Background: an optimization exercise with open tools, aiming at small area and a short achievable clock period. Do not read the settings as production practice.
RTL that was checked went through simulation tests only; none was proved equivalent to the original.
Not every run is shown, and edits may drop behaviour that the tests do not exercise.
Only the layout flow was run in runs 1, 2, 7, 14 and 15; the RTL was not checked for function there.
No activity file was given, so power comes from the tool's default toggle rates.

$ cat flow/design.v
module movavg(
    input logic clk,
    input logic reset,
    input logic [63:0] din,
    output logic [63:0] dout
);
   logic [63:0] t1, t2, r, r_next;
   logic [63:0] cs_s, cs_c;
   logic ao_w1;
   logic ao_w2;
   logic ao_w3;
   logic ao_w4;
   logic ao_w5;
   logic ao_w6;
   logic ao_w7;
   logic ao_w8;
   logic ao_w9;
   logic ao_w10;
   logic ao_w11;
   logic ao_w12;
   logic ao_w13;
   logic ao_w14;
   logic ao_w15;
   logic ao_w16;
   logic ao_w17;
   logic ao_w18;
   logic ao_w19;
   logic ao_w20;
   logic ao_w21;
   logic ao_w22;
   logic ao_w23;
   logic ao_w24;
   logic ao_w25;
   logic ao_w26;
   logic ao_w27;
   logic ao_w28;
   logic ao_w29;
   logic ao_w30;
   logic ao_w31;
   logic ao_w32;
   logic ao_w33;
   logic ao_w34;
   logic ao_w35;
   logic ao_w36;
   logic ao_w37;
   logic ao_w38;
   logic ao_w39;
   logic ao_w40;
   logic ao_w41;
   logic ao_w42;
   logic ao_w43;
   logic ao_w44;
   logic ao_w45;
   logic ao_w46;
   logic ao_w47;
   logic ao_w48;
   logic ao_w49;
   logic ao_w50;
   logic ao_w51;
   logic ao_w52;
   logic ao_w53;
   logic ao_w54;
   logic ao_w55;
   logic ao_w56;
   logic ao_w57;
   logic ao_w58;
   logic ao_w59;
   logic ao_w60;
   logic ao_w61;
   logic ao_w62;
   logic ao_w63;
   logic ao_w64;
   logic ao_w65;
   logic ao_w66;
   logic ao_w67;
   logic ao_w68;
   logic ao_w69;
   logic ao_w70;
   logic ao_w71;
   logic ao_w72;
   logic ao_w73;
   logic ao_w74;
   logic ao_w75;
   logic ao_w76;
   logic ao_w77;
   logic ao_w78;
   logic ao_w79;
   logic ao_w80;
   logic ao_w81;
   logic ao_w82;
   logic ao_w83;
   logic ao_w84;
   logic ao_w85;
   logic ao_w86;
   logic ao_w87;
   logic ao_w88;
   logic ao_w89;
   logic ao_w90;
   logic ao_w91;
   logic ao_w92;
   logic ao_w93;
   logic ao_w94;
   logic ao_w95;
   logic ao_w96;
   logic ao_w97;
   logic ao_w98;
   logic ao_w99;
   logic ao_w100;
   logic ao_w101;
   logic ao_w102;
   logic ao_w103;
   logic ao_w104;
   logic ao_w105;
   logic ao_w106;
   logic ao_w107;
   logic ao_w108;
   logic ao_w109;
   logic ao_w110;
   logic ao_w111;
   logic ao_w112;
   logic ao_w113;
   logic ao_w114;
   logic ao_w115;
   logic ao_w116;
   logic ao_w117;
   logic ao_w118;
   logic ao_w119;
   logic ao_w120;
   logic ao_w121;
   logic ao_w122;
   logic ao_w123;
   logic ao_w124;
   logic ao_w125;
   logic ao_w126;
   logic ao_w127;
   logic ao_w128;
   logic ao_w129;
   logic ao_w130;
   logic ao_w131;
   logic ao_w132;
   logic ao_w133;
   logic ao_w134;
   logic ao_w135;
   logic ao_w136;
   logic ao_w137;
   logic ao_w138;
   logic ao_w139;
   logic ao_w140;
   logic ao_w141;
   logic ao_w142;
   logic ao_w143;
   logic ao_w144;
   logic ao_w145;
   logic ao_w146;
   logic ao_w147;
   logic ao_w148;
   logic ao_w149;
   logic ao_w150;
   logic ao_w151;
   logic ao_w152;
   logic ao_w153;
   logic ao_w154;
   logic ao_w155;
   logic ao_w156;
   logic ao_w157;
   logic ao_w158;
   logic ao_w159;
   logic ao_w160;
   logic ao_w161;
   logic ao_w162;
   logic ao_w163;
   logic ao_w164;
   logic ao_w165;
   logic ao_w166;
   logic ao_w167;
   logic ao_w168;
   logic ao_w169;
   logic ao_w170;
   logic ao_w171;
   logic ao_w172;
   logic ao_w173;
   logic ao_w174;
   logic ao_w175;
   logic ao_w176;
   logic ao_w177;
   logic ao_w178;
   logic ao_w179;
   logic ao_w180;
   logic ao_w181;
   logic ao_w182;
   logic ao_w183;
   logic ao_w184;
   logic ao_w185;
   logic ao_w186;
   logic ao_w187;
   logic ao_w188;
   logic ao_w189;
   logic ao_w190;
   logic ao_w191;
   logic ao_w192;
   logic ao_w193;
   logic ao_w194;
   logic ao_w195;
   logic ao_w196;
   logic ao_w197;
   logic ao_w198;
   logic ao_w199;
   logic ao_w200;
   logic ao_w201;
   logic ao_w202;
   logic ao_w203;
   logic ao_w204;
   logic ao_w205;
   logic ao_w206;
   logic ao_w207;
   logic ao_w208;
   logic ao_w209;
   logic ao_w210;
   logic ao_w211;
   logic ao_w212;
   logic ao_w213;
   logic ao_w214;
   logic ao_w215;
   logic ao_w216;
   logic ao_w217;
   logic ao_w218;
   logic ao_w219;
   logic ao_w220;
   logic ao_w221;
   logic ao_w222;
   logic ao_w223;
   logic ao_w224;
   logic ao_w225;
   logic ao_w226;
   logic ao_w227;
   logic ao_w228;
   logic ao_w229;
   logic ao_w230;
   logic ao_w231;
   logic ao_w232;
   logic ao_w233;
   logic ao_w234;
   logic ao_w235;
   logic ao_w236;
   logic ao_w237;
   logic ao_w238;
   logic ao_w239;
   logic ao_w240;
   logic ao_w241;
   logic ao_w242;
   logic ao_w243;
   logic ao_w244;
   logic ao_w245;
   logic ao_w246;
   logic ao_w247;
   logic ao_w248;
   logic ao_w249;
   logic ao_w250;
   logic ao_w251;
   logic ao_w252;
   logic ao_w253;
   logic ao_w254;
   logic ao_w255;
   logic ao_w256;
   logic ao_w257;
   logic ao_w258;
   logic ao_w259;
   logic ao_w260;
   logic ao_w261;
   logic ao_w262;
   logic ao_w263;
   logic ao_w264;
   logic ao_w265;
   logic ao_w266;
   logic ao_w267;
   logic ao_w268;
   logic ao_w269;
   logic ao_w270;
   logic ao_w271;
   logic ao_w272;
   logic ao_w273;
   logic ao_w274;
   logic ao_w275;
   logic ao_w276;
   logic ao_w277;
   logic ao_w278;
   logic ao_w279;
   logic ao_w280;
   logic ao_w281;
   logic ao_w282;
   logic ao_w283;
   logic ao_w284;
   logic ao_w285;
   logic ao_w286;
   logic ao_w287;
   logic ao_w288;
   logic ao_w289;
   logic ao_w290;
   logic ao_w291;
   logic ao_w292;
   logic ao_w293;
   logic ao_w294;
   logic ao_w295;
   logic ao_w296;
   logic ao_w297;
   logic ao_w298;
   logic ao_w299;
   logic ao_w300;
   logic ao_w301;
   logic ao_w302;
   logic ao_w303;
   logic ao_w304;
   logic ao_w305;
   logic ao_w306;
   logic ao_w307;
   logic ao_w308;
   logic ao_w309;
   logic ao_w310;
   logic ao_w311;
   logic ao_w312;
   logic ao_w313;
   logic ao_w314;
   logic ao_w315;
   logic ao_w316;
   logic ao_w317;
   logic ao_w318;
   logic ao_w319;
   logic ao_w320;
   logic ao_w321;
   logic ao_w322;
   logic ao_w323;
   logic ao_w324;
   logic ao_w325;
   logic ao_w326;
   logic ao_w327;
   logic ao_w328;
   logic ao_w329;
   logic ao_w330;
   logic ao_w331;
   logic ao_w332;
   logic ao_w333;
   logic ao_w334;
   logic ao_w335;
   logic ao_w336;
   logic ao_w337;
   logic ao_w338;
   logic ao_w339;
   logic ao_w340;
   logic ao_w341;
   logic ao_w342;
   logic ao_w343;
   logic ao_w344;
   logic ao_w345;
   logic ao_w346;
   logic ao_w347;
   logic ao_w348;
   logic ao_w349;
   logic ao_w350;
   logic ao_w351;
   logic ao_w352;
   logic ao_w353;
   logic ao_w354;
   logic ao_w355;
   logic ao_w356;
   logic ao_w357;
   logic ao_w358;
   logic ao_w359;
   logic ao_w360;
   logic ao_w361;
   logic ao_w362;
   logic ao_w363;
   logic ao_w364;
   logic ao_w365;
   logic ao_w366;
   logic ao_w367;
   logic ao_w368;
   logic ao_w369;
   logic ao_w370;
   logic ao_w371;
   logic ao_w372;
   logic ao_w373;
   logic ao_w374;
   logic ar_w1;
   logic ar_w2;
   logic ar_w3;
   logic ar_w4;
   logic ar_w5;
   logic ar_w6;
   logic ar_w7;
   logic ar_w8;
   logic ar_w9;
   logic ar_w10;
   logic ar_w11;
   logic ar_w12;
   logic ar_w13;
   logic ar_w14;
   logic ar_w15;
   logic ar_w16;
   logic ar_w17;
   logic ar_w18;
   logic ar_w19;
   logic ar_w20;
   logic ar_w21;
   logic ar_w22;
   logic ar_w23;
   logic ar_w24;
   logic ar_w25;
   logic ar_w26;
   logic ar_w27;
   logic ar_w28;
   logic ar_w29;
   logic ar_w30;
   logic ar_w31;
   logic ar_w32;
   logic ar_w33;
   logic ar_w34;
   logic ar_w35;
   logic ar_w36;
   logic ar_w37;
   logic ar_w38;
   logic ar_w39;
   logic ar_w40;
   logic ar_w41;
   logic ar_w42;
   logic ar_w43;
   logic ar_w44;
   logic ar_w45;
   logic ar_w46;
   logic ar_w47;
   logic ar_w48;
   logic ar_w49;
   logic ar_w50;
   logic ar_w51;
   logic ar_w52;
   logic ar_w53;
   logic ar_w54;
   logic ar_w55;
   logic ar_w56;
   logic ar_w57;
   logic ar_w58;
   logic ar_w59;
   logic ar_w60;
   logic ar_w61;
   logic ar_w62;
   logic ar_w63;
   logic ar_w64;
   logic ar_w65;
   logic ar_w66;
   logic ar_w67;
   logic ar_w68;
   logic ar_w69;
   logic ar_w70;
   logic ar_w71;
   logic ar_w72;
   logic ar_w73;
   logic ar_w74;
   logic ar_w75;
   logic ar_w76;
   logic ar_w77;
   logic ar_w78;
   logic ar_w79;
   logic ar_w80;
   logic ar_w81;
   logic ar_w82;
   logic ar_w83;
   logic ar_w84;
   logic ar_w85;
   logic ar_w86;
   logic ar_w87;
   logic ar_w88;
   logic ar_w89;
   logic ar_w90;
   logic ar_w91;
   logic ar_w92;
   logic ar_w93;
   logic ar_w94;
   logic ar_w95;
   logic ar_w96;
   logic ar_w97;
   logic ar_w98;
   logic ar_w99;
   logic ar_w100;
   logic ar_w101;
   logic ar_w102;
   logic ar_w103;
   logic ar_w104;
   logic ar_w105;
   logic ar_w106;
   logic ar_w107;
   logic ar_w108;
   logic ar_w109;
   logic ar_w110;
   logic ar_w111;
   logic ar_w112;
   logic ar_w113;
   logic ar_w114;
   logic ar_w115;
   logic ar_w116;
   logic ar_w117;
   logic ar_w118;
   logic ar_w119;
   logic ar_w120;
   logic ar_w121;
   logic ar_w122;
   logic ar_w123;
   logic ar_w124;
   logic ar_w125;
   logic ar_w126;
   logic ar_w127;
   logic ar_w128;
   logic ar_w129;
   logic ar_w130;
   logic ar_w131;
   logic ar_w132;
   logic ar_w133;
   logic ar_w134;
   logic ar_w135;
   logic ar_w136;
   logic ar_w137;
   logic ar_w138;
   logic ar_w139;
   logic ar_w140;
   logic ar_w141;
   logic ar_w142;
   logic ar_w143;
   logic ar_w144;
   logic ar_w145;
   logic ar_w146;
   logic ar_w147;
   logic ar_w148;
   logic ar_w149;
   logic ar_w150;
   logic ar_w151;
   logic ar_w152;
   logic ar_w153;
   logic ar_w154;
   logic ar_w155;
   logic ar_w156;
   logic ar_w157;
   logic ar_w158;
   logic ar_w159;
   logic ar_w160;
   logic ar_w161;
   logic ar_w162;
   logic ar_w163;
   logic ar_w164;
   logic ar_w165;
   logic ar_w166;
   logic ar_w167;
   logic ar_w168;
   logic ar_w169;
   logic ar_w170;
   logic ar_w171;
   logic ar_w172;
   logic ar_w173;
   logic ar_w174;
   logic ar_w175;
   logic ar_w176;
   logic ar_w177;
   logic ar_w178;
   logic ar_w179;
   logic ar_w180;
   logic ar_w181;
   logic ar_w182;
   logic ar_w183;
   logic ar_w184;
   logic ar_w185;
   logic ar_w186;
   logic ar_w187;
   logic ar_w188;
   logic ar_w189;
   logic ar_w190;
   logic ar_w191;
   logic ar_w192;
   logic ar_w193;
   logic ar_w194;
   logic ar_w195;
   logic ar_w196;
   logic ar_w197;
   logic ar_w198;
   logic ar_w199;
   logic ar_w200;
   logic ar_w201;
   logic ar_w202;
   logic ar_w203;
   logic ar_w204;
   logic ar_w205;
   logic ar_w206;
   logic ar_w207;
   logic ar_w208;
   logic ar_w209;
   logic ar_w210;
   logic ar_w211;
   logic ar_w212;
   logic ar_w213;
   logic ar_w214;
   logic ar_w215;
   logic ar_w216;
   logic ar_w217;
   logic ar_w218;
   logic ar_w219;
   logic ar_w220;
   logic ar_w221;
   logic ar_w222;
   logic ar_w223;
   logic ar_w224;
   logic ar_w225;
   logic ar_w226;
   logic ar_w227;
   logic ar_w228;
   logic ar_w229;
   logic ar_w230;
   logic ar_w231;
   logic ar_w232;
   logic ar_w233;
   logic ar_w234;
   logic ar_w235;
   logic ar_w236;
   logic ar_w237;
   logic ar_w238;
   logic ar_w239;
   logic ar_w240;
   logic ar_w241;
   logic ar_w242;
   logic ar_w243;
   logic ar_w244;
   logic ar_w245;
   logic ar_w246;
   logic ar_w247;
   logic ar_w248;
   logic ar_w249;
   logic ar_w250;
   logic ar_w251;
   logic ar_w252;
   logic ar_w253;
   logic ar_w254;
   logic ar_w255;
   logic ar_w256;
   logic ar_w257;
   logic ar_w258;
   logic ar_w259;
   logic ar_w260;
   logic ar_w261;
   logic ar_w262;
   logic ar_w263;
   logic ar_w264;
   logic ar_w265;
   logic ar_w266;
   logic ar_w267;
   logic ar_w268;
   logic ar_w269;
   logic ar_w270;
   logic ar_w271;
   logic ar_w272;
   logic ar_w273;
   logic ar_w274;
   logic ar_w275;
   logic ar_w276;
   logic ar_w277;
   logic ar_w278;
   logic ar_w279;
   logic ar_w280;
   logic ar_w281;
   logic ar_w282;
   logic ar_w283;
   logic ar_w284;
   logic ar_w285;
   logic ar_w286;
   logic ar_w287;
   logic ar_w288;
   logic ar_w289;
   logic ar_w290;
   logic ar_w291;
   logic ar_w292;
   logic ar_w293;
   logic ar_w294;
   logic ar_w295;
   logic ar_w296;
   logic ar_w297;
   logic ar_w298;
   logic ar_w299;
   logic ar_w300;
   logic ar_w301;
   logic ar_w302;
   logic ar_w303;
   logic ar_w304;
   logic ar_w305;
   logic ar_w306;
   logic ar_w307;
   logic ar_w308;
   logic ar_w309;
   logic ar_w310;
   logic ar_w311;
   logic ar_w312;
   logic ar_w313;
   logic ar_w314;
   logic ar_w315;
   logic ar_w316;
   logic ar_w317;
   logic ar_w318;
   logic ar_w319;
   logic ar_w320;
   logic ar_w321;
   logic ar_w322;
   logic ar_w323;
   logic ar_w324;
   logic ar_w325;
   logic ar_w326;
   logic ar_w327;
   logic ar_w328;
   logic ar_w329;
   logic ar_w330;
   logic ar_w331;
   logic ar_w332;
   logic ar_w333;
   logic ar_w334;
   logic ar_w335;
   logic ar_w336;
   logic ar_w337;
   logic ar_w338;
   logic ar_w339;
   logic ar_w340;
   logic ar_w341;
   logic ar_w342;
   logic ar_w343;
   logic ar_w344;
   logic ar_w345;
   logic ar_w346;
   logic ar_w347;
   logic ar_w348;
   logic ar_w349;
   logic ar_w350;
   logic ar_w351;
   logic ar_w352;
   logic ar_w353;
   logic ar_w354;
   logic ar_w355;
   logic ar_w356;
   logic ar_w357;
   logic ar_w358;
   logic ar_w359;
   logic ar_w360;
   logic ar_w361;
   logic ar_w362;
   logic ar_w363;
   logic ar_w364;
   logic ar_w365;
   logic ar_w366;
   logic ar_w367;
   logic ar_w368;
   logic ar_w369;
   logic ar_w370;
   logic ar_w371;
   logic ar_w372;
   logic ar_w373;
   logic ar_w374;
   assign ao_w1 = din[0] & r[0];
   assign ao_w2 = din[1] & r[1];
   assign ao_w3 = din[2] & r[2];
   assign ao_w4 = din[3] & r[3];
   assign ao_w5 = din[4] & r[4];
   assign ao_w6 = din[5] & r[5];
   assign ao_w7 = din[6] & r[6];
   assign ao_w8 = din[7] & r[7];
   assign ao_w9 = din[8] & r[8];
   assign ao_w10 = din[9] & r[9];
   assign ao_w11 = din[10] & r[10];
   assign ao_w12 = din[11] & r[11];
   assign ao_w13 = din[12] & r[12];
   assign ao_w14 = din[13] & r[13];
   assign ao_w15 = din[14] & r[14];
   assign ao_w16 = din[15] & r[15];
   assign ao_w17 = din[16] & r[16];
   assign ao_w18 = din[17] & r[17];
   assign ao_w19 = din[18] & r[18];
   assign ao_w20 = din[19] & r[19];
   assign ao_w21 = din[20] & r[20];
   assign ao_w22 = din[21] & r[21];
   assign ao_w23 = din[22] & r[22];
   assign ao_w24 = din[23] & r[23];
   assign ao_w25 = din[24] & r[24];
   assign ao_w26 = din[25] & r[25];
   assign ao_w27 = din[26] & r[26];
   assign ao_w28 = din[27] & r[27];
   assign ao_w29 = din[28] & r[28];
   assign ao_w30 = din[29] & r[29];
   assign ao_w31 = din[30] & r[30];
   assign ao_w32 = din[31] & r[31];
   assign ao_w33 = din[32] & r[32];
   assign ao_w34 = din[33] & r[33];
   assign ao_w35 = din[34] & r[34];
   assign ao_w36 = din[35] & r[35];
   assign ao_w37 = din[36] & r[36];
   assign ao_w38 = din[37] & r[37];
   assign ao_w39 = din[38] & r[38];
   assign ao_w40 = din[39] & r[39];
   assign ao_w41 = din[40] & r[40];
   assign ao_w42 = din[41] & r[41];
   assign ao_w43 = din[42] & r[42];
   assign ao_w44 = din[43] & r[43];
   assign ao_w45 = din[44] & r[44];
   assign ao_w46 = din[45] & r[45];
   assign ao_w47 = din[46] & r[46];
   assign ao_w48 = din[47] & r[47];
   assign ao_w49 = din[48] & r[48];
   assign ao_w50 = din[49] & r[49];
   assign ao_w51 = din[50] & r[50];
   assign ao_w52 = din[51] & r[51];
   assign ao_w53 = din[52] & r[52];
   assign ao_w54 = din[53] & r[53];
   assign ao_w55 = din[54] & r[54];
   assign ao_w56 = din[55] & r[55];
   assign ao_w57 = din[56] & r[56];
   assign ao_w58 = din[57] & r[57];
   assign ao_w59 = din[58] & r[58];
   assign ao_w60 = din[59] & r[59];
   assign ao_w61 = din[60] & r[60];
   assign ao_w62 = din[61] & r[61];
   assign ao_w63 = din[62] & r[62];
   assign ao_w64 = din[63] & r[63];
   assign ao_w65 = din[0] ^ r[0];
   assign ao_w66 = din[1] ^ r[1];
   assign ao_w67 = din[2] ^ r[2];
   assign ao_w68 = din[3] ^ r[3];
   assign ao_w69 = din[4] ^ r[4];
   assign ao_w70 = din[5] ^ r[5];
   assign ao_w71 = din[6] ^ r[6];
   assign ao_w72 = din[7] ^ r[7];
   assign ao_w73 = din[8] ^ r[8];
   assign ao_w74 = din[9] ^ r[9];
   assign ao_w75 = din[10] ^ r[10];
   assign ao_w76 = din[11] ^ r[11];
   assign ao_w77 = din[12] ^ r[12];
   assign ao_w78 = din[13] ^ r[13];
   assign ao_w79 = din[14] ^ r[14];
   assign ao_w80 = din[15] ^ r[15];
   assign ao_w81 = din[16] ^ r[16];
   assign ao_w82 = din[17] ^ r[17];
   assign ao_w83 = din[18] ^ r[18];
   assign ao_w84 = din[19] ^ r[19];
   assign ao_w85 = din[20] ^ r[20];
   assign ao_w86 = din[21] ^ r[21];
   assign ao_w87 = din[22] ^ r[22];
   assign ao_w88 = din[23] ^ r[23];
   assign ao_w89 = din[24] ^ r[24];
   assign ao_w90 = din[25] ^ r[25];
   assign ao_w91 = din[26] ^ r[26];
   assign ao_w92 = din[27] ^ r[27];
   assign ao_w93 = din[28] ^ r[28];
   assign ao_w94 = din[29] ^ r[29];
   assign ao_w95 = din[30] ^ r[30];
   assign ao_w96 = din[31] ^ r[31];
   assign ao_w97 = din[32] ^ r[32];
   assign ao_w98 = din[33] ^ r[33];
   assign ao_w99 = din[34] ^ r[34];
   assign ao_w100 = din[35] ^ r[35];
   assign ao_w101 = din[36] ^ r[36];
   assign ao_w102 = din[37] ^ r[37];
   assign ao_w103 = din[38] ^ r[38];
   assign ao_w104 = din[39] ^ r[39];
   assign ao_w105 = din[40] ^ r[40];
   assign ao_w106 = din[41] ^ r[41];
   assign ao_w107 = din[42] ^ r[42];
   assign ao_w108 = din[43] ^ r[43];
   assign ao_w109 = din[44] ^ r[44];
   assign ao_w110 = din[45] ^ r[45];
   assign ao_w111 = din[46] ^ r[46];
   assign ao_w112 = din[47] ^ r[47];
   assign ao_w113 = din[48] ^ r[48];
   assign ao_w114 = din[49] ^ r[49];
   assign ao_w115 = din[50] ^ r[50];
   assign ao_w116 = din[51] ^ r[51];
   assign ao_w117 = din[52] ^ r[52];
   assign ao_w118 = din[53] ^ r[53];
   assign ao_w119 = din[54] ^ r[54];
   assign ao_w120 = din[55] ^ r[55];
   assign ao_w121 = din[56] ^ r[56];
   assign ao_w122 = din[57] ^ r[57];
   assign ao_w123 = din[58] ^ r[58];
   assign ao_w124 = din[59] ^ r[59];
   assign ao_w125 = din[60] ^ r[60];
   assign ao_w126 = din[61] ^ r[61];
   assign ao_w127 = din[62] ^ r[62];
   assign ao_w128 = din[63] ^ r[63];
   assign ao_w129 = ao_w2 | (ao_w66 & ao_w1);
   assign ao_w130 = ao_w66 & ao_w65;
   assign ao_w131 = ao_w4 | (ao_w68 & ao_w3);
   assign ao_w132 = ao_w68 & ao_w67;
   assign ao_w133 = ao_w6 | (ao_w70 & ao_w5);
   assign ao_w134 = ao_w70 & ao_w69;
   assign ao_w135 = ao_w8 | (ao_w72 & ao_w7);
   assign ao_w136 = ao_w72 & ao_w71;
   assign ao_w137 = ao_w10 | (ao_w74 & ao_w9);
   assign ao_w138 = ao_w74 & ao_w73;
   assign ao_w139 = ao_w12 | (ao_w76 & ao_w11);
   assign ao_w140 = ao_w76 & ao_w75;
   assign ao_w141 = ao_w14 | (ao_w78 & ao_w13);
   assign ao_w142 = ao_w78 & ao_w77;
   assign ao_w143 = ao_w16 | (ao_w80 & ao_w15);
   assign ao_w144 = ao_w80 & ao_w79;
   assign ao_w145 = ao_w18 | (ao_w82 & ao_w17);
   assign ao_w146 = ao_w82 & ao_w81;
   assign ao_w147 = ao_w20 | (ao_w84 & ao_w19);
   assign ao_w148 = ao_w84 & ao_w83;
   assign ao_w149 = ao_w22 | (ao_w86 & ao_w21);
   assign ao_w150 = ao_w86 & ao_w85;
   assign ao_w151 = ao_w24 | (ao_w88 & ao_w23);
   assign ao_w152 = ao_w88 & ao_w87;
   assign ao_w153 = ao_w26 | (ao_w90 & ao_w25);
   assign ao_w154 = ao_w90 & ao_w89;
   assign ao_w155 = ao_w28 | (ao_w92 & ao_w27);
   assign ao_w156 = ao_w92 & ao_w91;
   assign ao_w157 = ao_w30 | (ao_w94 & ao_w29);
   assign ao_w158 = ao_w94 & ao_w93;
   assign ao_w159 = ao_w32 | (ao_w96 & ao_w31);
   assign ao_w160 = ao_w96 & ao_w95;
   assign ao_w161 = ao_w34 | (ao_w98 & ao_w33);
   assign ao_w162 = ao_w98 & ao_w97;
   assign ao_w163 = ao_w36 | (ao_w100 & ao_w35);
   assign ao_w164 = ao_w100 & ao_w99;
   assign ao_w165 = ao_w38 | (ao_w102 & ao_w37);
   assign ao_w166 = ao_w102 & ao_w101;
   assign ao_w167 = ao_w40 | (ao_w104 & ao_w39);
   assign ao_w168 = ao_w104 & ao_w103;
   assign ao_w169 = ao_w42 | (ao_w106 & ao_w41);
   assign ao_w170 = ao_w106 & ao_w105;
   assign ao_w171 = ao_w44 | (ao_w108 & ao_w43);
   assign ao_w172 = ao_w108 & ao_w107;
   assign ao_w173 = ao_w46 | (ao_w110 & ao_w45);
   assign ao_w174 = ao_w110 & ao_w109;
   assign ao_w175 = ao_w48 | (ao_w112 & ao_w47);
   assign ao_w176 = ao_w112 & ao_w111;
   assign ao_w177 = ao_w50 | (ao_w114 & ao_w49);
   assign ao_w178 = ao_w114 & ao_w113;
   assign ao_w179 = ao_w52 | (ao_w116 & ao_w51);
   assign ao_w180 = ao_w116 & ao_w115;
   assign ao_w181 = ao_w54 | (ao_w118 & ao_w53);
   assign ao_w182 = ao_w118 & ao_w117;
   assign ao_w183 = ao_w56 | (ao_w120 & ao_w55);
   assign ao_w184 = ao_w120 & ao_w119;
   assign ao_w185 = ao_w58 | (ao_w122 & ao_w57);
   assign ao_w186 = ao_w122 & ao_w121;
   assign ao_w187 = ao_w60 | (ao_w124 & ao_w59);
   assign ao_w188 = ao_w124 & ao_w123;
   assign ao_w189 = ao_w62 | (ao_w126 & ao_w61);
   assign ao_w190 = ao_w126 & ao_w125;
   assign ao_w191 = ao_w64 | (ao_w128 & ao_w63);
   assign ao_w192 = ao_w128 & ao_w127;
   assign ao_w193 = ao_w131 | (ao_w132 & ao_w129);
   assign ao_w194 = ao_w132 & ao_w130;
   assign ao_w195 = ao_w135 | (ao_w136 & ao_w133);
   assign ao_w196 = ao_w136 & ao_w134;
   assign ao_w197 = ao_w139 | (ao_w140 & ao_w137);
   assign ao_w198 = ao_w140 & ao_w138;
   assign ao_w199 = ao_w143 | (ao_w144 & ao_w141);
   assign ao_w200 = ao_w144 & ao_w142;
   assign ao_w201 = ao_w147 | (ao_w148 & ao_w145);
   assign ao_w202 = ao_w148 & ao_w146;
   assign ao_w203 = ao_w151 | (ao_w152 & ao_w149);
   assign ao_w204 = ao_w152 & ao_w150;
   assign ao_w205 = ao_w155 | (ao_w156 & ao_w153);
   assign ao_w206 = ao_w156 & ao_w154;
   assign ao_w207 = ao_w159 | (ao_w160 & ao_w157);
   assign ao_w208 = ao_w160 & ao_w158;
   assign ao_w209 = ao_w163 | (ao_w164 & ao_w161);
   assign ao_w210 = ao_w164 & ao_w162;
   assign ao_w211 = ao_w167 | (ao_w168 & ao_w165);
   assign ao_w212 = ao_w168 & ao_w166;
   assign ao_w213 = ao_w171 | (ao_w172 & ao_w169);
   assign ao_w214 = ao_w172 & ao_w170;
   assign ao_w215 = ao_w175 | (ao_w176 & ao_w173);
   assign ao_w216 = ao_w176 & ao_w174;
   assign ao_w217 = ao_w179 | (ao_w180 & ao_w177);
   assign ao_w218 = ao_w180 & ao_w178;
   assign ao_w219 = ao_w183 | (ao_w184 & ao_w181);
   assign ao_w220 = ao_w184 & ao_w182;
   assign ao_w221 = ao_w187 | (ao_w188 & ao_w185);
   assign ao_w222 = ao_w188 & ao_w186;
   assign ao_w223 = ao_w191 | (ao_w192 & ao_w189);
   assign ao_w224 = ao_w192 & ao_w190;
   assign ao_w225 = ao_w195 | (ao_w196 & ao_w193);
   assign ao_w226 = ao_w196 & ao_w194;
   assign ao_w227 = ao_w199 | (ao_w200 & ao_w197);
   assign ao_w228 = ao_w200 & ao_w198;
   assign ao_w229 = ao_w203 | (ao_w204 & ao_w201);
   assign ao_w230 = ao_w204 & ao_w202;
   assign ao_w231 = ao_w207 | (ao_w208 & ao_w205);
   assign ao_w232 = ao_w208 & ao_w206;
   assign ao_w233 = ao_w211 | (ao_w212 & ao_w209);
   assign ao_w234 = ao_w212 & ao_w210;
   assign ao_w235 = ao_w215 | (ao_w216 & ao_w213);
   assign ao_w236 = ao_w216 & ao_w214;
   assign ao_w237 = ao_w219 | (ao_w220 & ao_w217);
   assign ao_w238 = ao_w220 & ao_w218;
   assign ao_w239 = ao_w223 | (ao_w224 & ao_w221);
   assign ao_w240 = ao_w224 & ao_w222;
   assign ao_w241 = ao_w227 | (ao_w228 & ao_w225);
   assign ao_w242 = ao_w228 & ao_w226;
   assign ao_w243 = ao_w231 | (ao_w232 & ao_w229);
   assign ao_w244 = ao_w232 & ao_w230;
   assign ao_w245 = ao_w235 | (ao_w236 & ao_w233);
   assign ao_w246 = ao_w236 & ao_w234;
   assign ao_w247 = ao_w239 | (ao_w240 & ao_w237);
   assign ao_w248 = ao_w240 & ao_w238;
   assign ao_w249 = ao_w243 | (ao_w244 & ao_w241);
   assign ao_w250 = ao_w244 & ao_w242;
   assign ao_w251 = ao_w247 | (ao_w248 & ao_w245);
   assign ao_w252 = ao_w248 & ao_w246;
   assign ao_w253 = ao_w251 | (ao_w252 & ao_w249);
   assign ao_w254 = ao_w252 & ao_w250;
   assign ao_w255 = ao_w245 | (ao_w246 & ao_w249);
   assign ao_w256 = ao_w229 | (ao_w230 & ao_w241);
   assign ao_w257 = ao_w233 | (ao_w234 & ao_w249);
   assign ao_w258 = ao_w237 | (ao_w238 & ao_w255);
   assign ao_w259 = ao_w197 | (ao_w198 & ao_w225);
   assign ao_w260 = ao_w201 | (ao_w202 & ao_w241);
   assign ao_w261 = ao_w205 | (ao_w206 & ao_w256);
   assign ao_w262 = ao_w209 | (ao_w210 & ao_w249);
   assign ao_w263 = ao_w213 | (ao_w214 & ao_w257);
   assign ao_w264 = ao_w217 | (ao_w218 & ao_w255);
   assign ao_w265 = ao_w221 | (ao_w222 & ao_w258);
   assign ao_w266 = ao_w133 | (ao_w134 & ao_w193);
   assign ao_w267 = ao_w137 | (ao_w138 & ao_w225);
   assign ao_w268 = ao_w141 | (ao_w142 & ao_w259);
   assign ao_w269 = ao_w145 | (ao_w146 & ao_w241);
   assign ao_w270 = ao_w149 | (ao_w150 & ao_w260);
   assign ao_w271 = ao_w153 | (ao_w154 & ao_w256);
   assign ao_w272 = ao_w157 | (ao_w158 & ao_w261);
   assign ao_w273 = ao_w161 | (ao_w162 & ao_w249);
   assign ao_w274 = ao_w165 | (ao_w166 & ao_w262);
   assign ao_w275 = ao_w169 | (ao_w170 & ao_w257);
   assign ao_w276 = ao_w173 | (ao_w174 & ao_w263);
   assign ao_w277 = ao_w177 | (ao_w178 & ao_w255);
   assign ao_w278 = ao_w181 | (ao_w182 & ao_w264);
   assign ao_w279 = ao_w185 | (ao_w186 & ao_w258);
   assign ao_w280 = ao_w189 | (ao_w190 & ao_w265);
   assign ao_w281 = ao_w3 | (ao_w67 & ao_w129);
   assign ao_w282 = ao_w5 | (ao_w69 & ao_w193);
   assign ao_w283 = ao_w7 | (ao_w71 & ao_w266);
   assign ao_w284 = ao_w9 | (ao_w73 & ao_w225);
   assign ao_w285 = ao_w11 | (ao_w75 & ao_w267);
   assign ao_w286 = ao_w13 | (ao_w77 & ao_w259);
   assign ao_w287 = ao_w15 | (ao_w79 & ao_w268);
   assign ao_w288 = ao_w17 | (ao_w81 & ao_w241);
   assign ao_w289 = ao_w19 | (ao_w83 & ao_w269);
   assign ao_w290 = ao_w21 | (ao_w85 & ao_w260);
   assign ao_w291 = ao_w23 | (ao_w87 & ao_w270);
   assign ao_w292 = ao_w25 | (ao_w89 & ao_w256);
   assign ao_w293 = ao_w27 | (ao_w91 & ao_w271);
   assign ao_w294 = ao_w29 | (ao_w93 & ao_w261);
   assign ao_w295 = ao_w31 | (ao_w95 & ao_w272);
   assign ao_w296 = ao_w33 | (ao_w97 & ao_w249);
   assign ao_w297 = ao_w35 | (ao_w99 & ao_w273);
   assign ao_w298 = ao_w37 | (ao_w101 & ao_w262);
   assign ao_w299 = ao_w39 | (ao_w103 & ao_w274);
   assign ao_w300 = ao_w41 | (ao_w105 & ao_w257);
   assign ao_w301 = ao_w43 | (ao_w107 & ao_w275);
   assign ao_w302 = ao_w45 | (ao_w109 & ao_w263);
   assign ao_w303 = ao_w47 | (ao_w111 & ao_w276);
   assign ao_w304 = ao_w49 | (ao_w113 & ao_w255);
   assign ao_w305 = ao_w51 | (ao_w115 & ao_w277);
   assign ao_w306 = ao_w53 | (ao_w117 & ao_w264);
   assign ao_w307 = ao_w55 | (ao_w119 & ao_w278);
   assign ao_w308 = ao_w57 | (ao_w121 & ao_w258);
   assign ao_w309 = ao_w59 | (ao_w123 & ao_w279);
   assign ao_w310 = ao_w61 | (ao_w125 & ao_w265);
   assign ao_w311 = ao_w63 | (ao_w127 & ao_w280);
   assign ao_w312 = ao_w66 ^ ao_w1;
   assign ao_w313 = ao_w67 ^ ao_w129;
   assign ao_w314 = ao_w68 ^ ao_w281;
   assign ao_w315 = ao_w69 ^ ao_w193;
   assign ao_w316 = ao_w70 ^ ao_w282;
   assign ao_w317 = ao_w71 ^ ao_w266;
   assign ao_w318 = ao_w72 ^ ao_w283;
   assign ao_w319 = ao_w73 ^ ao_w225;
   assign ao_w320 = ao_w74 ^ ao_w284;
   assign ao_w321 = ao_w75 ^ ao_w267;
   assign ao_w322 = ao_w76 ^ ao_w285;
   assign ao_w323 = ao_w77 ^ ao_w259;
   assign ao_w324 = ao_w78 ^ ao_w286;
   assign ao_w325 = ao_w79 ^ ao_w268;
   assign ao_w326 = ao_w80 ^ ao_w287;
   assign ao_w327 = ao_w81 ^ ao_w241;
   assign ao_w328 = ao_w82 ^ ao_w288;
   assign ao_w329 = ao_w83 ^ ao_w269;
   assign ao_w330 = ao_w84 ^ ao_w289;
   assign ao_w331 = ao_w85 ^ ao_w260;
   assign ao_w332 = ao_w86 ^ ao_w290;
   assign ao_w333 = ao_w87 ^ ao_w270;
   assign ao_w334 = ao_w88 ^ ao_w291;
   assign ao_w335 = ao_w89 ^ ao_w256;
   assign ao_w336 = ao_w90 ^ ao_w292;
   assign ao_w337 = ao_w91 ^ ao_w271;
   assign ao_w338 = ao_w92 ^ ao_w293;
   assign ao_w339 = ao_w93 ^ ao_w261;
   assign ao_w340 = ao_w94 ^ ao_w294;
   assign ao_w341 = ao_w95 ^ ao_w272;
   assign ao_w342 = ao_w96 ^ ao_w295;
   assign ao_w343 = ao_w97 ^ ao_w249;
   assign ao_w344 = ao_w98 ^ ao_w296;
   assign ao_w345 = ao_w99 ^ ao_w273;
   assign ao_w346 = ao_w100 ^ ao_w297;
   assign ao_w347 = ao_w101 ^ ao_w262;
   assign ao_w348 = ao_w102 ^ ao_w298;
   assign ao_w349 = ao_w103 ^ ao_w274;
   assign ao_w350 = ao_w104 ^ ao_w299;
   assign ao_w351 = ao_w105 ^ ao_w257;
   assign ao_w352 = ao_w106 ^ ao_w300;
   assign ao_w353 = ao_w107 ^ ao_w275;
   assign ao_w354 = ao_w108 ^ ao_w301;
   assign ao_w355 = ao_w109 ^ ao_w263;
   assign ao_w356 = ao_w110 ^ ao_w302;
   assign ao_w357 = ao_w111 ^ ao_w276;
   assign ao_w358 = ao_w112 ^ ao_w303;
   assign ao_w359 = ao_w113 ^ ao_w255;
   assign ao_w360 = ao_w114 ^ ao_w304;
   assign ao_w361 = ao_w115 ^ ao_w277;
   assign ao_w362 = ao_w116 ^ ao_w305;
   assign ao_w363 = ao_w117 ^ ao_w264;
   assign ao_w364 = ao_w118 ^ ao_w306;
   assign ao_w365 = ao_w119 ^ ao_w278;
   assign ao_w366 = ao_w120 ^ ao_w307;
   assign ao_w367 = ao_w121 ^ ao_w258;
   assign ao_w368 = ao_w122 ^ ao_w308;
   assign ao_w369 = ao_w123 ^ ao_w279;
   assign ao_w370 = ao_w124 ^ ao_w309;
   assign ao_w371 = ao_w125 ^ ao_w265;
   assign ao_w372 = ao_w126 ^ ao_w310;
   assign ao_w373 = ao_w127 ^ ao_w280;
   assign ao_w374 = ao_w128 ^ ao_w311;
   assign dout = {ao_w374, ao_w373, ao_w372, ao_w371, ao_w370, ao_w369, ao_w368, ao_w367, ao_w366, ao_w365, ao_w364, ao_w363, ao_w362, ao_w361, ao_w360, ao_w359, ao_w358, ao_w357, ao_w356, ao_w355, ao_w354, ao_w353, ao_w352, ao_w351, ao_w350, ao_w349, ao_w348, ao_w347, ao_w346, ao_w345, ao_w344, ao_w343, ao_w342, ao_w341, ao_w340, ao_w339, ao_w338, ao_w337, ao_w336, ao_w335, ao_w334, ao_w333, ao_w332, ao_w331, ao_w330, ao_w329, ao_w328, ao_w327, ao_w326, ao_w325, ao_w324, ao_w323, ao_w322, ao_w321, ao_w320, ao_w319, ao_w318, ao_w317, ao_w316, ao_w315, ao_w314, ao_w313, ao_w312, ao_w65};
   assign cs_s = din ^ t1 ^ t2;
   assign cs_c = {(t1[62:0] & t2[62:0]) | (din[62:0] & (t1[62:0] | t2[62:0])), 1'b0};
   assign ar_w1 = cs_s[0] & cs_c[0];
   assign ar_w2 = cs_s[1] & cs_c[1];
   assign ar_w3 = cs_s[2] & cs_c[2];
   assign ar_w4 = cs_s[3] & cs_c[3];
   assign ar_w5 = cs_s[4] & cs_c[4];
   assign ar_w6 = cs_s[5] & cs_c[5];
   assign ar_w7 = cs_s[6] & cs_c[6];
   assign ar_w8 = cs_s[7] & cs_c[7];
   assign ar_w9 = cs_s[8] & cs_c[8];
   assign ar_w10 = cs_s[9] & cs_c[9];
   assign ar_w11 = cs_s[10] & cs_c[10];
   assign ar_w12 = cs_s[11] & cs_c[11];
   assign ar_w13 = cs_s[12] & cs_c[12];
   assign ar_w14 = cs_s[13] & cs_c[13];
   assign ar_w15 = cs_s[14] & cs_c[14];
   assign ar_w16 = cs_s[15] & cs_c[15];
   assign ar_w17 = cs_s[16] & cs_c[16];
   assign ar_w18 = cs_s[17] & cs_c[17];
   assign ar_w19 = cs_s[18] & cs_c[18];
   assign ar_w20 = cs_s[19] & cs_c[19];
   assign ar_w21 = cs_s[20] & cs_c[20];
   assign ar_w22 = cs_s[21] & cs_c[21];
   assign ar_w23 = cs_s[22] & cs_c[22];
   assign ar_w24 = cs_s[23] & cs_c[23];
   assign ar_w25 = cs_s[24] & cs_c[24];
   assign ar_w26 = cs_s[25] & cs_c[25];
   assign ar_w27 = cs_s[26] & cs_c[26];
   assign ar_w28 = cs_s[27] & cs_c[27];
   assign ar_w29 = cs_s[28] & cs_c[28];
   assign ar_w30 = cs_s[29] & cs_c[29];
   assign ar_w31 = cs_s[30] & cs_c[30];
   assign ar_w32 = cs_s[31] & cs_c[31];
   assign ar_w33 = cs_s[32] & cs_c[32];
   assign ar_w34 = cs_s[33] & cs_c[33];
   assign ar_w35 = cs_s[34] & cs_c[34];
   assign ar_w36 = cs_s[35] & cs_c[35];
   assign ar_w37 = cs_s[36] & cs_c[36];
   assign ar_w38 = cs_s[37] & cs_c[37];
   assign ar_w39 = cs_s[38] & cs_c[38];
   assign ar_w40 = cs_s[39] & cs_c[39];
   assign ar_w41 = cs_s[40] & cs_c[40];
   assign ar_w42 = cs_s[41] & cs_c[41];
   assign ar_w43 = cs_s[42] & cs_c[42];
   assign ar_w44 = cs_s[43] & cs_c[43];
   assign ar_w45 = cs_s[44] & cs_c[44];
   assign ar_w46 = cs_s[45] & cs_c[45];
   assign ar_w47 = cs_s[46] & cs_c[46];
   assign ar_w48 = cs_s[47] & cs_c[47];
   assign ar_w49 = cs_s[48] & cs_c[48];
   assign ar_w50 = cs_s[49] & cs_c[49];
   assign ar_w51 = cs_s[50] & cs_c[50];
   assign ar_w52 = cs_s[51] & cs_c[51];
   assign ar_w53 = cs_s[52] & cs_c[52];
   assign ar_w54 = cs_s[53] & cs_c[53];
   assign ar_w55 = cs_s[54] & cs_c[54];
   assign ar_w56 = cs_s[55] & cs_c[55];
   assign ar_w57 = cs_s[56] & cs_c[56];
   assign ar_w58 = cs_s[57] & cs_c[57];
   assign ar_w59 = cs_s[58] & cs_c[58];
   assign ar_w60 = cs_s[59] & cs_c[59];
   assign ar_w61 = cs_s[60] & cs_c[60];
   assign ar_w62 = cs_s[61] & cs_c[61];
   assign ar_w63 = cs_s[62] & cs_c[62];
   assign ar_w64 = cs_s[63] & cs_c[63];
   assign ar_w65 = cs_s[0] ^ cs_c[0];
   assign ar_w66 = cs_s[1] ^ cs_c[1];
   assign ar_w67 = cs_s[2] ^ cs_c[2];
   assign ar_w68 = cs_s[3] ^ cs_c[3];
   assign ar_w69 = cs_s[4] ^ cs_c[4];
   assign ar_w70 = cs_s[5] ^ cs_c[5];
   assign ar_w71 = cs_s[6] ^ cs_c[6];
   assign ar_w72 = cs_s[7] ^ cs_c[7];
   assign ar_w73 = cs_s[8] ^ cs_c[8];
   assign ar_w74 = cs_s[9] ^ cs_c[9];
   assign ar_w75 = cs_s[10] ^ cs_c[10];
   assign ar_w76 = cs_s[11] ^ cs_c[11];
   assign ar_w77 = cs_s[12] ^ cs_c[12];
   assign ar_w78 = cs_s[13] ^ cs_c[13];
   assign ar_w79 = cs_s[14] ^ cs_c[14];
   assign ar_w80 = cs_s[15] ^ cs_c[15];
   assign ar_w81 = cs_s[16] ^ cs_c[16];
   assign ar_w82 = cs_s[17] ^ cs_c[17];
   assign ar_w83 = cs_s[18] ^ cs_c[18];
   assign ar_w84 = cs_s[19] ^ cs_c[19];
   assign ar_w85 = cs_s[20] ^ cs_c[20];
   assign ar_w86 = cs_s[21] ^ cs_c[21];
   assign ar_w87 = cs_s[22] ^ cs_c[22];
   assign ar_w88 = cs_s[23] ^ cs_c[23];
   assign ar_w89 = cs_s[24] ^ cs_c[24];
   assign ar_w90 = cs_s[25] ^ cs_c[25];
   assign ar_w91 = cs_s[26] ^ cs_c[26];
   assign ar_w92 = cs_s[27] ^ cs_c[27];
   assign ar_w93 = cs_s[28] ^ cs_c[28];
   assign ar_w94 = cs_s[29] ^ cs_c[29];
   assign ar_w95 = cs_s[30] ^ cs_c[30];
   assign ar_w96 = cs_s[31] ^ cs_c[31];
   assign ar_w97 = cs_s[32] ^ cs_c[32];
   assign ar_w98 = cs_s[33] ^ cs_c[33];
   assign ar_w99 = cs_s[34] ^ cs_c[34];
   assign ar_w100 = cs_s[35] ^ cs_c[35];
   assign ar_w101 = cs_s[36] ^ cs_c[36];
   assign ar_w102 = cs_s[37] ^ cs_c[37];
   assign ar_w103 = cs_s[38] ^ cs_c[38];
   assign ar_w104 = cs_s[39] ^ cs_c[39];
   assign ar_w105 = cs_s[40] ^ cs_c[40];
   assign ar_w106 = cs_s[41] ^ cs_c[41];
   assign ar_w107 = cs_s[42] ^ cs_c[42];
   assign ar_w108 = cs_s[43] ^ cs_c[43];
   assign ar_w109 = cs_s[44] ^ cs_c[44];
   assign ar_w110 = cs_s[45] ^ cs_c[45];
   assign ar_w111 = cs_s[46] ^ cs_c[46];
   assign ar_w112 = cs_s[47] ^ cs_c[47];
   assign ar_w113 = cs_s[48] ^ cs_c[48];
   assign ar_w114 = cs_s[49] ^ cs_c[49];
   assign ar_w115 = cs_s[50] ^ cs_c[50];
   assign ar_w116 = cs_s[51] ^ cs_c[51];
   assign ar_w117 = cs_s[52] ^ cs_c[52];
   assign ar_w118 = cs_s[53] ^ cs_c[53];
   assign ar_w119 = cs_s[54] ^ cs_c[54];
   assign ar_w120 = cs_s[55] ^ cs_c[55];
   assign ar_w121 = cs_s[56] ^ cs_c[56];
   assign ar_w122 = cs_s[57] ^ cs_c[57];
   assign ar_w123 = cs_s[58] ^ cs_c[58];
   assign ar_w124 = cs_s[59] ^ cs_c[59];
   assign ar_w125 = cs_s[60] ^ cs_c[60];
   assign ar_w126 = cs_s[61] ^ cs_c[61];
   assign ar_w127 = cs_s[62] ^ cs_c[62];
   assign ar_w128 = cs_s[63] ^ cs_c[63];
   assign ar_w129 = ar_w2 | (ar_w66 & ar_w1);
   assign ar_w130 = ar_w66 & ar_w65;
   assign ar_w131 = ar_w4 | (ar_w68 & ar_w3);
   assign ar_w132 = ar_w68 & ar_w67;
   assign ar_w133 = ar_w6 | (ar_w70 & ar_w5);
   assign ar_w134 = ar_w70 & ar_w69;
   assign ar_w135 = ar_w8 | (ar_w72 & ar_w7);
   assign ar_w136 = ar_w72 & ar_w71;
   assign ar_w137 = ar_w10 | (ar_w74 & ar_w9);
   assign ar_w138 = ar_w74 & ar_w73;
   assign ar_w139 = ar_w12 | (ar_w76 & ar_w11);
   assign ar_w140 = ar_w76 & ar_w75;
   assign ar_w141 = ar_w14 | (ar_w78 & ar_w13);
   assign ar_w142 = ar_w78 & ar_w77;
   assign ar_w143 = ar_w16 | (ar_w80 & ar_w15);
   assign ar_w144 = ar_w80 & ar_w79;
   assign ar_w145 = ar_w18 | (ar_w82 & ar_w17);
   assign ar_w146 = ar_w82 & ar_w81;
   assign ar_w147 = ar_w20 | (ar_w84 & ar_w19);
   assign ar_w148 = ar_w84 & ar_w83;
   assign ar_w149 = ar_w22 | (ar_w86 & ar_w21);
   assign ar_w150 = ar_w86 & ar_w85;
   assign ar_w151 = ar_w24 | (ar_w88 & ar_w23);
   assign ar_w152 = ar_w88 & ar_w87;
   assign ar_w153 = ar_w26 | (ar_w90 & ar_w25);
   assign ar_w154 = ar_w90 & ar_w89;
   assign ar_w155 = ar_w28 | (ar_w92 & ar_w27);
   assign ar_w156 = ar_w92 & ar_w91;
   assign ar_w157 = ar_w30 | (ar_w94 & ar_w29);
   assign ar_w158 = ar_w94 & ar_w93;
   assign ar_w159 = ar_w32 | (ar_w96 & ar_w31);
   assign ar_w160 = ar_w96 & ar_w95;
   assign ar_w161 = ar_w34 | (ar_w98 & ar_w33);
   assign ar_w162 = ar_w98 & ar_w97;
   assign ar_w163 = ar_w36 | (ar_w100 & ar_w35);
   assign ar_w164 = ar_w100 & ar_w99;
   assign ar_w165 = ar_w38 | (ar_w102 & ar_w37);
   assign ar_w166 = ar_w102 & ar_w101;
   assign ar_w167 = ar_w40 | (ar_w104 & ar_w39);
   assign ar_w168 = ar_w104 & ar_w103;
   assign ar_w169 = ar_w42 | (ar_w106 & ar_w41);
   assign ar_w170 = ar_w106 & ar_w105;
   assign ar_w171 = ar_w44 | (ar_w108 & ar_w43);
   assign ar_w172 = ar_w108 & ar_w107;
   assign ar_w173 = ar_w46 | (ar_w110 & ar_w45);
   assign ar_w174 = ar_w110 & ar_w109;
   assign ar_w175 = ar_w48 | (ar_w112 & ar_w47);
   assign ar_w176 = ar_w112 & ar_w111;
   assign ar_w177 = ar_w50 | (ar_w114 & ar_w49);
   assign ar_w178 = ar_w114 & ar_w113;
   assign ar_w179 = ar_w52 | (ar_w116 & ar_w51);
   assign ar_w180 = ar_w116 & ar_w115;
   assign ar_w181 = ar_w54 | (ar_w118 & ar_w53);
   assign ar_w182 = ar_w118 & ar_w117;
   assign ar_w183 = ar_w56 | (ar_w120 & ar_w55);
   assign ar_w184 = ar_w120 & ar_w119;
   assign ar_w185 = ar_w58 | (ar_w122 & ar_w57);
   assign ar_w186 = ar_w122 & ar_w121;
   assign ar_w187 = ar_w60 | (ar_w124 & ar_w59);
   assign ar_w188 = ar_w124 & ar_w123;
   assign ar_w189 = ar_w62 | (ar_w126 & ar_w61);
   assign ar_w190 = ar_w126 & ar_w125;
   assign ar_w191 = ar_w64 | (ar_w128 & ar_w63);
   assign ar_w192 = ar_w128 & ar_w127;
   assign ar_w193 = ar_w131 | (ar_w132 & ar_w129);
   assign ar_w194 = ar_w132 & ar_w130;
   assign ar_w195 = ar_w135 | (ar_w136 & ar_w133);
   assign ar_w196 = ar_w136 & ar_w134;
   assign ar_w197 = ar_w139 | (ar_w140 & ar_w137);
   assign ar_w198 = ar_w140 & ar_w138;
   assign ar_w199 = ar_w143 | (ar_w144 & ar_w141);
   assign ar_w200 = ar_w144 & ar_w142;
   assign ar_w201 = ar_w147 | (ar_w148 & ar_w145);
   assign ar_w202 = ar_w148 & ar_w146;
   assign ar_w203 = ar_w151 | (ar_w152 & ar_w149);
   assign ar_w204 = ar_w152 & ar_w150;
   assign ar_w205 = ar_w155 | (ar_w156 & ar_w153);
   assign ar_w206 = ar_w156 & ar_w154;
   assign ar_w207 = ar_w159 | (ar_w160 & ar_w157);
   assign ar_w208 = ar_w160 & ar_w158;
   assign ar_w209 = ar_w163 | (ar_w164 & ar_w161);
   assign ar_w210 = ar_w164 & ar_w162;
   assign ar_w211 = ar_w167 | (ar_w168 & ar_w165);
   assign ar_w212 = ar_w168 & ar_w166;
   assign ar_w213 = ar_w171 | (ar_w172 & ar_w169);
   assign ar_w214 = ar_w172 & ar_w170;
   assign ar_w215 = ar_w175 | (ar_w176 & ar_w173);
   assign ar_w216 = ar_w176 & ar_w174;
   assign ar_w217 = ar_w179 | (ar_w180 & ar_w177);
   assign ar_w218 = ar_w180 & ar_w178;
   assign ar_w219 = ar_w183 | (ar_w184 & ar_w181);
   assign ar_w220 = ar_w184 & ar_w182;
   assign ar_w221 = ar_w187 | (ar_w188 & ar_w185);
   assign ar_w222 = ar_w188 & ar_w186;
   assign ar_w223 = ar_w191 | (ar_w192 & ar_w189);
   assign ar_w224 = ar_w192 & ar_w190;
   assign ar_w225 = ar_w195 | (ar_w196 & ar_w193);
   assign ar_w226 = ar_w196 & ar_w194;
   assign ar_w227 = ar_w199 | (ar_w200 & ar_w197);
   assign ar_w228 = ar_w200 & ar_w198;
   assign ar_w229 = ar_w203 | (ar_w204 & ar_w201);
   assign ar_w230 = ar_w204 & ar_w202;
   assign ar_w231 = ar_w207 | (ar_w208 & ar_w205);
   assign ar_w232 = ar_w208 & ar_w206;
   assign ar_w233 = ar_w211 | (ar_w212 & ar_w209);
   assign ar_w234 = ar_w212 & ar_w210;
   assign ar_w235 = ar_w215 | (ar_w216 & ar_w213);
   assign ar_w236 = ar_w216 & ar_w214;
   assign ar_w237 = ar_w219 | (ar_w220 & ar_w217);
   assign ar_w238 = ar_w220 & ar_w218;
   assign ar_w239 = ar_w223 | (ar_w224 & ar_w221);
   assign ar_w240 = ar_w224 & ar_w222;
   assign ar_w241 = ar_w227 | (ar_w228 & ar_w225);
   assign ar_w242 = ar_w228 & ar_w226;
   assign ar_w243 = ar_w231 | (ar_w232 & ar_w229);
   assign ar_w244 = ar_w232 & ar_w230;
   assign ar_w245 = ar_w235 | (ar_w236 & ar_w233);
   assign ar_w246 = ar_w236 & ar_w234;
   assign ar_w247 = ar_w239 | (ar_w240 & ar_w237);
   assign ar_w248 = ar_w240 & ar_w238;
   assign ar_w249 = ar_w243 | (ar_w244 & ar_w241);
   assign ar_w250 = ar_w244 & ar_w242;
   assign ar_w251 = ar_w247 | (ar_w248 & ar_w245);
   assign ar_w252 = ar_w248 & ar_w246;
   assign ar_w253 = ar_w251 | (ar_w252 & ar_w249);
   assign ar_w254 = ar_w252 & ar_w250;
   assign ar_w255 = ar_w245 | (ar_w246 & ar_w249);
   assign ar_w256 = ar_w229 | (ar_w230 & ar_w241);
   assign ar_w257 = ar_w233 | (ar_w234 & ar_w249);
   assign ar_w258 = ar_w237 | (ar_w238 & ar_w255);
   assign ar_w259 = ar_w197 | (ar_w198 & ar_w225);
   assign ar_w260 = ar_w201 | (ar_w202 & ar_w241);
   assign ar_w261 = ar_w205 | (ar_w206 & ar_w256);
   assign ar_w262 = ar_w209 | (ar_w210 & ar_w249);
   assign ar_w263 = ar_w213 | (ar_w214 & ar_w257);
   assign ar_w264 = ar_w217 | (ar_w218 & ar_w255);
   assign ar_w265 = ar_w221 | (ar_w222 & ar_w258);
   assign ar_w266 = ar_w133 | (ar_w134 & ar_w193);
   assign ar_w267 = ar_w137 | (ar_w138 & ar_w225);
   assign ar_w268 = ar_w141 | (ar_w142 & ar_w259);
   assign ar_w269 = ar_w145 | (ar_w146 & ar_w241);
   assign ar_w270 = ar_w149 | (ar_w150 & ar_w260);
   assign ar_w271 = ar_w153 | (ar_w154 & ar_w256);
   assign ar_w272 = ar_w157 | (ar_w158 & ar_w261);
   assign ar_w273 = ar_w161 | (ar_w162 & ar_w249);
   assign ar_w274 = ar_w165 | (ar_w166 & ar_w262);
   assign ar_w275 = ar_w169 | (ar_w170 & ar_w257);
   assign ar_w276 = ar_w173 | (ar_w174 & ar_w263);
   assign ar_w277 = ar_w177 | (ar_w178 & ar_w255);
   assign ar_w278 = ar_w181 | (ar_w182 & ar_w264);
   assign ar_w279 = ar_w185 | (ar_w186 & ar_w258);
   assign ar_w280 = ar_w189 | (ar_w190 & ar_w265);
   assign ar_w281 = ar_w3 | (ar_w67 & ar_w129);
   assign ar_w282 = ar_w5 | (ar_w69 & ar_w193);
   assign ar_w283 = ar_w7 | (ar_w71 & ar_w266);
   assign ar_w284 = ar_w9 | (ar_w73 & ar_w225);
   assign ar_w285 = ar_w11 | (ar_w75 & ar_w267);
   assign ar_w286 = ar_w13 | (ar_w77 & ar_w259);
   assign ar_w287 = ar_w15 | (ar_w79 & ar_w268);
   assign ar_w288 = ar_w17 | (ar_w81 & ar_w241);
   assign ar_w289 = ar_w19 | (ar_w83 & ar_w269);
   assign ar_w290 = ar_w21 | (ar_w85 & ar_w260);
   assign ar_w291 = ar_w23 | (ar_w87 & ar_w270);
   assign ar_w292 = ar_w25 | (ar_w89 & ar_w256);
   assign ar_w293 = ar_w27 | (ar_w91 & ar_w271);
   assign ar_w294 = ar_w29 | (ar_w93 & ar_w261);
   assign ar_w295 = ar_w31 | (ar_w95 & ar_w272);
   assign ar_w296 = ar_w33 | (ar_w97 & ar_w249);
   assign ar_w297 = ar_w35 | (ar_w99 & ar_w273);
   assign ar_w298 = ar_w37 | (ar_w101 & ar_w262);
   assign ar_w299 = ar_w39 | (ar_w103 & ar_w274);
   assign ar_w300 = ar_w41 | (ar_w105 & ar_w257);
   assign ar_w301 = ar_w43 | (ar_w107 & ar_w275);
   assign ar_w302 = ar_w45 | (ar_w109 & ar_w263);
   assign ar_w303 = ar_w47 | (ar_w111 & ar_w276);
   assign ar_w304 = ar_w49 | (ar_w113 & ar_w255);
   assign ar_w305 = ar_w51 | (ar_w115 & ar_w277);
   assign ar_w306 = ar_w53 | (ar_w117 & ar_w264);
   assign ar_w307 = ar_w55 | (ar_w119 & ar_w278);
   assign ar_w308 = ar_w57 | (ar_w121 & ar_w258);
   assign ar_w309 = ar_w59 | (ar_w123 & ar_w279);
   assign ar_w310 = ar_w61 | (ar_w125 & ar_w265);
   assign ar_w311 = ar_w63 | (ar_w127 & ar_w280);
   assign ar_w312 = ar_w66 ^ ar_w1;
   assign ar_w313 = ar_w67 ^ ar_w129;
   assign ar_w314 = ar_w68 ^ ar_w281;
   assign ar_w315 = ar_w69 ^ ar_w193;
   assign ar_w316 = ar_w70 ^ ar_w282;
   assign ar_w317 = ar_w71 ^ ar_w266;
   assign ar_w318 = ar_w72 ^ ar_w283;
   assign ar_w319 = ar_w73 ^ ar_w225;
   assign ar_w320 = ar_w74 ^ ar_w284;
   assign ar_w321 = ar_w75 ^ ar_w267;
   assign ar_w322 = ar_w76 ^ ar_w285;
   assign ar_w323 = ar_w77 ^ ar_w259;
   assign ar_w324 = ar_w78 ^ ar_w286;
   assign ar_w325 = ar_w79 ^ ar_w268;
   assign ar_w326 = ar_w80 ^ ar_w287;
   assign ar_w327 = ar_w81 ^ ar_w241;
   assign ar_w328 = ar_w82 ^ ar_w288;
   assign ar_w329 = ar_w83 ^ ar_w269;
   assign ar_w330 = ar_w84 ^ ar_w289;
   assign ar_w331 = ar_w85 ^ ar_w260;
   assign ar_w332 = ar_w86 ^ ar_w290;
   assign ar_w333 = ar_w87 ^ ar_w270;
   assign ar_w334 = ar_w88 ^ ar_w291;
   assign ar_w335 = ar_w89 ^ ar_w256;
   assign ar_w336 = ar_w90 ^ ar_w292;
   assign ar_w337 = ar_w91 ^ ar_w271;
   assign ar_w338 = ar_w92 ^ ar_w293;
   assign ar_w339 = ar_w93 ^ ar_w261;
   assign ar_w340 = ar_w94 ^ ar_w294;
   assign ar_w341 = ar_w95 ^ ar_w272;
   assign ar_w342 = ar_w96 ^ ar_w295;
   assign ar_w343 = ar_w97 ^ ar_w249;
   assign ar_w344 = ar_w98 ^ ar_w296;
   assign ar_w345 = ar_w99 ^ ar_w273;
   assign ar_w346 = ar_w100 ^ ar_w297;
   assign ar_w347 = ar_w101 ^ ar_w262;
   assign ar_w348 = ar_w102 ^ ar_w298;
   assign ar_w349 = ar_w103 ^ ar_w274;
   assign ar_w350 = ar_w104 ^ ar_w299;
   assign ar_w351 = ar_w105 ^ ar_w257;
   assign ar_w352 = ar_w106 ^ ar_w300;
   assign ar_w353 = ar_w107 ^ ar_w275;
   assign ar_w354 = ar_w108 ^ ar_w301;
   assign ar_w355 = ar_w109 ^ ar_w263;
   assign ar_w356 = ar_w110 ^ ar_w302;
   assign ar_w357 = ar_w111 ^ ar_w276;
   assign ar_w358 = ar_w112 ^ ar_w303;
   assign ar_w359 = ar_w113 ^ ar_w255;
   assign ar_w360 = ar_w114 ^ ar_w304;
   assign ar_w361 = ar_w115 ^ ar_w277;
   assign ar_w362 = ar_w116 ^ ar_w305;
   assign ar_w363 = ar_w117 ^ ar_w264;
   assign ar_w364 = ar_w118 ^ ar_w306;
   assign ar_w365 = ar_w119 ^ ar_w278;
   assign ar_w366 = ar_w120 ^ ar_w307;
   assign ar_w367 = ar_w121 ^ ar_w258;
   assign ar_w368 = ar_w122 ^ ar_w308;
   assign ar_w369 = ar_w123 ^ ar_w279;
   assign ar_w370 = ar_w124 ^ ar_w309;
   assign ar_w371 = ar_w125 ^ ar_w265;
   assign ar_w372 = ar_w126 ^ ar_w310;
   assign ar_w373 = ar_w127 ^ ar_w280;
   assign ar_w374 = ar_w128 ^ ar_w311;
   assign r_next = {ar_w374, ar_w373, ar_w372, ar_w371, ar_w370, ar_w369, ar_w368, ar_w367, ar_w366, ar_w365, ar_w364, ar_w363, ar_w362, ar_w361, ar_w360, ar_w359, ar_w358, ar_w357, ar_w356, ar_w355, ar_w354, ar_w353, ar_w352, ar_w351, ar_w350, ar_w349, ar_w348, ar_w347, ar_w346, ar_w345, ar_w344, ar_w343, ar_w342, ar_w341, ar_w340, ar_w339, ar_w338, ar_w337, ar_w336, ar_w335, ar_w334, ar_w333, ar_w332, ar_w331, ar_w330, ar_w329, ar_w328, ar_w327, ar_w326, ar_w325, ar_w324, ar_w323, ar_w322, ar_w321, ar_w320, ar_w319, ar_w318, ar_w317, ar_w316, ar_w315, ar_w314, ar_w313, ar_w312, ar_w65};
   always_ff @(posedge clk) begin
      if (reset) begin
         t1 <= 64'h0;
         t2 <= 64'h0;
         r  <= 64'h0;
      end else begin
         t1 <= din;
         t2 <= t1;
         r  <= r_next;
      end
   end
endmodule
$ cat flow/flow/run.sh
#!/bin/bash
set -euo pipefail
export BUFFER_PORTS_ARGS="-buffer_cell sky130_fd_sc_hd__buf_2"
bash standard.sh > standard_make.log 2>&1
$ cat flow/standard.sh
#!/bin/bash
# synth_recipe.tcl (not shown) runs the flow's synth.tcl, then flattens the netlist and writes it again
# the make line also repeats each setting of config.mk as NAME=value (left out here)
make -C /OpenROAD-flow-scripts/flow DESIGN_CONFIG=/design/flow/config.mk WORK_HOME=/design/flow/orfs CLKGATE_MAP_FILE= SYNTH_SCRIPT=/design/flow/synth_recipe.tcl "${@:-finish}"
$ cat flow/config.mk
export PLATFORM = sky130hd
export DESIGN_NAME = movavg
export DESIGN_NICKNAME = movavg
export VERILOG_FILES = /design/flow/design.v
export SDC_FILE = /design/flow/constraint.sdc
export NUM_CORES = 4
export LEC_CHECK = 0
export CAP_MARGIN = 20
export CORE_MARGIN = 2
export CORE_UTILIZATION = 65
export CTS_BUF_LIST = sky130_fd_sc_hd__clkbuf_4 sky130_fd_sc_hd__clkbuf_8
export PLACE_DENSITY = 0.75
export SETUP_SLACK_MARGIN = 1.5
export SLEW_MARGIN = 20
$ cat flow/constraint.sdc
create_clock -name core_clock -period 7.5 [get_ports {clk}]
set_input_delay 1.5000 -clock core_clock [delete_from_list [all_inputs] [get_ports {clk}]]
set_output_delay 1.5000 -clock core_clock [all_outputs]
set_load 0.01 [all_outputs]
==> flow_metrics.tcl, run 1 <==
set metrics [dict create \
    synth_commonest_cells "dfxtp_1, inv_1, fa_1" \
    grtUsageTotal_pct 23.2 \
    area_growth_pct 9.51 \
    use_met1_pct 30.0 \
    cp.arrival_ns 4.52 \
    synth_top_area_cell "dfxtp_1" \
    endpoint "dout[63]" \
    r2r_slack_ns 2.99 \
    grt_pass1_wl_um 37200 \
    hold_depth 2 \
    syn_area_um2 12300 \
    cts_tree "done" \
    clkTransAtPathRegs_ns 0.08 \
    ir_worst_vdd_mv 0.154 \
    status "finished clean" \
    gp_routability_congestion 0.894 \
    synth.distinct_cells 47 \
    synth_compound_area_share_pct 9.20 \
    holdPathEnd "t2[15]$_SDFF_PP0_" \
    via_per_inst 5.20 \
    synth_cells 1216 \
    p_switching_w 0.00112 \
    path_class "in -> out" \
    worstRegToRegCells 18 \
    grt_pass1_vias 8244 \
    crit_path_end_kind "primary output" \
    maxCapViolations 0 \
    synth.most_common_cell "dfxtp_1" \
    layout.cells.most_common "dfxtp_1" \
    grt.overflow.total 0 \
    cp_data_required_time_ns 6.00 \
    crit_start "din[0]" \
    setup_slack_ns 1.48 \
    ys.flop_type "dfxtp_1" \
    min_path_type "reg -> reg" \
    startpoint_type "input port" \
    switching_share_pct 35.6 \
    cts_buffer_depth 2 \
    timing.rr.start "t1[9]$_SDFF_PP0_" \
    placed_cell_area_um2 12700 \
    pwr-share-seq_pct 37.5 \
    ys_warn_count 1 \
    synthSimpleGateAreaFrac_pct 12.6 \
    finalCritPeriodShare_pct 80.3 \
    antenna_found_initial 1 \
    top_usage_layer "met2" \
    htreeDepth 4 \
    p_comb_w 0.00131 \
    post-route-util_pct 72.3 \
    finalSetupTns_ns 0 \
    wl_per_cell_um 14.1 \
    ys_ff_latch 192 \
    synth_nets 1530 \
    grt_setup_unrepaired "yes" \
    dp_cells 1495 \
    postRouteAntennaNets 0 \
    met2_usage_pct 39.8 \
    finalHoldViolCount 0 \
    met3_usage_pct 3.61 \
    synth-xor-area-share_pct 4.71 \
    power_frac_clock_pct 20.8 \
    fmax_mhz 166 \
    muxShareOfSynthArea_pct 0 \
    route.met2.wl_um 10900 \
    die_height_um 141 \
    instances_no_fill 1539 \
    synth_top_family_by_area "adder cells" \
    drt_wl_total_um 21800 \
    holdWs_ns 0.470 \
    p_seq_w 0.00118 \
    drt_first_pass_iters 5 \
    final_area_um2 13400 \
    numClockSinks 192 \
    io_buffer_count 129 \
    syn_area_per_cell_um2 10.1 \
    crit_fanout 4 \
    setup_viol 0 \
    numCtsBuffers 17 \
    power_w 0.00315 \
    worst_r2r_endpoint "r[63]$_SDFF_PP0_" \
    drt-met1-wl_um 9770 \
    drive_gt1_share_pct 17.3 \
    drv_slew 0 \
    dieArea_um2 20000 \
    via_count 8002 \
    highest_layer "met4" \
    cts_root_buf "clkbuf_8" \
    period_minus_slack_ns 6.02 \
    route.met3.wl_um 679 \
    synthAdderAreaFrac_pct 33.0 \
    pg_clk_w 0.000656 \
    clock-skew-final_ns 0.0162 \
    remaining_drc_errors 0 \
]
[run 1: repair_timing]
action	in CTS	in global routing
buffers inserted	7	6
pin swaps	15	16
gates resized for setup	32	33
setup endpoints to repair	31	13
[run 1: worst max-delay path: stages]
cell and delay [ns]:
buf_6 0.10, ha_4 0.14, inv_2 0.04, fa_2 0.19, inv_2 0.04, a21oi_2 0.15
o211ai_1 0.23, a31oi_4 0.28, o211ai_1 0.10, buf_4 0.19, inv_4 0.07, o221ai_4 0.10
a31o_1 0.20, a21o_1 0.18, a31o_2 0.21, fa_2 0.36, xnor2_2 0.15, xnor2_1 0.13
buf_2 0.15
[run 1: layout make-up]
| class | instances | area (um2) |
|---|---|---|
| Multi-Input combinational cell | 791 | 7570 |
| Timing Repair Buffer | 143 | 791 |
| Fill cell | 1423 | 5150 |
| Inverter | 148 | 558 |
| Antenna cell | 1 | 2.50 |
| Sequential cell | 192 | 3840 |
| Clock buffer | 22 | 290 |
| Tap cell | 234 | 293 |
| Clock inverter | 8 | 83.8 |
[run 1: sequential cells by signal, summed over array words and instances, names as in the netlist]
signal and cells:
r 64, t1 64, t2 64
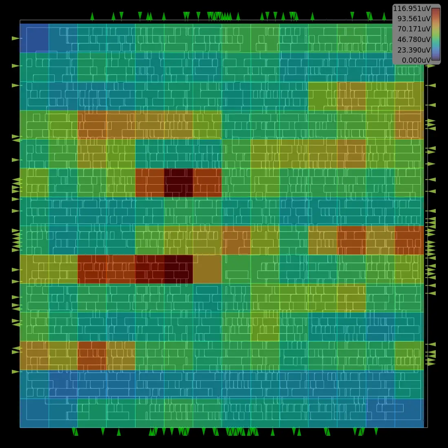
Figure 1: run 1, supply voltage drop heat map.
power density over the cells: 234 nW/um2
internal power: 0.00203 W

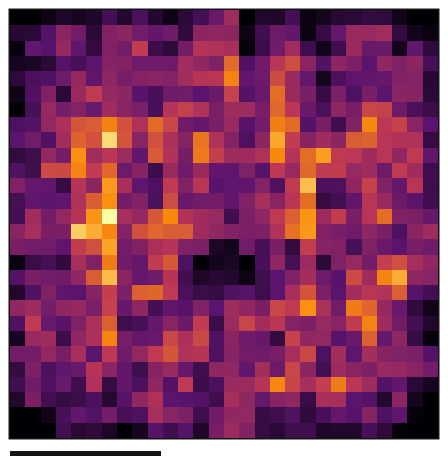
Figure 2: run 1, signal metal coverage by tile.
Scale bar: 50 um. The die is cut into 28 by 28 equal tiles; black is low, pale yellow is high, scaled to the fullest tile. Values are wire area over tile area, all layers added.
2.8% of the tiles are nearly empty. The mean over all tiles is 0.17. 16% of the tiles are over half the peak. The fullest tile reaches 0.50.

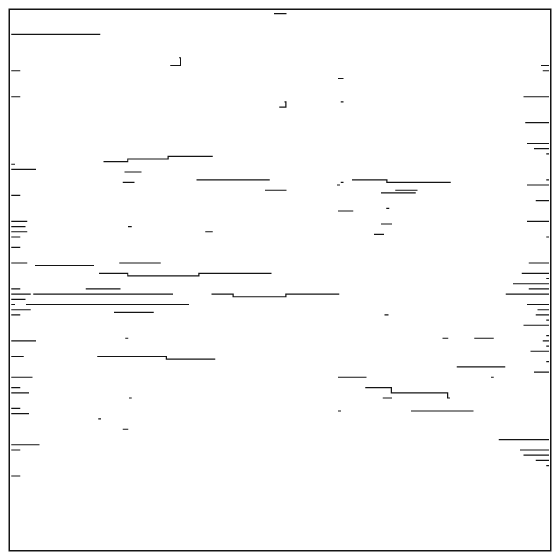
Figure 3: run 1, met3 routing.
The layer carries 679 um of wire. The layer holds 3.1% of the routed length. The wires run mostly horizontal.

Figure 4. Wires at chosen ports, followed through buffers (run 1).
Scale bar: 50 um.
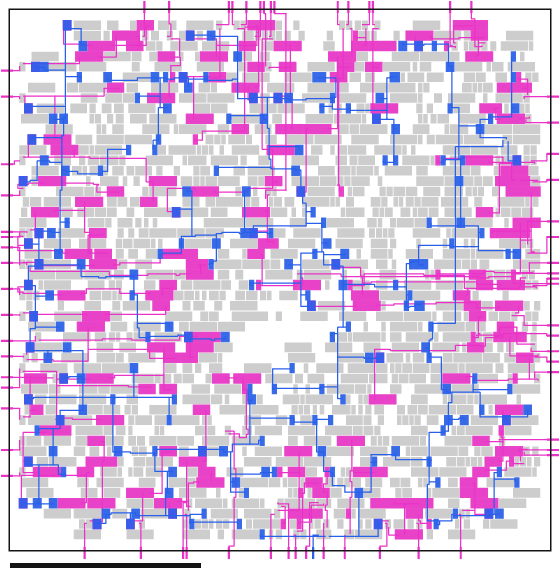

==> run 2: changes to the inputs <==
--- a/flow/design.v
+++ b/flow/design.v
@@ -382,2 +382,203 @@
    logic ao_w374;
+   logic ao_w375;
+   logic ao_w376;
+   logic ao_w377;
+   logic ao_w378;
+   logic ao_w379;
+   logic ao_w380;
+   logic ao_w381;
+   logic ao_w382;
+   logic ao_w383;
+   logic ao_w384;
+   logic ao_w385;
+   logic ao_w386;
+   logic ao_w387;
+   logic ao_w388;
+   logic ao_w389;
+   logic ao_w390;
+   logic ao_w391;
+   logic ao_w392;
+   logic ao_w393;
+   logic ao_w394;
+   logic ao_w395;
+   logic ao_w396;
+   logic ao_w397;
+   logic ao_w398;
+   logic ao_w399;
+   logic ao_w400;
+   logic ao_w401;
+   logic ao_w402;
+   logic ao_w403;
+   logic ao_w404;
+   logic ao_w405;
+   logic ao_w406;
+   logic ao_w407;
+   logic ao_w408;
+   logic ao_w409;
+   logic ao_w410;
+   logic ao_w411;
+   logic ao_w412;
+   logic ao_w413;
+   logic ao_w414;
+   logic ao_w415;
+   logic ao_w416;
+   logic ao_w417;
+   logic ao_w418;
+   logic ao_w419;
+   logic ao_w420;
+   logic ao_w421;
+   logic ao_w422;
+   logic ao_w423;
+   logic ao_w424;
+   logic ao_w425;
+   logic ao_w426;
+   logic ao_w427;
+   logic ao_w428;
+   logic ao_w429;
+   logic ao_w430;
+   logic ao_w431;
+   logic ao_w432;
+   logic ao_w433;
+   logic ao_w434;
+   logic ao_w435;
+   logic ao_w436;
+   logic ao_w437;
+   logic ao_w438;
+   logic ao_w439;
+   logic ao_w440;
+   logic ao_w441;
+   logic ao_w442;
+   logic ao_w443;
+   logic ao_w444;
+   logic ao_w445;
+   logic ao_w446;
+   logic ao_w447;
+   logic ao_w448;
+   logic ao_w449;
+   logic ao_w450;
+   logic ao_w451;
+   logic ao_w452;
+   logic ao_w453;
+   logic ao_w454;
+   logic ao_w455;
+   logic ao_w456;
+   logic ao_w457;
+   logic ao_w458;
+   logic ao_w459;
+   logic ao_w460;
+   logic ao_w461;
+   logic ao_w462;
+   logic ao_w463;
+   logic ao_w464;
+   logic ao_w465;
+   logic ao_w466;
+   logic ao_w467;
+   logic ao_w468;
+   logic ao_w469;
+   logic ao_w470;
+   logic ao_w471;
+   logic ao_w472;
+   logic ao_w473;
+   logic ao_w474;
+   logic ao_w475;
+   logic ao_w476;
+   logic ao_w477;
+   logic ao_w478;
+   logic ao_w479;
+   logic ao_w480;
+   logic ao_w481;
+   logic ao_w482;
+   logic ao_w483;
+   logic ao_w484;
+   logic ao_w485;
+   logic ao_w486;
+   logic ao_w487;
+   logic ao_w488;
+   logic ao_w489;
+   logic ao_w490;
+   logic ao_w491;
+   logic ao_w492;
+   logic ao_w493;
+   logic ao_w494;
+   logic ao_w495;
+   logic ao_w496;
+   logic ao_w497;
+   logic ao_w498;
+   logic ao_w499;
+   logic ao_w500;
+   logic ao_w501;
+   logic ao_w502;
+   logic ao_w503;
+   logic ao_w504;
+   logic ao_w505;
+   logic ao_w506;
+   logic ao_w507;
+   logic ao_w508;
+   logic ao_w509;
+   logic ao_w510;
+   logic ao_w511;
+   logic ao_w512;
+   logic ao_w513;
+   logic ao_w514;
+   logic ao_w515;
+   logic ao_w516;
+   logic ao_w517;
+   logic ao_w518;
+   logic ao_w519;
+   logic ao_w520;
+   logic ao_w521;
+   logic ao_w522;
+   logic ao_w523;
+   logic ao_w524;
+   logic ao_w525;
+   logic ao_w526;
+   logic ao_w527;
+   logic ao_w528;
+   logic ao_w529;
+   logic ao_w530;
+   logic ao_w531;
+   logic ao_w532;
+   logic ao_w533;
+   logic ao_w534;
+   logic ao_w535;
+   logic ao_w536;
+   logic ao_w537;
+   logic ao_w538;
+   logic ao_w539;
+   logic ao_w540;
+   logic ao_w541;
+   logic ao_w542;
+   logic ao_w543;
+   logic ao_w544;
+   logic ao_w545;
+   logic ao_w546;
+   logic ao_w547;
+   logic ao_w548;
+   logic ao_w549;
+   logic ao_w550;
+   logic ao_w551;
+   logic ao_w552;
+   logic ao_w553;
+   logic ao_w554;
+   logic ao_w555;
+   logic ao_w556;
+   logic ao_w557;
+   logic ao_w558;
+   logic ao_w559;
+   logic ao_w560;
+   logic ao_w561;
+   logic ao_w562;
+   logic ao_w563;
+   logic ao_w564;
+   logic ao_w565;
+   logic ao_w566;
+   logic ao_w567;
+   logic ao_w568;
+   logic ao_w569;
+   logic ao_w570;
+   logic ao_w571;
+   logic ao_w572;
+   logic ao_w573;
+   logic ao_w574;
+   logic ao_w575;
    logic ar_w1;
@@ -948,185 +1149,386 @@
    assign ao_w192 = ao_w128 & ao_w127;
-   assign ao_w193 = ao_w131 | (ao_w132 & ao_w129);
-   assign ao_w194 = ao_w132 & ao_w130;
-   assign ao_w195 = ao_w135 | (ao_w136 & ao_w133);
-   assign ao_w196 = ao_w136 & ao_w134;
-   assign ao_w197 = ao_w139 | (ao_w140 & ao_w137);
-   assign ao_w198 = ao_w140 & ao_w138;
-   assign ao_w199 = ao_w143 | (ao_w144 & ao_w141);
-   assign ao_w200 = ao_w144 & ao_w142;
-   assign ao_w201 = ao_w147 | (ao_w148 & ao_w145);
-   assign ao_w202 = ao_w148 & ao_w146;
-   assign ao_w203 = ao_w151 | (ao_w152 & ao_w149);
-   assign ao_w204 = ao_w152 & ao_w150;
-   assign ao_w205 = ao_w155 | (ao_w156 & ao_w153);
-   assign ao_w206 = ao_w156 & ao_w154;
-   assign ao_w207 = ao_w159 | (ao_w160 & ao_w157);
-   assign ao_w208 = ao_w160 & ao_w158;
-   assign ao_w209 = ao_w163 | (ao_w164 & ao_w161);
-   assign ao_w210 = ao_w164 & ao_w162;
-   assign ao_w211 = ao_w167 | (ao_w168 & ao_w165);
-   assign ao_w212 = ao_w168 & ao_w166;
-   assign ao_w213 = ao_w171 | (ao_w172 & ao_w169);
-   assign ao_w214 = ao_w172 & ao_w170;
-   assign ao_w215 = ao_w175 | (ao_w176 & ao_w173);
-   assign ao_w216 = ao_w176 & ao_w174;
-   assign ao_w217 = ao_w179 | (ao_w180 & ao_w177);
-   assign ao_w218 = ao_w180 & ao_w178;
-   assign ao_w219 = ao_w183 | (ao_w184 & ao_w181);
-   assign ao_w220 = ao_w184 & ao_w182;
-   assign ao_w221 = ao_w187 | (ao_w188 & ao_w185);
-   assign ao_w222 = ao_w188 & ao_w186;
-   assign ao_w223 = ao_w191 | (ao_w192 & ao_w189);
-   assign ao_w224 = ao_w192 & ao_w190;
-   assign ao_w225 = ao_w195 | (ao_w196 & ao_w193);
-   assign ao_w226 = ao_w196 & ao_w194;
-   assign ao_w227 = ao_w199 | (ao_w200 & ao_w197);
-   assign ao_w228 = ao_w200 & ao_w198;
-   assign ao_w229 = ao_w203 | (ao_w204 & ao_w201);
-   assign ao_w230 = ao_w204 & ao_w202;
-   assign ao_w231 = ao_w207 | (ao_w208 & ao_w205);
-   assign ao_w232 = ao_w208 & ao_w206;
-   assign ao_w233 = ao_w211 | (ao_w212 & ao_w209);
-   assign ao_w234 = ao_w212 & ao_w210;
-   assign ao_w235 = ao_w215 | (ao_w216 & ao_w213);
-   assign ao_w236 = ao_w216 & ao_w214;
-   assign ao_w237 = ao_w219 | (ao_w220 & ao_w217);
-   assign ao_w238 = ao_w220 & ao_w218;
-   assign ao_w239 = ao_w223 | (ao_w224 & ao_w221);
-   assign ao_w240 = ao_w224 & ao_w222;
-   assign ao_w241 = ao_w227 | (ao_w228 & ao_w225);
-   assign ao_w242 = ao_w228 & ao_w226;
-   assign ao_w243 = ao_w231 | (ao_w232 & ao_w229);
-   assign ao_w244 = ao_w232 & ao_w230;
-   assign ao_w245 = ao_w235 | (ao_w236 & ao_w233);
-   assign ao_w246 = ao_w236 & ao_w234;
-   assign ao_w247 = ao_w239 | (ao_w240 & ao_w237);
-   assign ao_w248 = ao_w240 & ao_w238;
-   assign ao_w249 = ao_w243 | (ao_w244 & ao_w241);
-   assign ao_w250 = ao_w244 & ao_w242;
-   assign ao_w251 = ao_w247 | (ao_w248 & ao_w245);
-   assign ao_w252 = ao_w248 & ao_w246;
-   assign ao_w253 = ao_w251 | (ao_w252 & ao_w249);
-   assign ao_w254 = ao_w252 & ao_w250;
-   assign ao_w255 = ao_w245 | (ao_w246 & ao_w249);
-   assign ao_w256 = ao_w229 | (ao_w230 & ao_w241);
-   assign ao_w257 = ao_w233 | (ao_w234 & ao_w249);
-   assign ao_w258 = ao_w237 | (ao_w238 & ao_w255);
-   assign ao_w259 = ao_w197 | (ao_w198 & ao_w225);
-   assign ao_w260 = ao_w201 | (ao_w202 & ao_w241);
-   assign ao_w261 = ao_w205 | (ao_w206 & ao_w256);
-   assign ao_w262 = ao_w209 | (ao_w210 & ao_w249);
-   assign ao_w263 = ao_w213 | (ao_w214 & ao_w257);
-   assign ao_w264 = ao_w217 | (ao_w218 & ao_w255);
-   assign ao_w265 = ao_w221 | (ao_w222 & ao_w258);
-   assign ao_w266 = ao_w133 | (ao_w134 & ao_w193);
-   assign ao_w267 = ao_w137 | (ao_w138 & ao_w225);
-   assign ao_w268 = ao_w141 | (ao_w142 & ao_w259);
-   assign ao_w269 = ao_w145 | (ao_w146 & ao_w241);
-   assign ao_w270 = ao_w149 | (ao_w150 & ao_w260);
-   assign ao_w271 = ao_w153 | (ao_w154 & ao_w256);
-   assign ao_w272 = ao_w157 | (ao_w158 & ao_w261);
-   assign ao_w273 = ao_w161 | (ao_w162 & ao_w249);
-   assign ao_w274 = ao_w165 | (ao_w166 & ao_w262);
-   assign ao_w275 = ao_w169 | (ao_w170 & ao_w257);
-   assign ao_w276 = ao_w173 | (ao_w174 & ao_w263);
-   assign ao_w277 = ao_w177 | (ao_w178 & ao_w255);
-   assign ao_w278 = ao_w181 | (ao_w182 & ao_w264);
-   assign ao_w279 = ao_w185 | (ao_w186 & ao_w258);
-   assign ao_w280 = ao_w189 | (ao_w190 & ao_w265);
-   assign ao_w281 = ao_w3 | (ao_w67 & ao_w129);
-   assign ao_w282 = ao_w5 | (ao_w69 & ao_w193);
-   assign ao_w283 = ao_w7 | (ao_w71 & ao_w266);
-   assign ao_w284 = ao_w9 | (ao_w73 & ao_w225);
-   assign ao_w285 = ao_w11 | (ao_w75 & ao_w267);
-   assign ao_w286 = ao_w13 | (ao_w77 & ao_w259);
-   assign ao_w287 = ao_w15 | (ao_w79 & ao_w268);
-   assign ao_w288 = ao_w17 | (ao_w81 & ao_w241);
-   assign ao_w289 = ao_w19 | (ao_w83 & ao_w269);
-   assign ao_w290 = ao_w21 | (ao_w85 & ao_w260);
-   assign ao_w291 = ao_w23 | (ao_w87 & ao_w270);
-   assign ao_w292 = ao_w25 | (ao_w89 & ao_w256);
-   assign ao_w293 = ao_w27 | (ao_w91 & ao_w271);
-   assign ao_w294 = ao_w29 | (ao_w93 & ao_w261);
-   assign ao_w295 = ao_w31 | (ao_w95 & ao_w272);
-   assign ao_w296 = ao_w33 | (ao_w97 & ao_w249);
-   assign ao_w297 = ao_w35 | (ao_w99 & ao_w273);
-   assign ao_w298 = ao_w37 | (ao_w101 & ao_w262);
-   assign ao_w299 = ao_w39 | (ao_w103 & ao_w274);
-   assign ao_w300 = ao_w41 | (ao_w105 & ao_w257);
-   assign ao_w301 = ao_w43 | (ao_w107 & ao_w275);
-   assign ao_w302 = ao_w45 | (ao_w109 & ao_w263);
-   assign ao_w303 = ao_w47 | (ao_w111 & ao_w276);
-   assign ao_w304 = ao_w49 | (ao_w113 & ao_w255);
-   assign ao_w305 = ao_w51 | (ao_w115 & ao_w277);
-   assign ao_w306 = ao_w53 | (ao_w117 & ao_w264);
-   assign ao_w307 = ao_w55 | (ao_w119 & ao_w278);
-   assign ao_w308 = ao_w57 | (ao_w121 & ao_w258);
-   assign ao_w309 = ao_w59 | (ao_w123 & ao_w279);
-   assign ao_w310 = ao_w61 | (ao_w125 & ao_w265);
-   assign ao_w311 = ao_w63 | (ao_w127 & ao_w280);
-   assign ao_w312 = ao_w66 ^ ao_w1;
-   assign ao_w313 = ao_w67 ^ ao_w129;
-   assign ao_w314 = ao_w68 ^ ao_w281;
-   assign ao_w315 = ao_w69 ^ ao_w193;
-   assign ao_w316 = ao_w70 ^ ao_w282;
-   assign ao_w317 = ao_w71 ^ ao_w266;
-   assign ao_w318 = ao_w72 ^ ao_w283;
-   assign ao_w319 = ao_w73 ^ ao_w225;
-   assign ao_w320 = ao_w74 ^ ao_w284;
-   assign ao_w321 = ao_w75 ^ ao_w267;
-   assign ao_w322 = ao_w76 ^ ao_w285;
-   assign ao_w323 = ao_w77 ^ ao_w259;
-   assign ao_w324 = ao_w78 ^ ao_w286;
-   assign ao_w325 = ao_w79 ^ ao_w268;
-   assign ao_w326 = ao_w80 ^ ao_w287;
-   assign ao_w327 = ao_w81 ^ ao_w241;
-   assign ao_w328 = ao_w82 ^ ao_w288;
-   assign ao_w329 = ao_w83 ^ ao_w269;
-   assign ao_w330 = ao_w84 ^ ao_w289;
-   assign ao_w331 = ao_w85 ^ ao_w260;
-   assign ao_w332 = ao_w86 ^ ao_w290;
-   assign ao_w333 = ao_w87 ^ ao_w270;
-   assign ao_w334 = ao_w88 ^ ao_w291;
-   assign ao_w335 = ao_w89 ^ ao_w256;
-   assign ao_w336 = ao_w90 ^ ao_w292;
-   assign ao_w337 = ao_w91 ^ ao_w271;
-   assign ao_w338 = ao_w92 ^ ao_w293;
-   assign ao_w339 = ao_w93 ^ ao_w261;
-   assign ao_w340 = ao_w94 ^ ao_w294;
-   assign ao_w341 = ao_w95 ^ ao_w272;
-   assign ao_w342 = ao_w96 ^ ao_w295;
-   assign ao_w343 = ao_w97 ^ ao_w249;
-   assign ao_w344 = ao_w98 ^ ao_w296;
-   assign ao_w345 = ao_w99 ^ ao_w273;
-   assign ao_w346 = ao_w100 ^ ao_w297;
-   assign ao_w347 = ao_w101 ^ ao_w262;
-   assign ao_w348 = ao_w102 ^ ao_w298;
-   assign ao_w349 = ao_w103 ^ ao_w274;
-   assign ao_w350 = ao_w104 ^ ao_w299;
-   assign ao_w351 = ao_w105 ^ ao_w257;
-   assign ao_w352 = ao_w106 ^ ao_w300;
-   assign ao_w353 = ao_w107 ^ ao_w275;
-   assign ao_w354 = ao_w108 ^ ao_w301;
-   assign ao_w355 = ao_w109 ^ ao_w263;
-   assign ao_w356 = ao_w110 ^ ao_w302;
-   assign ao_w357 = ao_w111 ^ ao_w276;
-   assign ao_w358 = ao_w112 ^ ao_w303;
-   assign ao_w359 = ao_w113 ^ ao_w255;
-   assign ao_w360 = ao_w114 ^ ao_w304;
-   assign ao_w361 = ao_w115 ^ ao_w277;
-   assign ao_w362 = ao_w116 ^ ao_w305;
-   assign ao_w363 = ao_w117 ^ ao_w264;
-   assign ao_w364 = ao_w118 ^ ao_w306;
-   assign ao_w365 = ao_w119 ^ ao_w278;
-   assign ao_w366 = ao_w120 ^ ao_w307;
-   assign ao_w367 = ao_w121 ^ ao_w258;
-   assign ao_w368 = ao_w122 ^ ao_w308;
-   assign ao_w369 = ao_w123 ^ ao_w279;
-   assign ao_w370 = ao_w124 ^ ao_w309;
-   assign ao_w371 = ao_w125 ^ ao_w265;
-   assign ao_w372 = ao_w126 ^ ao_w310;
-   assign ao_w373 = ao_w127 ^ ao_w280;
-   assign ao_w374 = ao_w128 ^ ao_w311;
-   assign dout = {ao_w374, ao_w373, ao_w372, ao_w371, ao_w370, ao_w369, ao_w368, ao_w367, ao_w366, ao_w365, ao_w364, ao_w363, ao_w362, ao_w361, ao_w360, ao_w359, ao_w358, ao_w357, ao_w356, ao_w355, ao_w354, ao_w353, ao_w352, ao_w351, ao_w350, ao_w349, ao_w348, ao_w347, ao_w346, ao_w345, ao_w344, ao_w343, ao_w342, ao_w341, ao_w340, ao_w339, ao_w338, ao_w337, ao_w336, ao_w335, ao_w334, ao_w333, ao_w332, ao_w331, ao_w330, ao_w329, ao_w328, ao_w327, ao_w326, ao_w325, ao_w324, ao_w323, ao_w322, ao_w321, ao_w320, ao_w319, ao_w318, ao_w317, ao_w316, ao_w315, ao_w314, ao_w313, ao_w312, ao_w65};
+   assign ao_w193 = ao_w3 | (ao_w67 & ao_w129);
+   assign ao_w194 = ao_w67 & ao_w130;
+   assign ao_w195 = ao_w131 | (ao_w132 & ao_w129);
+   assign ao_w196 = ao_w132 & ao_w130;
+   assign ao_w197 = ao_w7 | (ao_w71 & ao_w133);
+   assign ao_w198 = ao_w71 & ao_w134;
+   assign ao_w199 = ao_w135 | (ao_w136 & ao_w133);
+   assign ao_w200 = ao_w136 & ao_w134;
+   assign ao_w201 = ao_w11 | (ao_w75 & ao_w137);
+   assign ao_w202 = ao_w75 & ao_w138;
+   assign ao_w203 = ao_w139 | (ao_w140 & ao_w137);
+   assign ao_w204 = ao_w140 & ao_w138;
+   assign ao_w205 = ao_w15 | (ao_w79 & ao_w141);
+   assign ao_w206 = ao_w79 & ao_w142;
+   assign ao_w207 = ao_w143 | (ao_w144 & ao_w141);
+   assign ao_w208 = ao_w144 & ao_w142;
+   assign ao_w209 = ao_w19 | (ao_w83 & ao_w145);
+   assign ao_w210 = ao_w83 & ao_w146;
+   assign ao_w211 = ao_w147 | (ao_w148 & ao_w145);
+   assign ao_w212 = ao_w148 & ao_w146;
+   assign ao_w213 = ao_w23 | (ao_w87 & ao_w149);
+   assign ao_w214 = ao_w87 & ao_w150;
+   assign ao_w215 = ao_w151 | (ao_w152 & ao_w149);
+   assign ao_w216 = ao_w152 & ao_w150;
+   assign ao_w217 = ao_w27 | (ao_w91 & ao_w153);
+   assign ao_w218 = ao_w91 & ao_w154;
+   assign ao_w219 = ao_w155 | (ao_w156 & ao_w153);
+   assign ao_w220 = ao_w156 & ao_w154;
+   assign ao_w221 = ao_w31 | (ao_w95 & ao_w157);
+   assign ao_w222 = ao_w95 & ao_w158;
+   assign ao_w223 = ao_w159 | (ao_w160 & ao_w157);
+   assign ao_w224 = ao_w160 & ao_w158;
+   assign ao_w225 = ao_w35 | (ao_w99 & ao_w161);
+   assign ao_w226 = ao_w99 & ao_w162;
+   assign ao_w227 = ao_w163 | (ao_w164 & ao_w161);
+   assign ao_w228 = ao_w164 & ao_w162;
+   assign ao_w229 = ao_w39 | (ao_w103 & ao_w165);
+   assign ao_w230 = ao_w103 & ao_w166;
+   assign ao_w231 = ao_w167 | (ao_w168 & ao_w165);
+   assign ao_w232 = ao_w168 & ao_w166;
+   assign ao_w233 = ao_w43 | (ao_w107 & ao_w169);
+   assign ao_w234 = ao_w107 & ao_w170;
+   assign ao_w235 = ao_w171 | (ao_w172 & ao_w169);
+   assign ao_w236 = ao_w172 & ao_w170;
+   assign ao_w237 = ao_w47 | (ao_w111 & ao_w173);
+   assign ao_w238 = ao_w111 & ao_w174;
+   assign ao_w239 = ao_w175 | (ao_w176 & ao_w173);
+   assign ao_w240 = ao_w176 & ao_w174;
+   assign ao_w241 = ao_w51 | (ao_w115 & ao_w177);
+   assign ao_w242 = ao_w115 & ao_w178;
+   assign ao_w243 = ao_w179 | (ao_w180 & ao_w177);
+   assign ao_w244 = ao_w180 & ao_w178;
+   assign ao_w245 = ao_w55 | (ao_w119 & ao_w181);
+   assign ao_w246 = ao_w119 & ao_w182;
+   assign ao_w247 = ao_w183 | (ao_w184 & ao_w181);
+   assign ao_w248 = ao_w184 & ao_w182;
+   assign ao_w249 = ao_w59 | (ao_w123 & ao_w185);
+   assign ao_w250 = ao_w123 & ao_w186;
+   assign ao_w251 = ao_w187 | (ao_w188 & ao_w185);
+   assign ao_w252 = ao_w188 & ao_w186;
+   assign ao_w253 = ao_w63 | (ao_w127 & ao_w189);
+   assign ao_w254 = ao_w127 & ao_w190;
+   assign ao_w255 = ao_w191 | (ao_w192 & ao_w189);
+   assign ao_w256 = ao_w192 & ao_w190;
+   assign ao_w257 = ao_w5 | (ao_w69 & ao_w195);
+   assign ao_w258 = ao_w69 & ao_w196;
+   assign ao_w259 = ao_w133 | (ao_w134 & ao_w195);
+   assign ao_w260 = ao_w134 & ao_w196;
+   assign ao_w261 = ao_w197 | (ao_w198 & ao_w195);
+   assign ao_w262 = ao_w198 & ao_w196;
+   assign ao_w263 = ao_w199 | (ao_w200 & ao_w195);
+   assign ao_w264 = ao_w200 & ao_w196;
+   assign ao_w265 = ao_w13 | (ao_w77 & ao_w203);
+   assign ao_w266 = ao_w77 & ao_w204;
+   assign ao_w267 = ao_w141 | (ao_w142 & ao_w203);
+   assign ao_w268 = ao_w142 & ao_w204;
+   assign ao_w269 = ao_w205 | (ao_w206 & ao_w203);
+   assign ao_w270 = ao_w206 & ao_w204;
+   assign ao_w271 = ao_w207 | (ao_w208 & ao_w203);
+   assign ao_w272 = ao_w208 & ao_w204;
+   assign ao_w273 = ao_w21 | (ao_w85 & ao_w211);
+   assign ao_w274 = ao_w85 & ao_w212;
+   assign ao_w275 = ao_w149 | (ao_w150 & ao_w211);
+   assign ao_w276 = ao_w150 & ao_w212;
+   assign ao_w277 = ao_w213 | (ao_w214 & ao_w211);
+   assign ao_w278 = ao_w214 & ao_w212;
+   assign ao_w279 = ao_w215 | (ao_w216 & ao_w211);
+   assign ao_w280 = ao_w216 & ao_w212;
+   assign ao_w281 = ao_w29 | (ao_w93 & ao_w219);
+   assign ao_w282 = ao_w93 & ao_w220;
+   assign ao_w283 = ao_w157 | (ao_w158 & ao_w219);
+   assign ao_w284 = ao_w158 & ao_w220;
+   assign ao_w285 = ao_w221 | (ao_w222 & ao_w219);
+   assign ao_w286 = ao_w222 & ao_w220;
+   assign ao_w287 = ao_w223 | (ao_w224 & ao_w219);
+   assign ao_w288 = ao_w224 & ao_w220;
+   assign ao_w289 = ao_w37 | (ao_w101 & ao_w227);
+   assign ao_w290 = ao_w101 & ao_w228;
+   assign ao_w291 = ao_w165 | (ao_w166 & ao_w227);
+   assign ao_w292 = ao_w166 & ao_w228;
+   assign ao_w293 = ao_w229 | (ao_w230 & ao_w227);
+   assign ao_w294 = ao_w230 & ao_w228;
+   assign ao_w295 = ao_w231 | (ao_w232 & ao_w227);
+   assign ao_w296 = ao_w232 & ao_w228;
+   assign ao_w297 = ao_w45 | (ao_w109 & ao_w235);
+   assign ao_w298 = ao_w109 & ao_w236;
+   assign ao_w299 = ao_w173 | (ao_w174 & ao_w235);
+   assign ao_w300 = ao_w174 & ao_w236;
+   assign ao_w301 = ao_w237 | (ao_w238 & ao_w235);
+   assign ao_w302 = ao_w238 & ao_w236;
+   assign ao_w303 = ao_w239 | (ao_w240 & ao_w235);
+   assign ao_w304 = ao_w240 & ao_w236;
+   assign ao_w305 = ao_w53 | (ao_w117 & ao_w243);
+   assign ao_w306 = ao_w117 & ao_w244;
+   assign ao_w307 = ao_w181 | (ao_w182 & ao_w243);
+   assign ao_w308 = ao_w182 & ao_w244;
+   assign ao_w309 = ao_w245 | (ao_w246 & ao_w243);
+   assign ao_w310 = ao_w246 & ao_w244;
+   assign ao_w311 = ao_w247 | (ao_w248 & ao_w243);
+   assign ao_w312 = ao_w248 & ao_w244;
+   assign ao_w313 = ao_w61 | (ao_w125 & ao_w251);
+   assign ao_w314 = ao_w125 & ao_w252;
+   assign ao_w315 = ao_w189 | (ao_w190 & ao_w251);
+   assign ao_w316 = ao_w190 & ao_w252;
+   assign ao_w317 = ao_w253 | (ao_w254 & ao_w251);
+   assign ao_w318 = ao_w254 & ao_w252;
+   assign ao_w319 = ao_w255 | (ao_w256 & ao_w251);
+   assign ao_w320 = ao_w256 & ao_w252;
+   assign ao_w321 = ao_w9 | (ao_w73 & ao_w263);
+   assign ao_w322 = ao_w73 & ao_w264;
+   assign ao_w323 = ao_w137 | (ao_w138 & ao_w263);
+   assign ao_w324 = ao_w138 & ao_w264;
+   assign ao_w325 = ao_w201 | (ao_w202 & ao_w263);
+   assign ao_w326 = ao_w202 & ao_w264;
+   assign ao_w327 = ao_w203 | (ao_w204 & ao_w263);
+   assign ao_w328 = ao_w204 & ao_w264;
+   assign ao_w329 = ao_w265 | (ao_w266 & ao_w263);
+   assign ao_w330 = ao_w266 & ao_w264;
+   assign ao_w331 = ao_w267 | (ao_w268 & ao_w263);
+   assign ao_w332 = ao_w268 & ao_w264;
+   assign ao_w333 = ao_w269 | (ao_w270 & ao_w263);
+   assign ao_w334 = ao_w270 & ao_w264;
+   assign ao_w335 = ao_w271 | (ao_w272 & ao_w263);
+   assign ao_w336 = ao_w272 & ao_w264;
+   assign ao_w337 = ao_w25 | (ao_w89 & ao_w279);
+   assign ao_w338 = ao_w89 & ao_w280;
+   assign ao_w339 = ao_w153 | (ao_w154 & ao_w279);
+   assign ao_w340 = ao_w154 & ao_w280;
+   assign ao_w341 = ao_w217 | (ao_w218 & ao_w279);
+   assign ao_w342 = ao_w218 & ao_w280;
+   assign ao_w343 = ao_w219 | (ao_w220 & ao_w279);
+   assign ao_w344 = ao_w220 & ao_w280;
+   assign ao_w345 = ao_w281 | (ao_w282 & ao_w279);
+   assign ao_w346 = ao_w282 & ao_w280;
+   assign ao_w347 = ao_w283 | (ao_w284 & ao_w279);
+   assign ao_w348 = ao_w284 & ao_w280;
+   assign ao_w349 = ao_w285 | (ao_w286 & ao_w279);
+   assign ao_w350 = ao_w286 & ao_w280;
+   assign ao_w351 = ao_w287 | (ao_w288 & ao_w279);
+   assign ao_w352 = ao_w288 & ao_w280;
+   assign ao_w353 = ao_w41 | (ao_w105 & ao_w295);
+   assign ao_w354 = ao_w105 & ao_w296;
+   assign ao_w355 = ao_w169 | (ao_w170 & ao_w295);
+   assign ao_w356 = ao_w170 & ao_w296;
+   assign ao_w357 = ao_w233 | (ao_w234 & ao_w295);
+   assign ao_w358 = ao_w234 & ao_w296;
+   assign ao_w359 = ao_w235 | (ao_w236 & ao_w295);
+   assign ao_w360 = ao_w236 & ao_w296;
+   assign ao_w361 = ao_w297 | (ao_w298 & ao_w295);
+   assign ao_w362 = ao_w298 & ao_w296;
+   assign ao_w363 = ao_w299 | (ao_w300 & ao_w295);
+   assign ao_w364 = ao_w300 & ao_w296;
+   assign ao_w365 = ao_w301 | (ao_w302 & ao_w295);
+   assign ao_w366 = ao_w302 & ao_w296;
+   assign ao_w367 = ao_w303 | (ao_w304 & ao_w295);
+   assign ao_w368 = ao_w304 & ao_w296;
+   assign ao_w369 = ao_w57 | (ao_w121 & ao_w311);
+   assign ao_w370 = ao_w121 & ao_w312;
+   assign ao_w371 = ao_w185 | (ao_w186 & ao_w311);
+   assign ao_w372 = ao_w186 & ao_w312;
+   assign ao_w373 = ao_w249 | (ao_w250 & ao_w311);
+   assign ao_w374 = ao_w250 & ao_w312;
+   assign ao_w375 = ao_w251 | (ao_w252 & ao_w311);
+   assign ao_w376 = ao_w252 & ao_w312;
+   assign ao_w377 = ao_w313 | (ao_w314 & ao_w311);
+   assign ao_w378 = ao_w314 & ao_w312;
+   assign ao_w379 = ao_w315 | (ao_w316 & ao_w311);
+   assign ao_w380 = ao_w316 & ao_w312;
+   assign ao_w381 = ao_w317 | (ao_w318 & ao_w311);
+   assign ao_w382 = ao_w318 & ao_w312;
+   assign ao_w383 = ao_w319 | (ao_w320 & ao_w311);
+   assign ao_w384 = ao_w320 & ao_w312;
+   assign ao_w385 = ao_w17 | (ao_w81 & ao_w335);
+   assign ao_w386 = ao_w81 & ao_w336;
+   assign ao_w387 = ao_w145 | (ao_w146 & ao_w335);
+   assign ao_w388 = ao_w146 & ao_w336;
+   assign ao_w389 = ao_w209 | (ao_w210 & ao_w335);
+   assign ao_w390 = ao_w210 & ao_w336;
+   assign ao_w391 = ao_w211 | (ao_w212 & ao_w335);
+   assign ao_w392 = ao_w212 & ao_w336;
+   assign ao_w393 = ao_w273 | (ao_w274 & ao_w335);
+   assign ao_w394 = ao_w274 & ao_w336;
+   assign ao_w395 = ao_w275 | (ao_w276 & ao_w335);
+   assign ao_w396 = ao_w276 & ao_w336;
+   assign ao_w397 = ao_w277 | (ao_w278 & ao_w335);
+   assign ao_w398 = ao_w278 & ao_w336;
+   assign ao_w399 = ao_w279 | (ao_w280 & ao_w335);
+   assign ao_w400 = ao_w280 & ao_w336;
+   assign ao_w401 = ao_w337 | (ao_w338 & ao_w335);
+   assign ao_w402 = ao_w338 & ao_w336;
+   assign ao_w403 = ao_w339 | (ao_w340 & ao_w335);
+   assign ao_w404 = ao_w340 & ao_w336;
+   assign ao_w405 = ao_w341 | (ao_w342 & ao_w335);
+   assign ao_w406 = ao_w342 & ao_w336;
+   assign ao_w407 = ao_w343 | (ao_w344 & ao_w335);
+   assign ao_w408 = ao_w344 & ao_w336;
+   assign ao_w409 = ao_w345 | (ao_w346 & ao_w335);
+   assign ao_w410 = ao_w346 & ao_w336;
+   assign ao_w411 = ao_w347 | (ao_w348 & ao_w335);
+   assign ao_w412 = ao_w348 & ao_w336;
+   assign ao_w413 = ao_w349 | (ao_w350 & ao_w335);
+   assign ao_w414 = ao_w350 & ao_w336;
+   assign ao_w415 = ao_w351 | (ao_w352 & ao_w335);
+   assign ao_w416 = ao_w352 & ao_w336;
+   assign ao_w417 = ao_w49 | (ao_w113 & ao_w367);
+   assign ao_w418 = ao_w113 & ao_w368;
+   assign ao_w419 = ao_w177 | (ao_w178 & ao_w367);
+   assign ao_w420 = ao_w178 & ao_w368;
+   assign ao_w421 = ao_w241 | (ao_w242 & ao_w367);
+   assign ao_w422 = ao_w242 & ao_w368;
+   assign ao_w423 = ao_w243 | (ao_w244 & ao_w367);
+   assign ao_w424 = ao_w244 & ao_w368;
+   assign ao_w425 = ao_w305 | (ao_w306 & ao_w367);
+   assign ao_w426 = ao_w306 & ao_w368;
+   assign ao_w427 = ao_w307 | (ao_w308 & ao_w367);
+   assign ao_w428 = ao_w308 & ao_w368;
+   assign ao_w429 = ao_w309 | (ao_w310 & ao_w367);
+   assign ao_w430 = ao_w310 & ao_w368;
+   assign ao_w431 = ao_w311 | (ao_w312 & ao_w367);
+   assign ao_w432 = ao_w312 & ao_w368;
+   assign ao_w433 = ao_w369 | (ao_w370 & ao_w367);
+   assign ao_w434 = ao_w370 & ao_w368;
+   assign ao_w435 = ao_w371 | (ao_w372 & ao_w367);
+   assign ao_w436 = ao_w372 & ao_w368;
+   assign ao_w437 = ao_w373 | (ao_w374 & ao_w367);
+   assign ao_w438 = ao_w374 & ao_w368;
+   assign ao_w439 = ao_w375 | (ao_w376 & ao_w367);
+   assign ao_w440 = ao_w376 & ao_w368;
+   assign ao_w441 = ao_w377 | (ao_w378 & ao_w367);
+   assign ao_w442 = ao_w378 & ao_w368;
+   assign ao_w443 = ao_w379 | (ao_w380 & ao_w367);
+   assign ao_w444 = ao_w380 & ao_w368;
+   assign ao_w445 = ao_w381 | (ao_w382 & ao_w367);
+   assign ao_w446 = ao_w382 & ao_w368;
+   assign ao_w447 = ao_w383 | (ao_w384 & ao_w367);
+   assign ao_w448 = ao_w384 & ao_w368;
+   assign ao_w449 = ao_w33 | (ao_w97 & ao_w415);
+   assign ao_w450 = ao_w97 & ao_w416;
+   assign ao_w451 = ao_w161 | (ao_w162 & ao_w415);
+   assign ao_w452 = ao_w162 & ao_w416;
+   assign ao_w453 = ao_w225 | (ao_w226 & ao_w415);
+   assign ao_w454 = ao_w226 & ao_w416;
+   assign ao_w455 = ao_w227 | (ao_w228 & ao_w415);
+   assign ao_w456 = ao_w228 & ao_w416;
+   assign ao_w457 = ao_w289 | (ao_w290 & ao_w415);
+   assign ao_w458 = ao_w290 & ao_w416;
+   assign ao_w459 = ao_w291 | (ao_w292 & ao_w415);
+   assign ao_w460 = ao_w292 & ao_w416;
+   assign ao_w461 = ao_w293 | (ao_w294 & ao_w415);
+   assign ao_w462 = ao_w294 & ao_w416;
+   assign ao_w463 = ao_w295 | (ao_w296 & ao_w415);
+   assign ao_w464 = ao_w296 & ao_w416;
+   assign ao_w465 = ao_w353 | (ao_w354 & ao_w415);
+   assign ao_w466 = ao_w354 & ao_w416;
+   assign ao_w467 = ao_w355 | (ao_w356 & ao_w415);
+   assign ao_w468 = ao_w356 & ao_w416;
+   assign ao_w469 = ao_w357 | (ao_w358 & ao_w415);
+   assign ao_w470 = ao_w358 & ao_w416;
+   assign ao_w471 = ao_w359 | (ao_w360 & ao_w415);
+   assign ao_w472 = ao_w360 & ao_w416;
+   assign ao_w473 = ao_w361 | (ao_w362 & ao_w415);
+   assign ao_w474 = ao_w362 & ao_w416;
+   assign ao_w475 = ao_w363 | (ao_w364 & ao_w415);
+   assign ao_w476 = ao_w364 & ao_w416;
+   assign ao_w477 = ao_w365 | (ao_w366 & ao_w415);
+   assign ao_w478 = ao_w366 & ao_w416;
+   assign ao_w479 = ao_w367 | (ao_w368 & ao_w415);
+   assign ao_w480 = ao_w368 & ao_w416;
+   assign ao_w481 = ao_w417 | (ao_w418 & ao_w415);
+   assign ao_w482 = ao_w418 & ao_w416;
+   assign ao_w483 = ao_w419 | (ao_w420 & ao_w415);
+   assign ao_w484 = ao_w420 & ao_w416;
+   assign ao_w485 = ao_w421 | (ao_w422 & ao_w415);
+   assign ao_w486 = ao_w422 & ao_w416;
+   assign ao_w487 = ao_w423 | (ao_w424 & ao_w415);
+   assign ao_w488 = ao_w424 & ao_w416;
+   assign ao_w489 = ao_w425 | (ao_w426 & ao_w415);
+   assign ao_w490 = ao_w426 & ao_w416;
+   assign ao_w491 = ao_w427 | (ao_w428 & ao_w415);
+   assign ao_w492 = ao_w428 & ao_w416;
+   assign ao_w493 = ao_w429 | (ao_w430 & ao_w415);
+   assign ao_w494 = ao_w430 & ao_w416;
+   assign ao_w495 = ao_w431 | (ao_w432 & ao_w415);
+   assign ao_w496 = ao_w432 & ao_w416;
+   assign ao_w497 = ao_w433 | (ao_w434 & ao_w415);
+   assign ao_w498 = ao_w434 & ao_w416;
+   assign ao_w499 = ao_w435 | (ao_w436 & ao_w415);
+   assign ao_w500 = ao_w436 & ao_w416;
+   assign ao_w501 = ao_w437 | (ao_w438 & ao_w415);
+   assign ao_w502 = ao_w438 & ao_w416;
+   assign ao_w503 = ao_w439 | (ao_w440 & ao_w415);
+   assign ao_w504 = ao_w440 & ao_w416;
+   assign ao_w505 = ao_w441 | (ao_w442 & ao_w415);
+   assign ao_w506 = ao_w442 & ao_w416;
+   assign ao_w507 = ao_w443 | (ao_w444 & ao_w415);
+   assign ao_w508 = ao_w444 & ao_w416;
+   assign ao_w509 = ao_w445 | (ao_w446 & ao_w415);
+   assign ao_w510 = ao_w446 & ao_w416;
+   assign ao_w511 = ao_w447 | (ao_w448 & ao_w415);
+   assign ao_w512 = ao_w448 & ao_w416;
+   assign ao_w513 = ao_w66 ^ ao_w1;
+   assign ao_w514 = ao_w67 ^ ao_w129;
+   assign ao_w515 = ao_w68 ^ ao_w193;
+   assign ao_w516 = ao_w69 ^ ao_w195;
+   assign ao_w517 = ao_w70 ^ ao_w257;
+   assign ao_w518 = ao_w71 ^ ao_w259;
+   assign ao_w519 = ao_w72 ^ ao_w261;
+   assign ao_w520 = ao_w73 ^ ao_w263;
+   assign ao_w521 = ao_w74 ^ ao_w321;
+   assign ao_w522 = ao_w75 ^ ao_w323;
+   assign ao_w523 = ao_w76 ^ ao_w325;
+   assign ao_w524 = ao_w77 ^ ao_w327;
+   assign ao_w525 = ao_w78 ^ ao_w329;
+   assign ao_w526 = ao_w79 ^ ao_w331;
+   assign ao_w527 = ao_w80 ^ ao_w333;
+   assign ao_w528 = ao_w81 ^ ao_w335;
+   assign ao_w529 = ao_w82 ^ ao_w385;
+   assign ao_w530 = ao_w83 ^ ao_w387;
+   assign ao_w531 = ao_w84 ^ ao_w389;
+   assign ao_w532 = ao_w85 ^ ao_w391;
+   assign ao_w533 = ao_w86 ^ ao_w393;
+   assign ao_w534 = ao_w87 ^ ao_w395;
+   assign ao_w535 = ao_w88 ^ ao_w397;
+   assign ao_w536 = ao_w89 ^ ao_w399;
+   assign ao_w537 = ao_w90 ^ ao_w401;
+   assign ao_w538 = ao_w91 ^ ao_w403;
+   assign ao_w539 = ao_w92 ^ ao_w405;
+   assign ao_w540 = ao_w93 ^ ao_w407;
+   assign ao_w541 = ao_w94 ^ ao_w409;
+   assign ao_w542 = ao_w95 ^ ao_w411;
+   assign ao_w543 = ao_w96 ^ ao_w413;
+   assign ao_w544 = ao_w97 ^ ao_w415;
+   assign ao_w545 = ao_w98 ^ ao_w449;
+   assign ao_w546 = ao_w99 ^ ao_w451;
+   assign ao_w547 = ao_w100 ^ ao_w453;
+   assign ao_w548 = ao_w101 ^ ao_w455;
+   assign ao_w549 = ao_w102 ^ ao_w457;
+   assign ao_w550 = ao_w103 ^ ao_w459;
+   assign ao_w551 = ao_w104 ^ ao_w461;
+   assign ao_w552 = ao_w105 ^ ao_w463;
+   assign ao_w553 = ao_w106 ^ ao_w465;
+   assign ao_w554 = ao_w107 ^ ao_w467;
+   assign ao_w555 = ao_w108 ^ ao_w469;
+   assign ao_w556 = ao_w109 ^ ao_w471;
+   assign ao_w557 = ao_w110 ^ ao_w473;
+   assign ao_w558 = ao_w111 ^ ao_w475;
+   assign ao_w559 = ao_w112 ^ ao_w477;
+   assign ao_w560 = ao_w113 ^ ao_w479;
+   assign ao_w561 = ao_w114 ^ ao_w481;
+   assign ao_w562 = ao_w115 ^ ao_w483;
+   assign ao_w563 = ao_w116 ^ ao_w485;
+   assign ao_w564 = ao_w117 ^ ao_w487;
+   assign ao_w565 = ao_w118 ^ ao_w489;
+   assign ao_w566 = ao_w119 ^ ao_w491;
+   assign ao_w567 = ao_w120 ^ ao_w493;
+   assign ao_w568 = ao_w121 ^ ao_w495;
+   assign ao_w569 = ao_w122 ^ ao_w497;
+   assign ao_w570 = ao_w123 ^ ao_w499;
+   assign ao_w571 = ao_w124 ^ ao_w501;
+   assign ao_w572 = ao_w125 ^ ao_w503;
+   assign ao_w573 = ao_w126 ^ ao_w505;
+   assign ao_w574 = ao_w127 ^ ao_w507;
+   assign ao_w575 = ao_w128 ^ ao_w509;
+   assign dout = {ao_w575, ao_w574, ao_w573, ao_w572, ao_w571, ao_w570, ao_w569, ao_w568, ao_w567, ao_w566, ao_w565, ao_w564, ao_w563, ao_w562, ao_w561, ao_w560, ao_w559, ao_w558, ao_w557, ao_w556, ao_w555, ao_w554, ao_w553, ao_w552, ao_w551, ao_w550, ao_w549, ao_w548, ao_w547, ao_w546, ao_w545, ao_w544, ao_w543, ao_w542, ao_w541, ao_w540, ao_w539, ao_w538, ao_w537, ao_w536, ao_w535, ao_w534, ao_w533, ao_w532, ao_w531, ao_w530, ao_w529, ao_w528, ao_w527, ao_w526, ao_w525, ao_w524, ao_w523, ao_w522, ao_w521, ao_w520, ao_w519, ao_w518, ao_w517, ao_w516, ao_w515, ao_w514, ao_w513, ao_w65};
    assign cs_s = din ^ t1 ^ t2;
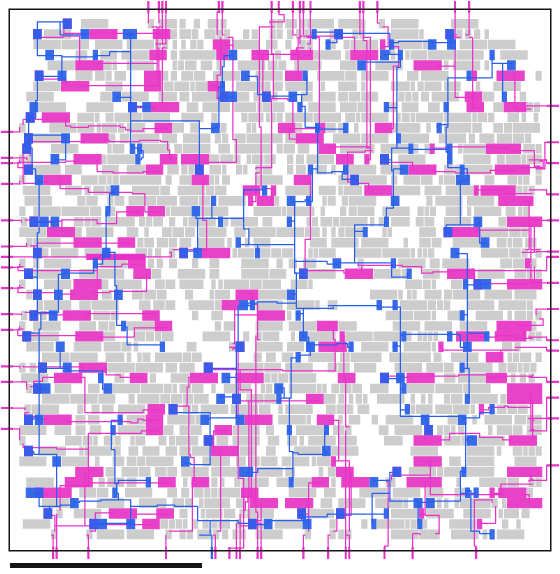
Figure 5: run 2, wires at chosen ports, followed through buffers.
Scale bar: 50 um.
Blue marks reset, bits 1, direction input, edge south, end cells 192, buffers 2, wire 1610 um. Magenta marks din, bits 64, direction input, edge 17 south, 17 north, 15 east, 15 west, end cells 175, buffers 64, wire 2760 um.

==> run 2 against run 1 <==
Effect of this change:
- global-route usage is 0.61 points lower
- first-iteration DRC count shrank 24%
- largest power group unchanged
- synthesized area fell by 0.60%
- clock skew decreased by 0.0033 ns
==> flow_metrics.tcl, run 2 <==
set metrics [dict create \
    status "finished clean" \
    antenna_found_initial 1 \
    die_height_um 141 \
    drt-met1-wl_um 9860 \
    synth_top_family_by_area "adder cells" \
    path_delay_family "compound AO/OA/AOI/OAI gates" \
    gp_routability_congestion 0.875 \
    drv_slew 0 \
    use_met1_pct 28.6 \
    synth_nets 1514 \
    pwr-share-seq_pct 35.8 \
    grt_setup_unrepaired "yes" \
    maxCapViolations 0 \
    cts_root_buf "clkbuf_8" \
    finalSetupTns_ns 0 \
    dp_cells 1504 \
    pg_clk_w 0.000692 \
    numClockSinks 192 \
    clkTransAtPathRegs_ns 0.10 \
    route.met2.wl_um 10800 \
    power.density_nw_per_um2 241 \
    diodes 0 \
    via_count 8163 \
    critPathMaxStageDelay_ns 0.45 \
    synth_cells 1225 \
    critPathSlowestCell "a221o_2" \
    io_buffer_count 129 \
    crit_fanout 5 \
    highest_layer "met5" \
    switching_share_pct 35.8 \
    cts_tree "done" \
    cts_buffer_depth 2 \
    fmax_mhz 167 \
    synth.distinct_cells 65 \
    startpoint_type "input port" \
    met3_usage_pct 3.74 \
    top_usage_layer "met2" \
    grtUsageTotal_pct 22.6 \
    setup_slack_ns 1.50 \
    synth.most_common_cell "dfxtp_1" \
    synth_compound_area_share_pct 10.1 \
    numCtsBuffers 17 \
    dieArea_um2 19900 \
    p_switching_w 0.00117 \
    drt_first_pass_iters 4 \
    muxShareOfSynthArea_pct 0 \
    htreeDepth 4 \
    crit_path_end_kind "primary output" \
    holdWs_ns 0.463 \
    p_int_w 0.00210 \
    clock-skew-final_ns 0.0128 \
    finalCritPeriodShare_pct 79.9 \
    ir_worst_vdd_mv 0.134 \
    area_growth_pct 11.0 \
    grt.overflow.total 0 \
    setup_viol 0 \
    grt_pass1_vias 7999 \
    p_seq_w 0.00117 \
    synth_top_area_cell "dfxtp_1" \
    path_class "in -> out" \
    layout.cells.most_common "dfxtp_1" \
    ys_ff_latch 192 \
    syn_area_per_cell_um2 9.95 \
    cp_data_required_time_ns 6.00 \
    grt_pass1_wl_um 36100 \
    synth-xor-area-share_pct 5.96 \
    met2_usage_pct 39.7 \
    synthSimpleGateAreaFrac_pct 14.8 \
    period_minus_slack_ns 6.00 \
    synthAdderAreaFrac_pct 29.0 \
    power_frac_clock_pct 21.2 \
    ys.flop_type "dfxtp_1" \
    via_per_inst 5.25 \
    top_regs "r (64), t1 (64), t2 (64)" \
]
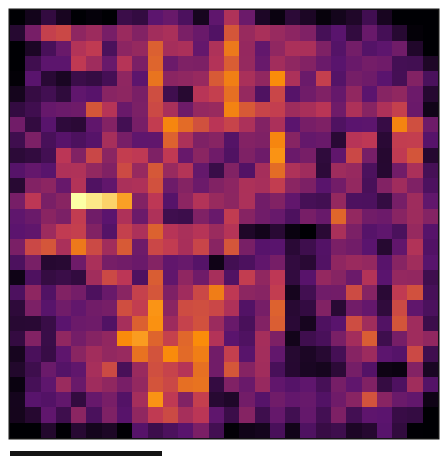
Figure 6: run 2, signal metal coverage by tile.
Scale bar: 50 um. The die is cut into 28 by 28 equal tiles; black is low, pale yellow is high, scaled to the fullest tile. Values are wire area over tile area, all layers added.
2.9% of the tiles are nearly empty. 16% of the tiles are over half the peak. The mean over all tiles is 0.17.

run 2: changes by cell type in the layout (fill, tap and decap cells not counted), moves of 6 or more:
cell     before  now
fa_1        123   98
xnor2_1      35   53
inv_1       144  127
a21o_1       51   41
nor2b_1     113  123
buf_4        14   22
and4_1        2    8
or3_1         7    1
run 2: per-stage QoR:
step	power [W]	utilization, %	area [um2]
2_1_floorplan	0.00232	-	12200
4_1_cts	0.00325	71.8	13300
6_report	0.00326	72.8	13500
3_3_place_gp	0.00244	67.7	12600
5_1_grt	0.00350	72.8	13500
3_5_place_dp	0.00247	67.7	12600
run 2: final timing paths:
path | to | start | cells past startpoint
setup / recovery | dout[40] | din[0] | 16
hold / removal | t2[27]$_SDFF_PP0_ | t1[27]$_SDFF_PP0_ | 2
setup reg to reg | r[63]$_SDFF_PP0_ | t1[19]$_SDFF_PP0_ | 20
hold reg to reg | t2[27]$_SDFF_PP0_ | t1[27]$_SDFF_PP0_ | 2
run 2: cell type report:
class | count | area [um2]
flip-flops and latches | 192 | 3840
clock buffers | 19 | 249
well taps | 234 | 293
repair buffers | 150 | 841
multi-input cells | 819 | 7670
inverters | 129 | 484
fillers | 1399 | 5050
clock inverters | 13 | 149
Figure 7. Met3 routing (run 2).
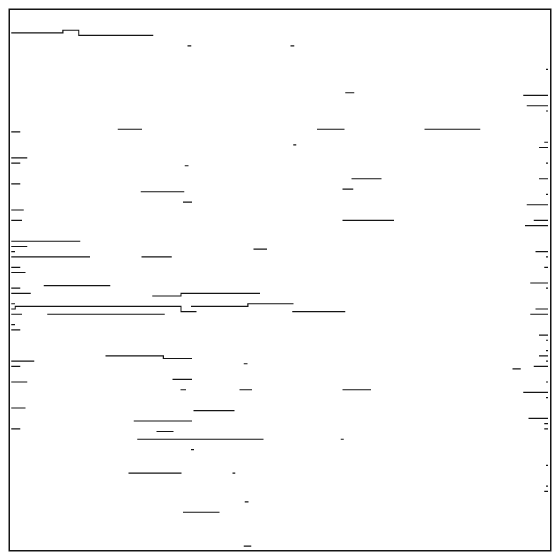

==> run 3: changes to the inputs <==
--- a/flow/design.v
+++ b/flow/design.v
@@ -957,2 +957,203 @@
    logic ar_w374;
+   logic ar_w375;
+   logic ar_w376;
+   logic ar_w377;
+   logic ar_w378;
+   logic ar_w379;
+   logic ar_w380;
+   logic ar_w381;
+   logic ar_w382;
+   logic ar_w383;
+   logic ar_w384;
+   logic ar_w385;
+   logic ar_w386;
+   logic ar_w387;
+   logic ar_w388;
+   logic ar_w389;
+   logic ar_w390;
+   logic ar_w391;
+   logic ar_w392;
+   logic ar_w393;
+   logic ar_w394;
+   logic ar_w395;
+   logic ar_w396;
+   logic ar_w397;
+   logic ar_w398;
+   logic ar_w399;
+   logic ar_w400;
+   logic ar_w401;
+   logic ar_w402;
+   logic ar_w403;
+   logic ar_w404;
+   logic ar_w405;
+   logic ar_w406;
+   logic ar_w407;
+   logic ar_w408;
+   logic ar_w409;
+   logic ar_w410;
+   logic ar_w411;
+   logic ar_w412;
+   logic ar_w413;
+   logic ar_w414;
+   logic ar_w415;
+   logic ar_w416;
+   logic ar_w417;
+   logic ar_w418;
+   logic ar_w419;
+   logic ar_w420;
+   logic ar_w421;
+   logic ar_w422;
+   logic ar_w423;
+   logic ar_w424;
+   logic ar_w425;
+   logic ar_w426;
+   logic ar_w427;
+   logic ar_w428;
+   logic ar_w429;
+   logic ar_w430;
+   logic ar_w431;
+   logic ar_w432;
+   logic ar_w433;
+   logic ar_w434;
+   logic ar_w435;
+   logic ar_w436;
+   logic ar_w437;
+   logic ar_w438;
+   logic ar_w439;
+   logic ar_w440;
+   logic ar_w441;
+   logic ar_w442;
+   logic ar_w443;
+   logic ar_w444;
+   logic ar_w445;
+   logic ar_w446;
+   logic ar_w447;
+   logic ar_w448;
+   logic ar_w449;
+   logic ar_w450;
+   logic ar_w451;
+   logic ar_w452;
+   logic ar_w453;
+   logic ar_w454;
+   logic ar_w455;
+   logic ar_w456;
+   logic ar_w457;
+   logic ar_w458;
+   logic ar_w459;
+   logic ar_w460;
+   logic ar_w461;
+   logic ar_w462;
+   logic ar_w463;
+   logic ar_w464;
+   logic ar_w465;
+   logic ar_w466;
+   logic ar_w467;
+   logic ar_w468;
+   logic ar_w469;
+   logic ar_w470;
+   logic ar_w471;
+   logic ar_w472;
+   logic ar_w473;
+   logic ar_w474;
+   logic ar_w475;
+   logic ar_w476;
+   logic ar_w477;
+   logic ar_w478;
+   logic ar_w479;
+   logic ar_w480;
+   logic ar_w481;
+   logic ar_w482;
+   logic ar_w483;
+   logic ar_w484;
+   logic ar_w485;
+   logic ar_w486;
+   logic ar_w487;
+   logic ar_w488;
+   logic ar_w489;
+   logic ar_w490;
+   logic ar_w491;
+   logic ar_w492;
+   logic ar_w493;
+   logic ar_w494;
+   logic ar_w495;
+   logic ar_w496;
+   logic ar_w497;
+   logic ar_w498;
+   logic ar_w499;
+   logic ar_w500;
+   logic ar_w501;
+   logic ar_w502;
+   logic ar_w503;
+   logic ar_w504;
+   logic ar_w505;
+   logic ar_w506;
+   logic ar_w507;
+   logic ar_w508;
+   logic ar_w509;
+   logic ar_w510;
+   logic ar_w511;
+   logic ar_w512;
+   logic ar_w513;
+   logic ar_w514;
+   logic ar_w515;
+   logic ar_w516;
+   logic ar_w517;
+   logic ar_w518;
+   logic ar_w519;
+   logic ar_w520;
+   logic ar_w521;
+   logic ar_w522;
+   logic ar_w523;
+   logic ar_w524;
+   logic ar_w525;
+   logic ar_w526;
+   logic ar_w527;
+   logic ar_w528;
+   logic ar_w529;
+   logic ar_w530;
+   logic ar_w531;
+   logic ar_w532;
+   logic ar_w533;
+   logic ar_w534;
+   logic ar_w535;
+   logic ar_w536;
+   logic ar_w537;
+   logic ar_w538;
+   logic ar_w539;
+   logic ar_w540;
+   logic ar_w541;
+   logic ar_w542;
+   logic ar_w543;
+   logic ar_w544;
+   logic ar_w545;
+   logic ar_w546;
+   logic ar_w547;
+   logic ar_w548;
+   logic ar_w549;
+   logic ar_w550;
+   logic ar_w551;
+   logic ar_w552;
+   logic ar_w553;
+   logic ar_w554;
+   logic ar_w555;
+   logic ar_w556;
+   logic ar_w557;
+   logic ar_w558;
+   logic ar_w559;
+   logic ar_w560;
+   logic ar_w561;
+   logic ar_w562;
+   logic ar_w563;
+   logic ar_w564;
+   logic ar_w565;
+   logic ar_w566;
+   logic ar_w567;
+   logic ar_w568;
+   logic ar_w569;
+   logic ar_w570;
+   logic ar_w571;
+   logic ar_w572;
+   logic ar_w573;
+   logic ar_w574;
+   logic ar_w575;
    assign ao_w1 = din[0] & r[0];
@@ -1727,185 +1928,386 @@
    assign ar_w192 = ar_w128 & ar_w127;
-   assign ar_w193 = ar_w131 | (ar_w132 & ar_w129);
-   assign ar_w194 = ar_w132 & ar_w130;
-   assign ar_w195 = ar_w135 | (ar_w136 & ar_w133);
-   assign ar_w196 = ar_w136 & ar_w134;
-   assign ar_w197 = ar_w139 | (ar_w140 & ar_w137);
-   assign ar_w198 = ar_w140 & ar_w138;
-   assign ar_w199 = ar_w143 | (ar_w144 & ar_w141);
-   assign ar_w200 = ar_w144 & ar_w142;
-   assign ar_w201 = ar_w147 | (ar_w148 & ar_w145);
-   assign ar_w202 = ar_w148 & ar_w146;
-   assign ar_w203 = ar_w151 | (ar_w152 & ar_w149);
-   assign ar_w204 = ar_w152 & ar_w150;
-   assign ar_w205 = ar_w155 | (ar_w156 & ar_w153);
-   assign ar_w206 = ar_w156 & ar_w154;
-   assign ar_w207 = ar_w159 | (ar_w160 & ar_w157);
-   assign ar_w208 = ar_w160 & ar_w158;
-   assign ar_w209 = ar_w163 | (ar_w164 & ar_w161);
-   assign ar_w210 = ar_w164 & ar_w162;
-   assign ar_w211 = ar_w167 | (ar_w168 & ar_w165);
-   assign ar_w212 = ar_w168 & ar_w166;
-   assign ar_w213 = ar_w171 | (ar_w172 & ar_w169);
-   assign ar_w214 = ar_w172 & ar_w170;
-   assign ar_w215 = ar_w175 | (ar_w176 & ar_w173);
-   assign ar_w216 = ar_w176 & ar_w174;
-   assign ar_w217 = ar_w179 | (ar_w180 & ar_w177);
-   assign ar_w218 = ar_w180 & ar_w178;
-   assign ar_w219 = ar_w183 | (ar_w184 & ar_w181);
-   assign ar_w220 = ar_w184 & ar_w182;
-   assign ar_w221 = ar_w187 | (ar_w188 & ar_w185);
-   assign ar_w222 = ar_w188 & ar_w186;
-   assign ar_w223 = ar_w191 | (ar_w192 & ar_w189);
-   assign ar_w224 = ar_w192 & ar_w190;
-   assign ar_w225 = ar_w195 | (ar_w196 & ar_w193);
-   assign ar_w226 = ar_w196 & ar_w194;
-   assign ar_w227 = ar_w199 | (ar_w200 & ar_w197);
-   assign ar_w228 = ar_w200 & ar_w198;
-   assign ar_w229 = ar_w203 | (ar_w204 & ar_w201);
-   assign ar_w230 = ar_w204 & ar_w202;
-   assign ar_w231 = ar_w207 | (ar_w208 & ar_w205);
-   assign ar_w232 = ar_w208 & ar_w206;
-   assign ar_w233 = ar_w211 | (ar_w212 & ar_w209);
-   assign ar_w234 = ar_w212 & ar_w210;
-   assign ar_w235 = ar_w215 | (ar_w216 & ar_w213);
-   assign ar_w236 = ar_w216 & ar_w214;
-   assign ar_w237 = ar_w219 | (ar_w220 & ar_w217);
-   assign ar_w238 = ar_w220 & ar_w218;
-   assign ar_w239 = ar_w223 | (ar_w224 & ar_w221);
-   assign ar_w240 = ar_w224 & ar_w222;
-   assign ar_w241 = ar_w227 | (ar_w228 & ar_w225);
-   assign ar_w242 = ar_w228 & ar_w226;
-   assign ar_w243 = ar_w231 | (ar_w232 & ar_w229);
-   assign ar_w244 = ar_w232 & ar_w230;
-   assign ar_w245 = ar_w235 | (ar_w236 & ar_w233);
-   assign ar_w246 = ar_w236 & ar_w234;
-   assign ar_w247 = ar_w239 | (ar_w240 & ar_w237);
-   assign ar_w248 = ar_w240 & ar_w238;
-   assign ar_w249 = ar_w243 | (ar_w244 & ar_w241);
-   assign ar_w250 = ar_w244 & ar_w242;
-   assign ar_w251 = ar_w247 | (ar_w248 & ar_w245);
-   assign ar_w252 = ar_w248 & ar_w246;
-   assign ar_w253 = ar_w251 | (ar_w252 & ar_w249);
-   assign ar_w254 = ar_w252 & ar_w250;
-   assign ar_w255 = ar_w245 | (ar_w246 & ar_w249);
-   assign ar_w256 = ar_w229 | (ar_w230 & ar_w241);
-   assign ar_w257 = ar_w233 | (ar_w234 & ar_w249);
-   assign ar_w258 = ar_w237 | (ar_w238 & ar_w255);
-   assign ar_w259 = ar_w197 | (ar_w198 & ar_w225);
-   assign ar_w260 = ar_w201 | (ar_w202 & ar_w241);
-   assign ar_w261 = ar_w205 | (ar_w206 & ar_w256);
-   assign ar_w262 = ar_w209 | (ar_w210 & ar_w249);
-   assign ar_w263 = ar_w213 | (ar_w214 & ar_w257);
-   assign ar_w264 = ar_w217 | (ar_w218 & ar_w255);
-   assign ar_w265 = ar_w221 | (ar_w222 & ar_w258);
-   assign ar_w266 = ar_w133 | (ar_w134 & ar_w193);
-   assign ar_w267 = ar_w137 | (ar_w138 & ar_w225);
-   assign ar_w268 = ar_w141 | (ar_w142 & ar_w259);
-   assign ar_w269 = ar_w145 | (ar_w146 & ar_w241);
-   assign ar_w270 = ar_w149 | (ar_w150 & ar_w260);
-   assign ar_w271 = ar_w153 | (ar_w154 & ar_w256);
-   assign ar_w272 = ar_w157 | (ar_w158 & ar_w261);
-   assign ar_w273 = ar_w161 | (ar_w162 & ar_w249);
-   assign ar_w274 = ar_w165 | (ar_w166 & ar_w262);
-   assign ar_w275 = ar_w169 | (ar_w170 & ar_w257);
-   assign ar_w276 = ar_w173 | (ar_w174 & ar_w263);
-   assign ar_w277 = ar_w177 | (ar_w178 & ar_w255);
-   assign ar_w278 = ar_w181 | (ar_w182 & ar_w264);
-   assign ar_w279 = ar_w185 | (ar_w186 & ar_w258);
-   assign ar_w280 = ar_w189 | (ar_w190 & ar_w265);
-   assign ar_w281 = ar_w3 | (ar_w67 & ar_w129);
-   assign ar_w282 = ar_w5 | (ar_w69 & ar_w193);
-   assign ar_w283 = ar_w7 | (ar_w71 & ar_w266);
-   assign ar_w284 = ar_w9 | (ar_w73 & ar_w225);
-   assign ar_w285 = ar_w11 | (ar_w75 & ar_w267);
-   assign ar_w286 = ar_w13 | (ar_w77 & ar_w259);
-   assign ar_w287 = ar_w15 | (ar_w79 & ar_w268);
-   assign ar_w288 = ar_w17 | (ar_w81 & ar_w241);
-   assign ar_w289 = ar_w19 | (ar_w83 & ar_w269);
-   assign ar_w290 = ar_w21 | (ar_w85 & ar_w260);
-   assign ar_w291 = ar_w23 | (ar_w87 & ar_w270);
-   assign ar_w292 = ar_w25 | (ar_w89 & ar_w256);
-   assign ar_w293 = ar_w27 | (ar_w91 & ar_w271);
-   assign ar_w294 = ar_w29 | (ar_w93 & ar_w261);
-   assign ar_w295 = ar_w31 | (ar_w95 & ar_w272);
-   assign ar_w296 = ar_w33 | (ar_w97 & ar_w249);
-   assign ar_w297 = ar_w35 | (ar_w99 & ar_w273);
-   assign ar_w298 = ar_w37 | (ar_w101 & ar_w262);
-   assign ar_w299 = ar_w39 | (ar_w103 & ar_w274);
-   assign ar_w300 = ar_w41 | (ar_w105 & ar_w257);
-   assign ar_w301 = ar_w43 | (ar_w107 & ar_w275);
-   assign ar_w302 = ar_w45 | (ar_w109 & ar_w263);
-   assign ar_w303 = ar_w47 | (ar_w111 & ar_w276);
-   assign ar_w304 = ar_w49 | (ar_w113 & ar_w255);
-   assign ar_w305 = ar_w51 | (ar_w115 & ar_w277);
-   assign ar_w306 = ar_w53 | (ar_w117 & ar_w264);
-   assign ar_w307 = ar_w55 | (ar_w119 & ar_w278);
-   assign ar_w308 = ar_w57 | (ar_w121 & ar_w258);
-   assign ar_w309 = ar_w59 | (ar_w123 & ar_w279);
-   assign ar_w310 = ar_w61 | (ar_w125 & ar_w265);
-   assign ar_w311 = ar_w63 | (ar_w127 & ar_w280);
-   assign ar_w312 = ar_w66 ^ ar_w1;
-   assign ar_w313 = ar_w67 ^ ar_w129;
-   assign ar_w314 = ar_w68 ^ ar_w281;
-   assign ar_w315 = ar_w69 ^ ar_w193;
-   assign ar_w316 = ar_w70 ^ ar_w282;
-   assign ar_w317 = ar_w71 ^ ar_w266;
-   assign ar_w318 = ar_w72 ^ ar_w283;
-   assign ar_w319 = ar_w73 ^ ar_w225;
-   assign ar_w320 = ar_w74 ^ ar_w284;
-   assign ar_w321 = ar_w75 ^ ar_w267;
-   assign ar_w322 = ar_w76 ^ ar_w285;
-   assign ar_w323 = ar_w77 ^ ar_w259;
-   assign ar_w324 = ar_w78 ^ ar_w286;
-   assign ar_w325 = ar_w79 ^ ar_w268;
-   assign ar_w326 = ar_w80 ^ ar_w287;
-   assign ar_w327 = ar_w81 ^ ar_w241;
-   assign ar_w328 = ar_w82 ^ ar_w288;
-   assign ar_w329 = ar_w83 ^ ar_w269;
-   assign ar_w330 = ar_w84 ^ ar_w289;
-   assign ar_w331 = ar_w85 ^ ar_w260;
-   assign ar_w332 = ar_w86 ^ ar_w290;
-   assign ar_w333 = ar_w87 ^ ar_w270;
-   assign ar_w334 = ar_w88 ^ ar_w291;
-   assign ar_w335 = ar_w89 ^ ar_w256;
-   assign ar_w336 = ar_w90 ^ ar_w292;
-   assign ar_w337 = ar_w91 ^ ar_w271;
-   assign ar_w338 = ar_w92 ^ ar_w293;
-   assign ar_w339 = ar_w93 ^ ar_w261;
-   assign ar_w340 = ar_w94 ^ ar_w294;
-   assign ar_w341 = ar_w95 ^ ar_w272;
-   assign ar_w342 = ar_w96 ^ ar_w295;
-   assign ar_w343 = ar_w97 ^ ar_w249;
-   assign ar_w344 = ar_w98 ^ ar_w296;
-   assign ar_w345 = ar_w99 ^ ar_w273;
-   assign ar_w346 = ar_w100 ^ ar_w297;
-   assign ar_w347 = ar_w101 ^ ar_w262;
-   assign ar_w348 = ar_w102 ^ ar_w298;
-   assign ar_w349 = ar_w103 ^ ar_w274;
-   assign ar_w350 = ar_w104 ^ ar_w299;
-   assign ar_w351 = ar_w105 ^ ar_w257;
-   assign ar_w352 = ar_w106 ^ ar_w300;
-   assign ar_w353 = ar_w107 ^ ar_w275;
-   assign ar_w354 = ar_w108 ^ ar_w301;
-   assign ar_w355 = ar_w109 ^ ar_w263;
-   assign ar_w356 = ar_w110 ^ ar_w302;
-   assign ar_w357 = ar_w111 ^ ar_w276;
-   assign ar_w358 = ar_w112 ^ ar_w303;
-   assign ar_w359 = ar_w113 ^ ar_w255;
-   assign ar_w360 = ar_w114 ^ ar_w304;
-   assign ar_w361 = ar_w115 ^ ar_w277;
-   assign ar_w362 = ar_w116 ^ ar_w305;
-   assign ar_w363 = ar_w117 ^ ar_w264;
-   assign ar_w364 = ar_w118 ^ ar_w306;
-   assign ar_w365 = ar_w119 ^ ar_w278;
-   assign ar_w366 = ar_w120 ^ ar_w307;
-   assign ar_w367 = ar_w121 ^ ar_w258;
-   assign ar_w368 = ar_w122 ^ ar_w308;
-   assign ar_w369 = ar_w123 ^ ar_w279;
-   assign ar_w370 = ar_w124 ^ ar_w309;
-   assign ar_w371 = ar_w125 ^ ar_w265;
-   assign ar_w372 = ar_w126 ^ ar_w310;
-   assign ar_w373 = ar_w127 ^ ar_w280;
-   assign ar_w374 = ar_w128 ^ ar_w311;
-   assign r_next = {ar_w374, ar_w373, ar_w372, ar_w371, ar_w370, ar_w369, ar_w368, ar_w367, ar_w366, ar_w365, ar_w364, ar_w363, ar_w362, ar_w361, ar_w360, ar_w359, ar_w358, ar_w357, ar_w356, ar_w355, ar_w354, ar_w353, ar_w352, ar_w351, ar_w350, ar_w349, ar_w348, ar_w347, ar_w346, ar_w345, ar_w344, ar_w343, ar_w342, ar_w341, ar_w340, ar_w339, ar_w338, ar_w337, ar_w336, ar_w335, ar_w334, ar_w333, ar_w332, ar_w331, ar_w330, ar_w329, ar_w328, ar_w327, ar_w326, ar_w325, ar_w324, ar_w323, ar_w322, ar_w321, ar_w320, ar_w319, ar_w318, ar_w317, ar_w316, ar_w315, ar_w314, ar_w313, ar_w312, ar_w65};
+   assign ar_w193 = ar_w3 | (ar_w67 & ar_w129);
+   assign ar_w194 = ar_w67 & ar_w130;
+   assign ar_w195 = ar_w131 | (ar_w132 & ar_w129);
+   assign ar_w196 = ar_w132 & ar_w130;
+   assign ar_w197 = ar_w7 | (ar_w71 & ar_w133);
+   assign ar_w198 = ar_w71 & ar_w134;
+   assign ar_w199 = ar_w135 | (ar_w136 & ar_w133);
+   assign ar_w200 = ar_w136 & ar_w134;
+   assign ar_w201 = ar_w11 | (ar_w75 & ar_w137);
+   assign ar_w202 = ar_w75 & ar_w138;
+   assign ar_w203 = ar_w139 | (ar_w140 & ar_w137);
+   assign ar_w204 = ar_w140 & ar_w138;
+   assign ar_w205 = ar_w15 | (ar_w79 & ar_w141);
+   assign ar_w206 = ar_w79 & ar_w142;
+   assign ar_w207 = ar_w143 | (ar_w144 & ar_w141);
+   assign ar_w208 = ar_w144 & ar_w142;
+   assign ar_w209 = ar_w19 | (ar_w83 & ar_w145);
+   assign ar_w210 = ar_w83 & ar_w146;
+   assign ar_w211 = ar_w147 | (ar_w148 & ar_w145);
+   assign ar_w212 = ar_w148 & ar_w146;
+   assign ar_w213 = ar_w23 | (ar_w87 & ar_w149);
+   assign ar_w214 = ar_w87 & ar_w150;
+   assign ar_w215 = ar_w151 | (ar_w152 & ar_w149);
+   assign ar_w216 = ar_w152 & ar_w150;
+   assign ar_w217 = ar_w27 | (ar_w91 & ar_w153);
+   assign ar_w218 = ar_w91 & ar_w154;
+   assign ar_w219 = ar_w155 | (ar_w156 & ar_w153);
+   assign ar_w220 = ar_w156 & ar_w154;
+   assign ar_w221 = ar_w31 | (ar_w95 & ar_w157);
+   assign ar_w222 = ar_w95 & ar_w158;
+   assign ar_w223 = ar_w159 | (ar_w160 & ar_w157);
+   assign ar_w224 = ar_w160 & ar_w158;
+   assign ar_w225 = ar_w35 | (ar_w99 & ar_w161);
+   assign ar_w226 = ar_w99 & ar_w162;
+   assign ar_w227 = ar_w163 | (ar_w164 & ar_w161);
+   assign ar_w228 = ar_w164 & ar_w162;
+   assign ar_w229 = ar_w39 | (ar_w103 & ar_w165);
+   assign ar_w230 = ar_w103 & ar_w166;
+   assign ar_w231 = ar_w167 | (ar_w168 & ar_w165);
+   assign ar_w232 = ar_w168 & ar_w166;
+   assign ar_w233 = ar_w43 | (ar_w107 & ar_w169);
+   assign ar_w234 = ar_w107 & ar_w170;
+   assign ar_w235 = ar_w171 | (ar_w172 & ar_w169);
+   assign ar_w236 = ar_w172 & ar_w170;
+   assign ar_w237 = ar_w47 | (ar_w111 & ar_w173);
+   assign ar_w238 = ar_w111 & ar_w174;
+   assign ar_w239 = ar_w175 | (ar_w176 & ar_w173);
+   assign ar_w240 = ar_w176 & ar_w174;
+   assign ar_w241 = ar_w51 | (ar_w115 & ar_w177);
+   assign ar_w242 = ar_w115 & ar_w178;
+   assign ar_w243 = ar_w179 | (ar_w180 & ar_w177);
+   assign ar_w244 = ar_w180 & ar_w178;
+   assign ar_w245 = ar_w55 | (ar_w119 & ar_w181);
+   assign ar_w246 = ar_w119 & ar_w182;
+   assign ar_w247 = ar_w183 | (ar_w184 & ar_w181);
+   assign ar_w248 = ar_w184 & ar_w182;
+   assign ar_w249 = ar_w59 | (ar_w123 & ar_w185);
+   assign ar_w250 = ar_w123 & ar_w186;
+   assign ar_w251 = ar_w187 | (ar_w188 & ar_w185);
+   assign ar_w252 = ar_w188 & ar_w186;
+   assign ar_w253 = ar_w63 | (ar_w127 & ar_w189);
+   assign ar_w254 = ar_w127 & ar_w190;
+   assign ar_w255 = ar_w191 | (ar_w192 & ar_w189);
+   assign ar_w256 = ar_w192 & ar_w190;
+   assign ar_w257 = ar_w5 | (ar_w69 & ar_w195);
+   assign ar_w258 = ar_w69 & ar_w196;
+   assign ar_w259 = ar_w133 | (ar_w134 & ar_w195);
+   assign ar_w260 = ar_w134 & ar_w196;
+   assign ar_w261 = ar_w197 | (ar_w198 & ar_w195);
+   assign ar_w262 = ar_w198 & ar_w196;
+   assign ar_w263 = ar_w199 | (ar_w200 & ar_w195);
+   assign ar_w264 = ar_w200 & ar_w196;
+   assign ar_w265 = ar_w13 | (ar_w77 & ar_w203);
+   assign ar_w266 = ar_w77 & ar_w204;
+   assign ar_w267 = ar_w141 | (ar_w142 & ar_w203);
+   assign ar_w268 = ar_w142 & ar_w204;
+   assign ar_w269 = ar_w205 | (ar_w206 & ar_w203);
+   assign ar_w270 = ar_w206 & ar_w204;
+   assign ar_w271 = ar_w207 | (ar_w208 & ar_w203);
+   assign ar_w272 = ar_w208 & ar_w204;
+   assign ar_w273 = ar_w21 | (ar_w85 & ar_w211);
+   assign ar_w274 = ar_w85 & ar_w212;
+   assign ar_w275 = ar_w149 | (ar_w150 & ar_w211);
+   assign ar_w276 = ar_w150 & ar_w212;
+   assign ar_w277 = ar_w213 | (ar_w214 & ar_w211);
+   assign ar_w278 = ar_w214 & ar_w212;
+   assign ar_w279 = ar_w215 | (ar_w216 & ar_w211);
+   assign ar_w280 = ar_w216 & ar_w212;
+   assign ar_w281 = ar_w29 | (ar_w93 & ar_w219);
+   assign ar_w282 = ar_w93 & ar_w220;
+   assign ar_w283 = ar_w157 | (ar_w158 & ar_w219);
+   assign ar_w284 = ar_w158 & ar_w220;
+   assign ar_w285 = ar_w221 | (ar_w222 & ar_w219);
+   assign ar_w286 = ar_w222 & ar_w220;
+   assign ar_w287 = ar_w223 | (ar_w224 & ar_w219);
+   assign ar_w288 = ar_w224 & ar_w220;
+   assign ar_w289 = ar_w37 | (ar_w101 & ar_w227);
+   assign ar_w290 = ar_w101 & ar_w228;
+   assign ar_w291 = ar_w165 | (ar_w166 & ar_w227);
+   assign ar_w292 = ar_w166 & ar_w228;
+   assign ar_w293 = ar_w229 | (ar_w230 & ar_w227);
+   assign ar_w294 = ar_w230 & ar_w228;
+   assign ar_w295 = ar_w231 | (ar_w232 & ar_w227);
+   assign ar_w296 = ar_w232 & ar_w228;
+   assign ar_w297 = ar_w45 | (ar_w109 & ar_w235);
+   assign ar_w298 = ar_w109 & ar_w236;
+   assign ar_w299 = ar_w173 | (ar_w174 & ar_w235);
+   assign ar_w300 = ar_w174 & ar_w236;
+   assign ar_w301 = ar_w237 | (ar_w238 & ar_w235);
+   assign ar_w302 = ar_w238 & ar_w236;
+   assign ar_w303 = ar_w239 | (ar_w240 & ar_w235);
+   assign ar_w304 = ar_w240 & ar_w236;
+   assign ar_w305 = ar_w53 | (ar_w117 & ar_w243);
+   assign ar_w306 = ar_w117 & ar_w244;
+   assign ar_w307 = ar_w181 | (ar_w182 & ar_w243);
+   assign ar_w308 = ar_w182 & ar_w244;
+   assign ar_w309 = ar_w245 | (ar_w246 & ar_w243);
+   assign ar_w310 = ar_w246 & ar_w244;
+   assign ar_w311 = ar_w247 | (ar_w248 & ar_w243);
+   assign ar_w312 = ar_w248 & ar_w244;
+   assign ar_w313 = ar_w61 | (ar_w125 & ar_w251);
+   assign ar_w314 = ar_w125 & ar_w252;
+   assign ar_w315 = ar_w189 | (ar_w190 & ar_w251);
+   assign ar_w316 = ar_w190 & ar_w252;
+   assign ar_w317 = ar_w253 | (ar_w254 & ar_w251);
+   assign ar_w318 = ar_w254 & ar_w252;
+   assign ar_w319 = ar_w255 | (ar_w256 & ar_w251);
+   assign ar_w320 = ar_w256 & ar_w252;
+   assign ar_w321 = ar_w9 | (ar_w73 & ar_w263);
+   assign ar_w322 = ar_w73 & ar_w264;
+   assign ar_w323 = ar_w137 | (ar_w138 & ar_w263);
+   assign ar_w324 = ar_w138 & ar_w264;
+   assign ar_w325 = ar_w201 | (ar_w202 & ar_w263);
+   assign ar_w326 = ar_w202 & ar_w264;
+   assign ar_w327 = ar_w203 | (ar_w204 & ar_w263);
+   assign ar_w328 = ar_w204 & ar_w264;
+   assign ar_w329 = ar_w265 | (ar_w266 & ar_w263);
+   assign ar_w330 = ar_w266 & ar_w264;
+   assign ar_w331 = ar_w267 | (ar_w268 & ar_w263);
+   assign ar_w332 = ar_w268 & ar_w264;
+   assign ar_w333 = ar_w269 | (ar_w270 & ar_w263);
+   assign ar_w334 = ar_w270 & ar_w264;
+   assign ar_w335 = ar_w271 | (ar_w272 & ar_w263);
+   assign ar_w336 = ar_w272 & ar_w264;
+   assign ar_w337 = ar_w25 | (ar_w89 & ar_w279);
+   assign ar_w338 = ar_w89 & ar_w280;
+   assign ar_w339 = ar_w153 | (ar_w154 & ar_w279);
+   assign ar_w340 = ar_w154 & ar_w280;
+   assign ar_w341 = ar_w217 | (ar_w218 & ar_w279);
+   assign ar_w342 = ar_w218 & ar_w280;
+   assign ar_w343 = ar_w219 | (ar_w220 & ar_w279);
+   assign ar_w344 = ar_w220 & ar_w280;
+   assign ar_w345 = ar_w281 | (ar_w282 & ar_w279);
+   assign ar_w346 = ar_w282 & ar_w280;
+   assign ar_w347 = ar_w283 | (ar_w284 & ar_w279);
+   assign ar_w348 = ar_w284 & ar_w280;
+   assign ar_w349 = ar_w285 | (ar_w286 & ar_w279);
+   assign ar_w350 = ar_w286 & ar_w280;
+   assign ar_w351 = ar_w287 | (ar_w288 & ar_w279);
+   assign ar_w352 = ar_w288 & ar_w280;
+   assign ar_w353 = ar_w41 | (ar_w105 & ar_w295);
+   assign ar_w354 = ar_w105 & ar_w296;
+   assign ar_w355 = ar_w169 | (ar_w170 & ar_w295);
+   assign ar_w356 = ar_w170 & ar_w296;
+   assign ar_w357 = ar_w233 | (ar_w234 & ar_w295);
+   assign ar_w358 = ar_w234 & ar_w296;
+   assign ar_w359 = ar_w235 | (ar_w236 & ar_w295);
+   assign ar_w360 = ar_w236 & ar_w296;
+   assign ar_w361 = ar_w297 | (ar_w298 & ar_w295);
+   assign ar_w362 = ar_w298 & ar_w296;
+   assign ar_w363 = ar_w299 | (ar_w300 & ar_w295);
+   assign ar_w364 = ar_w300 & ar_w296;
+   assign ar_w365 = ar_w301 | (ar_w302 & ar_w295);
+   assign ar_w366 = ar_w302 & ar_w296;
+   assign ar_w367 = ar_w303 | (ar_w304 & ar_w295);
+   assign ar_w368 = ar_w304 & ar_w296;
+   assign ar_w369 = ar_w57 | (ar_w121 & ar_w311);
+   assign ar_w370 = ar_w121 & ar_w312;
+   assign ar_w371 = ar_w185 | (ar_w186 & ar_w311);
+   assign ar_w372 = ar_w186 & ar_w312;
+   assign ar_w373 = ar_w249 | (ar_w250 & ar_w311);
+   assign ar_w374 = ar_w250 & ar_w312;
+   assign ar_w375 = ar_w251 | (ar_w252 & ar_w311);
+   assign ar_w376 = ar_w252 & ar_w312;
+   assign ar_w377 = ar_w313 | (ar_w314 & ar_w311);
+   assign ar_w378 = ar_w314 & ar_w312;
+   assign ar_w379 = ar_w315 | (ar_w316 & ar_w311);
+   assign ar_w380 = ar_w316 & ar_w312;
+   assign ar_w381 = ar_w317 | (ar_w318 & ar_w311);
+   assign ar_w382 = ar_w318 & ar_w312;
+   assign ar_w383 = ar_w319 | (ar_w320 & ar_w311);
+   assign ar_w384 = ar_w320 & ar_w312;
+   assign ar_w385 = ar_w17 | (ar_w81 & ar_w335);
+   assign ar_w386 = ar_w81 & ar_w336;
+   assign ar_w387 = ar_w145 | (ar_w146 & ar_w335);
+   assign ar_w388 = ar_w146 & ar_w336;
+   assign ar_w389 = ar_w209 | (ar_w210 & ar_w335);
+   assign ar_w390 = ar_w210 & ar_w336;
+   assign ar_w391 = ar_w211 | (ar_w212 & ar_w335);
+   assign ar_w392 = ar_w212 & ar_w336;
+   assign ar_w393 = ar_w273 | (ar_w274 & ar_w335);
+   assign ar_w394 = ar_w274 & ar_w336;
+   assign ar_w395 = ar_w275 | (ar_w276 & ar_w335);
+   assign ar_w396 = ar_w276 & ar_w336;
+   assign ar_w397 = ar_w277 | (ar_w278 & ar_w335);
+   assign ar_w398 = ar_w278 & ar_w336;
+   assign ar_w399 = ar_w279 | (ar_w280 & ar_w335);
+   assign ar_w400 = ar_w280 & ar_w336;
+   assign ar_w401 = ar_w337 | (ar_w338 & ar_w335);
+   assign ar_w402 = ar_w338 & ar_w336;
+   assign ar_w403 = ar_w339 | (ar_w340 & ar_w335);
+   assign ar_w404 = ar_w340 & ar_w336;
+   assign ar_w405 = ar_w341 | (ar_w342 & ar_w335);
+   assign ar_w406 = ar_w342 & ar_w336;
+   assign ar_w407 = ar_w343 | (ar_w344 & ar_w335);
+   assign ar_w408 = ar_w344 & ar_w336;
+   assign ar_w409 = ar_w345 | (ar_w346 & ar_w335);
+   assign ar_w410 = ar_w346 & ar_w336;
+   assign ar_w411 = ar_w347 | (ar_w348 & ar_w335);
+   assign ar_w412 = ar_w348 & ar_w336;
+   assign ar_w413 = ar_w349 | (ar_w350 & ar_w335);
+   assign ar_w414 = ar_w350 & ar_w336;
+   assign ar_w415 = ar_w351 | (ar_w352 & ar_w335);
+   assign ar_w416 = ar_w352 & ar_w336;
+   assign ar_w417 = ar_w49 | (ar_w113 & ar_w367);
+   assign ar_w418 = ar_w113 & ar_w368;
+   assign ar_w419 = ar_w177 | (ar_w178 & ar_w367);
+   assign ar_w420 = ar_w178 & ar_w368;
+   assign ar_w421 = ar_w241 | (ar_w242 & ar_w367);
+   assign ar_w422 = ar_w242 & ar_w368;
+   assign ar_w423 = ar_w243 | (ar_w244 & ar_w367);
+   assign ar_w424 = ar_w244 & ar_w368;
+   assign ar_w425 = ar_w305 | (ar_w306 & ar_w367);
+   assign ar_w426 = ar_w306 & ar_w368;
+   assign ar_w427 = ar_w307 | (ar_w308 & ar_w367);
+   assign ar_w428 = ar_w308 & ar_w368;
+   assign ar_w429 = ar_w309 | (ar_w310 & ar_w367);
+   assign ar_w430 = ar_w310 & ar_w368;
+   assign ar_w431 = ar_w311 | (ar_w312 & ar_w367);
+   assign ar_w432 = ar_w312 & ar_w368;
+   assign ar_w433 = ar_w369 | (ar_w370 & ar_w367);
+   assign ar_w434 = ar_w370 & ar_w368;
+   assign ar_w435 = ar_w371 | (ar_w372 & ar_w367);
+   assign ar_w436 = ar_w372 & ar_w368;
+   assign ar_w437 = ar_w373 | (ar_w374 & ar_w367);
+   assign ar_w438 = ar_w374 & ar_w368;
+   assign ar_w439 = ar_w375 | (ar_w376 & ar_w367);
+   assign ar_w440 = ar_w376 & ar_w368;
+   assign ar_w441 = ar_w377 | (ar_w378 & ar_w367);
+   assign ar_w442 = ar_w378 & ar_w368;
+   assign ar_w443 = ar_w379 | (ar_w380 & ar_w367);
+   assign ar_w444 = ar_w380 & ar_w368;
+   assign ar_w445 = ar_w381 | (ar_w382 & ar_w367);
+   assign ar_w446 = ar_w382 & ar_w368;
+   assign ar_w447 = ar_w383 | (ar_w384 & ar_w367);
+   assign ar_w448 = ar_w384 & ar_w368;
+   assign ar_w449 = ar_w33 | (ar_w97 & ar_w415);
+   assign ar_w450 = ar_w97 & ar_w416;
+   assign ar_w451 = ar_w161 | (ar_w162 & ar_w415);
+   assign ar_w452 = ar_w162 & ar_w416;
+   assign ar_w453 = ar_w225 | (ar_w226 & ar_w415);
+   assign ar_w454 = ar_w226 & ar_w416;
+   assign ar_w455 = ar_w227 | (ar_w228 & ar_w415);
+   assign ar_w456 = ar_w228 & ar_w416;
+   assign ar_w457 = ar_w289 | (ar_w290 & ar_w415);
+   assign ar_w458 = ar_w290 & ar_w416;
+   assign ar_w459 = ar_w291 | (ar_w292 & ar_w415);
+   assign ar_w460 = ar_w292 & ar_w416;
+   assign ar_w461 = ar_w293 | (ar_w294 & ar_w415);
+   assign ar_w462 = ar_w294 & ar_w416;
+   assign ar_w463 = ar_w295 | (ar_w296 & ar_w415);
+   assign ar_w464 = ar_w296 & ar_w416;
+   assign ar_w465 = ar_w353 | (ar_w354 & ar_w415);
+   assign ar_w466 = ar_w354 & ar_w416;
+   assign ar_w467 = ar_w355 | (ar_w356 & ar_w415);
+   assign ar_w468 = ar_w356 & ar_w416;
+   assign ar_w469 = ar_w357 | (ar_w358 & ar_w415);
+   assign ar_w470 = ar_w358 & ar_w416;
+   assign ar_w471 = ar_w359 | (ar_w360 & ar_w415);
+   assign ar_w472 = ar_w360 & ar_w416;
+   assign ar_w473 = ar_w361 | (ar_w362 & ar_w415);
+   assign ar_w474 = ar_w362 & ar_w416;
+   assign ar_w475 = ar_w363 | (ar_w364 & ar_w415);
+   assign ar_w476 = ar_w364 & ar_w416;
+   assign ar_w477 = ar_w365 | (ar_w366 & ar_w415);
+   assign ar_w478 = ar_w366 & ar_w416;
+   assign ar_w479 = ar_w367 | (ar_w368 & ar_w415);
+   assign ar_w480 = ar_w368 & ar_w416;
+   assign ar_w481 = ar_w417 | (ar_w418 & ar_w415);
+   assign ar_w482 = ar_w418 & ar_w416;
+   assign ar_w483 = ar_w419 | (ar_w420 & ar_w415);
+   assign ar_w484 = ar_w420 & ar_w416;
+   assign ar_w485 = ar_w421 | (ar_w422 & ar_w415);
+   assign ar_w486 = ar_w422 & ar_w416;
+   assign ar_w487 = ar_w423 | (ar_w424 & ar_w415);
+   assign ar_w488 = ar_w424 & ar_w416;
+   assign ar_w489 = ar_w425 | (ar_w426 & ar_w415);
+   assign ar_w490 = ar_w426 & ar_w416;
+   assign ar_w491 = ar_w427 | (ar_w428 & ar_w415);
+   assign ar_w492 = ar_w428 & ar_w416;
+   assign ar_w493 = ar_w429 | (ar_w430 & ar_w415);
+   assign ar_w494 = ar_w430 & ar_w416;
+   assign ar_w495 = ar_w431 | (ar_w432 & ar_w415);
+   assign ar_w496 = ar_w432 & ar_w416;
+   assign ar_w497 = ar_w433 | (ar_w434 & ar_w415);
+   assign ar_w498 = ar_w434 & ar_w416;
+   assign ar_w499 = ar_w435 | (ar_w436 & ar_w415);
+   assign ar_w500 = ar_w436 & ar_w416;
+   assign ar_w501 = ar_w437 | (ar_w438 & ar_w415);
+   assign ar_w502 = ar_w438 & ar_w416;
+   assign ar_w503 = ar_w439 | (ar_w440 & ar_w415);
+   assign ar_w504 = ar_w440 & ar_w416;
+   assign ar_w505 = ar_w441 | (ar_w442 & ar_w415);
+   assign ar_w506 = ar_w442 & ar_w416;
+   assign ar_w507 = ar_w443 | (ar_w444 & ar_w415);
+   assign ar_w508 = ar_w444 & ar_w416;
+   assign ar_w509 = ar_w445 | (ar_w446 & ar_w415);
+   assign ar_w510 = ar_w446 & ar_w416;
+   assign ar_w511 = ar_w447 | (ar_w448 & ar_w415);
+   assign ar_w512 = ar_w448 & ar_w416;
+   assign ar_w513 = ar_w66 ^ ar_w1;
+   assign ar_w514 = ar_w67 ^ ar_w129;
+   assign ar_w515 = ar_w68 ^ ar_w193;
+   assign ar_w516 = ar_w69 ^ ar_w195;
+   assign ar_w517 = ar_w70 ^ ar_w257;
+   assign ar_w518 = ar_w71 ^ ar_w259;
+   assign ar_w519 = ar_w72 ^ ar_w261;
+   assign ar_w520 = ar_w73 ^ ar_w263;
+   assign ar_w521 = ar_w74 ^ ar_w321;
+   assign ar_w522 = ar_w75 ^ ar_w323;
+   assign ar_w523 = ar_w76 ^ ar_w325;
+   assign ar_w524 = ar_w77 ^ ar_w327;
+   assign ar_w525 = ar_w78 ^ ar_w329;
+   assign ar_w526 = ar_w79 ^ ar_w331;
+   assign ar_w527 = ar_w80 ^ ar_w333;
+   assign ar_w528 = ar_w81 ^ ar_w335;
+   assign ar_w529 = ar_w82 ^ ar_w385;
+   assign ar_w530 = ar_w83 ^ ar_w387;
+   assign ar_w531 = ar_w84 ^ ar_w389;
+   assign ar_w532 = ar_w85 ^ ar_w391;
+   assign ar_w533 = ar_w86 ^ ar_w393;
+   assign ar_w534 = ar_w87 ^ ar_w395;
+   assign ar_w535 = ar_w88 ^ ar_w397;
+   assign ar_w536 = ar_w89 ^ ar_w399;
+   assign ar_w537 = ar_w90 ^ ar_w401;
+   assign ar_w538 = ar_w91 ^ ar_w403;
+   assign ar_w539 = ar_w92 ^ ar_w405;
+   assign ar_w540 = ar_w93 ^ ar_w407;
+   assign ar_w541 = ar_w94 ^ ar_w409;
+   assign ar_w542 = ar_w95 ^ ar_w411;
+   assign ar_w543 = ar_w96 ^ ar_w413;
+   assign ar_w544 = ar_w97 ^ ar_w415;
+   assign ar_w545 = ar_w98 ^ ar_w449;
+   assign ar_w546 = ar_w99 ^ ar_w451;
+   assign ar_w547 = ar_w100 ^ ar_w453;
+   assign ar_w548 = ar_w101 ^ ar_w455;
+   assign ar_w549 = ar_w102 ^ ar_w457;
+   assign ar_w550 = ar_w103 ^ ar_w459;
+   assign ar_w551 = ar_w104 ^ ar_w461;
+   assign ar_w552 = ar_w105 ^ ar_w463;
+   assign ar_w553 = ar_w106 ^ ar_w465;
+   assign ar_w554 = ar_w107 ^ ar_w467;
+   assign ar_w555 = ar_w108 ^ ar_w469;
+   assign ar_w556 = ar_w109 ^ ar_w471;
+   assign ar_w557 = ar_w110 ^ ar_w473;
+   assign ar_w558 = ar_w111 ^ ar_w475;
+   assign ar_w559 = ar_w112 ^ ar_w477;
+   assign ar_w560 = ar_w113 ^ ar_w479;
+   assign ar_w561 = ar_w114 ^ ar_w481;
+   assign ar_w562 = ar_w115 ^ ar_w483;
+   assign ar_w563 = ar_w116 ^ ar_w485;
+   assign ar_w564 = ar_w117 ^ ar_w487;
+   assign ar_w565 = ar_w118 ^ ar_w489;
+   assign ar_w566 = ar_w119 ^ ar_w491;
+   assign ar_w567 = ar_w120 ^ ar_w493;
+   assign ar_w568 = ar_w121 ^ ar_w495;
+   assign ar_w569 = ar_w122 ^ ar_w497;
+   assign ar_w570 = ar_w123 ^ ar_w499;
+   assign ar_w571 = ar_w124 ^ ar_w501;
+   assign ar_w572 = ar_w125 ^ ar_w503;
+   assign ar_w573 = ar_w126 ^ ar_w505;
+   assign ar_w574 = ar_w127 ^ ar_w507;
+   assign ar_w575 = ar_w128 ^ ar_w509;
+   assign r_next = {ar_w575, ar_w574, ar_w573, ar_w572, ar_w571, ar_w570, ar_w569, ar_w568, ar_w567, ar_w566, ar_w565, ar_w564, ar_w563, ar_w562, ar_w561, ar_w560, ar_w559, ar_w558, ar_w557, ar_w556, ar_w555, ar_w554, ar_w553, ar_w552, ar_w551, ar_w550, ar_w549, ar_w548, ar_w547, ar_w546, ar_w545, ar_w544, ar_w543, ar_w542, ar_w541, ar_w540, ar_w539, ar_w538, ar_w537, ar_w536, ar_w535, ar_w534, ar_w533, ar_w532, ar_w531, ar_w530, ar_w529, ar_w528, ar_w527, ar_w526, ar_w525, ar_w524, ar_w523, ar_w522, ar_w521, ar_w520, ar_w519, ar_w518, ar_w517, ar_w516, ar_w515, ar_w514, ar_w513, ar_w65};
    always_ff @(posedge clk) begin
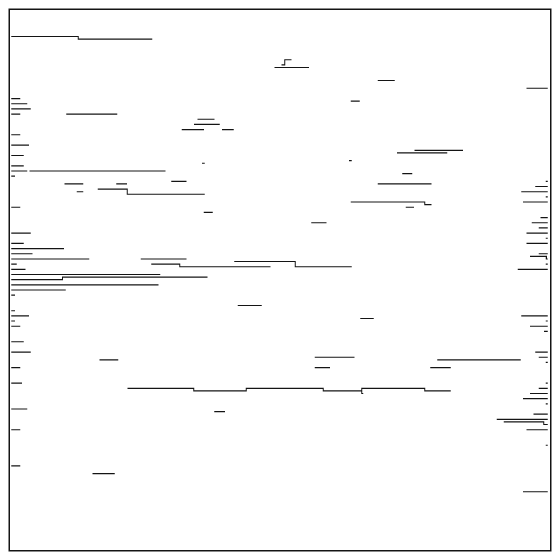
Figure 8: run 3, met3 routing.
The longest straight run is 38.9 um. The layer carries 844 um of wire.

==> run 3 against run 2 <==
Effect of this change:
- setup slack better by 0.16 ns
- highest routed layer unchanged
- still clean
- fmax grew 2.7%
- worst hold slack better by 0.0078 ns
- clock skew increased by 0.0066 ns
- largest power group unchanged
- die area increased by 1.4%
- routed wire length increased by 11%
- non-clock buffer count is 13 lower
==> flow_metrics.tcl, run 3 <==
set metrics [dict create \
    clock-skew-final_ns 0.0194 \
    setup_viol 0 \
    crit_path_end_kind "primary output" \
    hold_depth 2 \
    synth_cells 1330 \
    synth.distinct_cells 70 \
    power.density_nw_per_um2 244 \
    nFillCells 1508 \
    finalCritPeriodShare_pct 77.9 \
    setup_slack_ns 1.66 \
    switching_share_pct 38.0 \
    dieArea_um2 20100 \
    ir_worst_vdd_mv 0.165 \
    drv_slew 0 \
    synth_nets 1594 \
    period_minus_slack_ns 5.84 \
    synth.most_common_cell "dfxtp_1" \
    startpoint_type "input port" \
    r2r_slack_ns 3.68 \
    post-route-util_pct 71.2 \
    numCtsBuffers 17 \
    worst_r2r_endpoint "r[58]$_SDFF_PP0_" \
    diodes 0 \
    via_per_inst 5.42 \
    status "finished clean" \
    cp_data_required_time_ns 6.00 \
    top_regs "r (64), t1 (64), t2 (64)" \
    critPathSlowestCell "fa_1" \
    area_growth_pct 7.66 \
    pwr-share-seq_pct 35.8 \
    grtUsageTotal_pct 24.8 \
    endpoint "dout[32]" \
    drt_first_pass_iters 5 \
    regArea_um2 3840 \
    die_height_um 142 \
    grt_pass1_vias 8633 \
    io_buffer_count 129 \
    ys.flop_type "dfxtp_1" \
    crit_fanout 3 \
    multi_input_area_um2 7570 \
    grt.overflow.total 0 \
    gp_routability_congestion 0.838 \
    timing.rr.start "t1[35]$_SDFF_PP0_" \
    numClockSinks 192 \
    path_class "in -> out" \
    final_area_um2 13300 \
    critical_path_depth 14 \
    cts_buffer_depth 2 \
    cts_tree "done" \
    syn_area_per_cell_um2 9.30 \
    synth_commonest_cells "dfxtp_1, nor2_1, inv_1" \
    layout.cells.most_common "dfxtp_1" \
    worstRegToRegCells 13 \
    crit_start "din[0]" \
    synthTopCellsByArea "dfxtp_1, ha_1, fa_1" \
    cts_root_buf "clkbuf_8" \
    ys_ff_latch 192 \
    grt_setup_unrepaired "yes" \
    power_frac_clock_pct 21.8 \
    via_count 8923 \
    dp_cells 1608 \
    hold_start "t1[11]$_SDFF_PP0_" \
    clkTransAtPathRegs_ns 0.11 \
    p_switching_w 0.00123 \
    critPathMaxStageDelay_ns 0.43 \
    holdWs_ns 0.471 \
    holdPathEnd "t2[11]$_SDFF_PP0_" \
    grt_pass1_wl_um 40000 \
    p_int_w 0.00202 \
    fmax_mhz 171 \
    placed_cell_area_um2 12800 \
    maxCapViolations 0 \
    antenna_found_initial 2 \
]
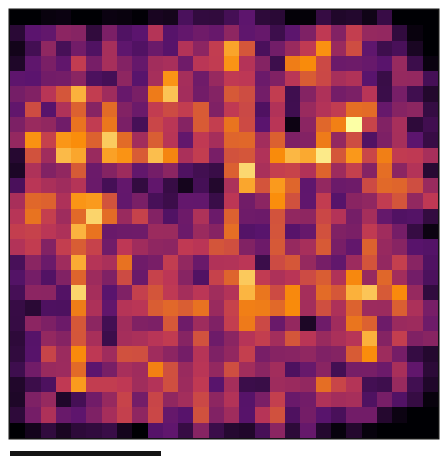
Figure 9: run 3, signal metal coverage by tile.
Scale bar: 50 um. The die is cut into 28 by 28 equal tiles; black is low, pale yellow is high, scaled to the fullest tile. Values are wire area over tile area, all layers added.
2.6% of the tiles are nearly empty. The fullest tile reaches 0.47. The mean over all tiles is 0.19. 29% of the tiles are over half the peak.

## run 3: cell count changes in the layout (fill, tap and decap cells not counted), sizes merged, moves of 9 or more
cell,previous run,this run
a21oi,52,80
buf,150,137
fa,100,74
mux2,0,9
nand2,29,42
nor2,109,133
nor2b,123,110
nor3,9,28
o21ai,29,40
xor2,28,37
## run 3: area by class of cell
| type | instances | share of cell area, % |
|---|---|---|
| Inverter | 128 | 3.61 |
| Multi-Input combinational cell | 922 | 56.9 |
| Sequential cell | 192 | 28.9 |
| Tap cell | 234 | 2.20 |
| Timing Repair Buffer | 137 | 5.37 |
| Clock inverter | 14 | 1.23 |
| Clock buffer | 18 | 1.86 |
## run 3: cell families (layout without fill, tap and decap cells)
family          after synthesis  in the layout  share of synthesized area [%]
flops                       192            192                           31.1
mux                          10             10                          0.931
xor+xnor                     87             87                           6.16
buf+inv                     216            297                           8.50
fa+ha+maj                   198            198                           24.5
simple gates                385            385                           15.7
compound gates              242            242                           13.1
## run 3: routing by layer
layer / share of wire (%) / global-route usage (%)
met1: 46 / 32.0
met2: 50 / 43.9
met3: 3.5 / 4.78
met4: 0.71 / 4.47
met5: 0.054 / 0
Figure 10. Drive-strength map (run 3).
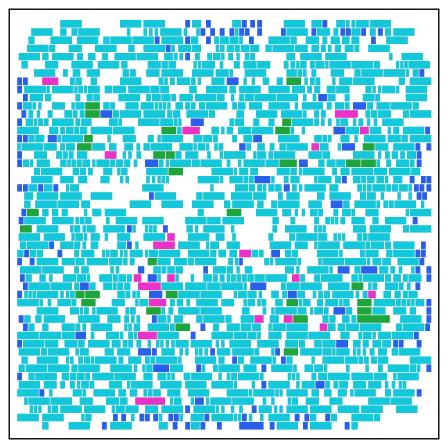

==> run 4: changes to the inputs <==
==> flow/flow/run.sh (replaced) <==
#!/bin/bash
set -euo pipefail
export BUFFER_PORTS_ARGS="-buffer_cell sky130_fd_sc_hd__buf_2"
export SYNTH_ARGS="-noabc"
bash standard.sh > standard_make.log 2>&1
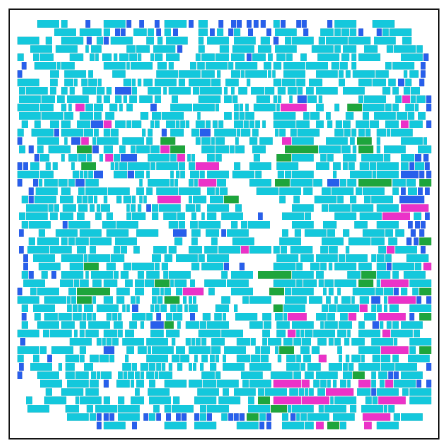
Figure 11: run 4, drive-strength map.
Blue marks x2, cells 141. Cyan marks x1 and smaller, cells 1059. Green marks x6 and larger, cells 34. Magenta marks x3 and x4, cells 40.

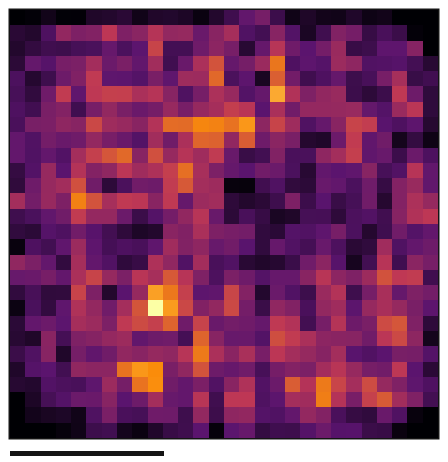
Figure 12: run 4, signal metal coverage by tile.
Scale bar: 50 um. The die is cut into 28 by 28 equal tiles; black is low, pale yellow is high, scaled to the fullest tile. Values are wire area over tile area, all layers added.
11% of the tiles are over half the peak. The fullest tile reaches 0.62. The mean over all tiles is 0.19. 2.7% of the tiles are nearly empty.

==> run 4 against run 3 <==
Effect of this change:
- still clean on timing, DRC and antenna
- cell count is 8.6% lower
- fmax is 1.8% lower
- clock power rose by 7.2%
- register-to-register slack lost 0.28 ns
- die area is 3.9% lower
- cell area decreased by 1.7%
- clock skew rose by 0.0099 ns
- sequential power is essentially flat
- highest routed layer is now met4
==> flow_metrics.tcl, run 4 <==
set metrics [dict create \
    drtIter0Drc 414 \
    synth_commonest_cells "dfxtp_1, nor2b_1, ha_1" \
    synthSimpleGateAreaFrac_pct 16.2 \
    leakage_nw 6.03 \
    crit_top_cell "a2111o_1" \
    ys_warn_count 1 \
    min_path_type "reg -> reg" \
    timing.rr.start "t1[19]$_SDFF_PP0_" \
    crit_start "din[15]" \
    path_class "in -> out" \
    status "finished clean" \
    holdWs_ns 0.468 \
    yosysSeqAreaShare_pct 32.4 \
    grt_pass1_wl_um 38700 \
    synthAdderAreaFrac_pct 25.5 \
    start_util_pct 66.1 \
    top_regs "r (64), t1 (64), t2 (64)" \
    hold_start "t1[13]$_SDFF_PP0_" \
    synth.distinct_cells 64 \
    route.met3.wl_um 857 \
    drv_slew 0 \
    numClockSinks 192 \
    cp_data_required_time_ns 6.00 \
    ir_worst_vdd_mv 0.161 \
    clkTransAtPathRegs_ns 0.11 \
    worst_r2r_endpoint "r[63]$_SDFF_PP0_" \
    remaining_drc_errors 0 \
    period_minus_slack_ns 5.95 \
    via_count 8397 \
    path_buf_inv 2 \
    rows 49 \
    grt_pass1_vias 8279 \
    slew_headroom_pct 38.1 \
    final_area_um2 13100 \
    nFillCells 1337 \
    critical_path_depth 13 \
    synth-xor-area-share_pct 7.30 \
    io_pins 130 \
    crit_fanout 4 \
    clk_latency_ns 0.47 \
    path_delay_family "compound AO/OA/AOI/OAI gates" \
    startpoint_type "input port" \
    clock-skew-final_ns 0.0293 \
    antenna_found_initial 1 \
    io_buffer_count 129 \
    area_growth_pct 10.3 \
    worstRegToRegCells 12 \
    finalHoldViolCount 0 \
    drt_wl_total_um 23400 \
    grt_max_degree 124 \
    ys_ff_latch 192 \
    finalNetCount 1525 \
    ctsHoldBuffers 0 \
    pre_cts_slack_ns 1.23 \
    dp_hpwl_um 17700 \
    finalCritPeriodShare_pct 79.3 \
    holdPathEnd "t2[13]$_SDFF_PP0_" \
    wl_per_cell_um 15.6 \
    gp_routability_congestion 0.853 \
    htreeDepth 4 \
    grt.overflow.total 0 \
    synth_edf_count 0 \
    route.met2.wl_um 11300 \
    drive_gt1_share_pct 16.9 \
    syn_area_um2 11900 \
    final_cell_mix "dfxtp_1, nor2b_1, buf_2, ha_1, nor2_1" \
    cp.arrival_ns 4.45 \
    worstPathCellList "buf_6 > ha_4 > nand4_1 > a2111o_1 > a31o_1 > a211o_4 > a2111o_1 > a31oi_4 > o211ai_1 > a21boi_2 > mux2i_1 > nand2_1 > buf_2" \
    ys.flop_type "dfxtp_1" \
    drt_first_pass_iters 6 \
    grt_setup_unrepaired "yes" \
    crit_path_end_kind "primary output" \
    met2_usage_pct 40.6 \
    fmax_mhz 168 \
    dieArea_um2 19400 \
    critPathMaxStageDelay_ns 0.49 \
    grtUsageTotal_pct 24.3 \
    synth_top_area_share_pct 32.4 \
    synth_compound_area_share_pct 13.1 \
    r2r_slack_ns 3.40 \
    hold_depth 1 \
    drt-met1-wl_um 10900 \
    setup_viol 0 \
    regArea_um2 3840 \
    highest_layer "met4" \
    synth_nets 1450 \
    die_height_um 139 \
    cts_root_buf "clkbuf_8" \
    endpoint "dout[43]" \
    setup_slack_ns 1.55 \
    critPathSlowestCell "a2111o_1" \
    tightest_slew_ns 0.929 \
    met3_usage_pct 4.04 \
    finalSetupTns_ns 0 \
    top_usage_layer "met2" \
    cts_buffer_depth 2 \
    numCtsBuffers 17 \
    layout.cells.most_common "dfxtp_1" \
    power.density_nw_per_um2 251 \
    die_w_um 139 \
    synth_top_area_cell "dfxtp_1" \
    placed_cell_area_um2 12300 \
    core_um2 18000 \
    muxShareOfSynthArea_pct 0.179 \
    synth_top_family_by_area "adder cells" \
    maxCapViolations 0 \
    synth_cells 1186 \
    postRouteAntennaNets 0 \
    synthArstFlopShare_pct 0 \
    synthTopCellsByArea "dfxtp_1, ha_1, fa_1" \
    syn_area_per_cell_um2 10.0 \
    via_per_inst 5.58 \
    synth.most_common_cell "dfxtp_1" \
    use_met1_pct 33.0 \
    multi_input_area_um2 7630 \
    cts_tree "done" \
]
## run 4: cell count changes after synthesis, sizes merged, moves of 8 or more
cell and change:
inv -109, nor2 -41, nor2b +36, a21oi -20, o21ai -9, xnor2 +9
mux2 -8
## run 4: repair_timing
item | 4_1_cts | 5_1_grt
pin swaps | 10 | 24
gates resized for setup | 15 | 38
endpoints found under the setup margin | 16 | 19
buffers inserted | 5 | 7
## run 4: cell type report
type	count	share of cell area (%)
Antenna cell	1	0.0191
Clock buffer	20	2.01
Clock inverter	12	1.39
Inverter	19	0.545
Multi-Input combinational cell	889	58.3
Sequential cell	192	29.4
Tap cell	229	2.19
Timing Repair Buffer	142	6.22
## run 4: report_power, final
part / switching, W / internal [W]
Combinational: 0.000741 / 0.000615
Sequential: 0.0000505 / 0.00112
Clock: 0.000376 / 0.000383
## run 4: stage by stage
| step | total power [W] | cells | util [%] |
|---|---|---|---|
| 4_1_cts | 0.00327 | 1496 | 71.7 |
| 3_3_place_gp | 0.00245 | 1459 | 68.2 |
| 6_report | 0.00329 | 1504 | 72.9 |
| 2_1_floorplan | 0.00231 | 1186 | - |
| 3_5_place_dp | 0.00248 | 1459 | 68.2 |
| 5_1_grt | 0.00350 | 1503 | 72.9 |
Figure 13. Supply voltage drop heat map (run 4).
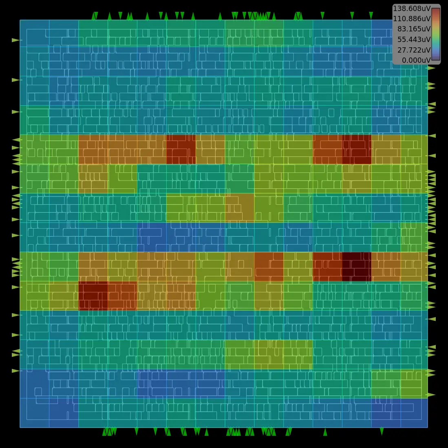

==> run 5: changes to the inputs <==
==> flow/flow/run.sh (replaced) <==
#!/bin/bash
set -euo pipefail
export BUFFER_PORTS_ARGS="-buffer_cell sky130_fd_sc_hd__buf_2"
bash standard.sh > standard_make.log 2>&1
--- a/flow/config.mk
+++ b/flow/config.mk
@@ -9,5 +9,4 @@
 export CORE_MARGIN = 2
-export CORE_UTILIZATION = 65
+export CORE_UTILIZATION = 40
 export CTS_BUF_LIST = sky130_fd_sc_hd__clkbuf_4 sky130_fd_sc_hd__clkbuf_8
-export PLACE_DENSITY = 0.75
 export SETUP_SLACK_MARGIN = 1.5
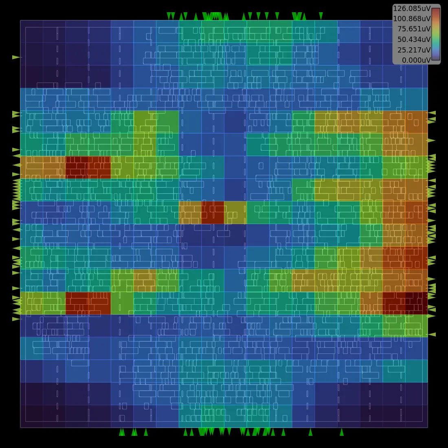
Figure 14: run 5, supply voltage drop heat map.
internal power: 0.00197 W
Psw: 0.00123 W
Power, Total: 0.00320 W
power density over the cells: 236 nW/um2

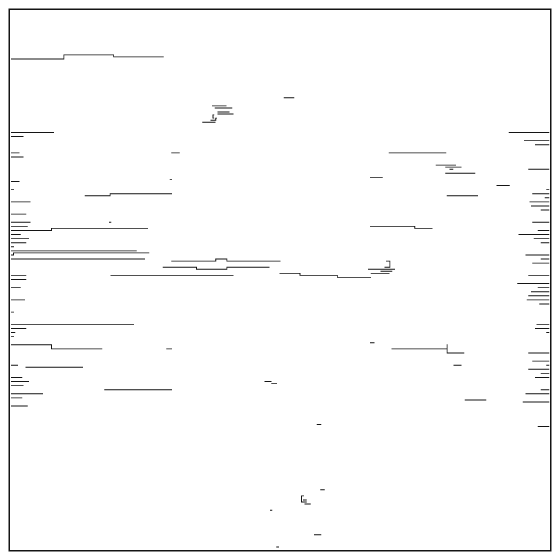
Figure 15: run 5, met3 routing.
The layer holds 4.0% of the routed length. The longest straight run is 45.1 um. The wires run mostly horizontal.

==> run 5 against run 4 <==
Effect of this change:
- worst hold slack got worse by 0.013 ns
- combinational power about the same
- critical path type unchanged
- flip-flop and latch count unchanged
- still clean
- synthesized area increased by 4.2%
==> flow_metrics.tcl, run 5 <==
set metrics [dict create \
    status "finished clean" \
    crit_path_end_kind "primary output" \
    drtIter0Drc 349 \
    die_w_um 180 \
    drive_gt1_share_pct 15.6 \
    tightest_slew_ns 1.02 \
    period_minus_slack_ns 5.89 \
    nClkBuffers 18 \
    grt_max_degree 134 \
    clock-skew-final_ns 0.0213 \
    cts_tree "done" \
    finalSetupTns_ns 0 \
    p_comb_share_pct 43.3 \
    slew_headroom_pct 31.8 \
    highest_layer "met4" \
    maxCapViolations 0 \
    synth_edf_count 0 \
    dp_hpwl_um 20100 \
    io_buffer_count 129 \
    synth.distinct_cells 70 \
    route.met2.wl_um 11800 \
    post-route-util_pct 44.3 \
    clkTransAtPathRegs_ns 0.11 \
    finalNetCount 1660 \
    grt_setup_unrepaired "yes" \
    core_um2 30500 \
    dieArea_um2 32300 \
    clockNetworkAreaShare_pct 2.67 \
    area_growth_pct 9.31 \
    comb.multi_input.count 922 \
    ir_worst_vdd_mv 0.127 \
    numCtsBuffers 17 \
    met3_usage_pct 3.57 \
    startpoint_type "input port" \
    hold_depth 2 \
    crit_top_cell "buf_2" \
    top_usage_layer "met2" \
    nNonClkBuffers 135 \
    start_util_pct 40.5 \
    grt_pass1_wl_um 42900 \
    top_regs "r (64), t1 (64), t2 (64)" \
    grt.overflow.total 0 \
    pre_cts_slack_ns 1.19 \
    wl_per_cell_um 14.1 \
    synth_commonest_cells "dfxtp_1, nor2_1, inv_1" \
    route.met3.wl_um 1030 \
    final_cell_mix "dfxtp_1, nor2_1, buf_2, inv_1, ha_1" \
    ys_ff_latch 192 \
    cts_buffer_depth 2 \
    path_buf_inv 2 \
    syn_area_um2 12400 \
    switching_share_pct 38.4 \
    ys_warn_count 1 \
    htreeDepth 4 \
    setup_viol 0 \
    die_height_um 180 \
    synth_top_area_cell "dfxtp_1" \
    cp.arrival_ns 4.39 \
    power_frac_clock_pct 20.3 \
    multi_input_area_share_pct 56.4 \
    syn_area_per_cell_um2 9.30 \
    nWellTaps 396 \
    synth_cells 1330 \
    postRouteAntennaNets 0 \
    use_met1_pct 21.4 \
    via_per_inst 4.90 \
    buf_share_pct 5.16 \
    final_area_um2 13500 \
    largestClassByArea "multi-input combinational cells" \
    worstPathCellList "buf_2 > ha_1 > nand4_1 > or3_4 > a211o_4 > a21oi_2 > a21o_4 > a31o_2 > nand3_1 > a211o_1 > o311ai_1 > buf_2" \
]
## run 5: final timing paths
kind	from	to	slack, ns
max	din[12]	dout[51]	1.61
max reg2reg	t1[22]$_SDFF_PP0_	r[39]$_SDFF_PP0_	3.70
min	t1[23]$_SDFF_PP0_	t2[23]$_SDFF_PP0_	0.45
min reg2reg	t1[23]$_SDFF_PP0_	t2[23]$_SDFF_PP0_	0.45
## run 5: logic make-up after synthesis
family,synth area share (%)
simple gates,15.7
mux,0.931
fa+ha+maj,24.5
flops,31.1
buf+inv,8.50
compound gates,13.1
xor+xnor,6.16
## run 5: repair_timing
action,in CTS,in global routing
hold endpoints to repair,0,0
endpoints found under the setup margin,13,21
setup buffers,2,2
resized for setup,9,21
hold buffers,0,0
pin swaps,2,4
## run 5: power groups by stage
stage | clock, W | sequential [W] | combinational (W)
finish | 0.000650 | 0.00116 | 0.00138
global route | 0.000718 | 0.00118 | 0.00156
CTS | 0.000679 | 0.00117 | 0.00137
detailed placement | 0 | 0.00119 | 0.00134
global placement | 0 | 0.00119 | 0.00133
floorplan | 0 | 0.00118 | 0.00117
Figure 16. Drive-strength map (run 5).
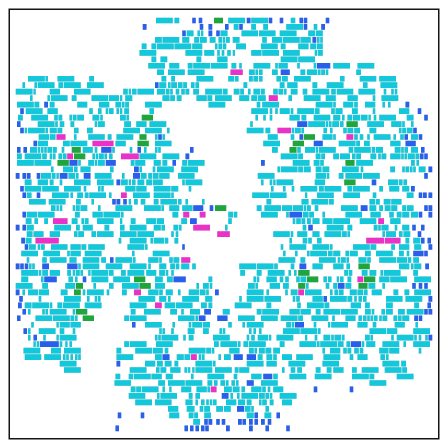

==> run 6: changes to the inputs <==
--- a/flow/config.mk
+++ b/flow/config.mk
@@ -10,3 +10,2 @@
 export CORE_UTILIZATION = 40
-export CTS_BUF_LIST = sky130_fd_sc_hd__clkbuf_4 sky130_fd_sc_hd__clkbuf_8
 export SETUP_SLACK_MARGIN = 1.5
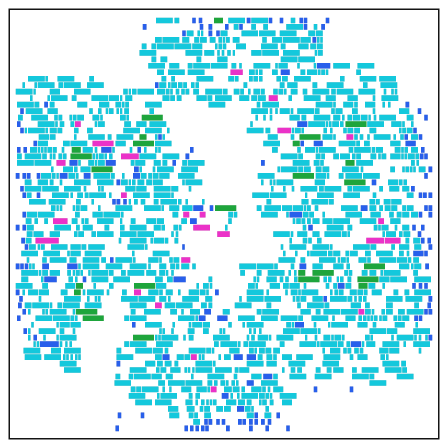
Figure 17: run 6, drive-strength map.
Cyan marks x1 and smaller, cells 1190. Blue marks x2, cells 169. Green marks x6 and larger, cells 26. Magenta marks x3 and x4, cells 24.

==> run 6 against run 5 <==
Effect of this change:
- die area unchanged
- clock skew down 0.0061 ns
- register-to-register slack about the same
- critical path depth up 1
- largest cell class unchanged
- cell area up 1.4%
- setup slack better by 0.025 ns
- flip-flop and latch count unchanged
- worst hold slack better by 0.0088 ns
- power up 6.9%
- global-route usage about the same
- utilization up 0.62 points
==> flow_metrics.tcl, run 6 <==
set metrics [dict create \
    area_growth_pct 10.8 \
    crit_top_cell "buf_2" \
    die_height_um 180 \
    ys_warn_count 1 \
    p_int_w 0.00216 \
    timing.rr.start "t1[22]$_SDFF_PP0_" \
    grt_max_degree 134 \
    power_frac_clock_pct 25.4 \
    p_comb_share_pct 40.5 \
    numCtsBuffers 17 \
    tightest_slew_ns 1.02 \
    r2r_slack_ns 3.69 \
    setup_viol 0 \
    dp_hpwl_um 20100 \
    p_switching_w 0.00125 \
    worst_r2r_endpoint "r[39]$_SDFF_PP0_" \
    via_per_inst 4.89 \
    cts_buffer_depth 2 \
    start_util_pct 40.5 \
    synth-xor-area-share_pct 6.16 \
    switching_share_pct 36.7 \
    cp.arrival_ns 4.37 \
    core_um2 30500 \
    postRouteAntennaNets 0 \
    hold_depth 2 \
    ys_ff_latch 192 \
    maxCapViolations 0 \
    status "finished clean" \
    grt_pass1_wl_um 43100 \
    htreeDepth 4 \
    power.density_nw_per_um2 249 \
    drive_gt1_share_pct 15.5 \
    wl_per_cell_um 14.1 \
    synthSimpleGateAreaFrac_pct 15.7 \
    top_regs "r (64), t1 (64), t2 (64)" \
    cts_setup_buffers 2 \
    synth_commonest_cells "dfxtp_1, nor2_1, inv_1" \
    clkTransAtPathRegs_ns 0.07 \
    finalNetCount 1660 \
    cts_tree "done" \
    muxShareOfSynthArea_pct 0.931 \
    die_w_um 180 \
    synth_cells 1330 \
    worstPathCellList "buf_2 > ha_1 > o21ai_0 > o22ai_2 > nor4_4 > buf_4 > a21oi_2 > a21o_4 > a31oi_4 > o21bai_4 > a311oi_1 > xnor2_1 > buf_2" \
    synthAdderAreaFrac_pct 24.5 \
    power_w 0.00342 \
    holdPathEnd "t2[23]$_SDFF_PP0_" \
    ir_worst_vdd_mv 0.151 \
    cts.repair.resized 9 \
    synth_top_family_by_area "adder cells" \
    synth.distinct_cells 70 \
    synth_edf_count 0 \
    slew_headroom_pct 32.0 \
    ctsHoldBuffers 0 \
    startpoint_type "input port" \
    io_buffer_count 129 \
    crit_start "din[14]" \
    finalSetupTns_ns 0 \
    grt.overflow.total 0 \
    syn_area_um2 12400 \
    dieArea_um2 32300 \
]
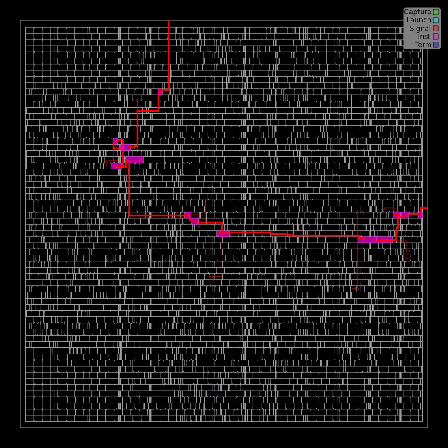
Figure 18: run 6, critical path on the layout.
Non-Filler Instances: 1809
Min Clock Period, post-route: 5.87 ns
final worst slack: 1.63 ns
Finished Core Util: 44.9%

run 6: cell counts after synthesis:
No cell type changed its count.
run 6: cell type report:
type	instances	area share (%)
clock buffer	18	3.13
inverter	128	3.51
antenna	4	0.0730
clock inverter	14	0.876
tap	396	3.61
multi-input combinational	922	55.7
sequential	192	28.0
timing repair buffer	135	5.08
run 6: power groups by stage:
stage                     clock [W]  combinational (W)  sequential, W
final                      0.000869            0.00138        0.00116
after detailed placement          0            0.00134        0.00119
after floorplan                   0            0.00117        0.00118
after global placement            0            0.00133        0.00119
after global routing       0.000938            0.00156        0.00118
after CTS                  0.000898            0.00137        0.00117
run 6: critical path, delay by kind of cell:
kind | cells | cell delay, ns
adder cells (fa/ha/maj) | 1 | 0.34
AO/OA/AOI/OAI | 7 | 1.45
XOR/XNOR | 1 | 0.15
buffers and inverters | 3 | 0.46
AND/OR/NAND/NOR | 1 | 0.45
run 6: layer usage:
layer	wire length (um)	track usage, %
met1	12300	21.4
met2	11800	27.0
met3	1060	3.50
met4	362	4.23
met5	0	0
Figure 19. Signal metal coverage by tile (run 6).
Scale bar: 50 um. The die is cut into 36 by 36 equal tiles; black is low, pale yellow is high, scaled to the fullest tile. Values are wire area over tile area, all layers added.
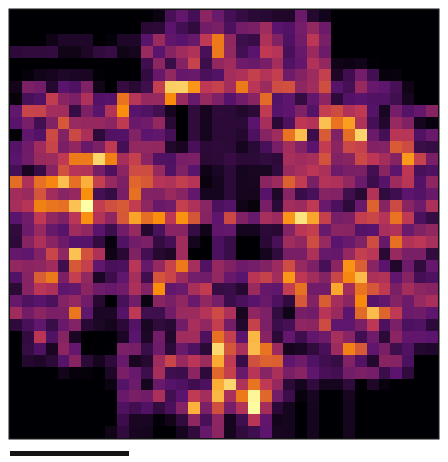

## Run 7: large edit since run 6, in outline
flow/design.v: 2324 -> 1796 lines; modules unchanged: 0
  movavg: edited, 2324 -> 1796 lines
--- a/flow/config.mk
+++ b/flow/config.mk
@@ -8,5 +8,7 @@
 export CAP_MARGIN = 20
 export CORE_MARGIN = 2
-export CORE_UTILIZATION = 40
+export CORE_UTILIZATION = 65
+export CTS_BUF_LIST = sky130_fd_sc_hd__clkbuf_4 sky130_fd_sc_hd__clkbuf_8
+export PLACE_DENSITY = 0.75
 export SETUP_SLACK_MARGIN = 1.5
 export SLEW_MARGIN = 20
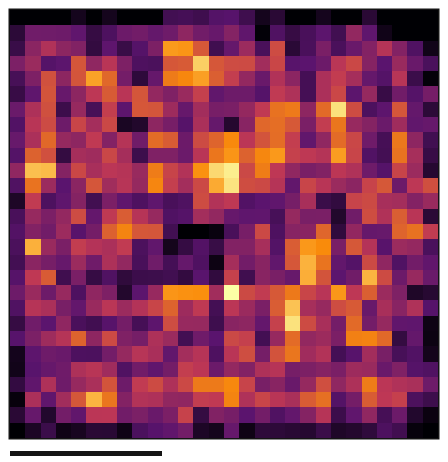
Figure 20: run 7, signal metal coverage by tile.
Scale bar: 50 um. The die is cut into 28 by 28 equal tiles; black is low, pale yellow is high, scaled to the fullest tile. Values are wire area over tile area, all layers added.
The fullest tile reaches 0.47. The mean over all tiles is 0.17. 25% of the tiles are over half the peak. 3.3% of the tiles are nearly empty.

==> run 7 against run 6 <==
Effect of this change:
- die area fell by 39%
- critical path depth fell by 1
- combinational power fell by 12%
- sequential power barely moved
- utilization rose by 27 points
==> flow_metrics.tcl, run 7 <==
set metrics [dict create \
    grtUsageTotal_pct 23.5 \
    grt.overflow.total 0 \
    ir_worst_vdd_mv 0.137 \
    antenna_found_initial 0 \
    ys_warn_count 1 \
    crit_fanout 4 \
    numCtsBuffers 17 \
    yosysSeqAreaShare_pct 31.7 \
    power_w 0.00303 \
    finalNetCount 1599 \
    synthArstFlopShare_pct 0 \
    ys_ff_latch 192 \
    worst_r2r_endpoint "r[53]$_SDFF_PP0_" \
    synth.distinct_cells 60 \
    synth_commonest_cells "dfxtp_1, nor2b_1, ha_1" \
    area_growth_pct 6.93 \
    placed_cell_area_um2 12500 \
    grt_max_degree 111 \
    hold_start "t1[11]$_SDFF_PP0_" \
    status "finished clean" \
    p_int_w 0.00191 \
    p_comb_share_pct 40.1 \
    cp.arrival_ns 4.38 \
    maxCapViolations 0 \
    cts_root_buf "clkbuf_8" \
    r2r_slack_ns 3.43 \
    pwr-share-seq_pct 38.2 \
    finalCritPeriodShare_pct 78.4 \
    clkTransAtPathRegs_ns 0.10 \
    die_height_um 141 \
    p_comb_w 0.00121 \
    drtIter0Drc 398 \
    grt_pass1_wl_um 38400 \
    drv_slew 0 \
    synth_cells 1267 \
    drt_first_pass_iters 5 \
    timing.rr.start "t1[19]$_SDFF_PP0_" \
    synth-xor-area-share_pct 5.13 \
    synth_top_area_share_pct 31.7 \
    core_um2 18100 \
    ctsHoldBuffers 0 \
    cts_tree "done" \
    grt_pass1_vias 8581 \
    syn_area_per_cell_um2 9.57 \
    io_pins 130 \
    wl_per_cell_um 14.1 \
    remaining_drc_errors 0 \
    die_w_um 141 \
    rows 49 \
    clock-skew-final_ns 0.0207 \
    p_switching_w 0.00112 \
    final_cell_mix "dfxtp_1, buf_2, nor2b_1, ha_1, nor2_1" \
    hold_depth 2 \
    power_frac_clock_pct 21.7 \
    synthSimpleGateAreaFrac_pct 16.8 \
    cts_buffer_depth 2 \
    path_class "in -> out" \
    slew_headroom_pct 54.9 \
    power.density_nw_per_um2 234 \
    top_regs "r (64), t1 (64), t2 (64)" \
    min_path_type "reg -> reg" \
    endpoint "dout[58]" \
    ys.flop_type "dfxtp_1" \
    leakage_nw 6.08 \
    maxPowerGroup "combinational cells" \
    holdPathEnd "t2[11]$_SDFF_PP0_" \
    synth.most_common_cell "dfxtp_1" \
    finalSetupTns_ns 0 \
    worstPathCellList "buf_2 > ha_1 > a21oi_1 > o21ai_0 > a221oi_1 > o211ai_1 > a21oi_2 > a21oi_1 > or2_2 > a2111o_1 > o311ai_0 > buf_2" \
    startpoint_type "input port" \
    htreeDepth 4 \
    setup_viol 0 \
    path_delay_family "compound AO/OA/AOI/OAI gates" \
    dieArea_um2 19800 \
    finalHoldViolCount 0 \
    nFillCells 1436 \
    fmax_mhz 170 \
    drt_wl_total_um 22200 \
    worstRegToRegCells 13 \
    tightest_slew_ns 0.676 \
    crit_start "din[27]" \
    grt_setup_unrepaired "yes" \
    dp_hpwl_um 17300 \
    clk_latency_ns 0.49 \
    syn_area_um2 12100 \
    cp_data_required_time_ns 6.00 \
    switching_share_pct 36.9 \
    via_count 8642 \
    critPathMaxStageDelay_ns 0.41 \
    p_seq_w 0.00116 \
    synth_nets 1533 \
    drive_gt1_share_pct 13.8 \
    start_util_pct 66.8 \
    path_buf_inv 2 \
    postRouteAntennaNets 0 \
    synth_edf_count 0 \
    layout.cells.most_common "dfxtp_1" \
    muxShareOfSynthArea_pct 0.557 \
    crit_path_end_kind "primary output" \
    pg_clk_w 0.000658 \
    numClockSinks 192 \
    io_buffer_count 129 \
    gp_routability_congestion 0.904 \
    critPathSlowestCell "a2111o_1" \
    final_area_um2 13000 \
    synth_compound_area_share_pct 13.2 \
    synth_top_family_by_area "adder cells" \
    via_per_inst 5.48 \
    critical_path_depth 12 \
    synthAdderAreaFrac_pct 25.3 \
    dp_cells 1539 \
    synthTopCellsByArea "dfxtp_1, ha_1, fa_1" \
    synth_top_area_cell "dfxtp_1" \
]
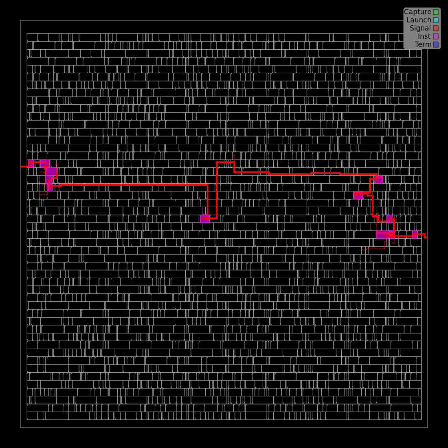
Figure 21: run 7, critical path on the layout.
Non-Filler Instances: 1576
Min Clock Period, post-route: 5.88 ns
final worst slack: 1.62 ns
Finished Core Util: 71.5%

[run 7: repair_timing]
item                       CTS  global route
pin swaps                    0             2
resized for setup            2             6
setup buffers                1             2
setup endpoints to repair   24            16
[run 7: layer usage]
layer	vias up	share of wire [%]	global-route usage, %	routed length (um)
li1	4401	-	-	-
met1	4093	47	31.7	10500
met2	124	49	39.6	10800
met3	24	3.1	3.94	688
met4	0	1.1	6.00	255
met5	-	0	0	0
[run 7: per-stage QoR]
stage / hold slack, ns / worst slack, ns
after floorplan: 0.448 / 2.04
after global placement: 0.450 / 1.23
after detailed placement: 0.461 / 1.10
after CTS: 0.478 / 1.52
after global routing: 0.490 / 1.42
final: 0.474 / 1.62
[run 7: layout make-up]
type / count / area [um2] / share of cell area [%]
inverters: 87 / 327 / 2.52
diodes: 1 / 2.50 / 0.0193
clock buffers: 17 / 234 / 1.80
well taps: 229 / 287 / 2.21
repair buffers: 134 / 709 / 5.47
clock inverters: 15 / 140 / 1.08
flip-flops and latches: 192 / 3840 / 29.6
multi-input cells: 901 / 7430 / 57.3
Figure 22. Drive-strength map (run 7).
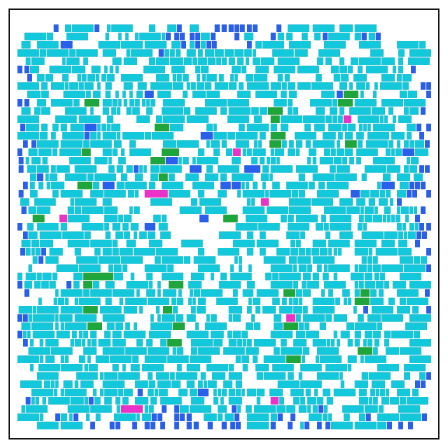

==> run 8: too many edits to list; what changed since run 7 <==
flow/design.v: 1796 -> 1876 lines; modules unchanged: 0
  movavg: edited, 1796 -> 1876 lines
==> flow/flow/run.sh (replaced) <==
#!/bin/bash
set -euo pipefail
export BUFFER_PORTS_ARGS="-buffer_cell sky130_fd_sc_hd__buf_2"
export SYNTH_ARGS="-noabc"
bash standard.sh > standard_make.log 2>&1
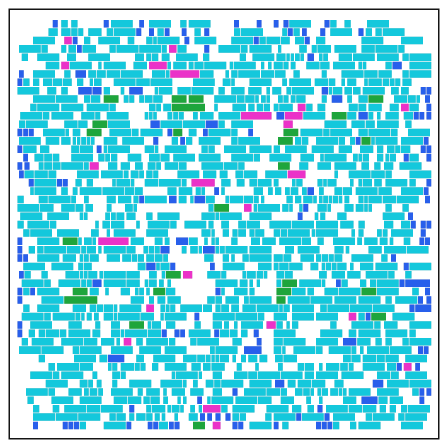
Figure 23: run 8, drive-strength map.
Green marks x6 and larger, cells 26. Magenta marks x3 and x4, cells 23. Blue marks x2, cells 158. Cyan marks x1 and smaller, cells 1050.

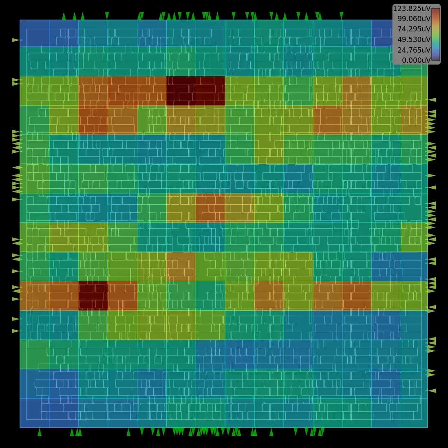
Figure 24: run 8, supply voltage drop heat map.
Psw: 0.00115 W
Power, Total: 0.00317 W

==> run 8 against run 7 <==
Effect of this change:
- still clean
- setup slack lost 0.017 ns
- count of clock-buffer cells in the layout grew 2
- synthesized area fell by 2.2%
- die area decreased by 2.1%
- sequential share of layout area grew 0.42 points
- global-route usage is 0.16 points lower
- worst hold slack got worse by 0.00090 ns
- clock skew about the same
- flip-flop and latch count unchanged
- routed wire length down 1.7%
- synthesized cell count down 7.4%
- critical path depth grew 2
- critical endpoint is now dout[63]
==> flow_metrics.tcl, run 8 <==
set metrics [dict create \
    crit_fanout 4 \
    holdPathEnd "t2[6]$_SDFF_PP0_" \
    slew_headroom_pct 43.4 \
    maxCapViolations 0 \
    synthArstFlopShare_pct 0 \
    io_pins 130 \
    synthTopCellsByArea "dfxtp_1, ha_1, fa_1" \
    synth_commonest_cells "dfxtp_1, nor2b_1, ha_1" \
    drt_first_pass_iters 4 \
    gp_routability_congestion 0.849 \
    top_regs "r (64), t1 (64), t2 (64)" \
    cts_root_buf "clkbuf_8" \
    path_delay_family "compound AO/OA/AOI/OAI gates" \
    grt.overflow.total 0 \
    hold_depth 1 \
    cp_data_required_time_ns 6.00 \
    finalNetCount 1510 \
    io_buffer_count 129 \
    wl_per_cell_um 14.7 \
    synth_top_family_by_area "adder cells" \
    syn_area_per_cell_um2 10.1 \
    worstRegToRegCells 12 \
    synth-xor-area-share_pct 6.86 \
    setup_viol 0 \
    met3_usage_pct 4.70 \
    remaining_drc_errors 0 \
    period_minus_slack_ns 5.89 \
    postRouteAntennaNets 0 \
    ys_warn_count 1 \
    highest_layer "met5" \
    finalSetupTns_ns 0 \
    synth_top_area_share_pct 32.4 \
    ys.flop_type "dfxtp_1" \
    post-route-util_pct 71.2 \
    clk_latency_ns 0.47 \
    crit_path_end_kind "primary output" \
    diodes 0 \
    path_class "in -> out" \
    final_area_um2 12800 \
    worst_r2r_endpoint "r[63]$_SDFF_PP0_" \
    setup_slack_ns 1.61 \
    instances_no_fill 1486 \
    synth_edf_count 0 \
    dieArea_um2 19400 \
    finalHoldViolCount 0 \
    drt_wl_total_um 21900 \
    grtUsageTotal_pct 23.3 \
    via_per_inst 5.45 \
    status "finished clean" \
    final_cell_mix "dfxtp_1, nor2b_1, buf_2, ha_1, nor2_1" \
    pre_cts_slack_ns 1.20 \
    area_growth_pct 7.77 \
    numClockSinks 192 \
    r2r_slack_ns 3.67 \
    layout.cells.most_common "dfxtp_1" \
    grt_pass1_vias 7910 \
    drt-met1-wl_um 10800 \
    switching_share_pct 36.2 \
    route.met3.wl_um 679 \
    p_seq_w 0.00117 \
    synthSimpleGateAreaFrac_pct 15.9 \
    synthAdderAreaFrac_pct 25.9 \
]
## run 8: cell types whose count changed in the layout (fill, tap and decap cells not counted), sizes merged, moves of 13 or more
| cell | change |
|---|---|
| xnor2 | +13 |
| a21o | +21 |
| o21a | -16 |
| nor2b | +14 |
| nor2 | -14 |
| inv | -68 |
| nand3 | -14 |
| nor3 | -18 |
## run 8: worst max-delay path by stage
| stage | start | endpoint | slack [ns] | cells past startpoint |
|---|---|---|---|---|
| floorplan | din[0] | dout[63] | 1.88 | 13 |
| global placement | din[0] | dout[55] | 1.31 | 15 |
| detailed placement | din[0] | dout[55] | 1.20 | 15 |
| CTS | din[0] | dout[63] | 1.54 | 14 |
| global route | din[17] | dout[47] | 1.41 | 13 |
| finish | din[0] | dout[63] | 1.61 | 14 |
## run 8: cell type report
type | count | area, um2
clock buffer | 19 | 255
clock inverter | 13 | 153
fill | 1417 | 5180
inverter | 24 | 90.1
multi-input combinational | 871 | 7440
sequential | 192 | 3840
tap | 229 | 287
timing repair buffer | 138 | 719
## run 8: timing repair
item,in CTS,in global routing
hold buffers,0,0
gates cloned,0,0
setup endpoints to repair,8,6
buffers inserted,1,6
resized for setup,6,13
pin swaps,2,6
Figure 25. Wires at chosen ports, followed through buffers (run 8).
Scale bar: 50 um.
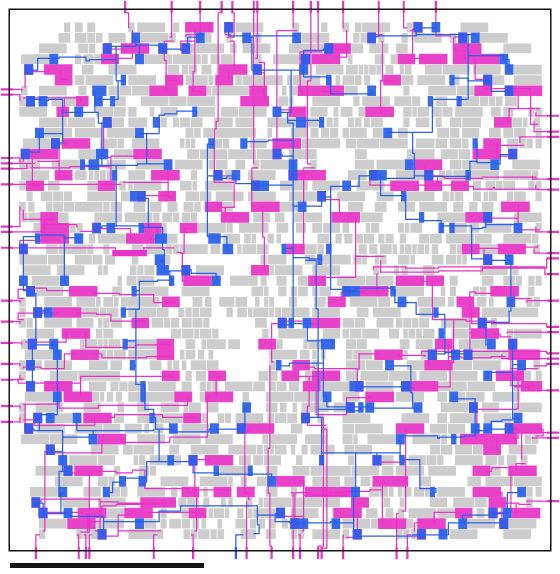

==> run 9: changes to the inputs <==
==> flow/flow/run.sh (replaced) <==
#!/bin/bash
set -euo pipefail
export BUFFER_PORTS_ARGS="-buffer_cell sky130_fd_sc_hd__buf_2"
bash standard.sh > standard_make.log 2>&1
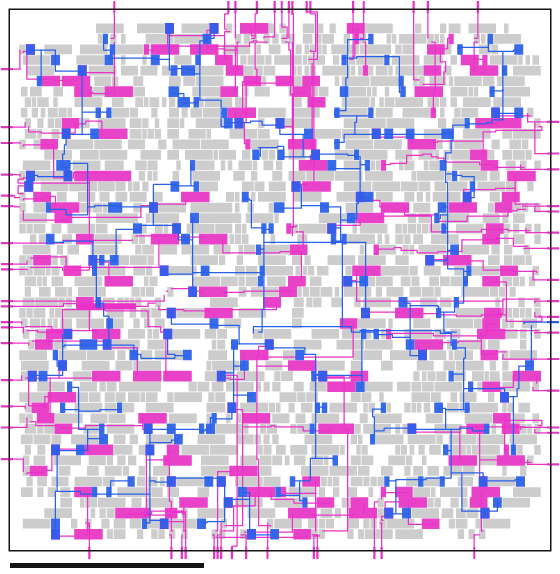
Figure 26: run 9, wires at chosen ports, followed through buffers.
Scale bar: 50 um.
Magenta marks din, bits 64, direction input, edge 18 west, 16 east, 15 north, 15 south, end cells 183, buffers 64, wire 2720 um. Blue marks reset, bits 1, direction input, edge east, end cells 196, buffers 3, wire 1700 um.

==> run 9 against run 8 <==
Effect of this change:
- still clean
- first-iteration DRC count shrank 23%
- non-clock buffer count is 3 lower
- fmax grew 1.7%
- count of clock-buffer cells in the layout rose by 1
- power up 1.1%
- die area rose by 0.40%
- utilization grew 0.49 points
- cell area increased by 0.69%
- flip-flop and latch count did not move
- sequential power about the same
- global-route usage is 0.52 points lower
- clock power rose by 12%
- largest power group unchanged
- highest routed layer unchanged
==> flow_metrics.tcl, run 9 <==
set metrics [dict create \
    status "finished clean" \
    clk_latency_ns 0.48 \
    syn_area_per_cell_um2 9.61 \
    clockNetworkAreaShare_pct 3.66 \
    rows 49 \
    synth_edf_count 0 \
    numClockSinks 192 \
    ys.flop_type "dfxtp_1" \
    largestClassByArea "multi-input combinational cells" \
    final_cell_mix "dfxtp_1, buf_2, ha_1, nor2b_1, nor2_1" \
    min_path_type "reg -> reg" \
    cts_root_buf "clkbuf_8" \
    grt_max_degree 88 \
    path_delay_family "compound AO/OA/AOI/OAI gates" \
    io_pins 130 \
    route.met2.wl_um 9930 \
    grt_pass1_vias 8051 \
    multi_input_area_um2 7190 \
    yosysSeqAreaShare_pct 32.3 \
    gp_routability_congestion 0.837 \
    diodes 2 \
    drt_first_pass_iters 5 \
    placed_cell_area_um2 12300 \
    crit_start "din[0]" \
    via_per_inst 5.27 \
    multi_input_area_share_pct 55.8 \
    die_height_um 139 \
    postRouteAntennaNets 0 \
    layout.cells.most_common "dfxtp_1" \
    r2r_slack_ns 3.74 \
    top_usage_layer "met2" \
    clock-skew-final_ns 0.0190 \
    grtUsageTotal_pct 22.8 \
    worstPathCellList "buf_2 > ha_1 > inv_1 > fa_2 > nand2b_4 > a21oi_2 > o21ai_2 > a211oi_2 > or2_2 > a21oi_2 > o21bai_2 > a21oi_1 > o21ai_0 > xor2_1 > buf_2" \
    drt_wl_total_um 21400 \
    crit_fanout 4 \
    nFlopsAndLatches 192 \
    crit_path_end_kind "primary output" \
    synth_commonest_cells "dfxtp_1, ha_1, nor2b_1" \
    top_regs "r (64), t1 (64), t2 (64)" \
    num-nonclk-inverters 102 \
    seq_share_pct 29.9 \
    cts_setup_buffers 0 \
    highest_layer "met5" \
    nClkBuffers 20 \
    cp_data_required_time_ns 6.00 \
    nNonClkBuffers 135 \
    slew_headroom_pct 42.1 \
    hold_depth 2 \
    finalSetupTns_ns 0 \
    drv_slew 0 \
    comb.multi_input.count 859 \
    synthArstFlopShare_pct 0 \
    critical_path_depth 15 \
    holdPathEnd "t2[7]$_SDFF_PP0_" \
    power.density_nw_per_um2 249 \
    period_minus_slack_ns 5.79 \
    cts.repair.resized 6 \
    synth_nets 1506 \
    setup_viol 0 \
    wl_per_cell_um 13.8 \
    finalHoldViolCount 0 \
    worst_r2r_endpoint "r[61]$_SDFF_PP0_" \
    io_buffer_count 129 \
    buf_share_pct 5.41 \
    maxCapViolations 0 \
    grt.overflow.total 0 \
    area_growth_pct 8.08 \
    path_class "in -> out" \
    instances_no_fill 1551 \
    remaining_drc_errors 0 \
    endpoint "dout[31]" \
    regArea_um2 3840 \
    use_met1_pct 30.7 \
    worstRegToRegCells 14 \
    synth_top_area_share_pct 32.3 \
    final_area_um2 12900 \
    dp_hpwl_um 16800 \
    tightest_slew_ns 0.869 \
    ys_warn_count 1 \
    drt-met1-wl_um 10300 \
    met3_usage_pct 4.58 \
    nFillCells 1432 \
    synthTopCellsByArea "dfxtp_1, ha_1, fa_1" \
    cts_tree "done" \
    dieArea_um2 19400 \
    ctsHoldBuffers 0 \
    finalNetCount 1573 \
    nWellTaps 229 \
    route.met3.wl_um 794 \
]
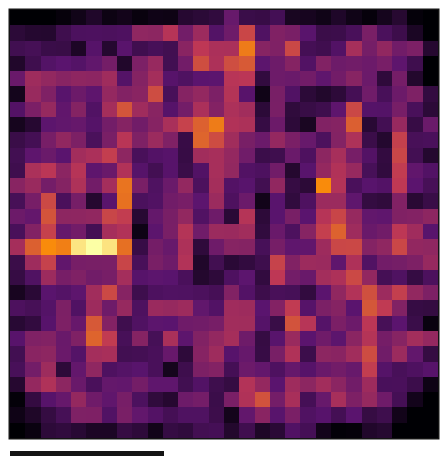
Figure 27: run 9, signal metal coverage by tile.
Scale bar: 50 um. The die is cut into 28 by 28 equal tiles; black is low, pale yellow is high, scaled to the fullest tile. Values are wire area over tile area, all layers added.
The densest ninth of the die: west. The mean over all tiles is 0.17. The fullest tile reaches 0.60. 7.7% of the tiles are over half the peak.

==> run 9: changes by cell type after synthesis, moves of 4 or more <==
cell      previous run  this run
or3_1                2         7
o21bai_1             8        13
a21o_1              48        35
inv_1               24       102
nor2b_1            140       107
a31oi_1              5        10
clkbuf_1            19        23
o21ai_0             31        27
xor2_1              37        45
nand3_1              8        14
nor2_1              78       106
==> run 9: stage by stage <==
step	hold slack (ns)	setup WS (ns)	power, W	util [%]
finish	0.472	1.71	0.00321	71.7
global route	0.490	1.53	0.00344	71.7
CTS	0.475	1.45	0.00322	71.2
detailed placement	0.463	1.04	0.00242	68.5
global placement	0.454	1.23	0.00240	68.5
floorplan	0.448	2.00	0.00230	-
==> run 9: cells by family after synthesis <==
family | after synthesis | synth area share [%]
muxes | 1 | 0.0945
buffers and inverters | 189 | 7.97
DFF | 192 | 32.3
and+or+nand+nor | 345 | 14.9
AOI/OAI and AO/OA | 214 | 11.7
adders and majority gates | 200 | 25.8
xor gates and xnor gates | 99 | 7.28
==> run 9: power breakdown <==
part | switching, W | internal, W | leakage, nW
registers | 0.0000414 | 0.00112 | 1.59
logic | 0.000691 | 0.000563 | 4.39
clock network | 0.000372 | 0.000421 | 0.238
Figure 28. Met3 routing (run 9).
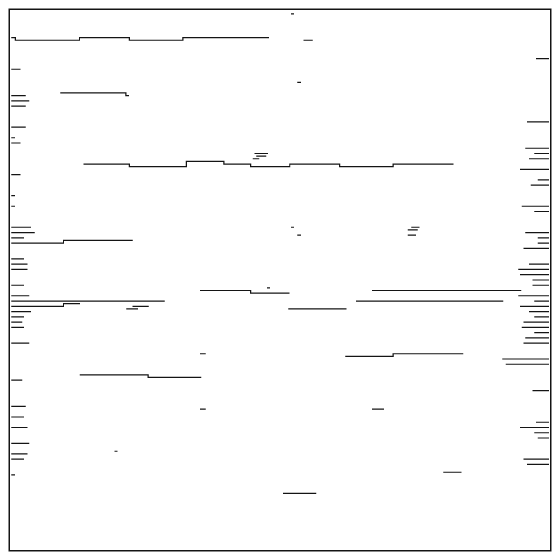

==> run 10: too many edits to list; what changed since run 9 <==
flow/design.v: 1876 -> 952 lines; modules unchanged: 0
  movavg: edited, 1876 -> 952 lines
--- a/flow/config.mk
+++ b/flow/config.mk
@@ -11,4 +11,4 @@
 export CTS_BUF_LIST = sky130_fd_sc_hd__clkbuf_4 sky130_fd_sc_hd__clkbuf_8
 export PLACE_DENSITY = 0.75
-export SETUP_SLACK_MARGIN = 1.5
+export SETUP_SLACK_MARGIN = 0
 export SLEW_MARGIN = 20
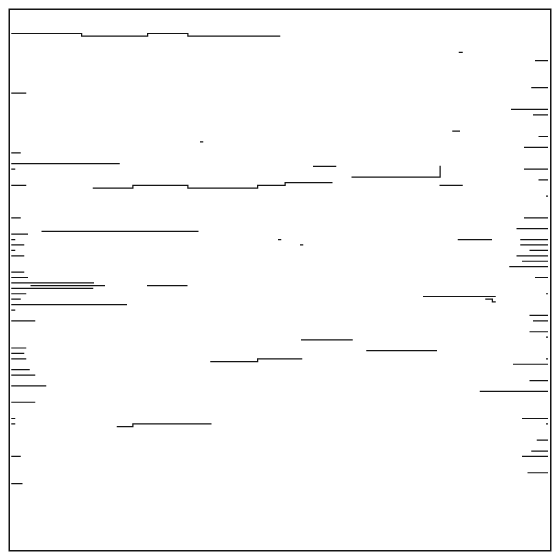
Figure 29: run 10, met3 routing.
The wires run mostly horizontal. 74 nets have wire on it. The layer holds 3.8% of the routed length. The layer carries 682 um of wire. The longest straight run is 39.1 um.

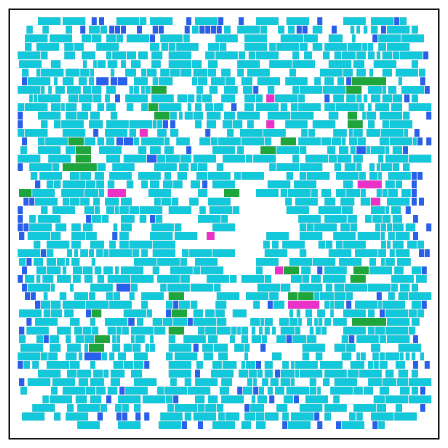
Figure 30: run 10, drive-strength map.
Blue marks x2, cells 140. Magenta marks x3 and x4, cells 9. Cyan marks x1 and smaller, cells 971. Green marks x6 and larger, cells 27.

==> run 10 against run 9 <==
Effect of this change:
- fmax is 5.7% lower
- critical path depth is 1 lower
- clock power is 9.0% lower
- cell count is 12% lower
- flip-flop and latch count stayed put
- register-to-register slack better by 3.1 ns
- synthesized area is 5.8% lower
- first-iteration DRC count is 30% lower
- critical path type unchanged
==> flow_metrics.tcl, run 10 <==
set metrics [dict create \
    ctsHoldBuffers 0 \
    remaining_drc_errors 0 \
    final_area_um2 12000 \
    io_pins 130 \
    period_minus_slack_ns 6.15 \
    rows 48 \
    route.met3.wl_um 682 \
    critPathSlowestCell "a21oi_1" \
    maxCapViolations 0 \
    instances_no_fill 1372 \
    muxShareOfSynthArea_pct 0 \
    power_frac_clock_pct 25.3 \
    top_regs "t1 (64), t2 (64), t3 (64)" \
    wl_per_cell_um 13.2 \
    p_seq_w 0.00109 \
    clock-skew-final_ns 0.0124 \
    start_util_pct 65.6 \
    route.met2.wl_um 8540 \
    io_buffer_count 129 \
    finalHoldViolCount 0 \
    finalNetCount 1332 \
    numClockSinks 192 \
    worstPathCellList "buf_2 > maj3_1 > ha_1 > a21oi_1 > o21ai_1 > a21oi_1 > a2111oi_4 > o211ai_2 > a21oi_4 > o21ai_1 > nand2b_2 > a41o_1 > xnor2_1 > buf_2" \
    yosysSeqAreaShare_pct 34.2 \
    met3_usage_pct 4.45 \
    crit_path_end_kind "primary output" \
    met2_usage_pct 34.8 \
    final_cell_mix "nor2b_1, dfxtp_1, xnor2_1, buf_2, fa_1" \
    nFillCells 1354 \
    synth_edf_count 0 \
    synthTopCellsByArea "dfxtp_1, xnor2_1, fa_1" \
    p_int_w 0.00191 \
    cts.repair.resized 0 \
    ys.flop_type "dfxtp_1" \
    cts_setup_buffers 0 \
    cts_root_buf "clkbuf_8" \
    drv_slew 0 \
    power.density_nw_per_um2 237 \
    drt_wl_total_um 18200 \
    ys_warn_count 1 \
    p_switching_w 0.000948 \
    holdWs_ns 0.476 \
    highest_layer "met5" \
    pg_clk_w 0.000722 \
    grtUsageTotal_pct 20.3 \
    setup_viol 0 \
    power_w 0.00286 \
    clk_latency_ns 0.45 \
    pwr-share-seq_pct 38.1 \
    grt_max_degree 118 \
    synth_commonest_cells "dfxtp_1, nor2b_1, xnor2_1" \
    crit_fanout 6 \
    synth_cells 1070 \
    status "finished clean" \
    pre_cts_slack_ns 1.35 \
    dieArea_um2 18300 \
    synthArstFlopShare_pct 0 \
    dp_hpwl_um 13800 \
    maxPowerGroup "sequential cells" \
    postRouteAntennaNets 0 \
    top_usage_layer "met2" \
    grt_pass1_vias 6701 \
    min_path_type "reg -> reg" \
    syn_area_per_cell_um2 10.5 \
    p_comb_share_pct 36.6 \
    area_growth_pct 7.20 \
    via_per_inst 5.02 \
    tightest_slew_ns 0.849 \
    p_comb_w 0.00105 \
    synth_top_area_share_pct 34.2 \
    drt-met1-wl_um 8810 \
    use_met1_pct 26.8 \
    post-route-util_pct 70.3 \
    synth-xor-area-share_pct 13.9 \
    gp_routability_congestion 0.814 \
    synth_compound_area_share_pct 7.21 \
    finalSetupTns_ns 0 \
    slew_headroom_pct 43.4 \
]
-- run 10: cell types whose count changed in the layout (fill, tap and decap cells not counted), sizes merged, moves of 16 or more --
cell	delta
inv	-61
xnor2	+107
maj3	+56
nand2	-19
ha	-61
nor2b	+85
xor2	-28
nor2	-82
a21oi	-35
nor3	-16
-- run 10: layout make-up --
cell class	count	area, um2	area share, %
Clock buffer	21	277	2.30
Clock inverter	11	150	1.25
Inverter	40	150	1.25
Multi-Input combinational cell	753	6680	55.5
Sequential cell	192	3840	31.9
Tap cell	225	282	2.34
Timing Repair Buffer	130	659	5.48
-- run 10: path summary, 6_finish.rpt --
kind	start	endpoint	slack, ns	cells after the start
max	din[8]	dout[63]	1.35	14
min	t2[23]$_SDFF_PP0_	t3[23]$_SDFF_PP0_	0.48	1
max reg2reg	t1[18]$_SDFF_PP0_	t2[18]$_SDFF_PP0_	6.88	1
min reg2reg	t2[23]$_SDFF_PP0_	t3[23]$_SDFF_PP0_	0.48	1
-- run 10: logic make-up after synthesis --
| kind of cell | Yosys count |
|---|---|
| compound gates | 116 |
| simple gates | 271 |
| fa+ha+maj | 188 |
| flops | 192 |
| buf+inv | 125 |
| xor+xnor | 178 |
==> run 11: changes to the inputs <==
--- a/flow/config.mk
+++ b/flow/config.mk
@@ -12,3 +12,3 @@
 export PLACE_DENSITY = 0.75
-export SETUP_SLACK_MARGIN = 0
+export SETUP_SLACK_MARGIN = 1.0
 export SLEW_MARGIN = 20
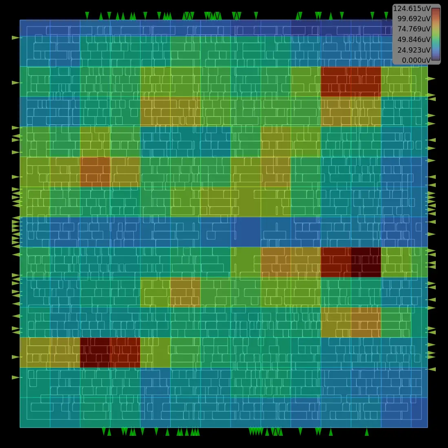
Figure 31: run 11, supply voltage drop heat map.
Psw: 0.000948 W
internal power: 0.00191 W

==> run 11 against run 10 <==
Effect of this change:
- routed wire length is the same
- cell area is the same
- power is the same
- flip-flop and latch count is the same
- via count is the same
- cell count is the same
- non-clock buffer count is the same
- sequential power is essentially flat
- combinational power is essentially flat
- clock power is essentially flat
- fmax is the same
- critical path depth is the same
- critical endpoint unchanged
- largest cell class unchanged
==> flow_metrics.tcl, run 11 <==
set metrics [dict create \
    clock-skew-final_ns 0.0124 \
    antenna_found_initial 1 \
    synth_commonest_cells "dfxtp_1, nor2b_1, xnor2_1" \
    min_path_type "reg -> reg" \
    crit_path_end_kind "primary output" \
    met3_usage_pct 4.45 \
    maxCapViolations 0 \
    crit_fanout 6 \
    ir_worst_vdd_mv 0.196 \
    clkTransAtPathRegs_ns 0.10 \
    via_per_inst 5.02 \
    route.met2.wl_um 8540 \
    finalCritPeriodShare_pct 82.0 \
    drt-met1-wl_um 8810 \
    die_w_um 135 \
    drt_first_pass_iters 4 \
    timing.rr.start "t1[18]$_SDFF_PP0_" \
    slew_headroom_pct 43.4 \
    htreeDepth 4 \
    syn_area_um2 11200 \
    final_area_um2 12000 \
    power_frac_clock_pct 25.3 \
    holdWs_ns 0.476 \
    grtUsageTotal_pct 20.3 \
    synth_nets 1268 \
    numClockSinks 192 \
    ys_warn_count 1 \
    drt_wl_total_um 18200 \
    synth_edf_count 0 \
    setup_viol 0 \
    grt_pass1_wl_um 30200 \
    p_comb_share_pct 36.6 \
    finalNetCount 1332 \
    top_usage_layer "met2" \
    postRouteAntennaNets 0 \
    cts_tree "done" \
    top_regs "t1 (64), t2 (64), t3 (64)" \
    grt_pass1_vias 6701 \
    met2_usage_pct 34.8 \
    cp_data_required_time_ns 6.00 \
    grt_setup_unrepaired "no" \
    leakage_nw 5.24 \
    critPathSlowestCell "a21oi_1" \
    gp_routability_congestion 0.814 \
    synth_cells 1070 \
    drive_gt1_share_pct 15.3 \
    syn_area_per_cell_um2 10.5 \
    critPathMaxStageDelay_ns 0.42 \
    status "finished clean" \
    placed_cell_area_um2 11600 \
    via_count 6881 \
    diodes 0 \
    path_class "in -> out" \
    grt_max_degree 118 \
    finalHoldViolCount 0 \
    startpoint_type "input port" \
    dieArea_um2 18300 \
    drtIter0Drc 177 \
    power.density_nw_per_um2 237 \
    drv_slew 0 \
    fmax_mhz 163 \
    start_util_pct 65.6 \
    highest_layer "met5" \
    cts.repair.resized 0 \
    hold_start "t2[23]$_SDFF_PP0_" \
    area_growth_pct 7.20 \
    ys_ff_latch 192 \
    power_w 0.00286 \
    io_buffer_count 129 \
    cts_root_buf "clkbuf_8" \
    route.met3.wl_um 682 \
    synth.distinct_cells 47 \
    synthTopCellsByArea "dfxtp_1, xnor2_1, fa_1" \
    io_pins 130 \
    period_minus_slack_ns 6.15 \
    r2r_slack_ns 6.88 \
    hold_depth 1 \
    worstRegToRegCells 1 \
    ys.flop_type "dfxtp_1" \
    worstPathCellList "buf_2 > maj3_1 > ha_1 > a21oi_1 > o21ai_1 > a21oi_1 > a2111oi_4 > o211ai_2 > a21oi_4 > o21ai_1 > nand2b_2 > a41o_1 > xnor2_1 > buf_2" \
    holdPathEnd "t3[23]$_SDFF_PP0_" \
    rows 48 \
    die_height_um 135 \
    worst_r2r_endpoint "t2[18]$_SDFF_PP0_" \
    pwr-share-seq_pct 38.1 \
    path_buf_inv 2 \
    remaining_drc_errors 0 \
    cts_buffer_depth 2 \
    dp_hpwl_um 13800 \
    core_um2 17100 \
    synth_top_area_cell "dfxtp_1" \
    endpoint "dout[63]" \
    synth_top_area_share_pct 34.2 \
    final_cell_mix "nor2b_1, dfxtp_1, xnor2_1, buf_2, fa_1" \
    wl_per_cell_um 13.2 \
    cts_setup_buffers 0 \
    cp.arrival_ns 4.65 \
    tightest_slew_ns 0.849 \
    ctsHoldBuffers 0 \
    critical_path_depth 14 \
    numCtsBuffers 17 \
    finalSetupTns_ns 0 \
    synthArstFlopShare_pct 0 \
    yosysSeqAreaShare_pct 34.2 \
    crit_start "din[8]" \
    path_delay_family "compound AO/OA/AOI/OAI gates" \
    switching_share_pct 33.2 \
    grt.overflow.total 0 \
    clk_latency_ns 0.45 \
    use_met1_pct 26.8 \
]
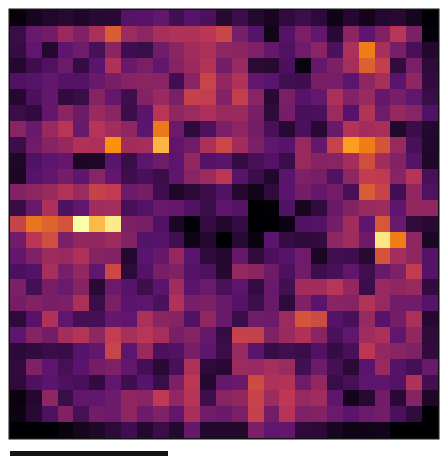
Figure 32: run 11, signal metal coverage by tile.
Scale bar: 50 um. The die is cut into 27 by 27 equal tiles; black is low, pale yellow is high, scaled to the fullest tile. Values are wire area over tile area, all layers added.
The mean over all tiles is 0.15. 6.6% of the tiles are over half the peak. 2.2% of the tiles are nearly empty. The emptiest ninth of the die: center. The fullest tile reaches 0.53.

run 11: through the flow:
stage                     instances  setup slack, ns  util, %
after global placement         1340             1.38     67.8
after floorplan                1070             1.95        -
final                          1372             1.35     70.3
after detailed placement       1340             1.35     67.8
after global routing           1372             1.13     70.3
after CTS                      1372             1.32     70.3
run 11: cells by family after synthesis:
group | share of synthesized area, %
AO/OA/AOI/OAI | 7.21
XOR/XNOR | 13.9
adder cells (fa/ha/maj) | 24.3
buffers and inverters | 6.32
flip-flops | 34.2
AND/OR/NAND/NOR | 14.0
run 11: power by group through the flow:
stage | clock (W) | sequential, W | combinational, W
3_5_place_dp | 0 | 0.00111 | 0.00105
2_1_floorplan | 0 | 0.00111 | 0.000971
6_report | 0.000722 | 0.00109 | 0.00105
4_1_cts | 0.000747 | 0.00109 | 0.00106
5_1_grt | 0.000787 | 0.00110 | 0.00116
3_3_place_gp | 0 | 0.00111 | 0.00103
run 11: final cells by class:
type                       count  area (um2)
clock buffer                  21         277
inverter                      40         150
tap                          225         282
clock inverter                11         150
multi-input combinational    753        6680
timing repair buffer         130         659
sequential                   192        3840
fill                        1354        5080
Figure 33. Wires at chosen ports, followed through buffers (run 11).
Scale bar: 50 um.
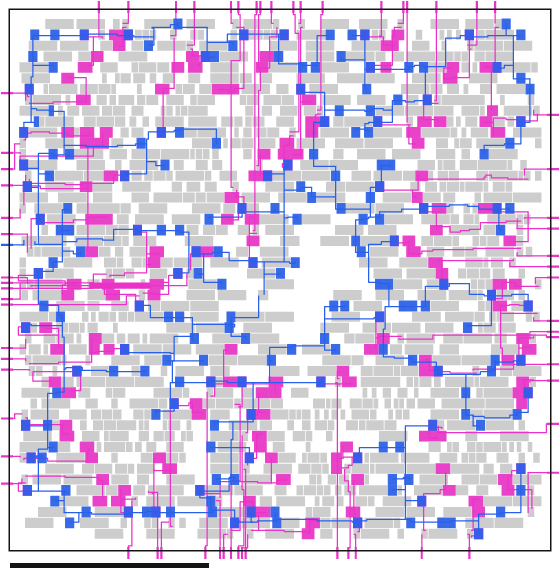

==> run 12: changes to the inputs <==
--- a/flow/config.mk
+++ b/flow/config.mk
@@ -12,3 +12,3 @@
 export PLACE_DENSITY = 0.75
-export SETUP_SLACK_MARGIN = 1.0
+export SETUP_SLACK_MARGIN = 1.5
 export SLEW_MARGIN = 20
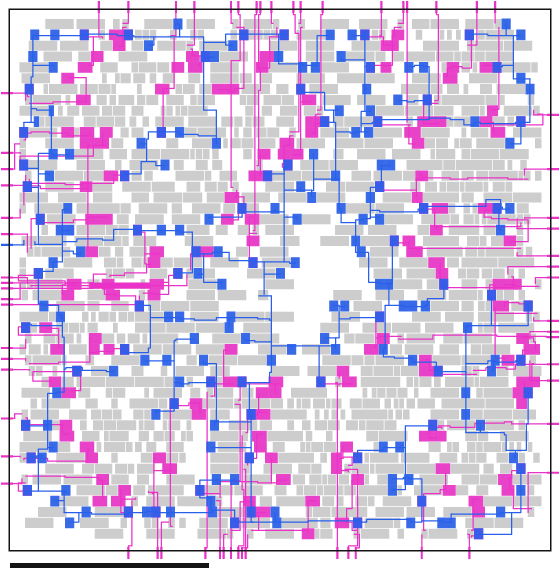
Figure 34: run 12, wires at chosen ports, followed through buffers.
Scale bar: 50 um.
Blue marks reset, bits 1, direction input, edge west, end cells 192, buffers 2, wire 1650 um. Magenta marks din, bits 64, direction input, edge 18 north, 17 west, 15 south, 14 east, end cells 193, buffers 64, wire 2290 um.

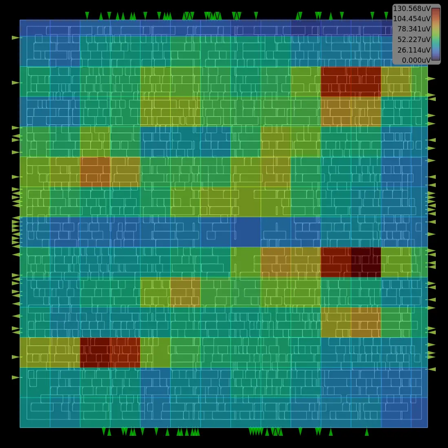
Figure 35: run 12, supply voltage drop heat map.
power density over the cells: 237 nW/um2
Psw: 0.000989 W
internal power: 0.00196 W
Power, Total: 0.00295 W

==> run 12 against run 11 <==
Effect of this change:
- combinational power rose by 9%
- clock skew grew 0.0025 ns
- global-route usage grew 0.31 points
- cell area increased by 3.4%
- die area unchanged
- sequential power is essentially flat
- first-iteration DRC count rose by 9.0%
- sequential share of layout area shrank 1.1 points
- utilization up 2.4 points
==> flow_metrics.tcl, run 12 <==
set metrics [dict create \
    drtIter0Drc 193 \
    die_w_um 135 \
    dp_hpwl_um 13800 \
    critical_path_depth 15 \
    clk_latency_ns 0.45 \
    hold_start "t2[23]$_SDFF_PP0_" \
    top_usage_layer "met2" \
    instances_no_fill 1383 \
    postRouteAntennaNets 0 \
    nFlopsAndLatches 192 \
    maxCapViolations 0 \
    syn_area_um2 11200 \
    setup_viol 0 \
    yosysSeqAreaShare_pct 34.2 \
    cts_tree "done" \
    nClkBuffers 21 \
    clock-skew-final_ns 0.0149 \
    worstRegToRegCells 1 \
    final_area_um2 12500 \
    status "finished clean" \
    die_height_um 135 \
    setup_slack_ns 1.57 \
    synth_nets 1268 \
    synth.distinct_cells 47 \
    grt_pass1_wl_um 30700 \
    grt_max_degree 118 \
    seq_share_pct 30.9 \
    crit_fanout 6 \
    diodes 1 \
    tightest_slew_ns 0.846 \
    synthTopCellsByArea "dfxtp_1, xnor2_1, fa_1" \
    num-nonclk-inverters 40 \
    ys_ff_latch 192 \
    ys.flop_type "dfxtp_1" \
    nFillCells 1285 \
    worst_r2r_endpoint "t2[4]$_SDFF_PP0_" \
    grt.overflow.total 0 \
    drive_gt1_share_pct 20.1 \
    synth_top_area_share_pct 34.2 \
    rows 48 \
    area_growth_pct 10.9 \
    finalNetCount 1342 \
    clockNetworkAreaShare_pct 3.43 \
    antenna_found_initial 2 \
    numCtsBuffers 17 \
    path_class "in -> out" \
    path_buf_inv 3 \
    use_met1_pct 27.1 \
    worstPathCellList "buf_2 > maj3_1 > ha_4 > a21oi_2 > o21ai_2 > a221oi_1 > o211ai_1 > buf_4 > o211ai_4 > a21oi_4 > o21ai_2 > nand2b_4 > a41o_1 > xnor2_2 > buf_2" \
    io_pins 130 \
    grt_pass1_vias 6811 \
    met2_usage_pct 35.2 \
    finalHoldViolCount 0 \
    crit_start "din[24]" \
    io_buffer_count 129 \
    pre_cts_slack_ns 1.35 \
    multi_input_area_um2 7010 \
    synthArstFlopShare_pct 0 \
    cp.arrival_ns 4.43 \
    htreeDepth 4 \
    period_minus_slack_ns 5.93 \
    synth_top_family_by_area "adder cells" \
    dp_cells 1340 \
    path_delay_family "compound AO/OA/AOI/OAI gates" \
    synth_top_area_cell "dfxtp_1" \
    buf_share_pct 5.90 \
    nWellTaps 225 \
    cts.repair.resized 9 \
    cts_setup_buffers 6 \
    nNonClkBuffers 140 \
    critPathMaxStageDelay_ns 0.39 \
    fmax_mhz 169 \
    synth_commonest_cells "dfxtp_1, nor2b_1, xnor2_1" \
    remaining_drc_errors 0 \
    start_util_pct 65.6 \
    drt_first_pass_iters 5 \
    multi_input_area_share_pct 56.3 \
    clkTransAtPathRegs_ns 0.10 \
    synthSimpleGateAreaFrac_pct 14.0 \
    dieArea_um2 18300 \
    regArea_um2 3840 \
    finalCritPeriodShare_pct 79.0 \
    met3_usage_pct 4.45 \
    gp_routability_congestion 0.814 \
    endpoint "dout[63]" \
]
==> run 12: cell counts after synthesis <==
No cell type changed its count.
==> run 12: cell families (layout without fill, tap and decap cells) <==
logic type                 count (synthesis)  in the layout
other                                      0              1
buffers and inverters                    125            212
xor gates and xnor gates                 178            178
DFF                                      192            192
and+or+nand+nor                          271            271
adders and majority gates                188            188
AOI/OAI and AO/OA                        116            116
==> run 12: report_power, final <==
part           internal (W)  leakage [nW]  switching [W]
registers           0.00106          1.58      0.0000281
logic              0.000541          3.52       0.000594
clock network      0.000359         0.214       0.000366
==> run 12: layer usage <==
| layer | share of wire (%) | wire length, um |
|---|---|---|
| met5 | 0.068 | 13 |
| met4 | 0.88 | 169 |
| met3 | 3.4 | 654 |
| met2 | 48 | 9240 |
| met1 | 47 | 9090 |
==> run 12: stage by stage <==
stage | hold WS (ns) | utilization [%] | total power [W]
CTS | 0.476 | 71.0 | 0.00292
floorplan | 0.448 | - | 0.00208
global placement | 0.460 | 67.8 | 0.00215
detailed placement | 0.473 | 67.8 | 0.00216
finish | 0.473 | 72.7 | 0.00295
global route | 0.480 | 72.7 | 0.00313
Figure 36. Signal metal coverage by tile (run 12).
Scale bar: 50 um. The die is cut into 27 by 27 equal tiles; black is low, pale yellow is high, scaled to the fullest tile. Values are wire area over tile area, all layers added.
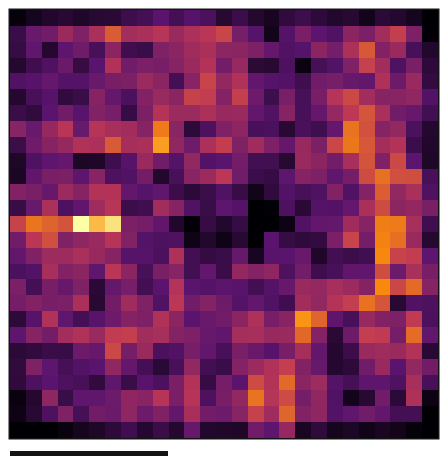

==> run 13: changes to the inputs <==
--- a/flow/config.mk
+++ b/flow/config.mk
@@ -10,5 +10,5 @@
 export CORE_UTILIZATION = 65
-export CTS_BUF_LIST = sky130_fd_sc_hd__clkbuf_4 sky130_fd_sc_hd__clkbuf_8
+export CTS_BUF_LIST = sky130_fd_sc_hd__clkbuf_8
+export CTS_CLUSTER_SIZE = 40
 export PLACE_DENSITY = 0.75
-export SETUP_SLACK_MARGIN = 1.5
 export SLEW_MARGIN = 20
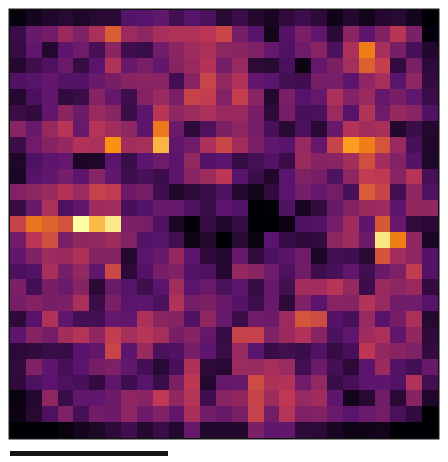
Figure 37: run 13, signal metal coverage by tile.
Scale bar: 50 um. The die is cut into 27 by 27 equal tiles; black is low, pale yellow is high, scaled to the fullest tile. Values are wire area over tile area, all layers added.
6.6% of the tiles are over half the peak. 2.2% of the tiles are nearly empty. The emptiest ninth of the die: center. The fullest tile reaches 0.53. The mean over all tiles is 0.15.

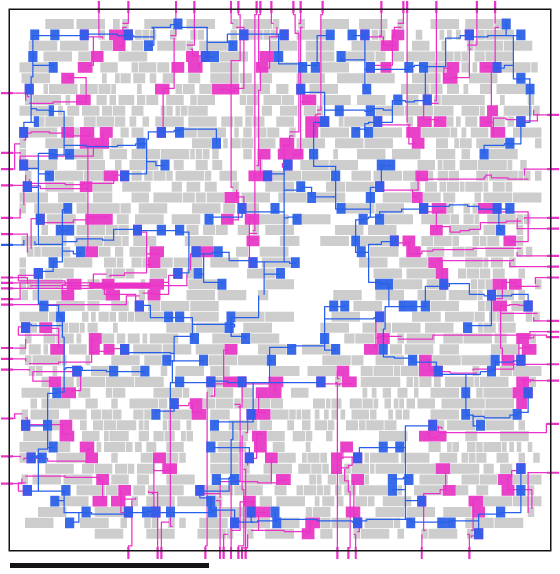
Figure 38: run 13, wires at chosen ports, followed through buffers.
Scale bar: 50 um.
Magenta marks din, bits 64, direction input, edge 18 north, 17 west, 15 south, 14 east, end cells 193, buffers 64, wire 2280 um. Blue marks reset, bits 1, direction input, edge west, end cells 192, buffers 2, wire 1610 um.

==> run 13 against run 12 <==
Effect of this change:
- highest routed layer unchanged
- still clean on timing, DRC and antenna
- routed wire length decreased by 5.3%
- critical path depth decreased by 1
- worst hold slack improved by 0.0036 ns
==> flow_metrics.tcl, run 13 <==
set metrics [dict create \
    cp.arrival_ns 4.65 \
    grt.overflow.total 0 \
    pwr-share-seq_pct 38.2 \
    cts_tree "done" \
    maxPowerGroup "sequential cells" \
    worstRegToRegCells 1 \
    remaining_drc_errors 0 \
    path_delay_family "compound AO/OA/AOI/OAI gates" \
    drtIter0Drc 177 \
    status "finished clean" \
    ys_ff_latch 192 \
    power_w 0.00285 \
    crit_fanout 6 \
    synthArstFlopShare_pct 0 \
    drive_gt1_share_pct 15.2 \
    power.density_nw_per_um2 237 \
    hold_start "t2[23]$_SDFF_PP0_" \
    grt_max_degree 118 \
    setup_viol 0 \
    p_comb_share_pct 36.8 \
    cts.repair.resized 0 \
    area_growth_pct 7.13 \
    die_w_um 135 \
    io_buffer_count 129 \
    clkTransAtPathRegs_ns 0.10 \
    critical_path_depth 14 \
    cts_setup_buffers 0 \
    htreeDepth 4 \
    worstPathCellList "buf_2 > maj3_1 > ha_1 > a21oi_1 > o21ai_1 > a21oi_1 > a2111oi_4 > o211ai_2 > a21oi_4 > o21ai_1 > nand2b_2 > a41o_1 > xnor2_1 > buf_2" \
    synth_top_area_share_pct 34.2 \
    p_comb_w 0.00105 \
    io_pins 130 \
    syn_area_um2 11200 \
    dieArea_um2 18300 \
    power_frac_clock_pct 25.0 \
    finalHoldViolCount 0 \
    synth_commonest_cells "dfxtp_1, nor2b_1, xnor2_1" \
    nFillCells 1355 \
    critPathMaxStageDelay_ns 0.42 \
    pre_cts_slack_ns 1.35 \
    worst_r2r_endpoint "t2[18]$_SDFF_PP0_" \
    holdWs_ns 0.476 \
    instances_no_fill 1372 \
    dp_hpwl_um 13800 \
    path_class "in -> out" \
    switching_share_pct 33.3 \
    post-route-util_pct 70.3 \
    antenna_found_initial 1 \
    rows 48 \
    fmax_mhz 163 \
    drt_first_pass_iters 4 \
    ys.flop_type "dfxtp_1" \
    finalNetCount 1332 \
    maxCapViolations 0 \
    setup_slack_ns 1.35 \
    synth.distinct_cells 47 \
    grt_pass1_wl_um 30200 \
    period_minus_slack_ns 6.15 \
    synth_nets 1268 \
    clock-skew-final_ns 0.0124 \
    path_buf_inv 2 \
    postRouteAntennaNets 0 \
]
==> run 13: cell counts after synthesis <==
Identical to the previous run, type by type.
==> run 13: how the worst max path moves through the flow <==
stage                 start        to  slack, ns
global placement     din[8]  dout[63]       1.38
global route        din[10]  dout[63]       1.13
finish               din[8]  dout[63]       1.35
CTS                  din[8]  dout[63]       1.32
floorplan           din[14]  dout[41]       1.95
detailed placement   din[8]  dout[63]       1.35
==> run 13: per-layer routing <==
metal	global-route usage, %	wire length (um)	up-vias
met5	0	13	-
met4	3.82	111	2
met3	4.45	682	11
met2	34.8	8540	96
met1	26.8	8810	3226
li1	-	-	3546
==> run 13: cells by family after synthesis <==
group,after synthesis,synth area share (%)
AOI/OAI and AO/OA,116,7.21
xor gates and xnor gates,178,13.9
adders and majority gates,188,24.3
buffers and inverters,125,6.32
DFF,192,34.2
and+or+nand+nor,271,14.0
==> run 13: final cells by class <==
class / instances / area [um2] / share of cell area, %
well taps: 225 / 282 / 2.34
clock buffers: 19 / 262 / 2.17
clock inverters: 13 / 158 / 1.31
inverters: 40 / 150 / 1.25
flip-flops and latches: 192 / 3840 / 32.0
multi-input cells: 753 / 6680 / 55.5
repair buffers: 130 / 659 / 5.48
Figure 39. Critical path on the layout (run 13).
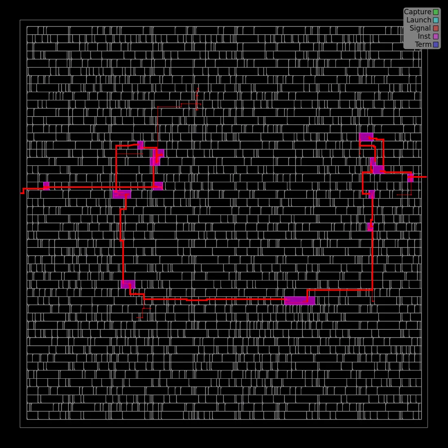

==> run 14: changes to the inputs <==
--- a/flow/design.v
+++ b/flow/design.v
@@ -473,5 +473,4 @@
    assign c1 = {(t1[62:0] & t2[62:0]) | (t3[62:0] & (t1[62:0] | t2[62:0])), 1'b0};
-   assign x1 = s1 ^ c1;
-   assign s2 = din ^ x1;
-   assign c2 = {x1[62:0] & din[62:0] | ~x1[62:0] & s1[62:0], 1'b0};
+   assign s2 = din ^ s1 ^ c1;
+   assign c2 = {(s1[62:0] & c1[62:0]) | (din[62:0] & (s1[62:0] | c1[62:0])), 1'b0};
    assign ao_w1 = s2[0] & c2[0];
--- a/flow/config.mk
+++ b/flow/config.mk
@@ -10,4 +10,3 @@
 export CORE_UTILIZATION = 65
-export CTS_BUF_LIST = sky130_fd_sc_hd__clkbuf_8
-export CTS_CLUSTER_SIZE = 40
+export CTS_BUF_LIST = sky130_fd_sc_hd__clkbuf_4 sky130_fd_sc_hd__clkbuf_8
 export PLACE_DENSITY = 0.75
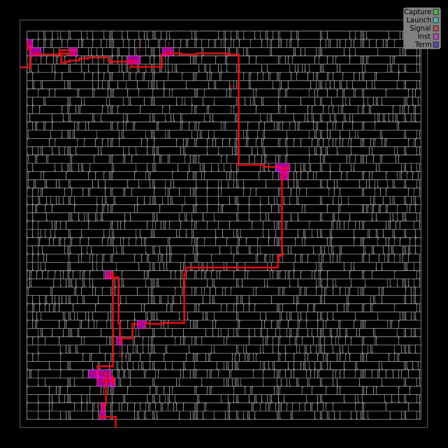
Figure 40: run 14, critical path on the layout.
final worst slack: 0.470 ns
Min Clock Period, post-route: 7.03 ns

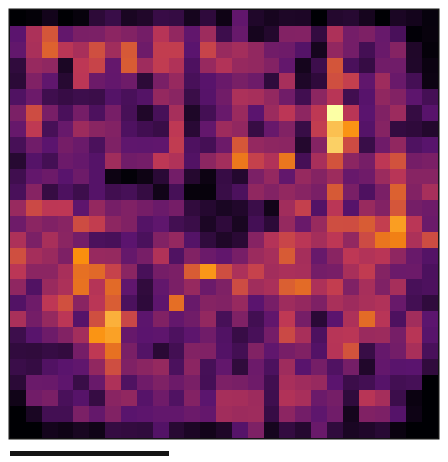
Figure 41: run 14, signal metal coverage by tile.
Scale bar: 50 um. The die is cut into 27 by 27 equal tiles; black is low, pale yellow is high, scaled to the fullest tile. Values are wire area over tile area, all layers added.
The mean over all tiles is 0.16. 2.6% of the tiles are nearly empty. The densest ninth of the die: east. The fullest tile reaches 0.50.

==> run 14 against run 13 <==
Effect of this change:
- die area decreased by 1.8%
- first-iteration DRC count increased by 56%
- global-route usage increased by 0.82 points
- critical endpoint unchanged
- critical path depth increased by 1
- critical path type unchanged
- sequential power about the same
- setup slack got worse by 0.88 ns
- fmax decreased by 13%
==> flow_metrics.tcl, run 14 <==
set metrics [dict create \
    critPathSlowestCell "a211oi_1" \
    layout.cells.most_common "dfxtp_1" \
    finalCritPeriodShare_pct 93.7 \
    drt_wl_total_um 17900 \
    p_comb_share_pct 36.4 \
    syn_area_um2 11000 \
    crit_path_end_kind "primary output" \
    start_util_pct 66.5 \
    ys_ff_latch 192 \
    synthTopCellsByArea "dfxtp_1, fa_1, nor2b_1" \
    num-nonclk-inverters 80 \
    top_regs "t1 (64), t2 (64), t3 (64)" \
    comb.multi_input.count 652 \
    clkTransAtPathRegs_ns 0.11 \
    antenna_found_initial 1 \
    slew_headroom_pct 49.8 \
    finalSetupTns_ns 0 \
    synth_top_area_share_pct 34.9 \
    buf_share_pct 5.76 \
    synth_nets 1270 \
    instances_no_fill 1308 \
    grt_max_degree 109 \
    finalHoldViolCount 0 \
    synth_top_family_by_area "adder cells" \
    regArea_um2 3840 \
    startpoint_type "input port" \
    power_frac_clock_pct 23.8 \
    leakage_nw 5.52 \
    ys_warn_count 1 \
    diodes 1 \
    grt_pass1_wl_um 30400 \
    min_path_type "reg -> reg" \
    synth_compound_area_share_pct 7.22 \
    final_area_um2 11800 \
    worstPathCellList "buf_2 > inv_1 > fa_1 > inv_1 > ha_1 > a21oi_1 > o21ai_0 > a211oi_1 > a211oi_1 > o31ai_2 > a21oi_2 > a221o_2 > a31oi_1 > o211a_1 > buf_2" \
    syn_area_per_cell_um2 10.9 \
    postRouteAntennaNets 0 \
    cts_root_buf "clkbuf_8" \
    drt_first_pass_iters 5 \
    multi_input_area_share_pct 53.5 \
    p_seq_w 0.00109 \
    drtIter0Drc 277 \
    maxCapViolations 0 \
    hold_depth 1 \
    nFillCells 1326 \
    cp.arrival_ns 5.53 \
    via_count 6585 \
    synthArstFlopShare_pct 0 \
    critical_path_depth 15 \
    p_int_w 0.00175 \
    fmax_mhz 142 \
    htreeDepth 4 \
    remaining_drc_errors 0 \
    drive_gt1_share_pct 15.7 \
    cts_buffer_depth 2 \
    pwr-share-seq_pct 39.8 \
    multi_input_area_um2 6310 \
    cts.repair.resized 0 \
    ctsHoldBuffers 0 \
    status "finished clean" \
    muxShareOfSynthArea_pct 0.0908 \
    ys.flop_type "dfxtp_1" \
    grtUsageTotal_pct 21.1 \
    maxPowerGroup "sequential cells" \
    grt_pass1_vias 6619 \
    rows 47 \
    drv_slew 0 \
    largestClassByArea "multi-input combinational cells" \
    pg_clk_w 0.000650 \
    path_delay_family "compound AO/OA/AOI/OAI gates" \
    nFlopsAndLatches 192 \
    ir_worst_vdd_mv 0.167 \
    io_buffer_count 129 \
    dp_hpwl_um 14200 \
    grt.overflow.total 0 \
    final_cell_mix "dfxtp_1, nor2b_1, fa_1, buf_2, inv_1" \
    synth-xor-area-share_pct 4.05 \
    clk_latency_ns 0.46 \
    path_class "in -> out" \
    nNonClkBuffers 131 \
    synth_cells 1010 \
    pre_cts_slack_ns 0.514 \
    via_per_inst 5.03 \
    finalNetCount 1334 \
    crit_fanout 5 \
    switching_share_pct 35.9 \
    critPathMaxStageDelay_ns 0.67 \
    dieArea_um2 18000 \
    numCtsBuffers 17 \
    synthSimpleGateAreaFrac_pct 15.0 \
    area_growth_pct 7.04 \
    p_comb_w 0.000994 \
    setup_viol 0 \
    numClockSinks 192 \
    synth_top_area_cell "dfxtp_1" \
    cp_data_required_time_ns 6.00 \
    grt_setup_unrepaired "no" \
    wl_per_cell_um 13.7 \
    power.density_nw_per_um2 232 \
    p_switching_w 0.000981 \
    cts_setup_buffers 0 \
    synth_commonest_cells "dfxtp_1, nor2b_1, fa_1" \
    clock-skew-final_ns 0.00783 \
    synth_edf_count 0 \
    core_um2 16600 \
    nClkBuffers 17 \
    synthAdderAreaFrac_pct 30.9 \
    synth.distinct_cells 52 \
    synth.most_common_cell "dfxtp_1" \
    yosysSeqAreaShare_pct 34.9 \
    dp_cells 1274 \
    holdWs_ns 0.480 \
    nWellTaps 220 \
    io_pins 130 \
    seq_share_pct 32.6 \
    cts_tree "done" \
    placed_cell_area_um2 11400 \
    tightest_slew_ns 0.745 \
    path_buf_inv 4 \
    die_w_um 134 \
    worstRegToRegCells 1 \
    gp_routability_congestion 0.827 \
    die_height_um 134 \
    clockNetworkAreaShare_pct 3.24 \
]
[run 14: path summary, 6_finish.rpt]
kind,from,to,slack [ns]
worst max-delay path,din[11],dout[63],0.47
worst min-delay path,t2[25]$_SDFF_PP0_,t3[25]$_SDFF_PP0_,0.48
worst max register to register,t1[46]$_SDFF_PP0_,t2[46]$_SDFF_PP0_,6.89
worst min register to register,t2[25]$_SDFF_PP0_,t3[25]$_SDFF_PP0_,0.48
[run 14: metrics by stage]
stage	total power, W	util (%)
2_1_floorplan	0.00201	-
3_3_place_gp	0.00210	68.7
3_5_place_dp	0.00211	68.7
4_1_cts	0.00277	71.0
5_1_grt	0.00293	71.1
6_report	0.00273	71.1
[run 14: layer usage]
| metal | global-route usage (%) | wire (um) |
|---|---|---|
| met5 | 0 | 0 |
| met1 | 28.7 | 8430 |
| met2 | 34.1 | 8460 |
| met4 | 5.32 | 219 |
| met3 | 5.52 | 812 |
[run 14: logic make-up after synthesis]
family / Yosys count
XOR/XNOR: 51
multiplexers: 1
AND/OR/NAND/NOR: 288
flip-flops: 192
adder cells (fa/ha/maj): 194
buffers and inverters: 166
AO/OA/AOI/OAI: 118
Figure 42. Wires at chosen ports, followed through buffers (run 14).
Scale bar: 50 um.
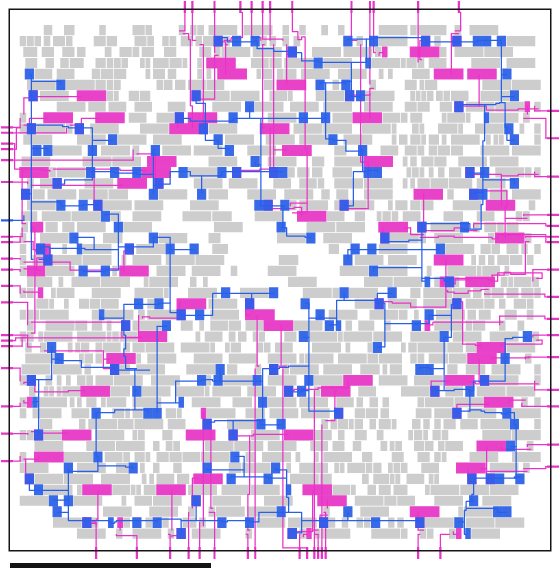

==> run 15: changes to the inputs <==
--- a/flow/design.v
+++ b/flow/design.v
@@ -7,3 +7,3 @@
    logic [63:0] t1, t2, t3;
-   logic [63:0] s1, c1, x1, s2, c2;
+   logic [63:0] s1, c1, x1, y1, s2, c2;
    logic ao_w1;
@@ -473,4 +473,5 @@
    assign c1 = {(t1[62:0] & t2[62:0]) | (t3[62:0] & (t1[62:0] | t2[62:0])), 1'b0};
-   assign s2 = din ^ s1 ^ c1;
-   assign c2 = {(s1[62:0] & c1[62:0]) | (din[62:0] & (s1[62:0] | c1[62:0])), 1'b0};
+   assign x1 = s1 ^ c1;
+   assign s2 = din ^ x1;
+   assign c2 = {x1[62:0] & din[62:0] | ~x1[62:0] & s1[62:0], 1'b0};
    assign ao_w1 = s2[0] & c2[0];
==> flow/flow/run.sh (replaced) <==
#!/bin/bash
set -euo pipefail
export BUFFER_PORTS_ARGS="-buffer_cell sky130_fd_sc_hd__buf_2"
python3 flow/mknet.py sp8 > netlist.v 2> mknet.log
bash standard.sh VERILOG_FILES="$PWD/netlist.v" ADDER_MAP_FILE= finish > standard_make.log 2>&1
==> flow/flow/mknet.py (new file) <==
#!/usr/bin/env python3
"""Writes the movavg design as a netlist: the registers, their clears and the carry-save
rows as sky130 cells, the carry-propagate adder as plain logic for synthesis to map.

    dout = din + t1 + t2 + t3, with t1, t2, t3 the last three samples.
    (s1, c1) = full adders on t1, t2, t3          (register outputs only)
    x1 = s1 ^ c1, y1 = s1 & c1                     (half adders, still off the din path)
    s2 = din ^ x1, c2 = y1 | (din & x1)            (adds din to the carry-save pair)
    g = s2 & c2, p = s2 ^ c2, then a prefix adder.
usage: mknet.py PREFIX_KIND > netlist.v     (PREFIX_KIND: sk, sp4, sp8, ks, bk)"""
import sys

N = 64
P = "sky130_fd_sc_hd__"
kind = sys.argv[1] if len(sys.argv) > 1 else "sp8"
out = []
wires = []
assigns = []
ncell = [0]


def cell(typ, **pins):
    ncell[0] += 1
    conn = ", ".join(f".{k}({v})" for k, v in pins.items())
    out.append(f"  {P}{typ} hm_{ncell[0]} ({conn});")


def wire(name):
    wires.append(name)
    return name


# registers and their synchronous clears
for i in range(N):
    for r, src in (("t1", f"din[{i}]"), ("t2", f"t1[{i}]"), ("t3", f"t2[{i}]")):
        d = wire(f"d_{r}_{i}")
        cell("nor2b_1", A="reset", B_N=src, Y=d)
        out.append(f"  {P}dfxtp_1 \\{r}[{i}]$_SDFF_PP0_  (.CLK(clk), .D({d}), .Q({r}[{i}]));")

# carry-save rows and generate/propagate
g = ["1'b0"] * N
p = [None] * N
for i in range(N):
    s1 = wire(f"s1_{i}")
    if i < N - 1:
        k1 = wire(f"k1_{i}")
        cell("fa_1", A=f"t1[{i}]", B=f"t2[{i}]", CIN=f"t3[{i}]", SUM=s1, COUT=k1)
    else:
        k1 = wire(f"k1_{i}")
        cell("fa_1", A=f"t1[{i}]", B=f"t2[{i}]", CIN=f"t3[{i}]", SUM=s1, COUT=k1)
    if i == 0:
        x1, y1 = s1, None
    else:
        x1, y1 = wire(f"x1_{i}"), wire(f"y1_{i}")
        cell("ha_1", A=s1, B=f"k1_{i-1}", SUM=x1, COUT=y1)
    s2n = wire(f"s2n_{i}")
    cell("xnor2_1", A=f"din[{i}]", B=x1, Y=s2n)
    if i < N - 1:
        c2n = wire(f"c2n_{i+1}")
        if y1 is None:
            cell("nand2_1", A=f"din[{i}]", B=x1, Y=c2n)
        else:
            cell("a21oi_1", A1=f"din[{i}]", A2=x1, B1=y1, Y=c2n)
    if i == 0:
        p[0] = wire("p_0")
        cell("inv_1", A=s2n, Y=p[0])
    else:
        g[i], p[i] = wire(f"g_{i}"), wire(f"p_{i}")
        cell("nor2_1", A=s2n, B=f"c2n_{i}", Y=g[i])
        cell("xor2_1", A=s2n, B=f"c2n_{i}", X=p[i])

# prefix network (plain logic)
nw = [0]


def w(expr):
    nw[0] += 1
    nm = wire(f"pf_{nw[0]}")
    assigns.append(f"  assign {nm} = {expr};")
    return nm


def comb(Gh, Ph, Gl, Pl, needp=True):
    G = w(f"{Gh} | ({Ph} & {Gl})")
    Pn = w(f"{Ph} & {Pl}") if needp else None
    return G, Pn


G, Pp = list(g), list(p)
if kind in ("sk", "ks", "bk"):
    if kind == "ks":
        d = 1
        while d < N:
            nG, nP = list(G), list(Pp)
            for i in range(d, N):
                nG[i], nP[i] = comb(G[i], Pp[i], G[i - d], Pp[i - d])
            G, Pp = nG, nP
            d *= 2
    elif kind == "sk":
        d = 1
        while d < N:
            nG, nP = list(G), list(Pp)
            for i in range(N):
                if (i // d) % 2 == 1:
                    j = (i // d) * d - 1
                    nG[i], nP[i] = comb(G[i], Pp[i], G[j], Pp[j])
            G, Pp = nG, nP
            d *= 2
    else:
        d = 1
        while d < N:
            for i in range(2 * d - 1, N, 2 * d):
                G[i], Pp[i] = comb(G[i], Pp[i], G[i - d], Pp[i - d])
            d *= 2
        d = N // 4
        while d >= 1:
            for i in range(3 * d - 1, N, 2 * d):
                G[i], _ = comb(G[i], Pp[i], G[i - d], Pp[i - d], False)
            d //= 2
else:
    k = int(kind[2:])
    ng = N // k
    LG, LP = list(g), list(p)
    for gi in range(ng):
        base = gi * k
        d = 1
        while d < k:
            nLG, nLP = list(LG), list(LP)
            for i in range(base, base + k):
                if ((i - base) // d) % 2 == 1:
                    j = base + ((i - base) // d) * d - 1
                    nLG[i], nLP[i] = comb(LG[i], LP[i], LG[j], LP[j])
            LG, LP = nLG, nLP
            d *= 2
    GG = [LG[gi * k + k - 1] for gi in range(ng)]
    GP = [LP[gi * k + k - 1] for gi in range(ng)]
    d = 1
    while d < ng:
        nG, nP = list(GG), list(GP)
        for i in range(ng):
            if (i // d) % 2 == 1:
                j = (i // d) * d - 1
                nG[i], nP[i] = comb(GG[i], GP[i], GG[j], GP[j])
        GG, GP = nG, nP
        d *= 2
    for i in range(N):
        gi = i // k
        G[i] = LG[i] if gi == 0 else w(f"{LG[i]} | ({LP[i]} & {GG[gi - 1]})")

for i in range(N):
    if i == 0:
        assigns.append(f"  assign dout[0] = {p[0]};")
    else:
        assigns.append(f"  assign dout[{i}] = {p[i]} ^ {G[i - 1]};")

print("// Generated by mknet.py " + kind)
print("module movavg(clk, reset, din, dout);")
print("  input clk;\n  input reset;\n  input [63:0] din;\n  output [63:0] dout;")
print("  wire [63:0] t1, t2, t3;")
for x in wires:
    print(f"  wire {x};")
print("\n".join(out))
print("\n".join(assigns))
print("endmodule")
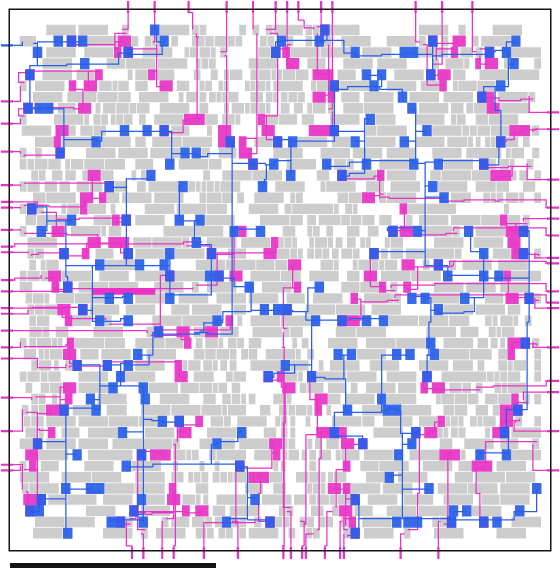
Figure 43: run 15, wires at chosen ports, followed through buffers.
Scale bar: 50 um.
Blue marks reset, bits 1, direction input, edge west, end cells 192, buffers 2, wire 1510 um. Magenta marks din, bits 64, direction input, edge 20 west, 16 east, 15 south, 13 north, end cells 191, buffers 64, wire 2150 um.

==> run 15 against run 14 <==
Effect of this change:
- largest power group unchanged
- power increased by 3.4%
- sequential power about the same
- via count increased by 9.9%
- setup slack improved by 0.64 ns
- worst hold slack about the same
- clock power increased by 4.8%
- critical path depth decreased by 1
- first-iteration DRC count increased by 9.7%
- synthesized cell count increased by 3.6%
==> flow_metrics.tcl, run 15 <==
set metrics [dict create \
    status "finished clean" \
    maxCapViolations 0 \
    finalHoldViolCount 0 \
    synth_top_area_share_pct 36.5 \
    setup_slack_ns 1.11 \
    synth_top_family_by_area "adder cells" \
    nFillCells 1215 \
    syn_area_per_cell_um2 10.1 \
    synth_nets 1239 \
    die_height_um 131 \
    final_cell_mix "nor2b_1, dfxtp_1, buf_2, a21oi_1, xnor2_1" \
    holdPathEnd "t3[31]$_SDFF_PP0_" \
    grtUsageTotal_pct 22.5 \
    synth_commonest_cells "nor2b_1, dfxtp_1, a21oi_1" \
    area_growth_pct 12.4 \
    cp.arrival_ns 4.89 \
    power_w 0.00283 \
    endpoint "dout[54]" \
    dp_cells 1388 \
    p_comb_w 0.00106 \
    pre_cts_slack_ns 1.16 \
    yosysSeqAreaShare_pct 36.5 \
    nFlopsAndLatches 192 \
    layout.cells.most_common "nor2b_1" \
    synth.most_common_cell "nor2b_1" \
    instances_no_fill 1421 \
    synth_top_area_cell "dfxtp_1" \
    drt_wl_total_um 18300 \
    synth_cells 1046 \
    grt_pass1_wl_um 32100 \
    synth_compound_area_share_pct 9.59 \
    dp_hpwl_um 14100 \
    drt_first_pass_iters 4 \
    die_w_um 131 \
    io_buffer_count 129 \
    diodes 2 \
    top_regs "t1 (64), t2 (64), t3 (64)" \
    drive_gt1_share_pct 14.5 \
    finalCritPeriodShare_pct 85.2 \
    num-nonclk-inverters 14 \
    finalNetCount 1384 \
    p_switching_w 0.00100 \
    startpoint_type "register" \
    period_minus_slack_ns 6.39 \
    maxPowerGroup "sequential cells" \
    rows 46 \
    htreeDepth 4 \
    leakage_nw 5.25 \
    pwr-share-seq_pct 38.5 \
    ctsHoldBuffers 0 \
    largestClassByArea "multi-input combinational cells" \
    power.density_nw_per_um2 238 \
    synth-xor-area-share_pct 14.9 \
    timing.rr.start "t1[12]$_SDFF_PP0_" \
    switching_share_pct 35.4 \
    cts_root_buf "clkbuf_8" \
    via_count 7236 \
    clockNetworkAreaShare_pct 3.35 \
    multi_input_area_um2 6620 \
    io_pins 130 \
    min_path_type "reg -> reg" \
]
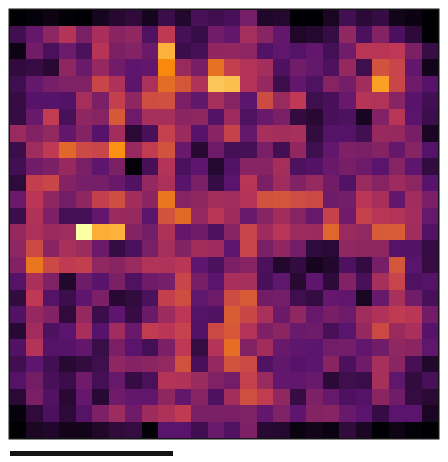
Figure 44: run 15, signal metal coverage by tile.
Scale bar: 50 um. The die is cut into 26 by 26 equal tiles; black is low, pale yellow is high, scaled to the fullest tile. Values are wire area over tile area, all layers added.
The mean over all tiles is 0.17. 2.2% of the tiles are nearly empty. The fullest tile reaches 0.53.

## run 15: per-layer routing
| metal | wire (um) | vias up | GRT usage [%] |
|---|---|---|---|
| li1 | - | 3768 | - |
| met1 | 8750 | 3340 | 29.8 |
| met2 | 8610 | 103 | 36.8 |
| met3 | 620 | 23 | 5.44 |
| met4 | 332 | 2 | 6.64 |
| met5 | 13 | - | 0 |
## run 15: cells by family after synthesis
| family | count (synthesis) |
|---|---|
| AOI/OAI and AO/OA | 169 |
| xor gates and xnor gates | 179 |
| adders and majority gates | 127 |
| buffers and inverters | 18 |
| DFF | 192 |
| and+or+nand+nor | 361 |
## run 15: worst max-delay path, stage by stage (launching register included)
cell	delay (ns)
dfxtp_1	0.34
fa_1	0.49
ha_1	0.34
a21oi_1	0.24
xor2_1	0.43
nand4_1	0.29
nor4_1	0.50
nand3_1	0.13
a21oi_1	0.31
nor3_1	0.19
o31ai_1	0.55
a21o_1	0.23
a21oi_1	0.08
xnor2_1	0.16
buf_2	0.15
## run 15: stage by stage
step | instance area, um2 | utilization (%)
final | 11900 | 74.6
after global routing | 11800 | 74.6
after CTS | 11800 | 74.6
after detailed placement | 11400 | 72.1
after global placement | 11400 | 72.1
after floorplan | 10500 | -

## Gallery

Wires at chosen ports, followed through buffers.
Scale bar: 50 um.
image #1
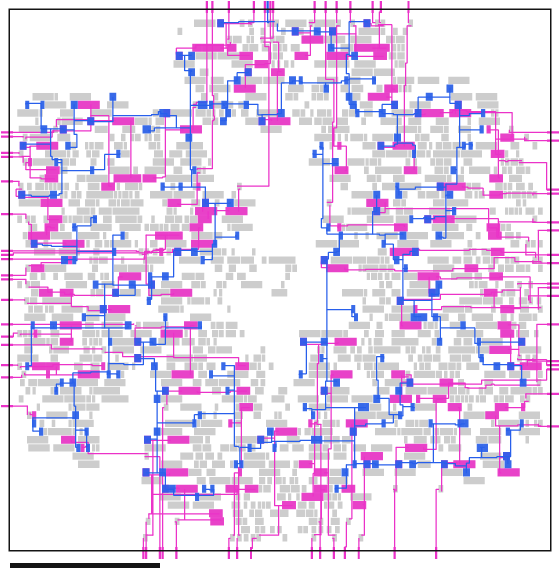
image #2
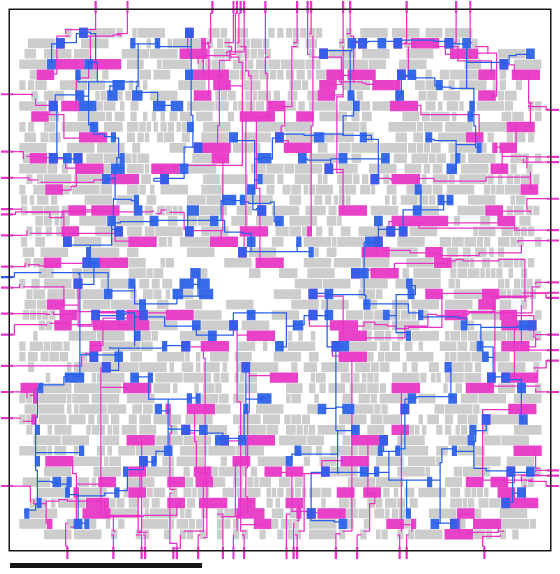
image #3
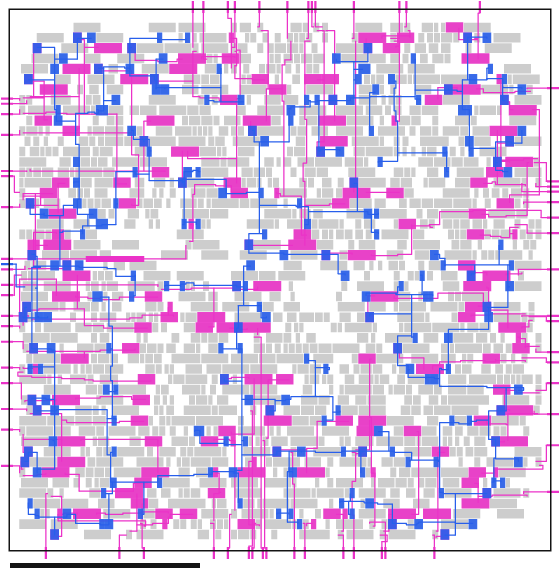
image #4
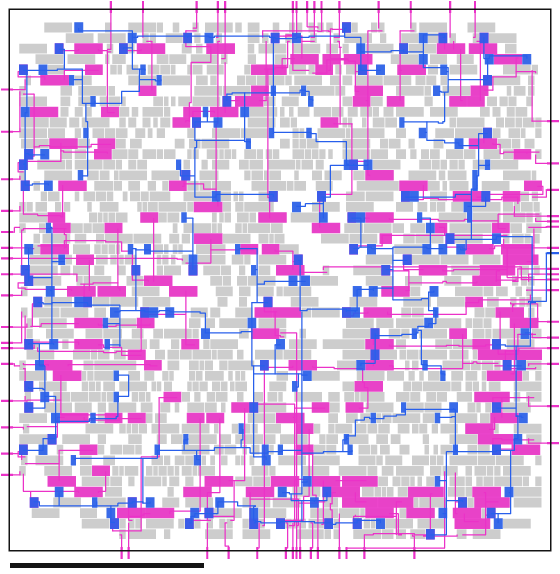
- largest die: image #1
| from | picture |
|---|---|
| run 7 | image #2 |
| run 6 | image #1 |
| run 3 | image #3 |
| run 4 | image #4 |

Key to image #3:
Blue marks reset, bits 1, direction input, edge west, end cells 207, buffers 2, wire 1710 um. Magenta marks din, bits 64, direction input, edge 19 west, 16 south, 16 east, 13 north, end cells 178, buffers 64, wire 2770 um.

==> separate check: timing with driven ports <==
No port has a modelled driver above. Below, the same layouts with a new extraction and two added sets of constraints. Step 1 sets driving cells, clkbuf_16 on the clock port and buf_2 on the other inputs (assumed; they add their load-dependent delay and slew). Step 2 moves the port delays by t, midway between the first and last clock arrival at a register: inputs arrive t later, outputs are due t later. That takes back most of the time a late clock gives input paths. a / b / c = ideal ports / drivers / drivers and shift; a / b = the first two.
| run | t (ns) | setup WS [ns] | slew at the worst register clock pin (ns) |
|---|---|---|---|
| run 1 | 0.506 | 1.481 / 1.445 / 1.445 | 0.10 / 0.10 |
| run 2 | 0.508 | 1.505 / 1.454 / 1.348 | 0.10 / 0.10 |
| run 3 | 0.507 | 1.660 / 1.639 / 1.639 | 0.11 / 0.11 |
| run 4 | 0.492 | 1.555 / 1.522 / 1.522 | 0.11 / 0.11 |
| run 5 | 0.516 | 1.606 / 1.586 / 1.586 | 0.11 / 0.11 |
| run 6 | 0.484 | 1.631 / 1.597 / 1.597 | 0.08 / 0.08 |
| run 7 | 0.518 | 1.623 / 1.604 / 1.604 | 0.12 / 0.12 |
| run 8 | 0.502 | 1.606 / 1.587 / 1.587 | 0.11 / 0.11 |
| run 9 | 0.508 | 1.706 / 1.681 / 1.681 | 0.10 / 0.10 |
| run 10 | 0.479 | 1.352 / 1.333 / 1.333 | 0.10 / 0.10 |
| run 11 | 0.479 | 1.352 / 1.333 / 1.333 | 0.10 / 0.10 |
| run 12 | 0.483 | 1.571 / 1.552 / 1.552 | 0.10 / 0.10 |
| run 13 | 0.479 | 1.352 / 1.333 / 1.333 | 0.10 / 0.10 |
| run 14 | 0.492 | 0.470 / 0.447 / 0.447 | 0.11 / 0.11 |
| run 15 | 0.496 | 1.109 / 1.069 / 1.086 | 0.10 / 0.10 |
After both steps every run listed still meets setup and hold. The setup slack of run 2, which loses most, moves by -0.051 ns with the drivers and by -0.157 ns with both steps.
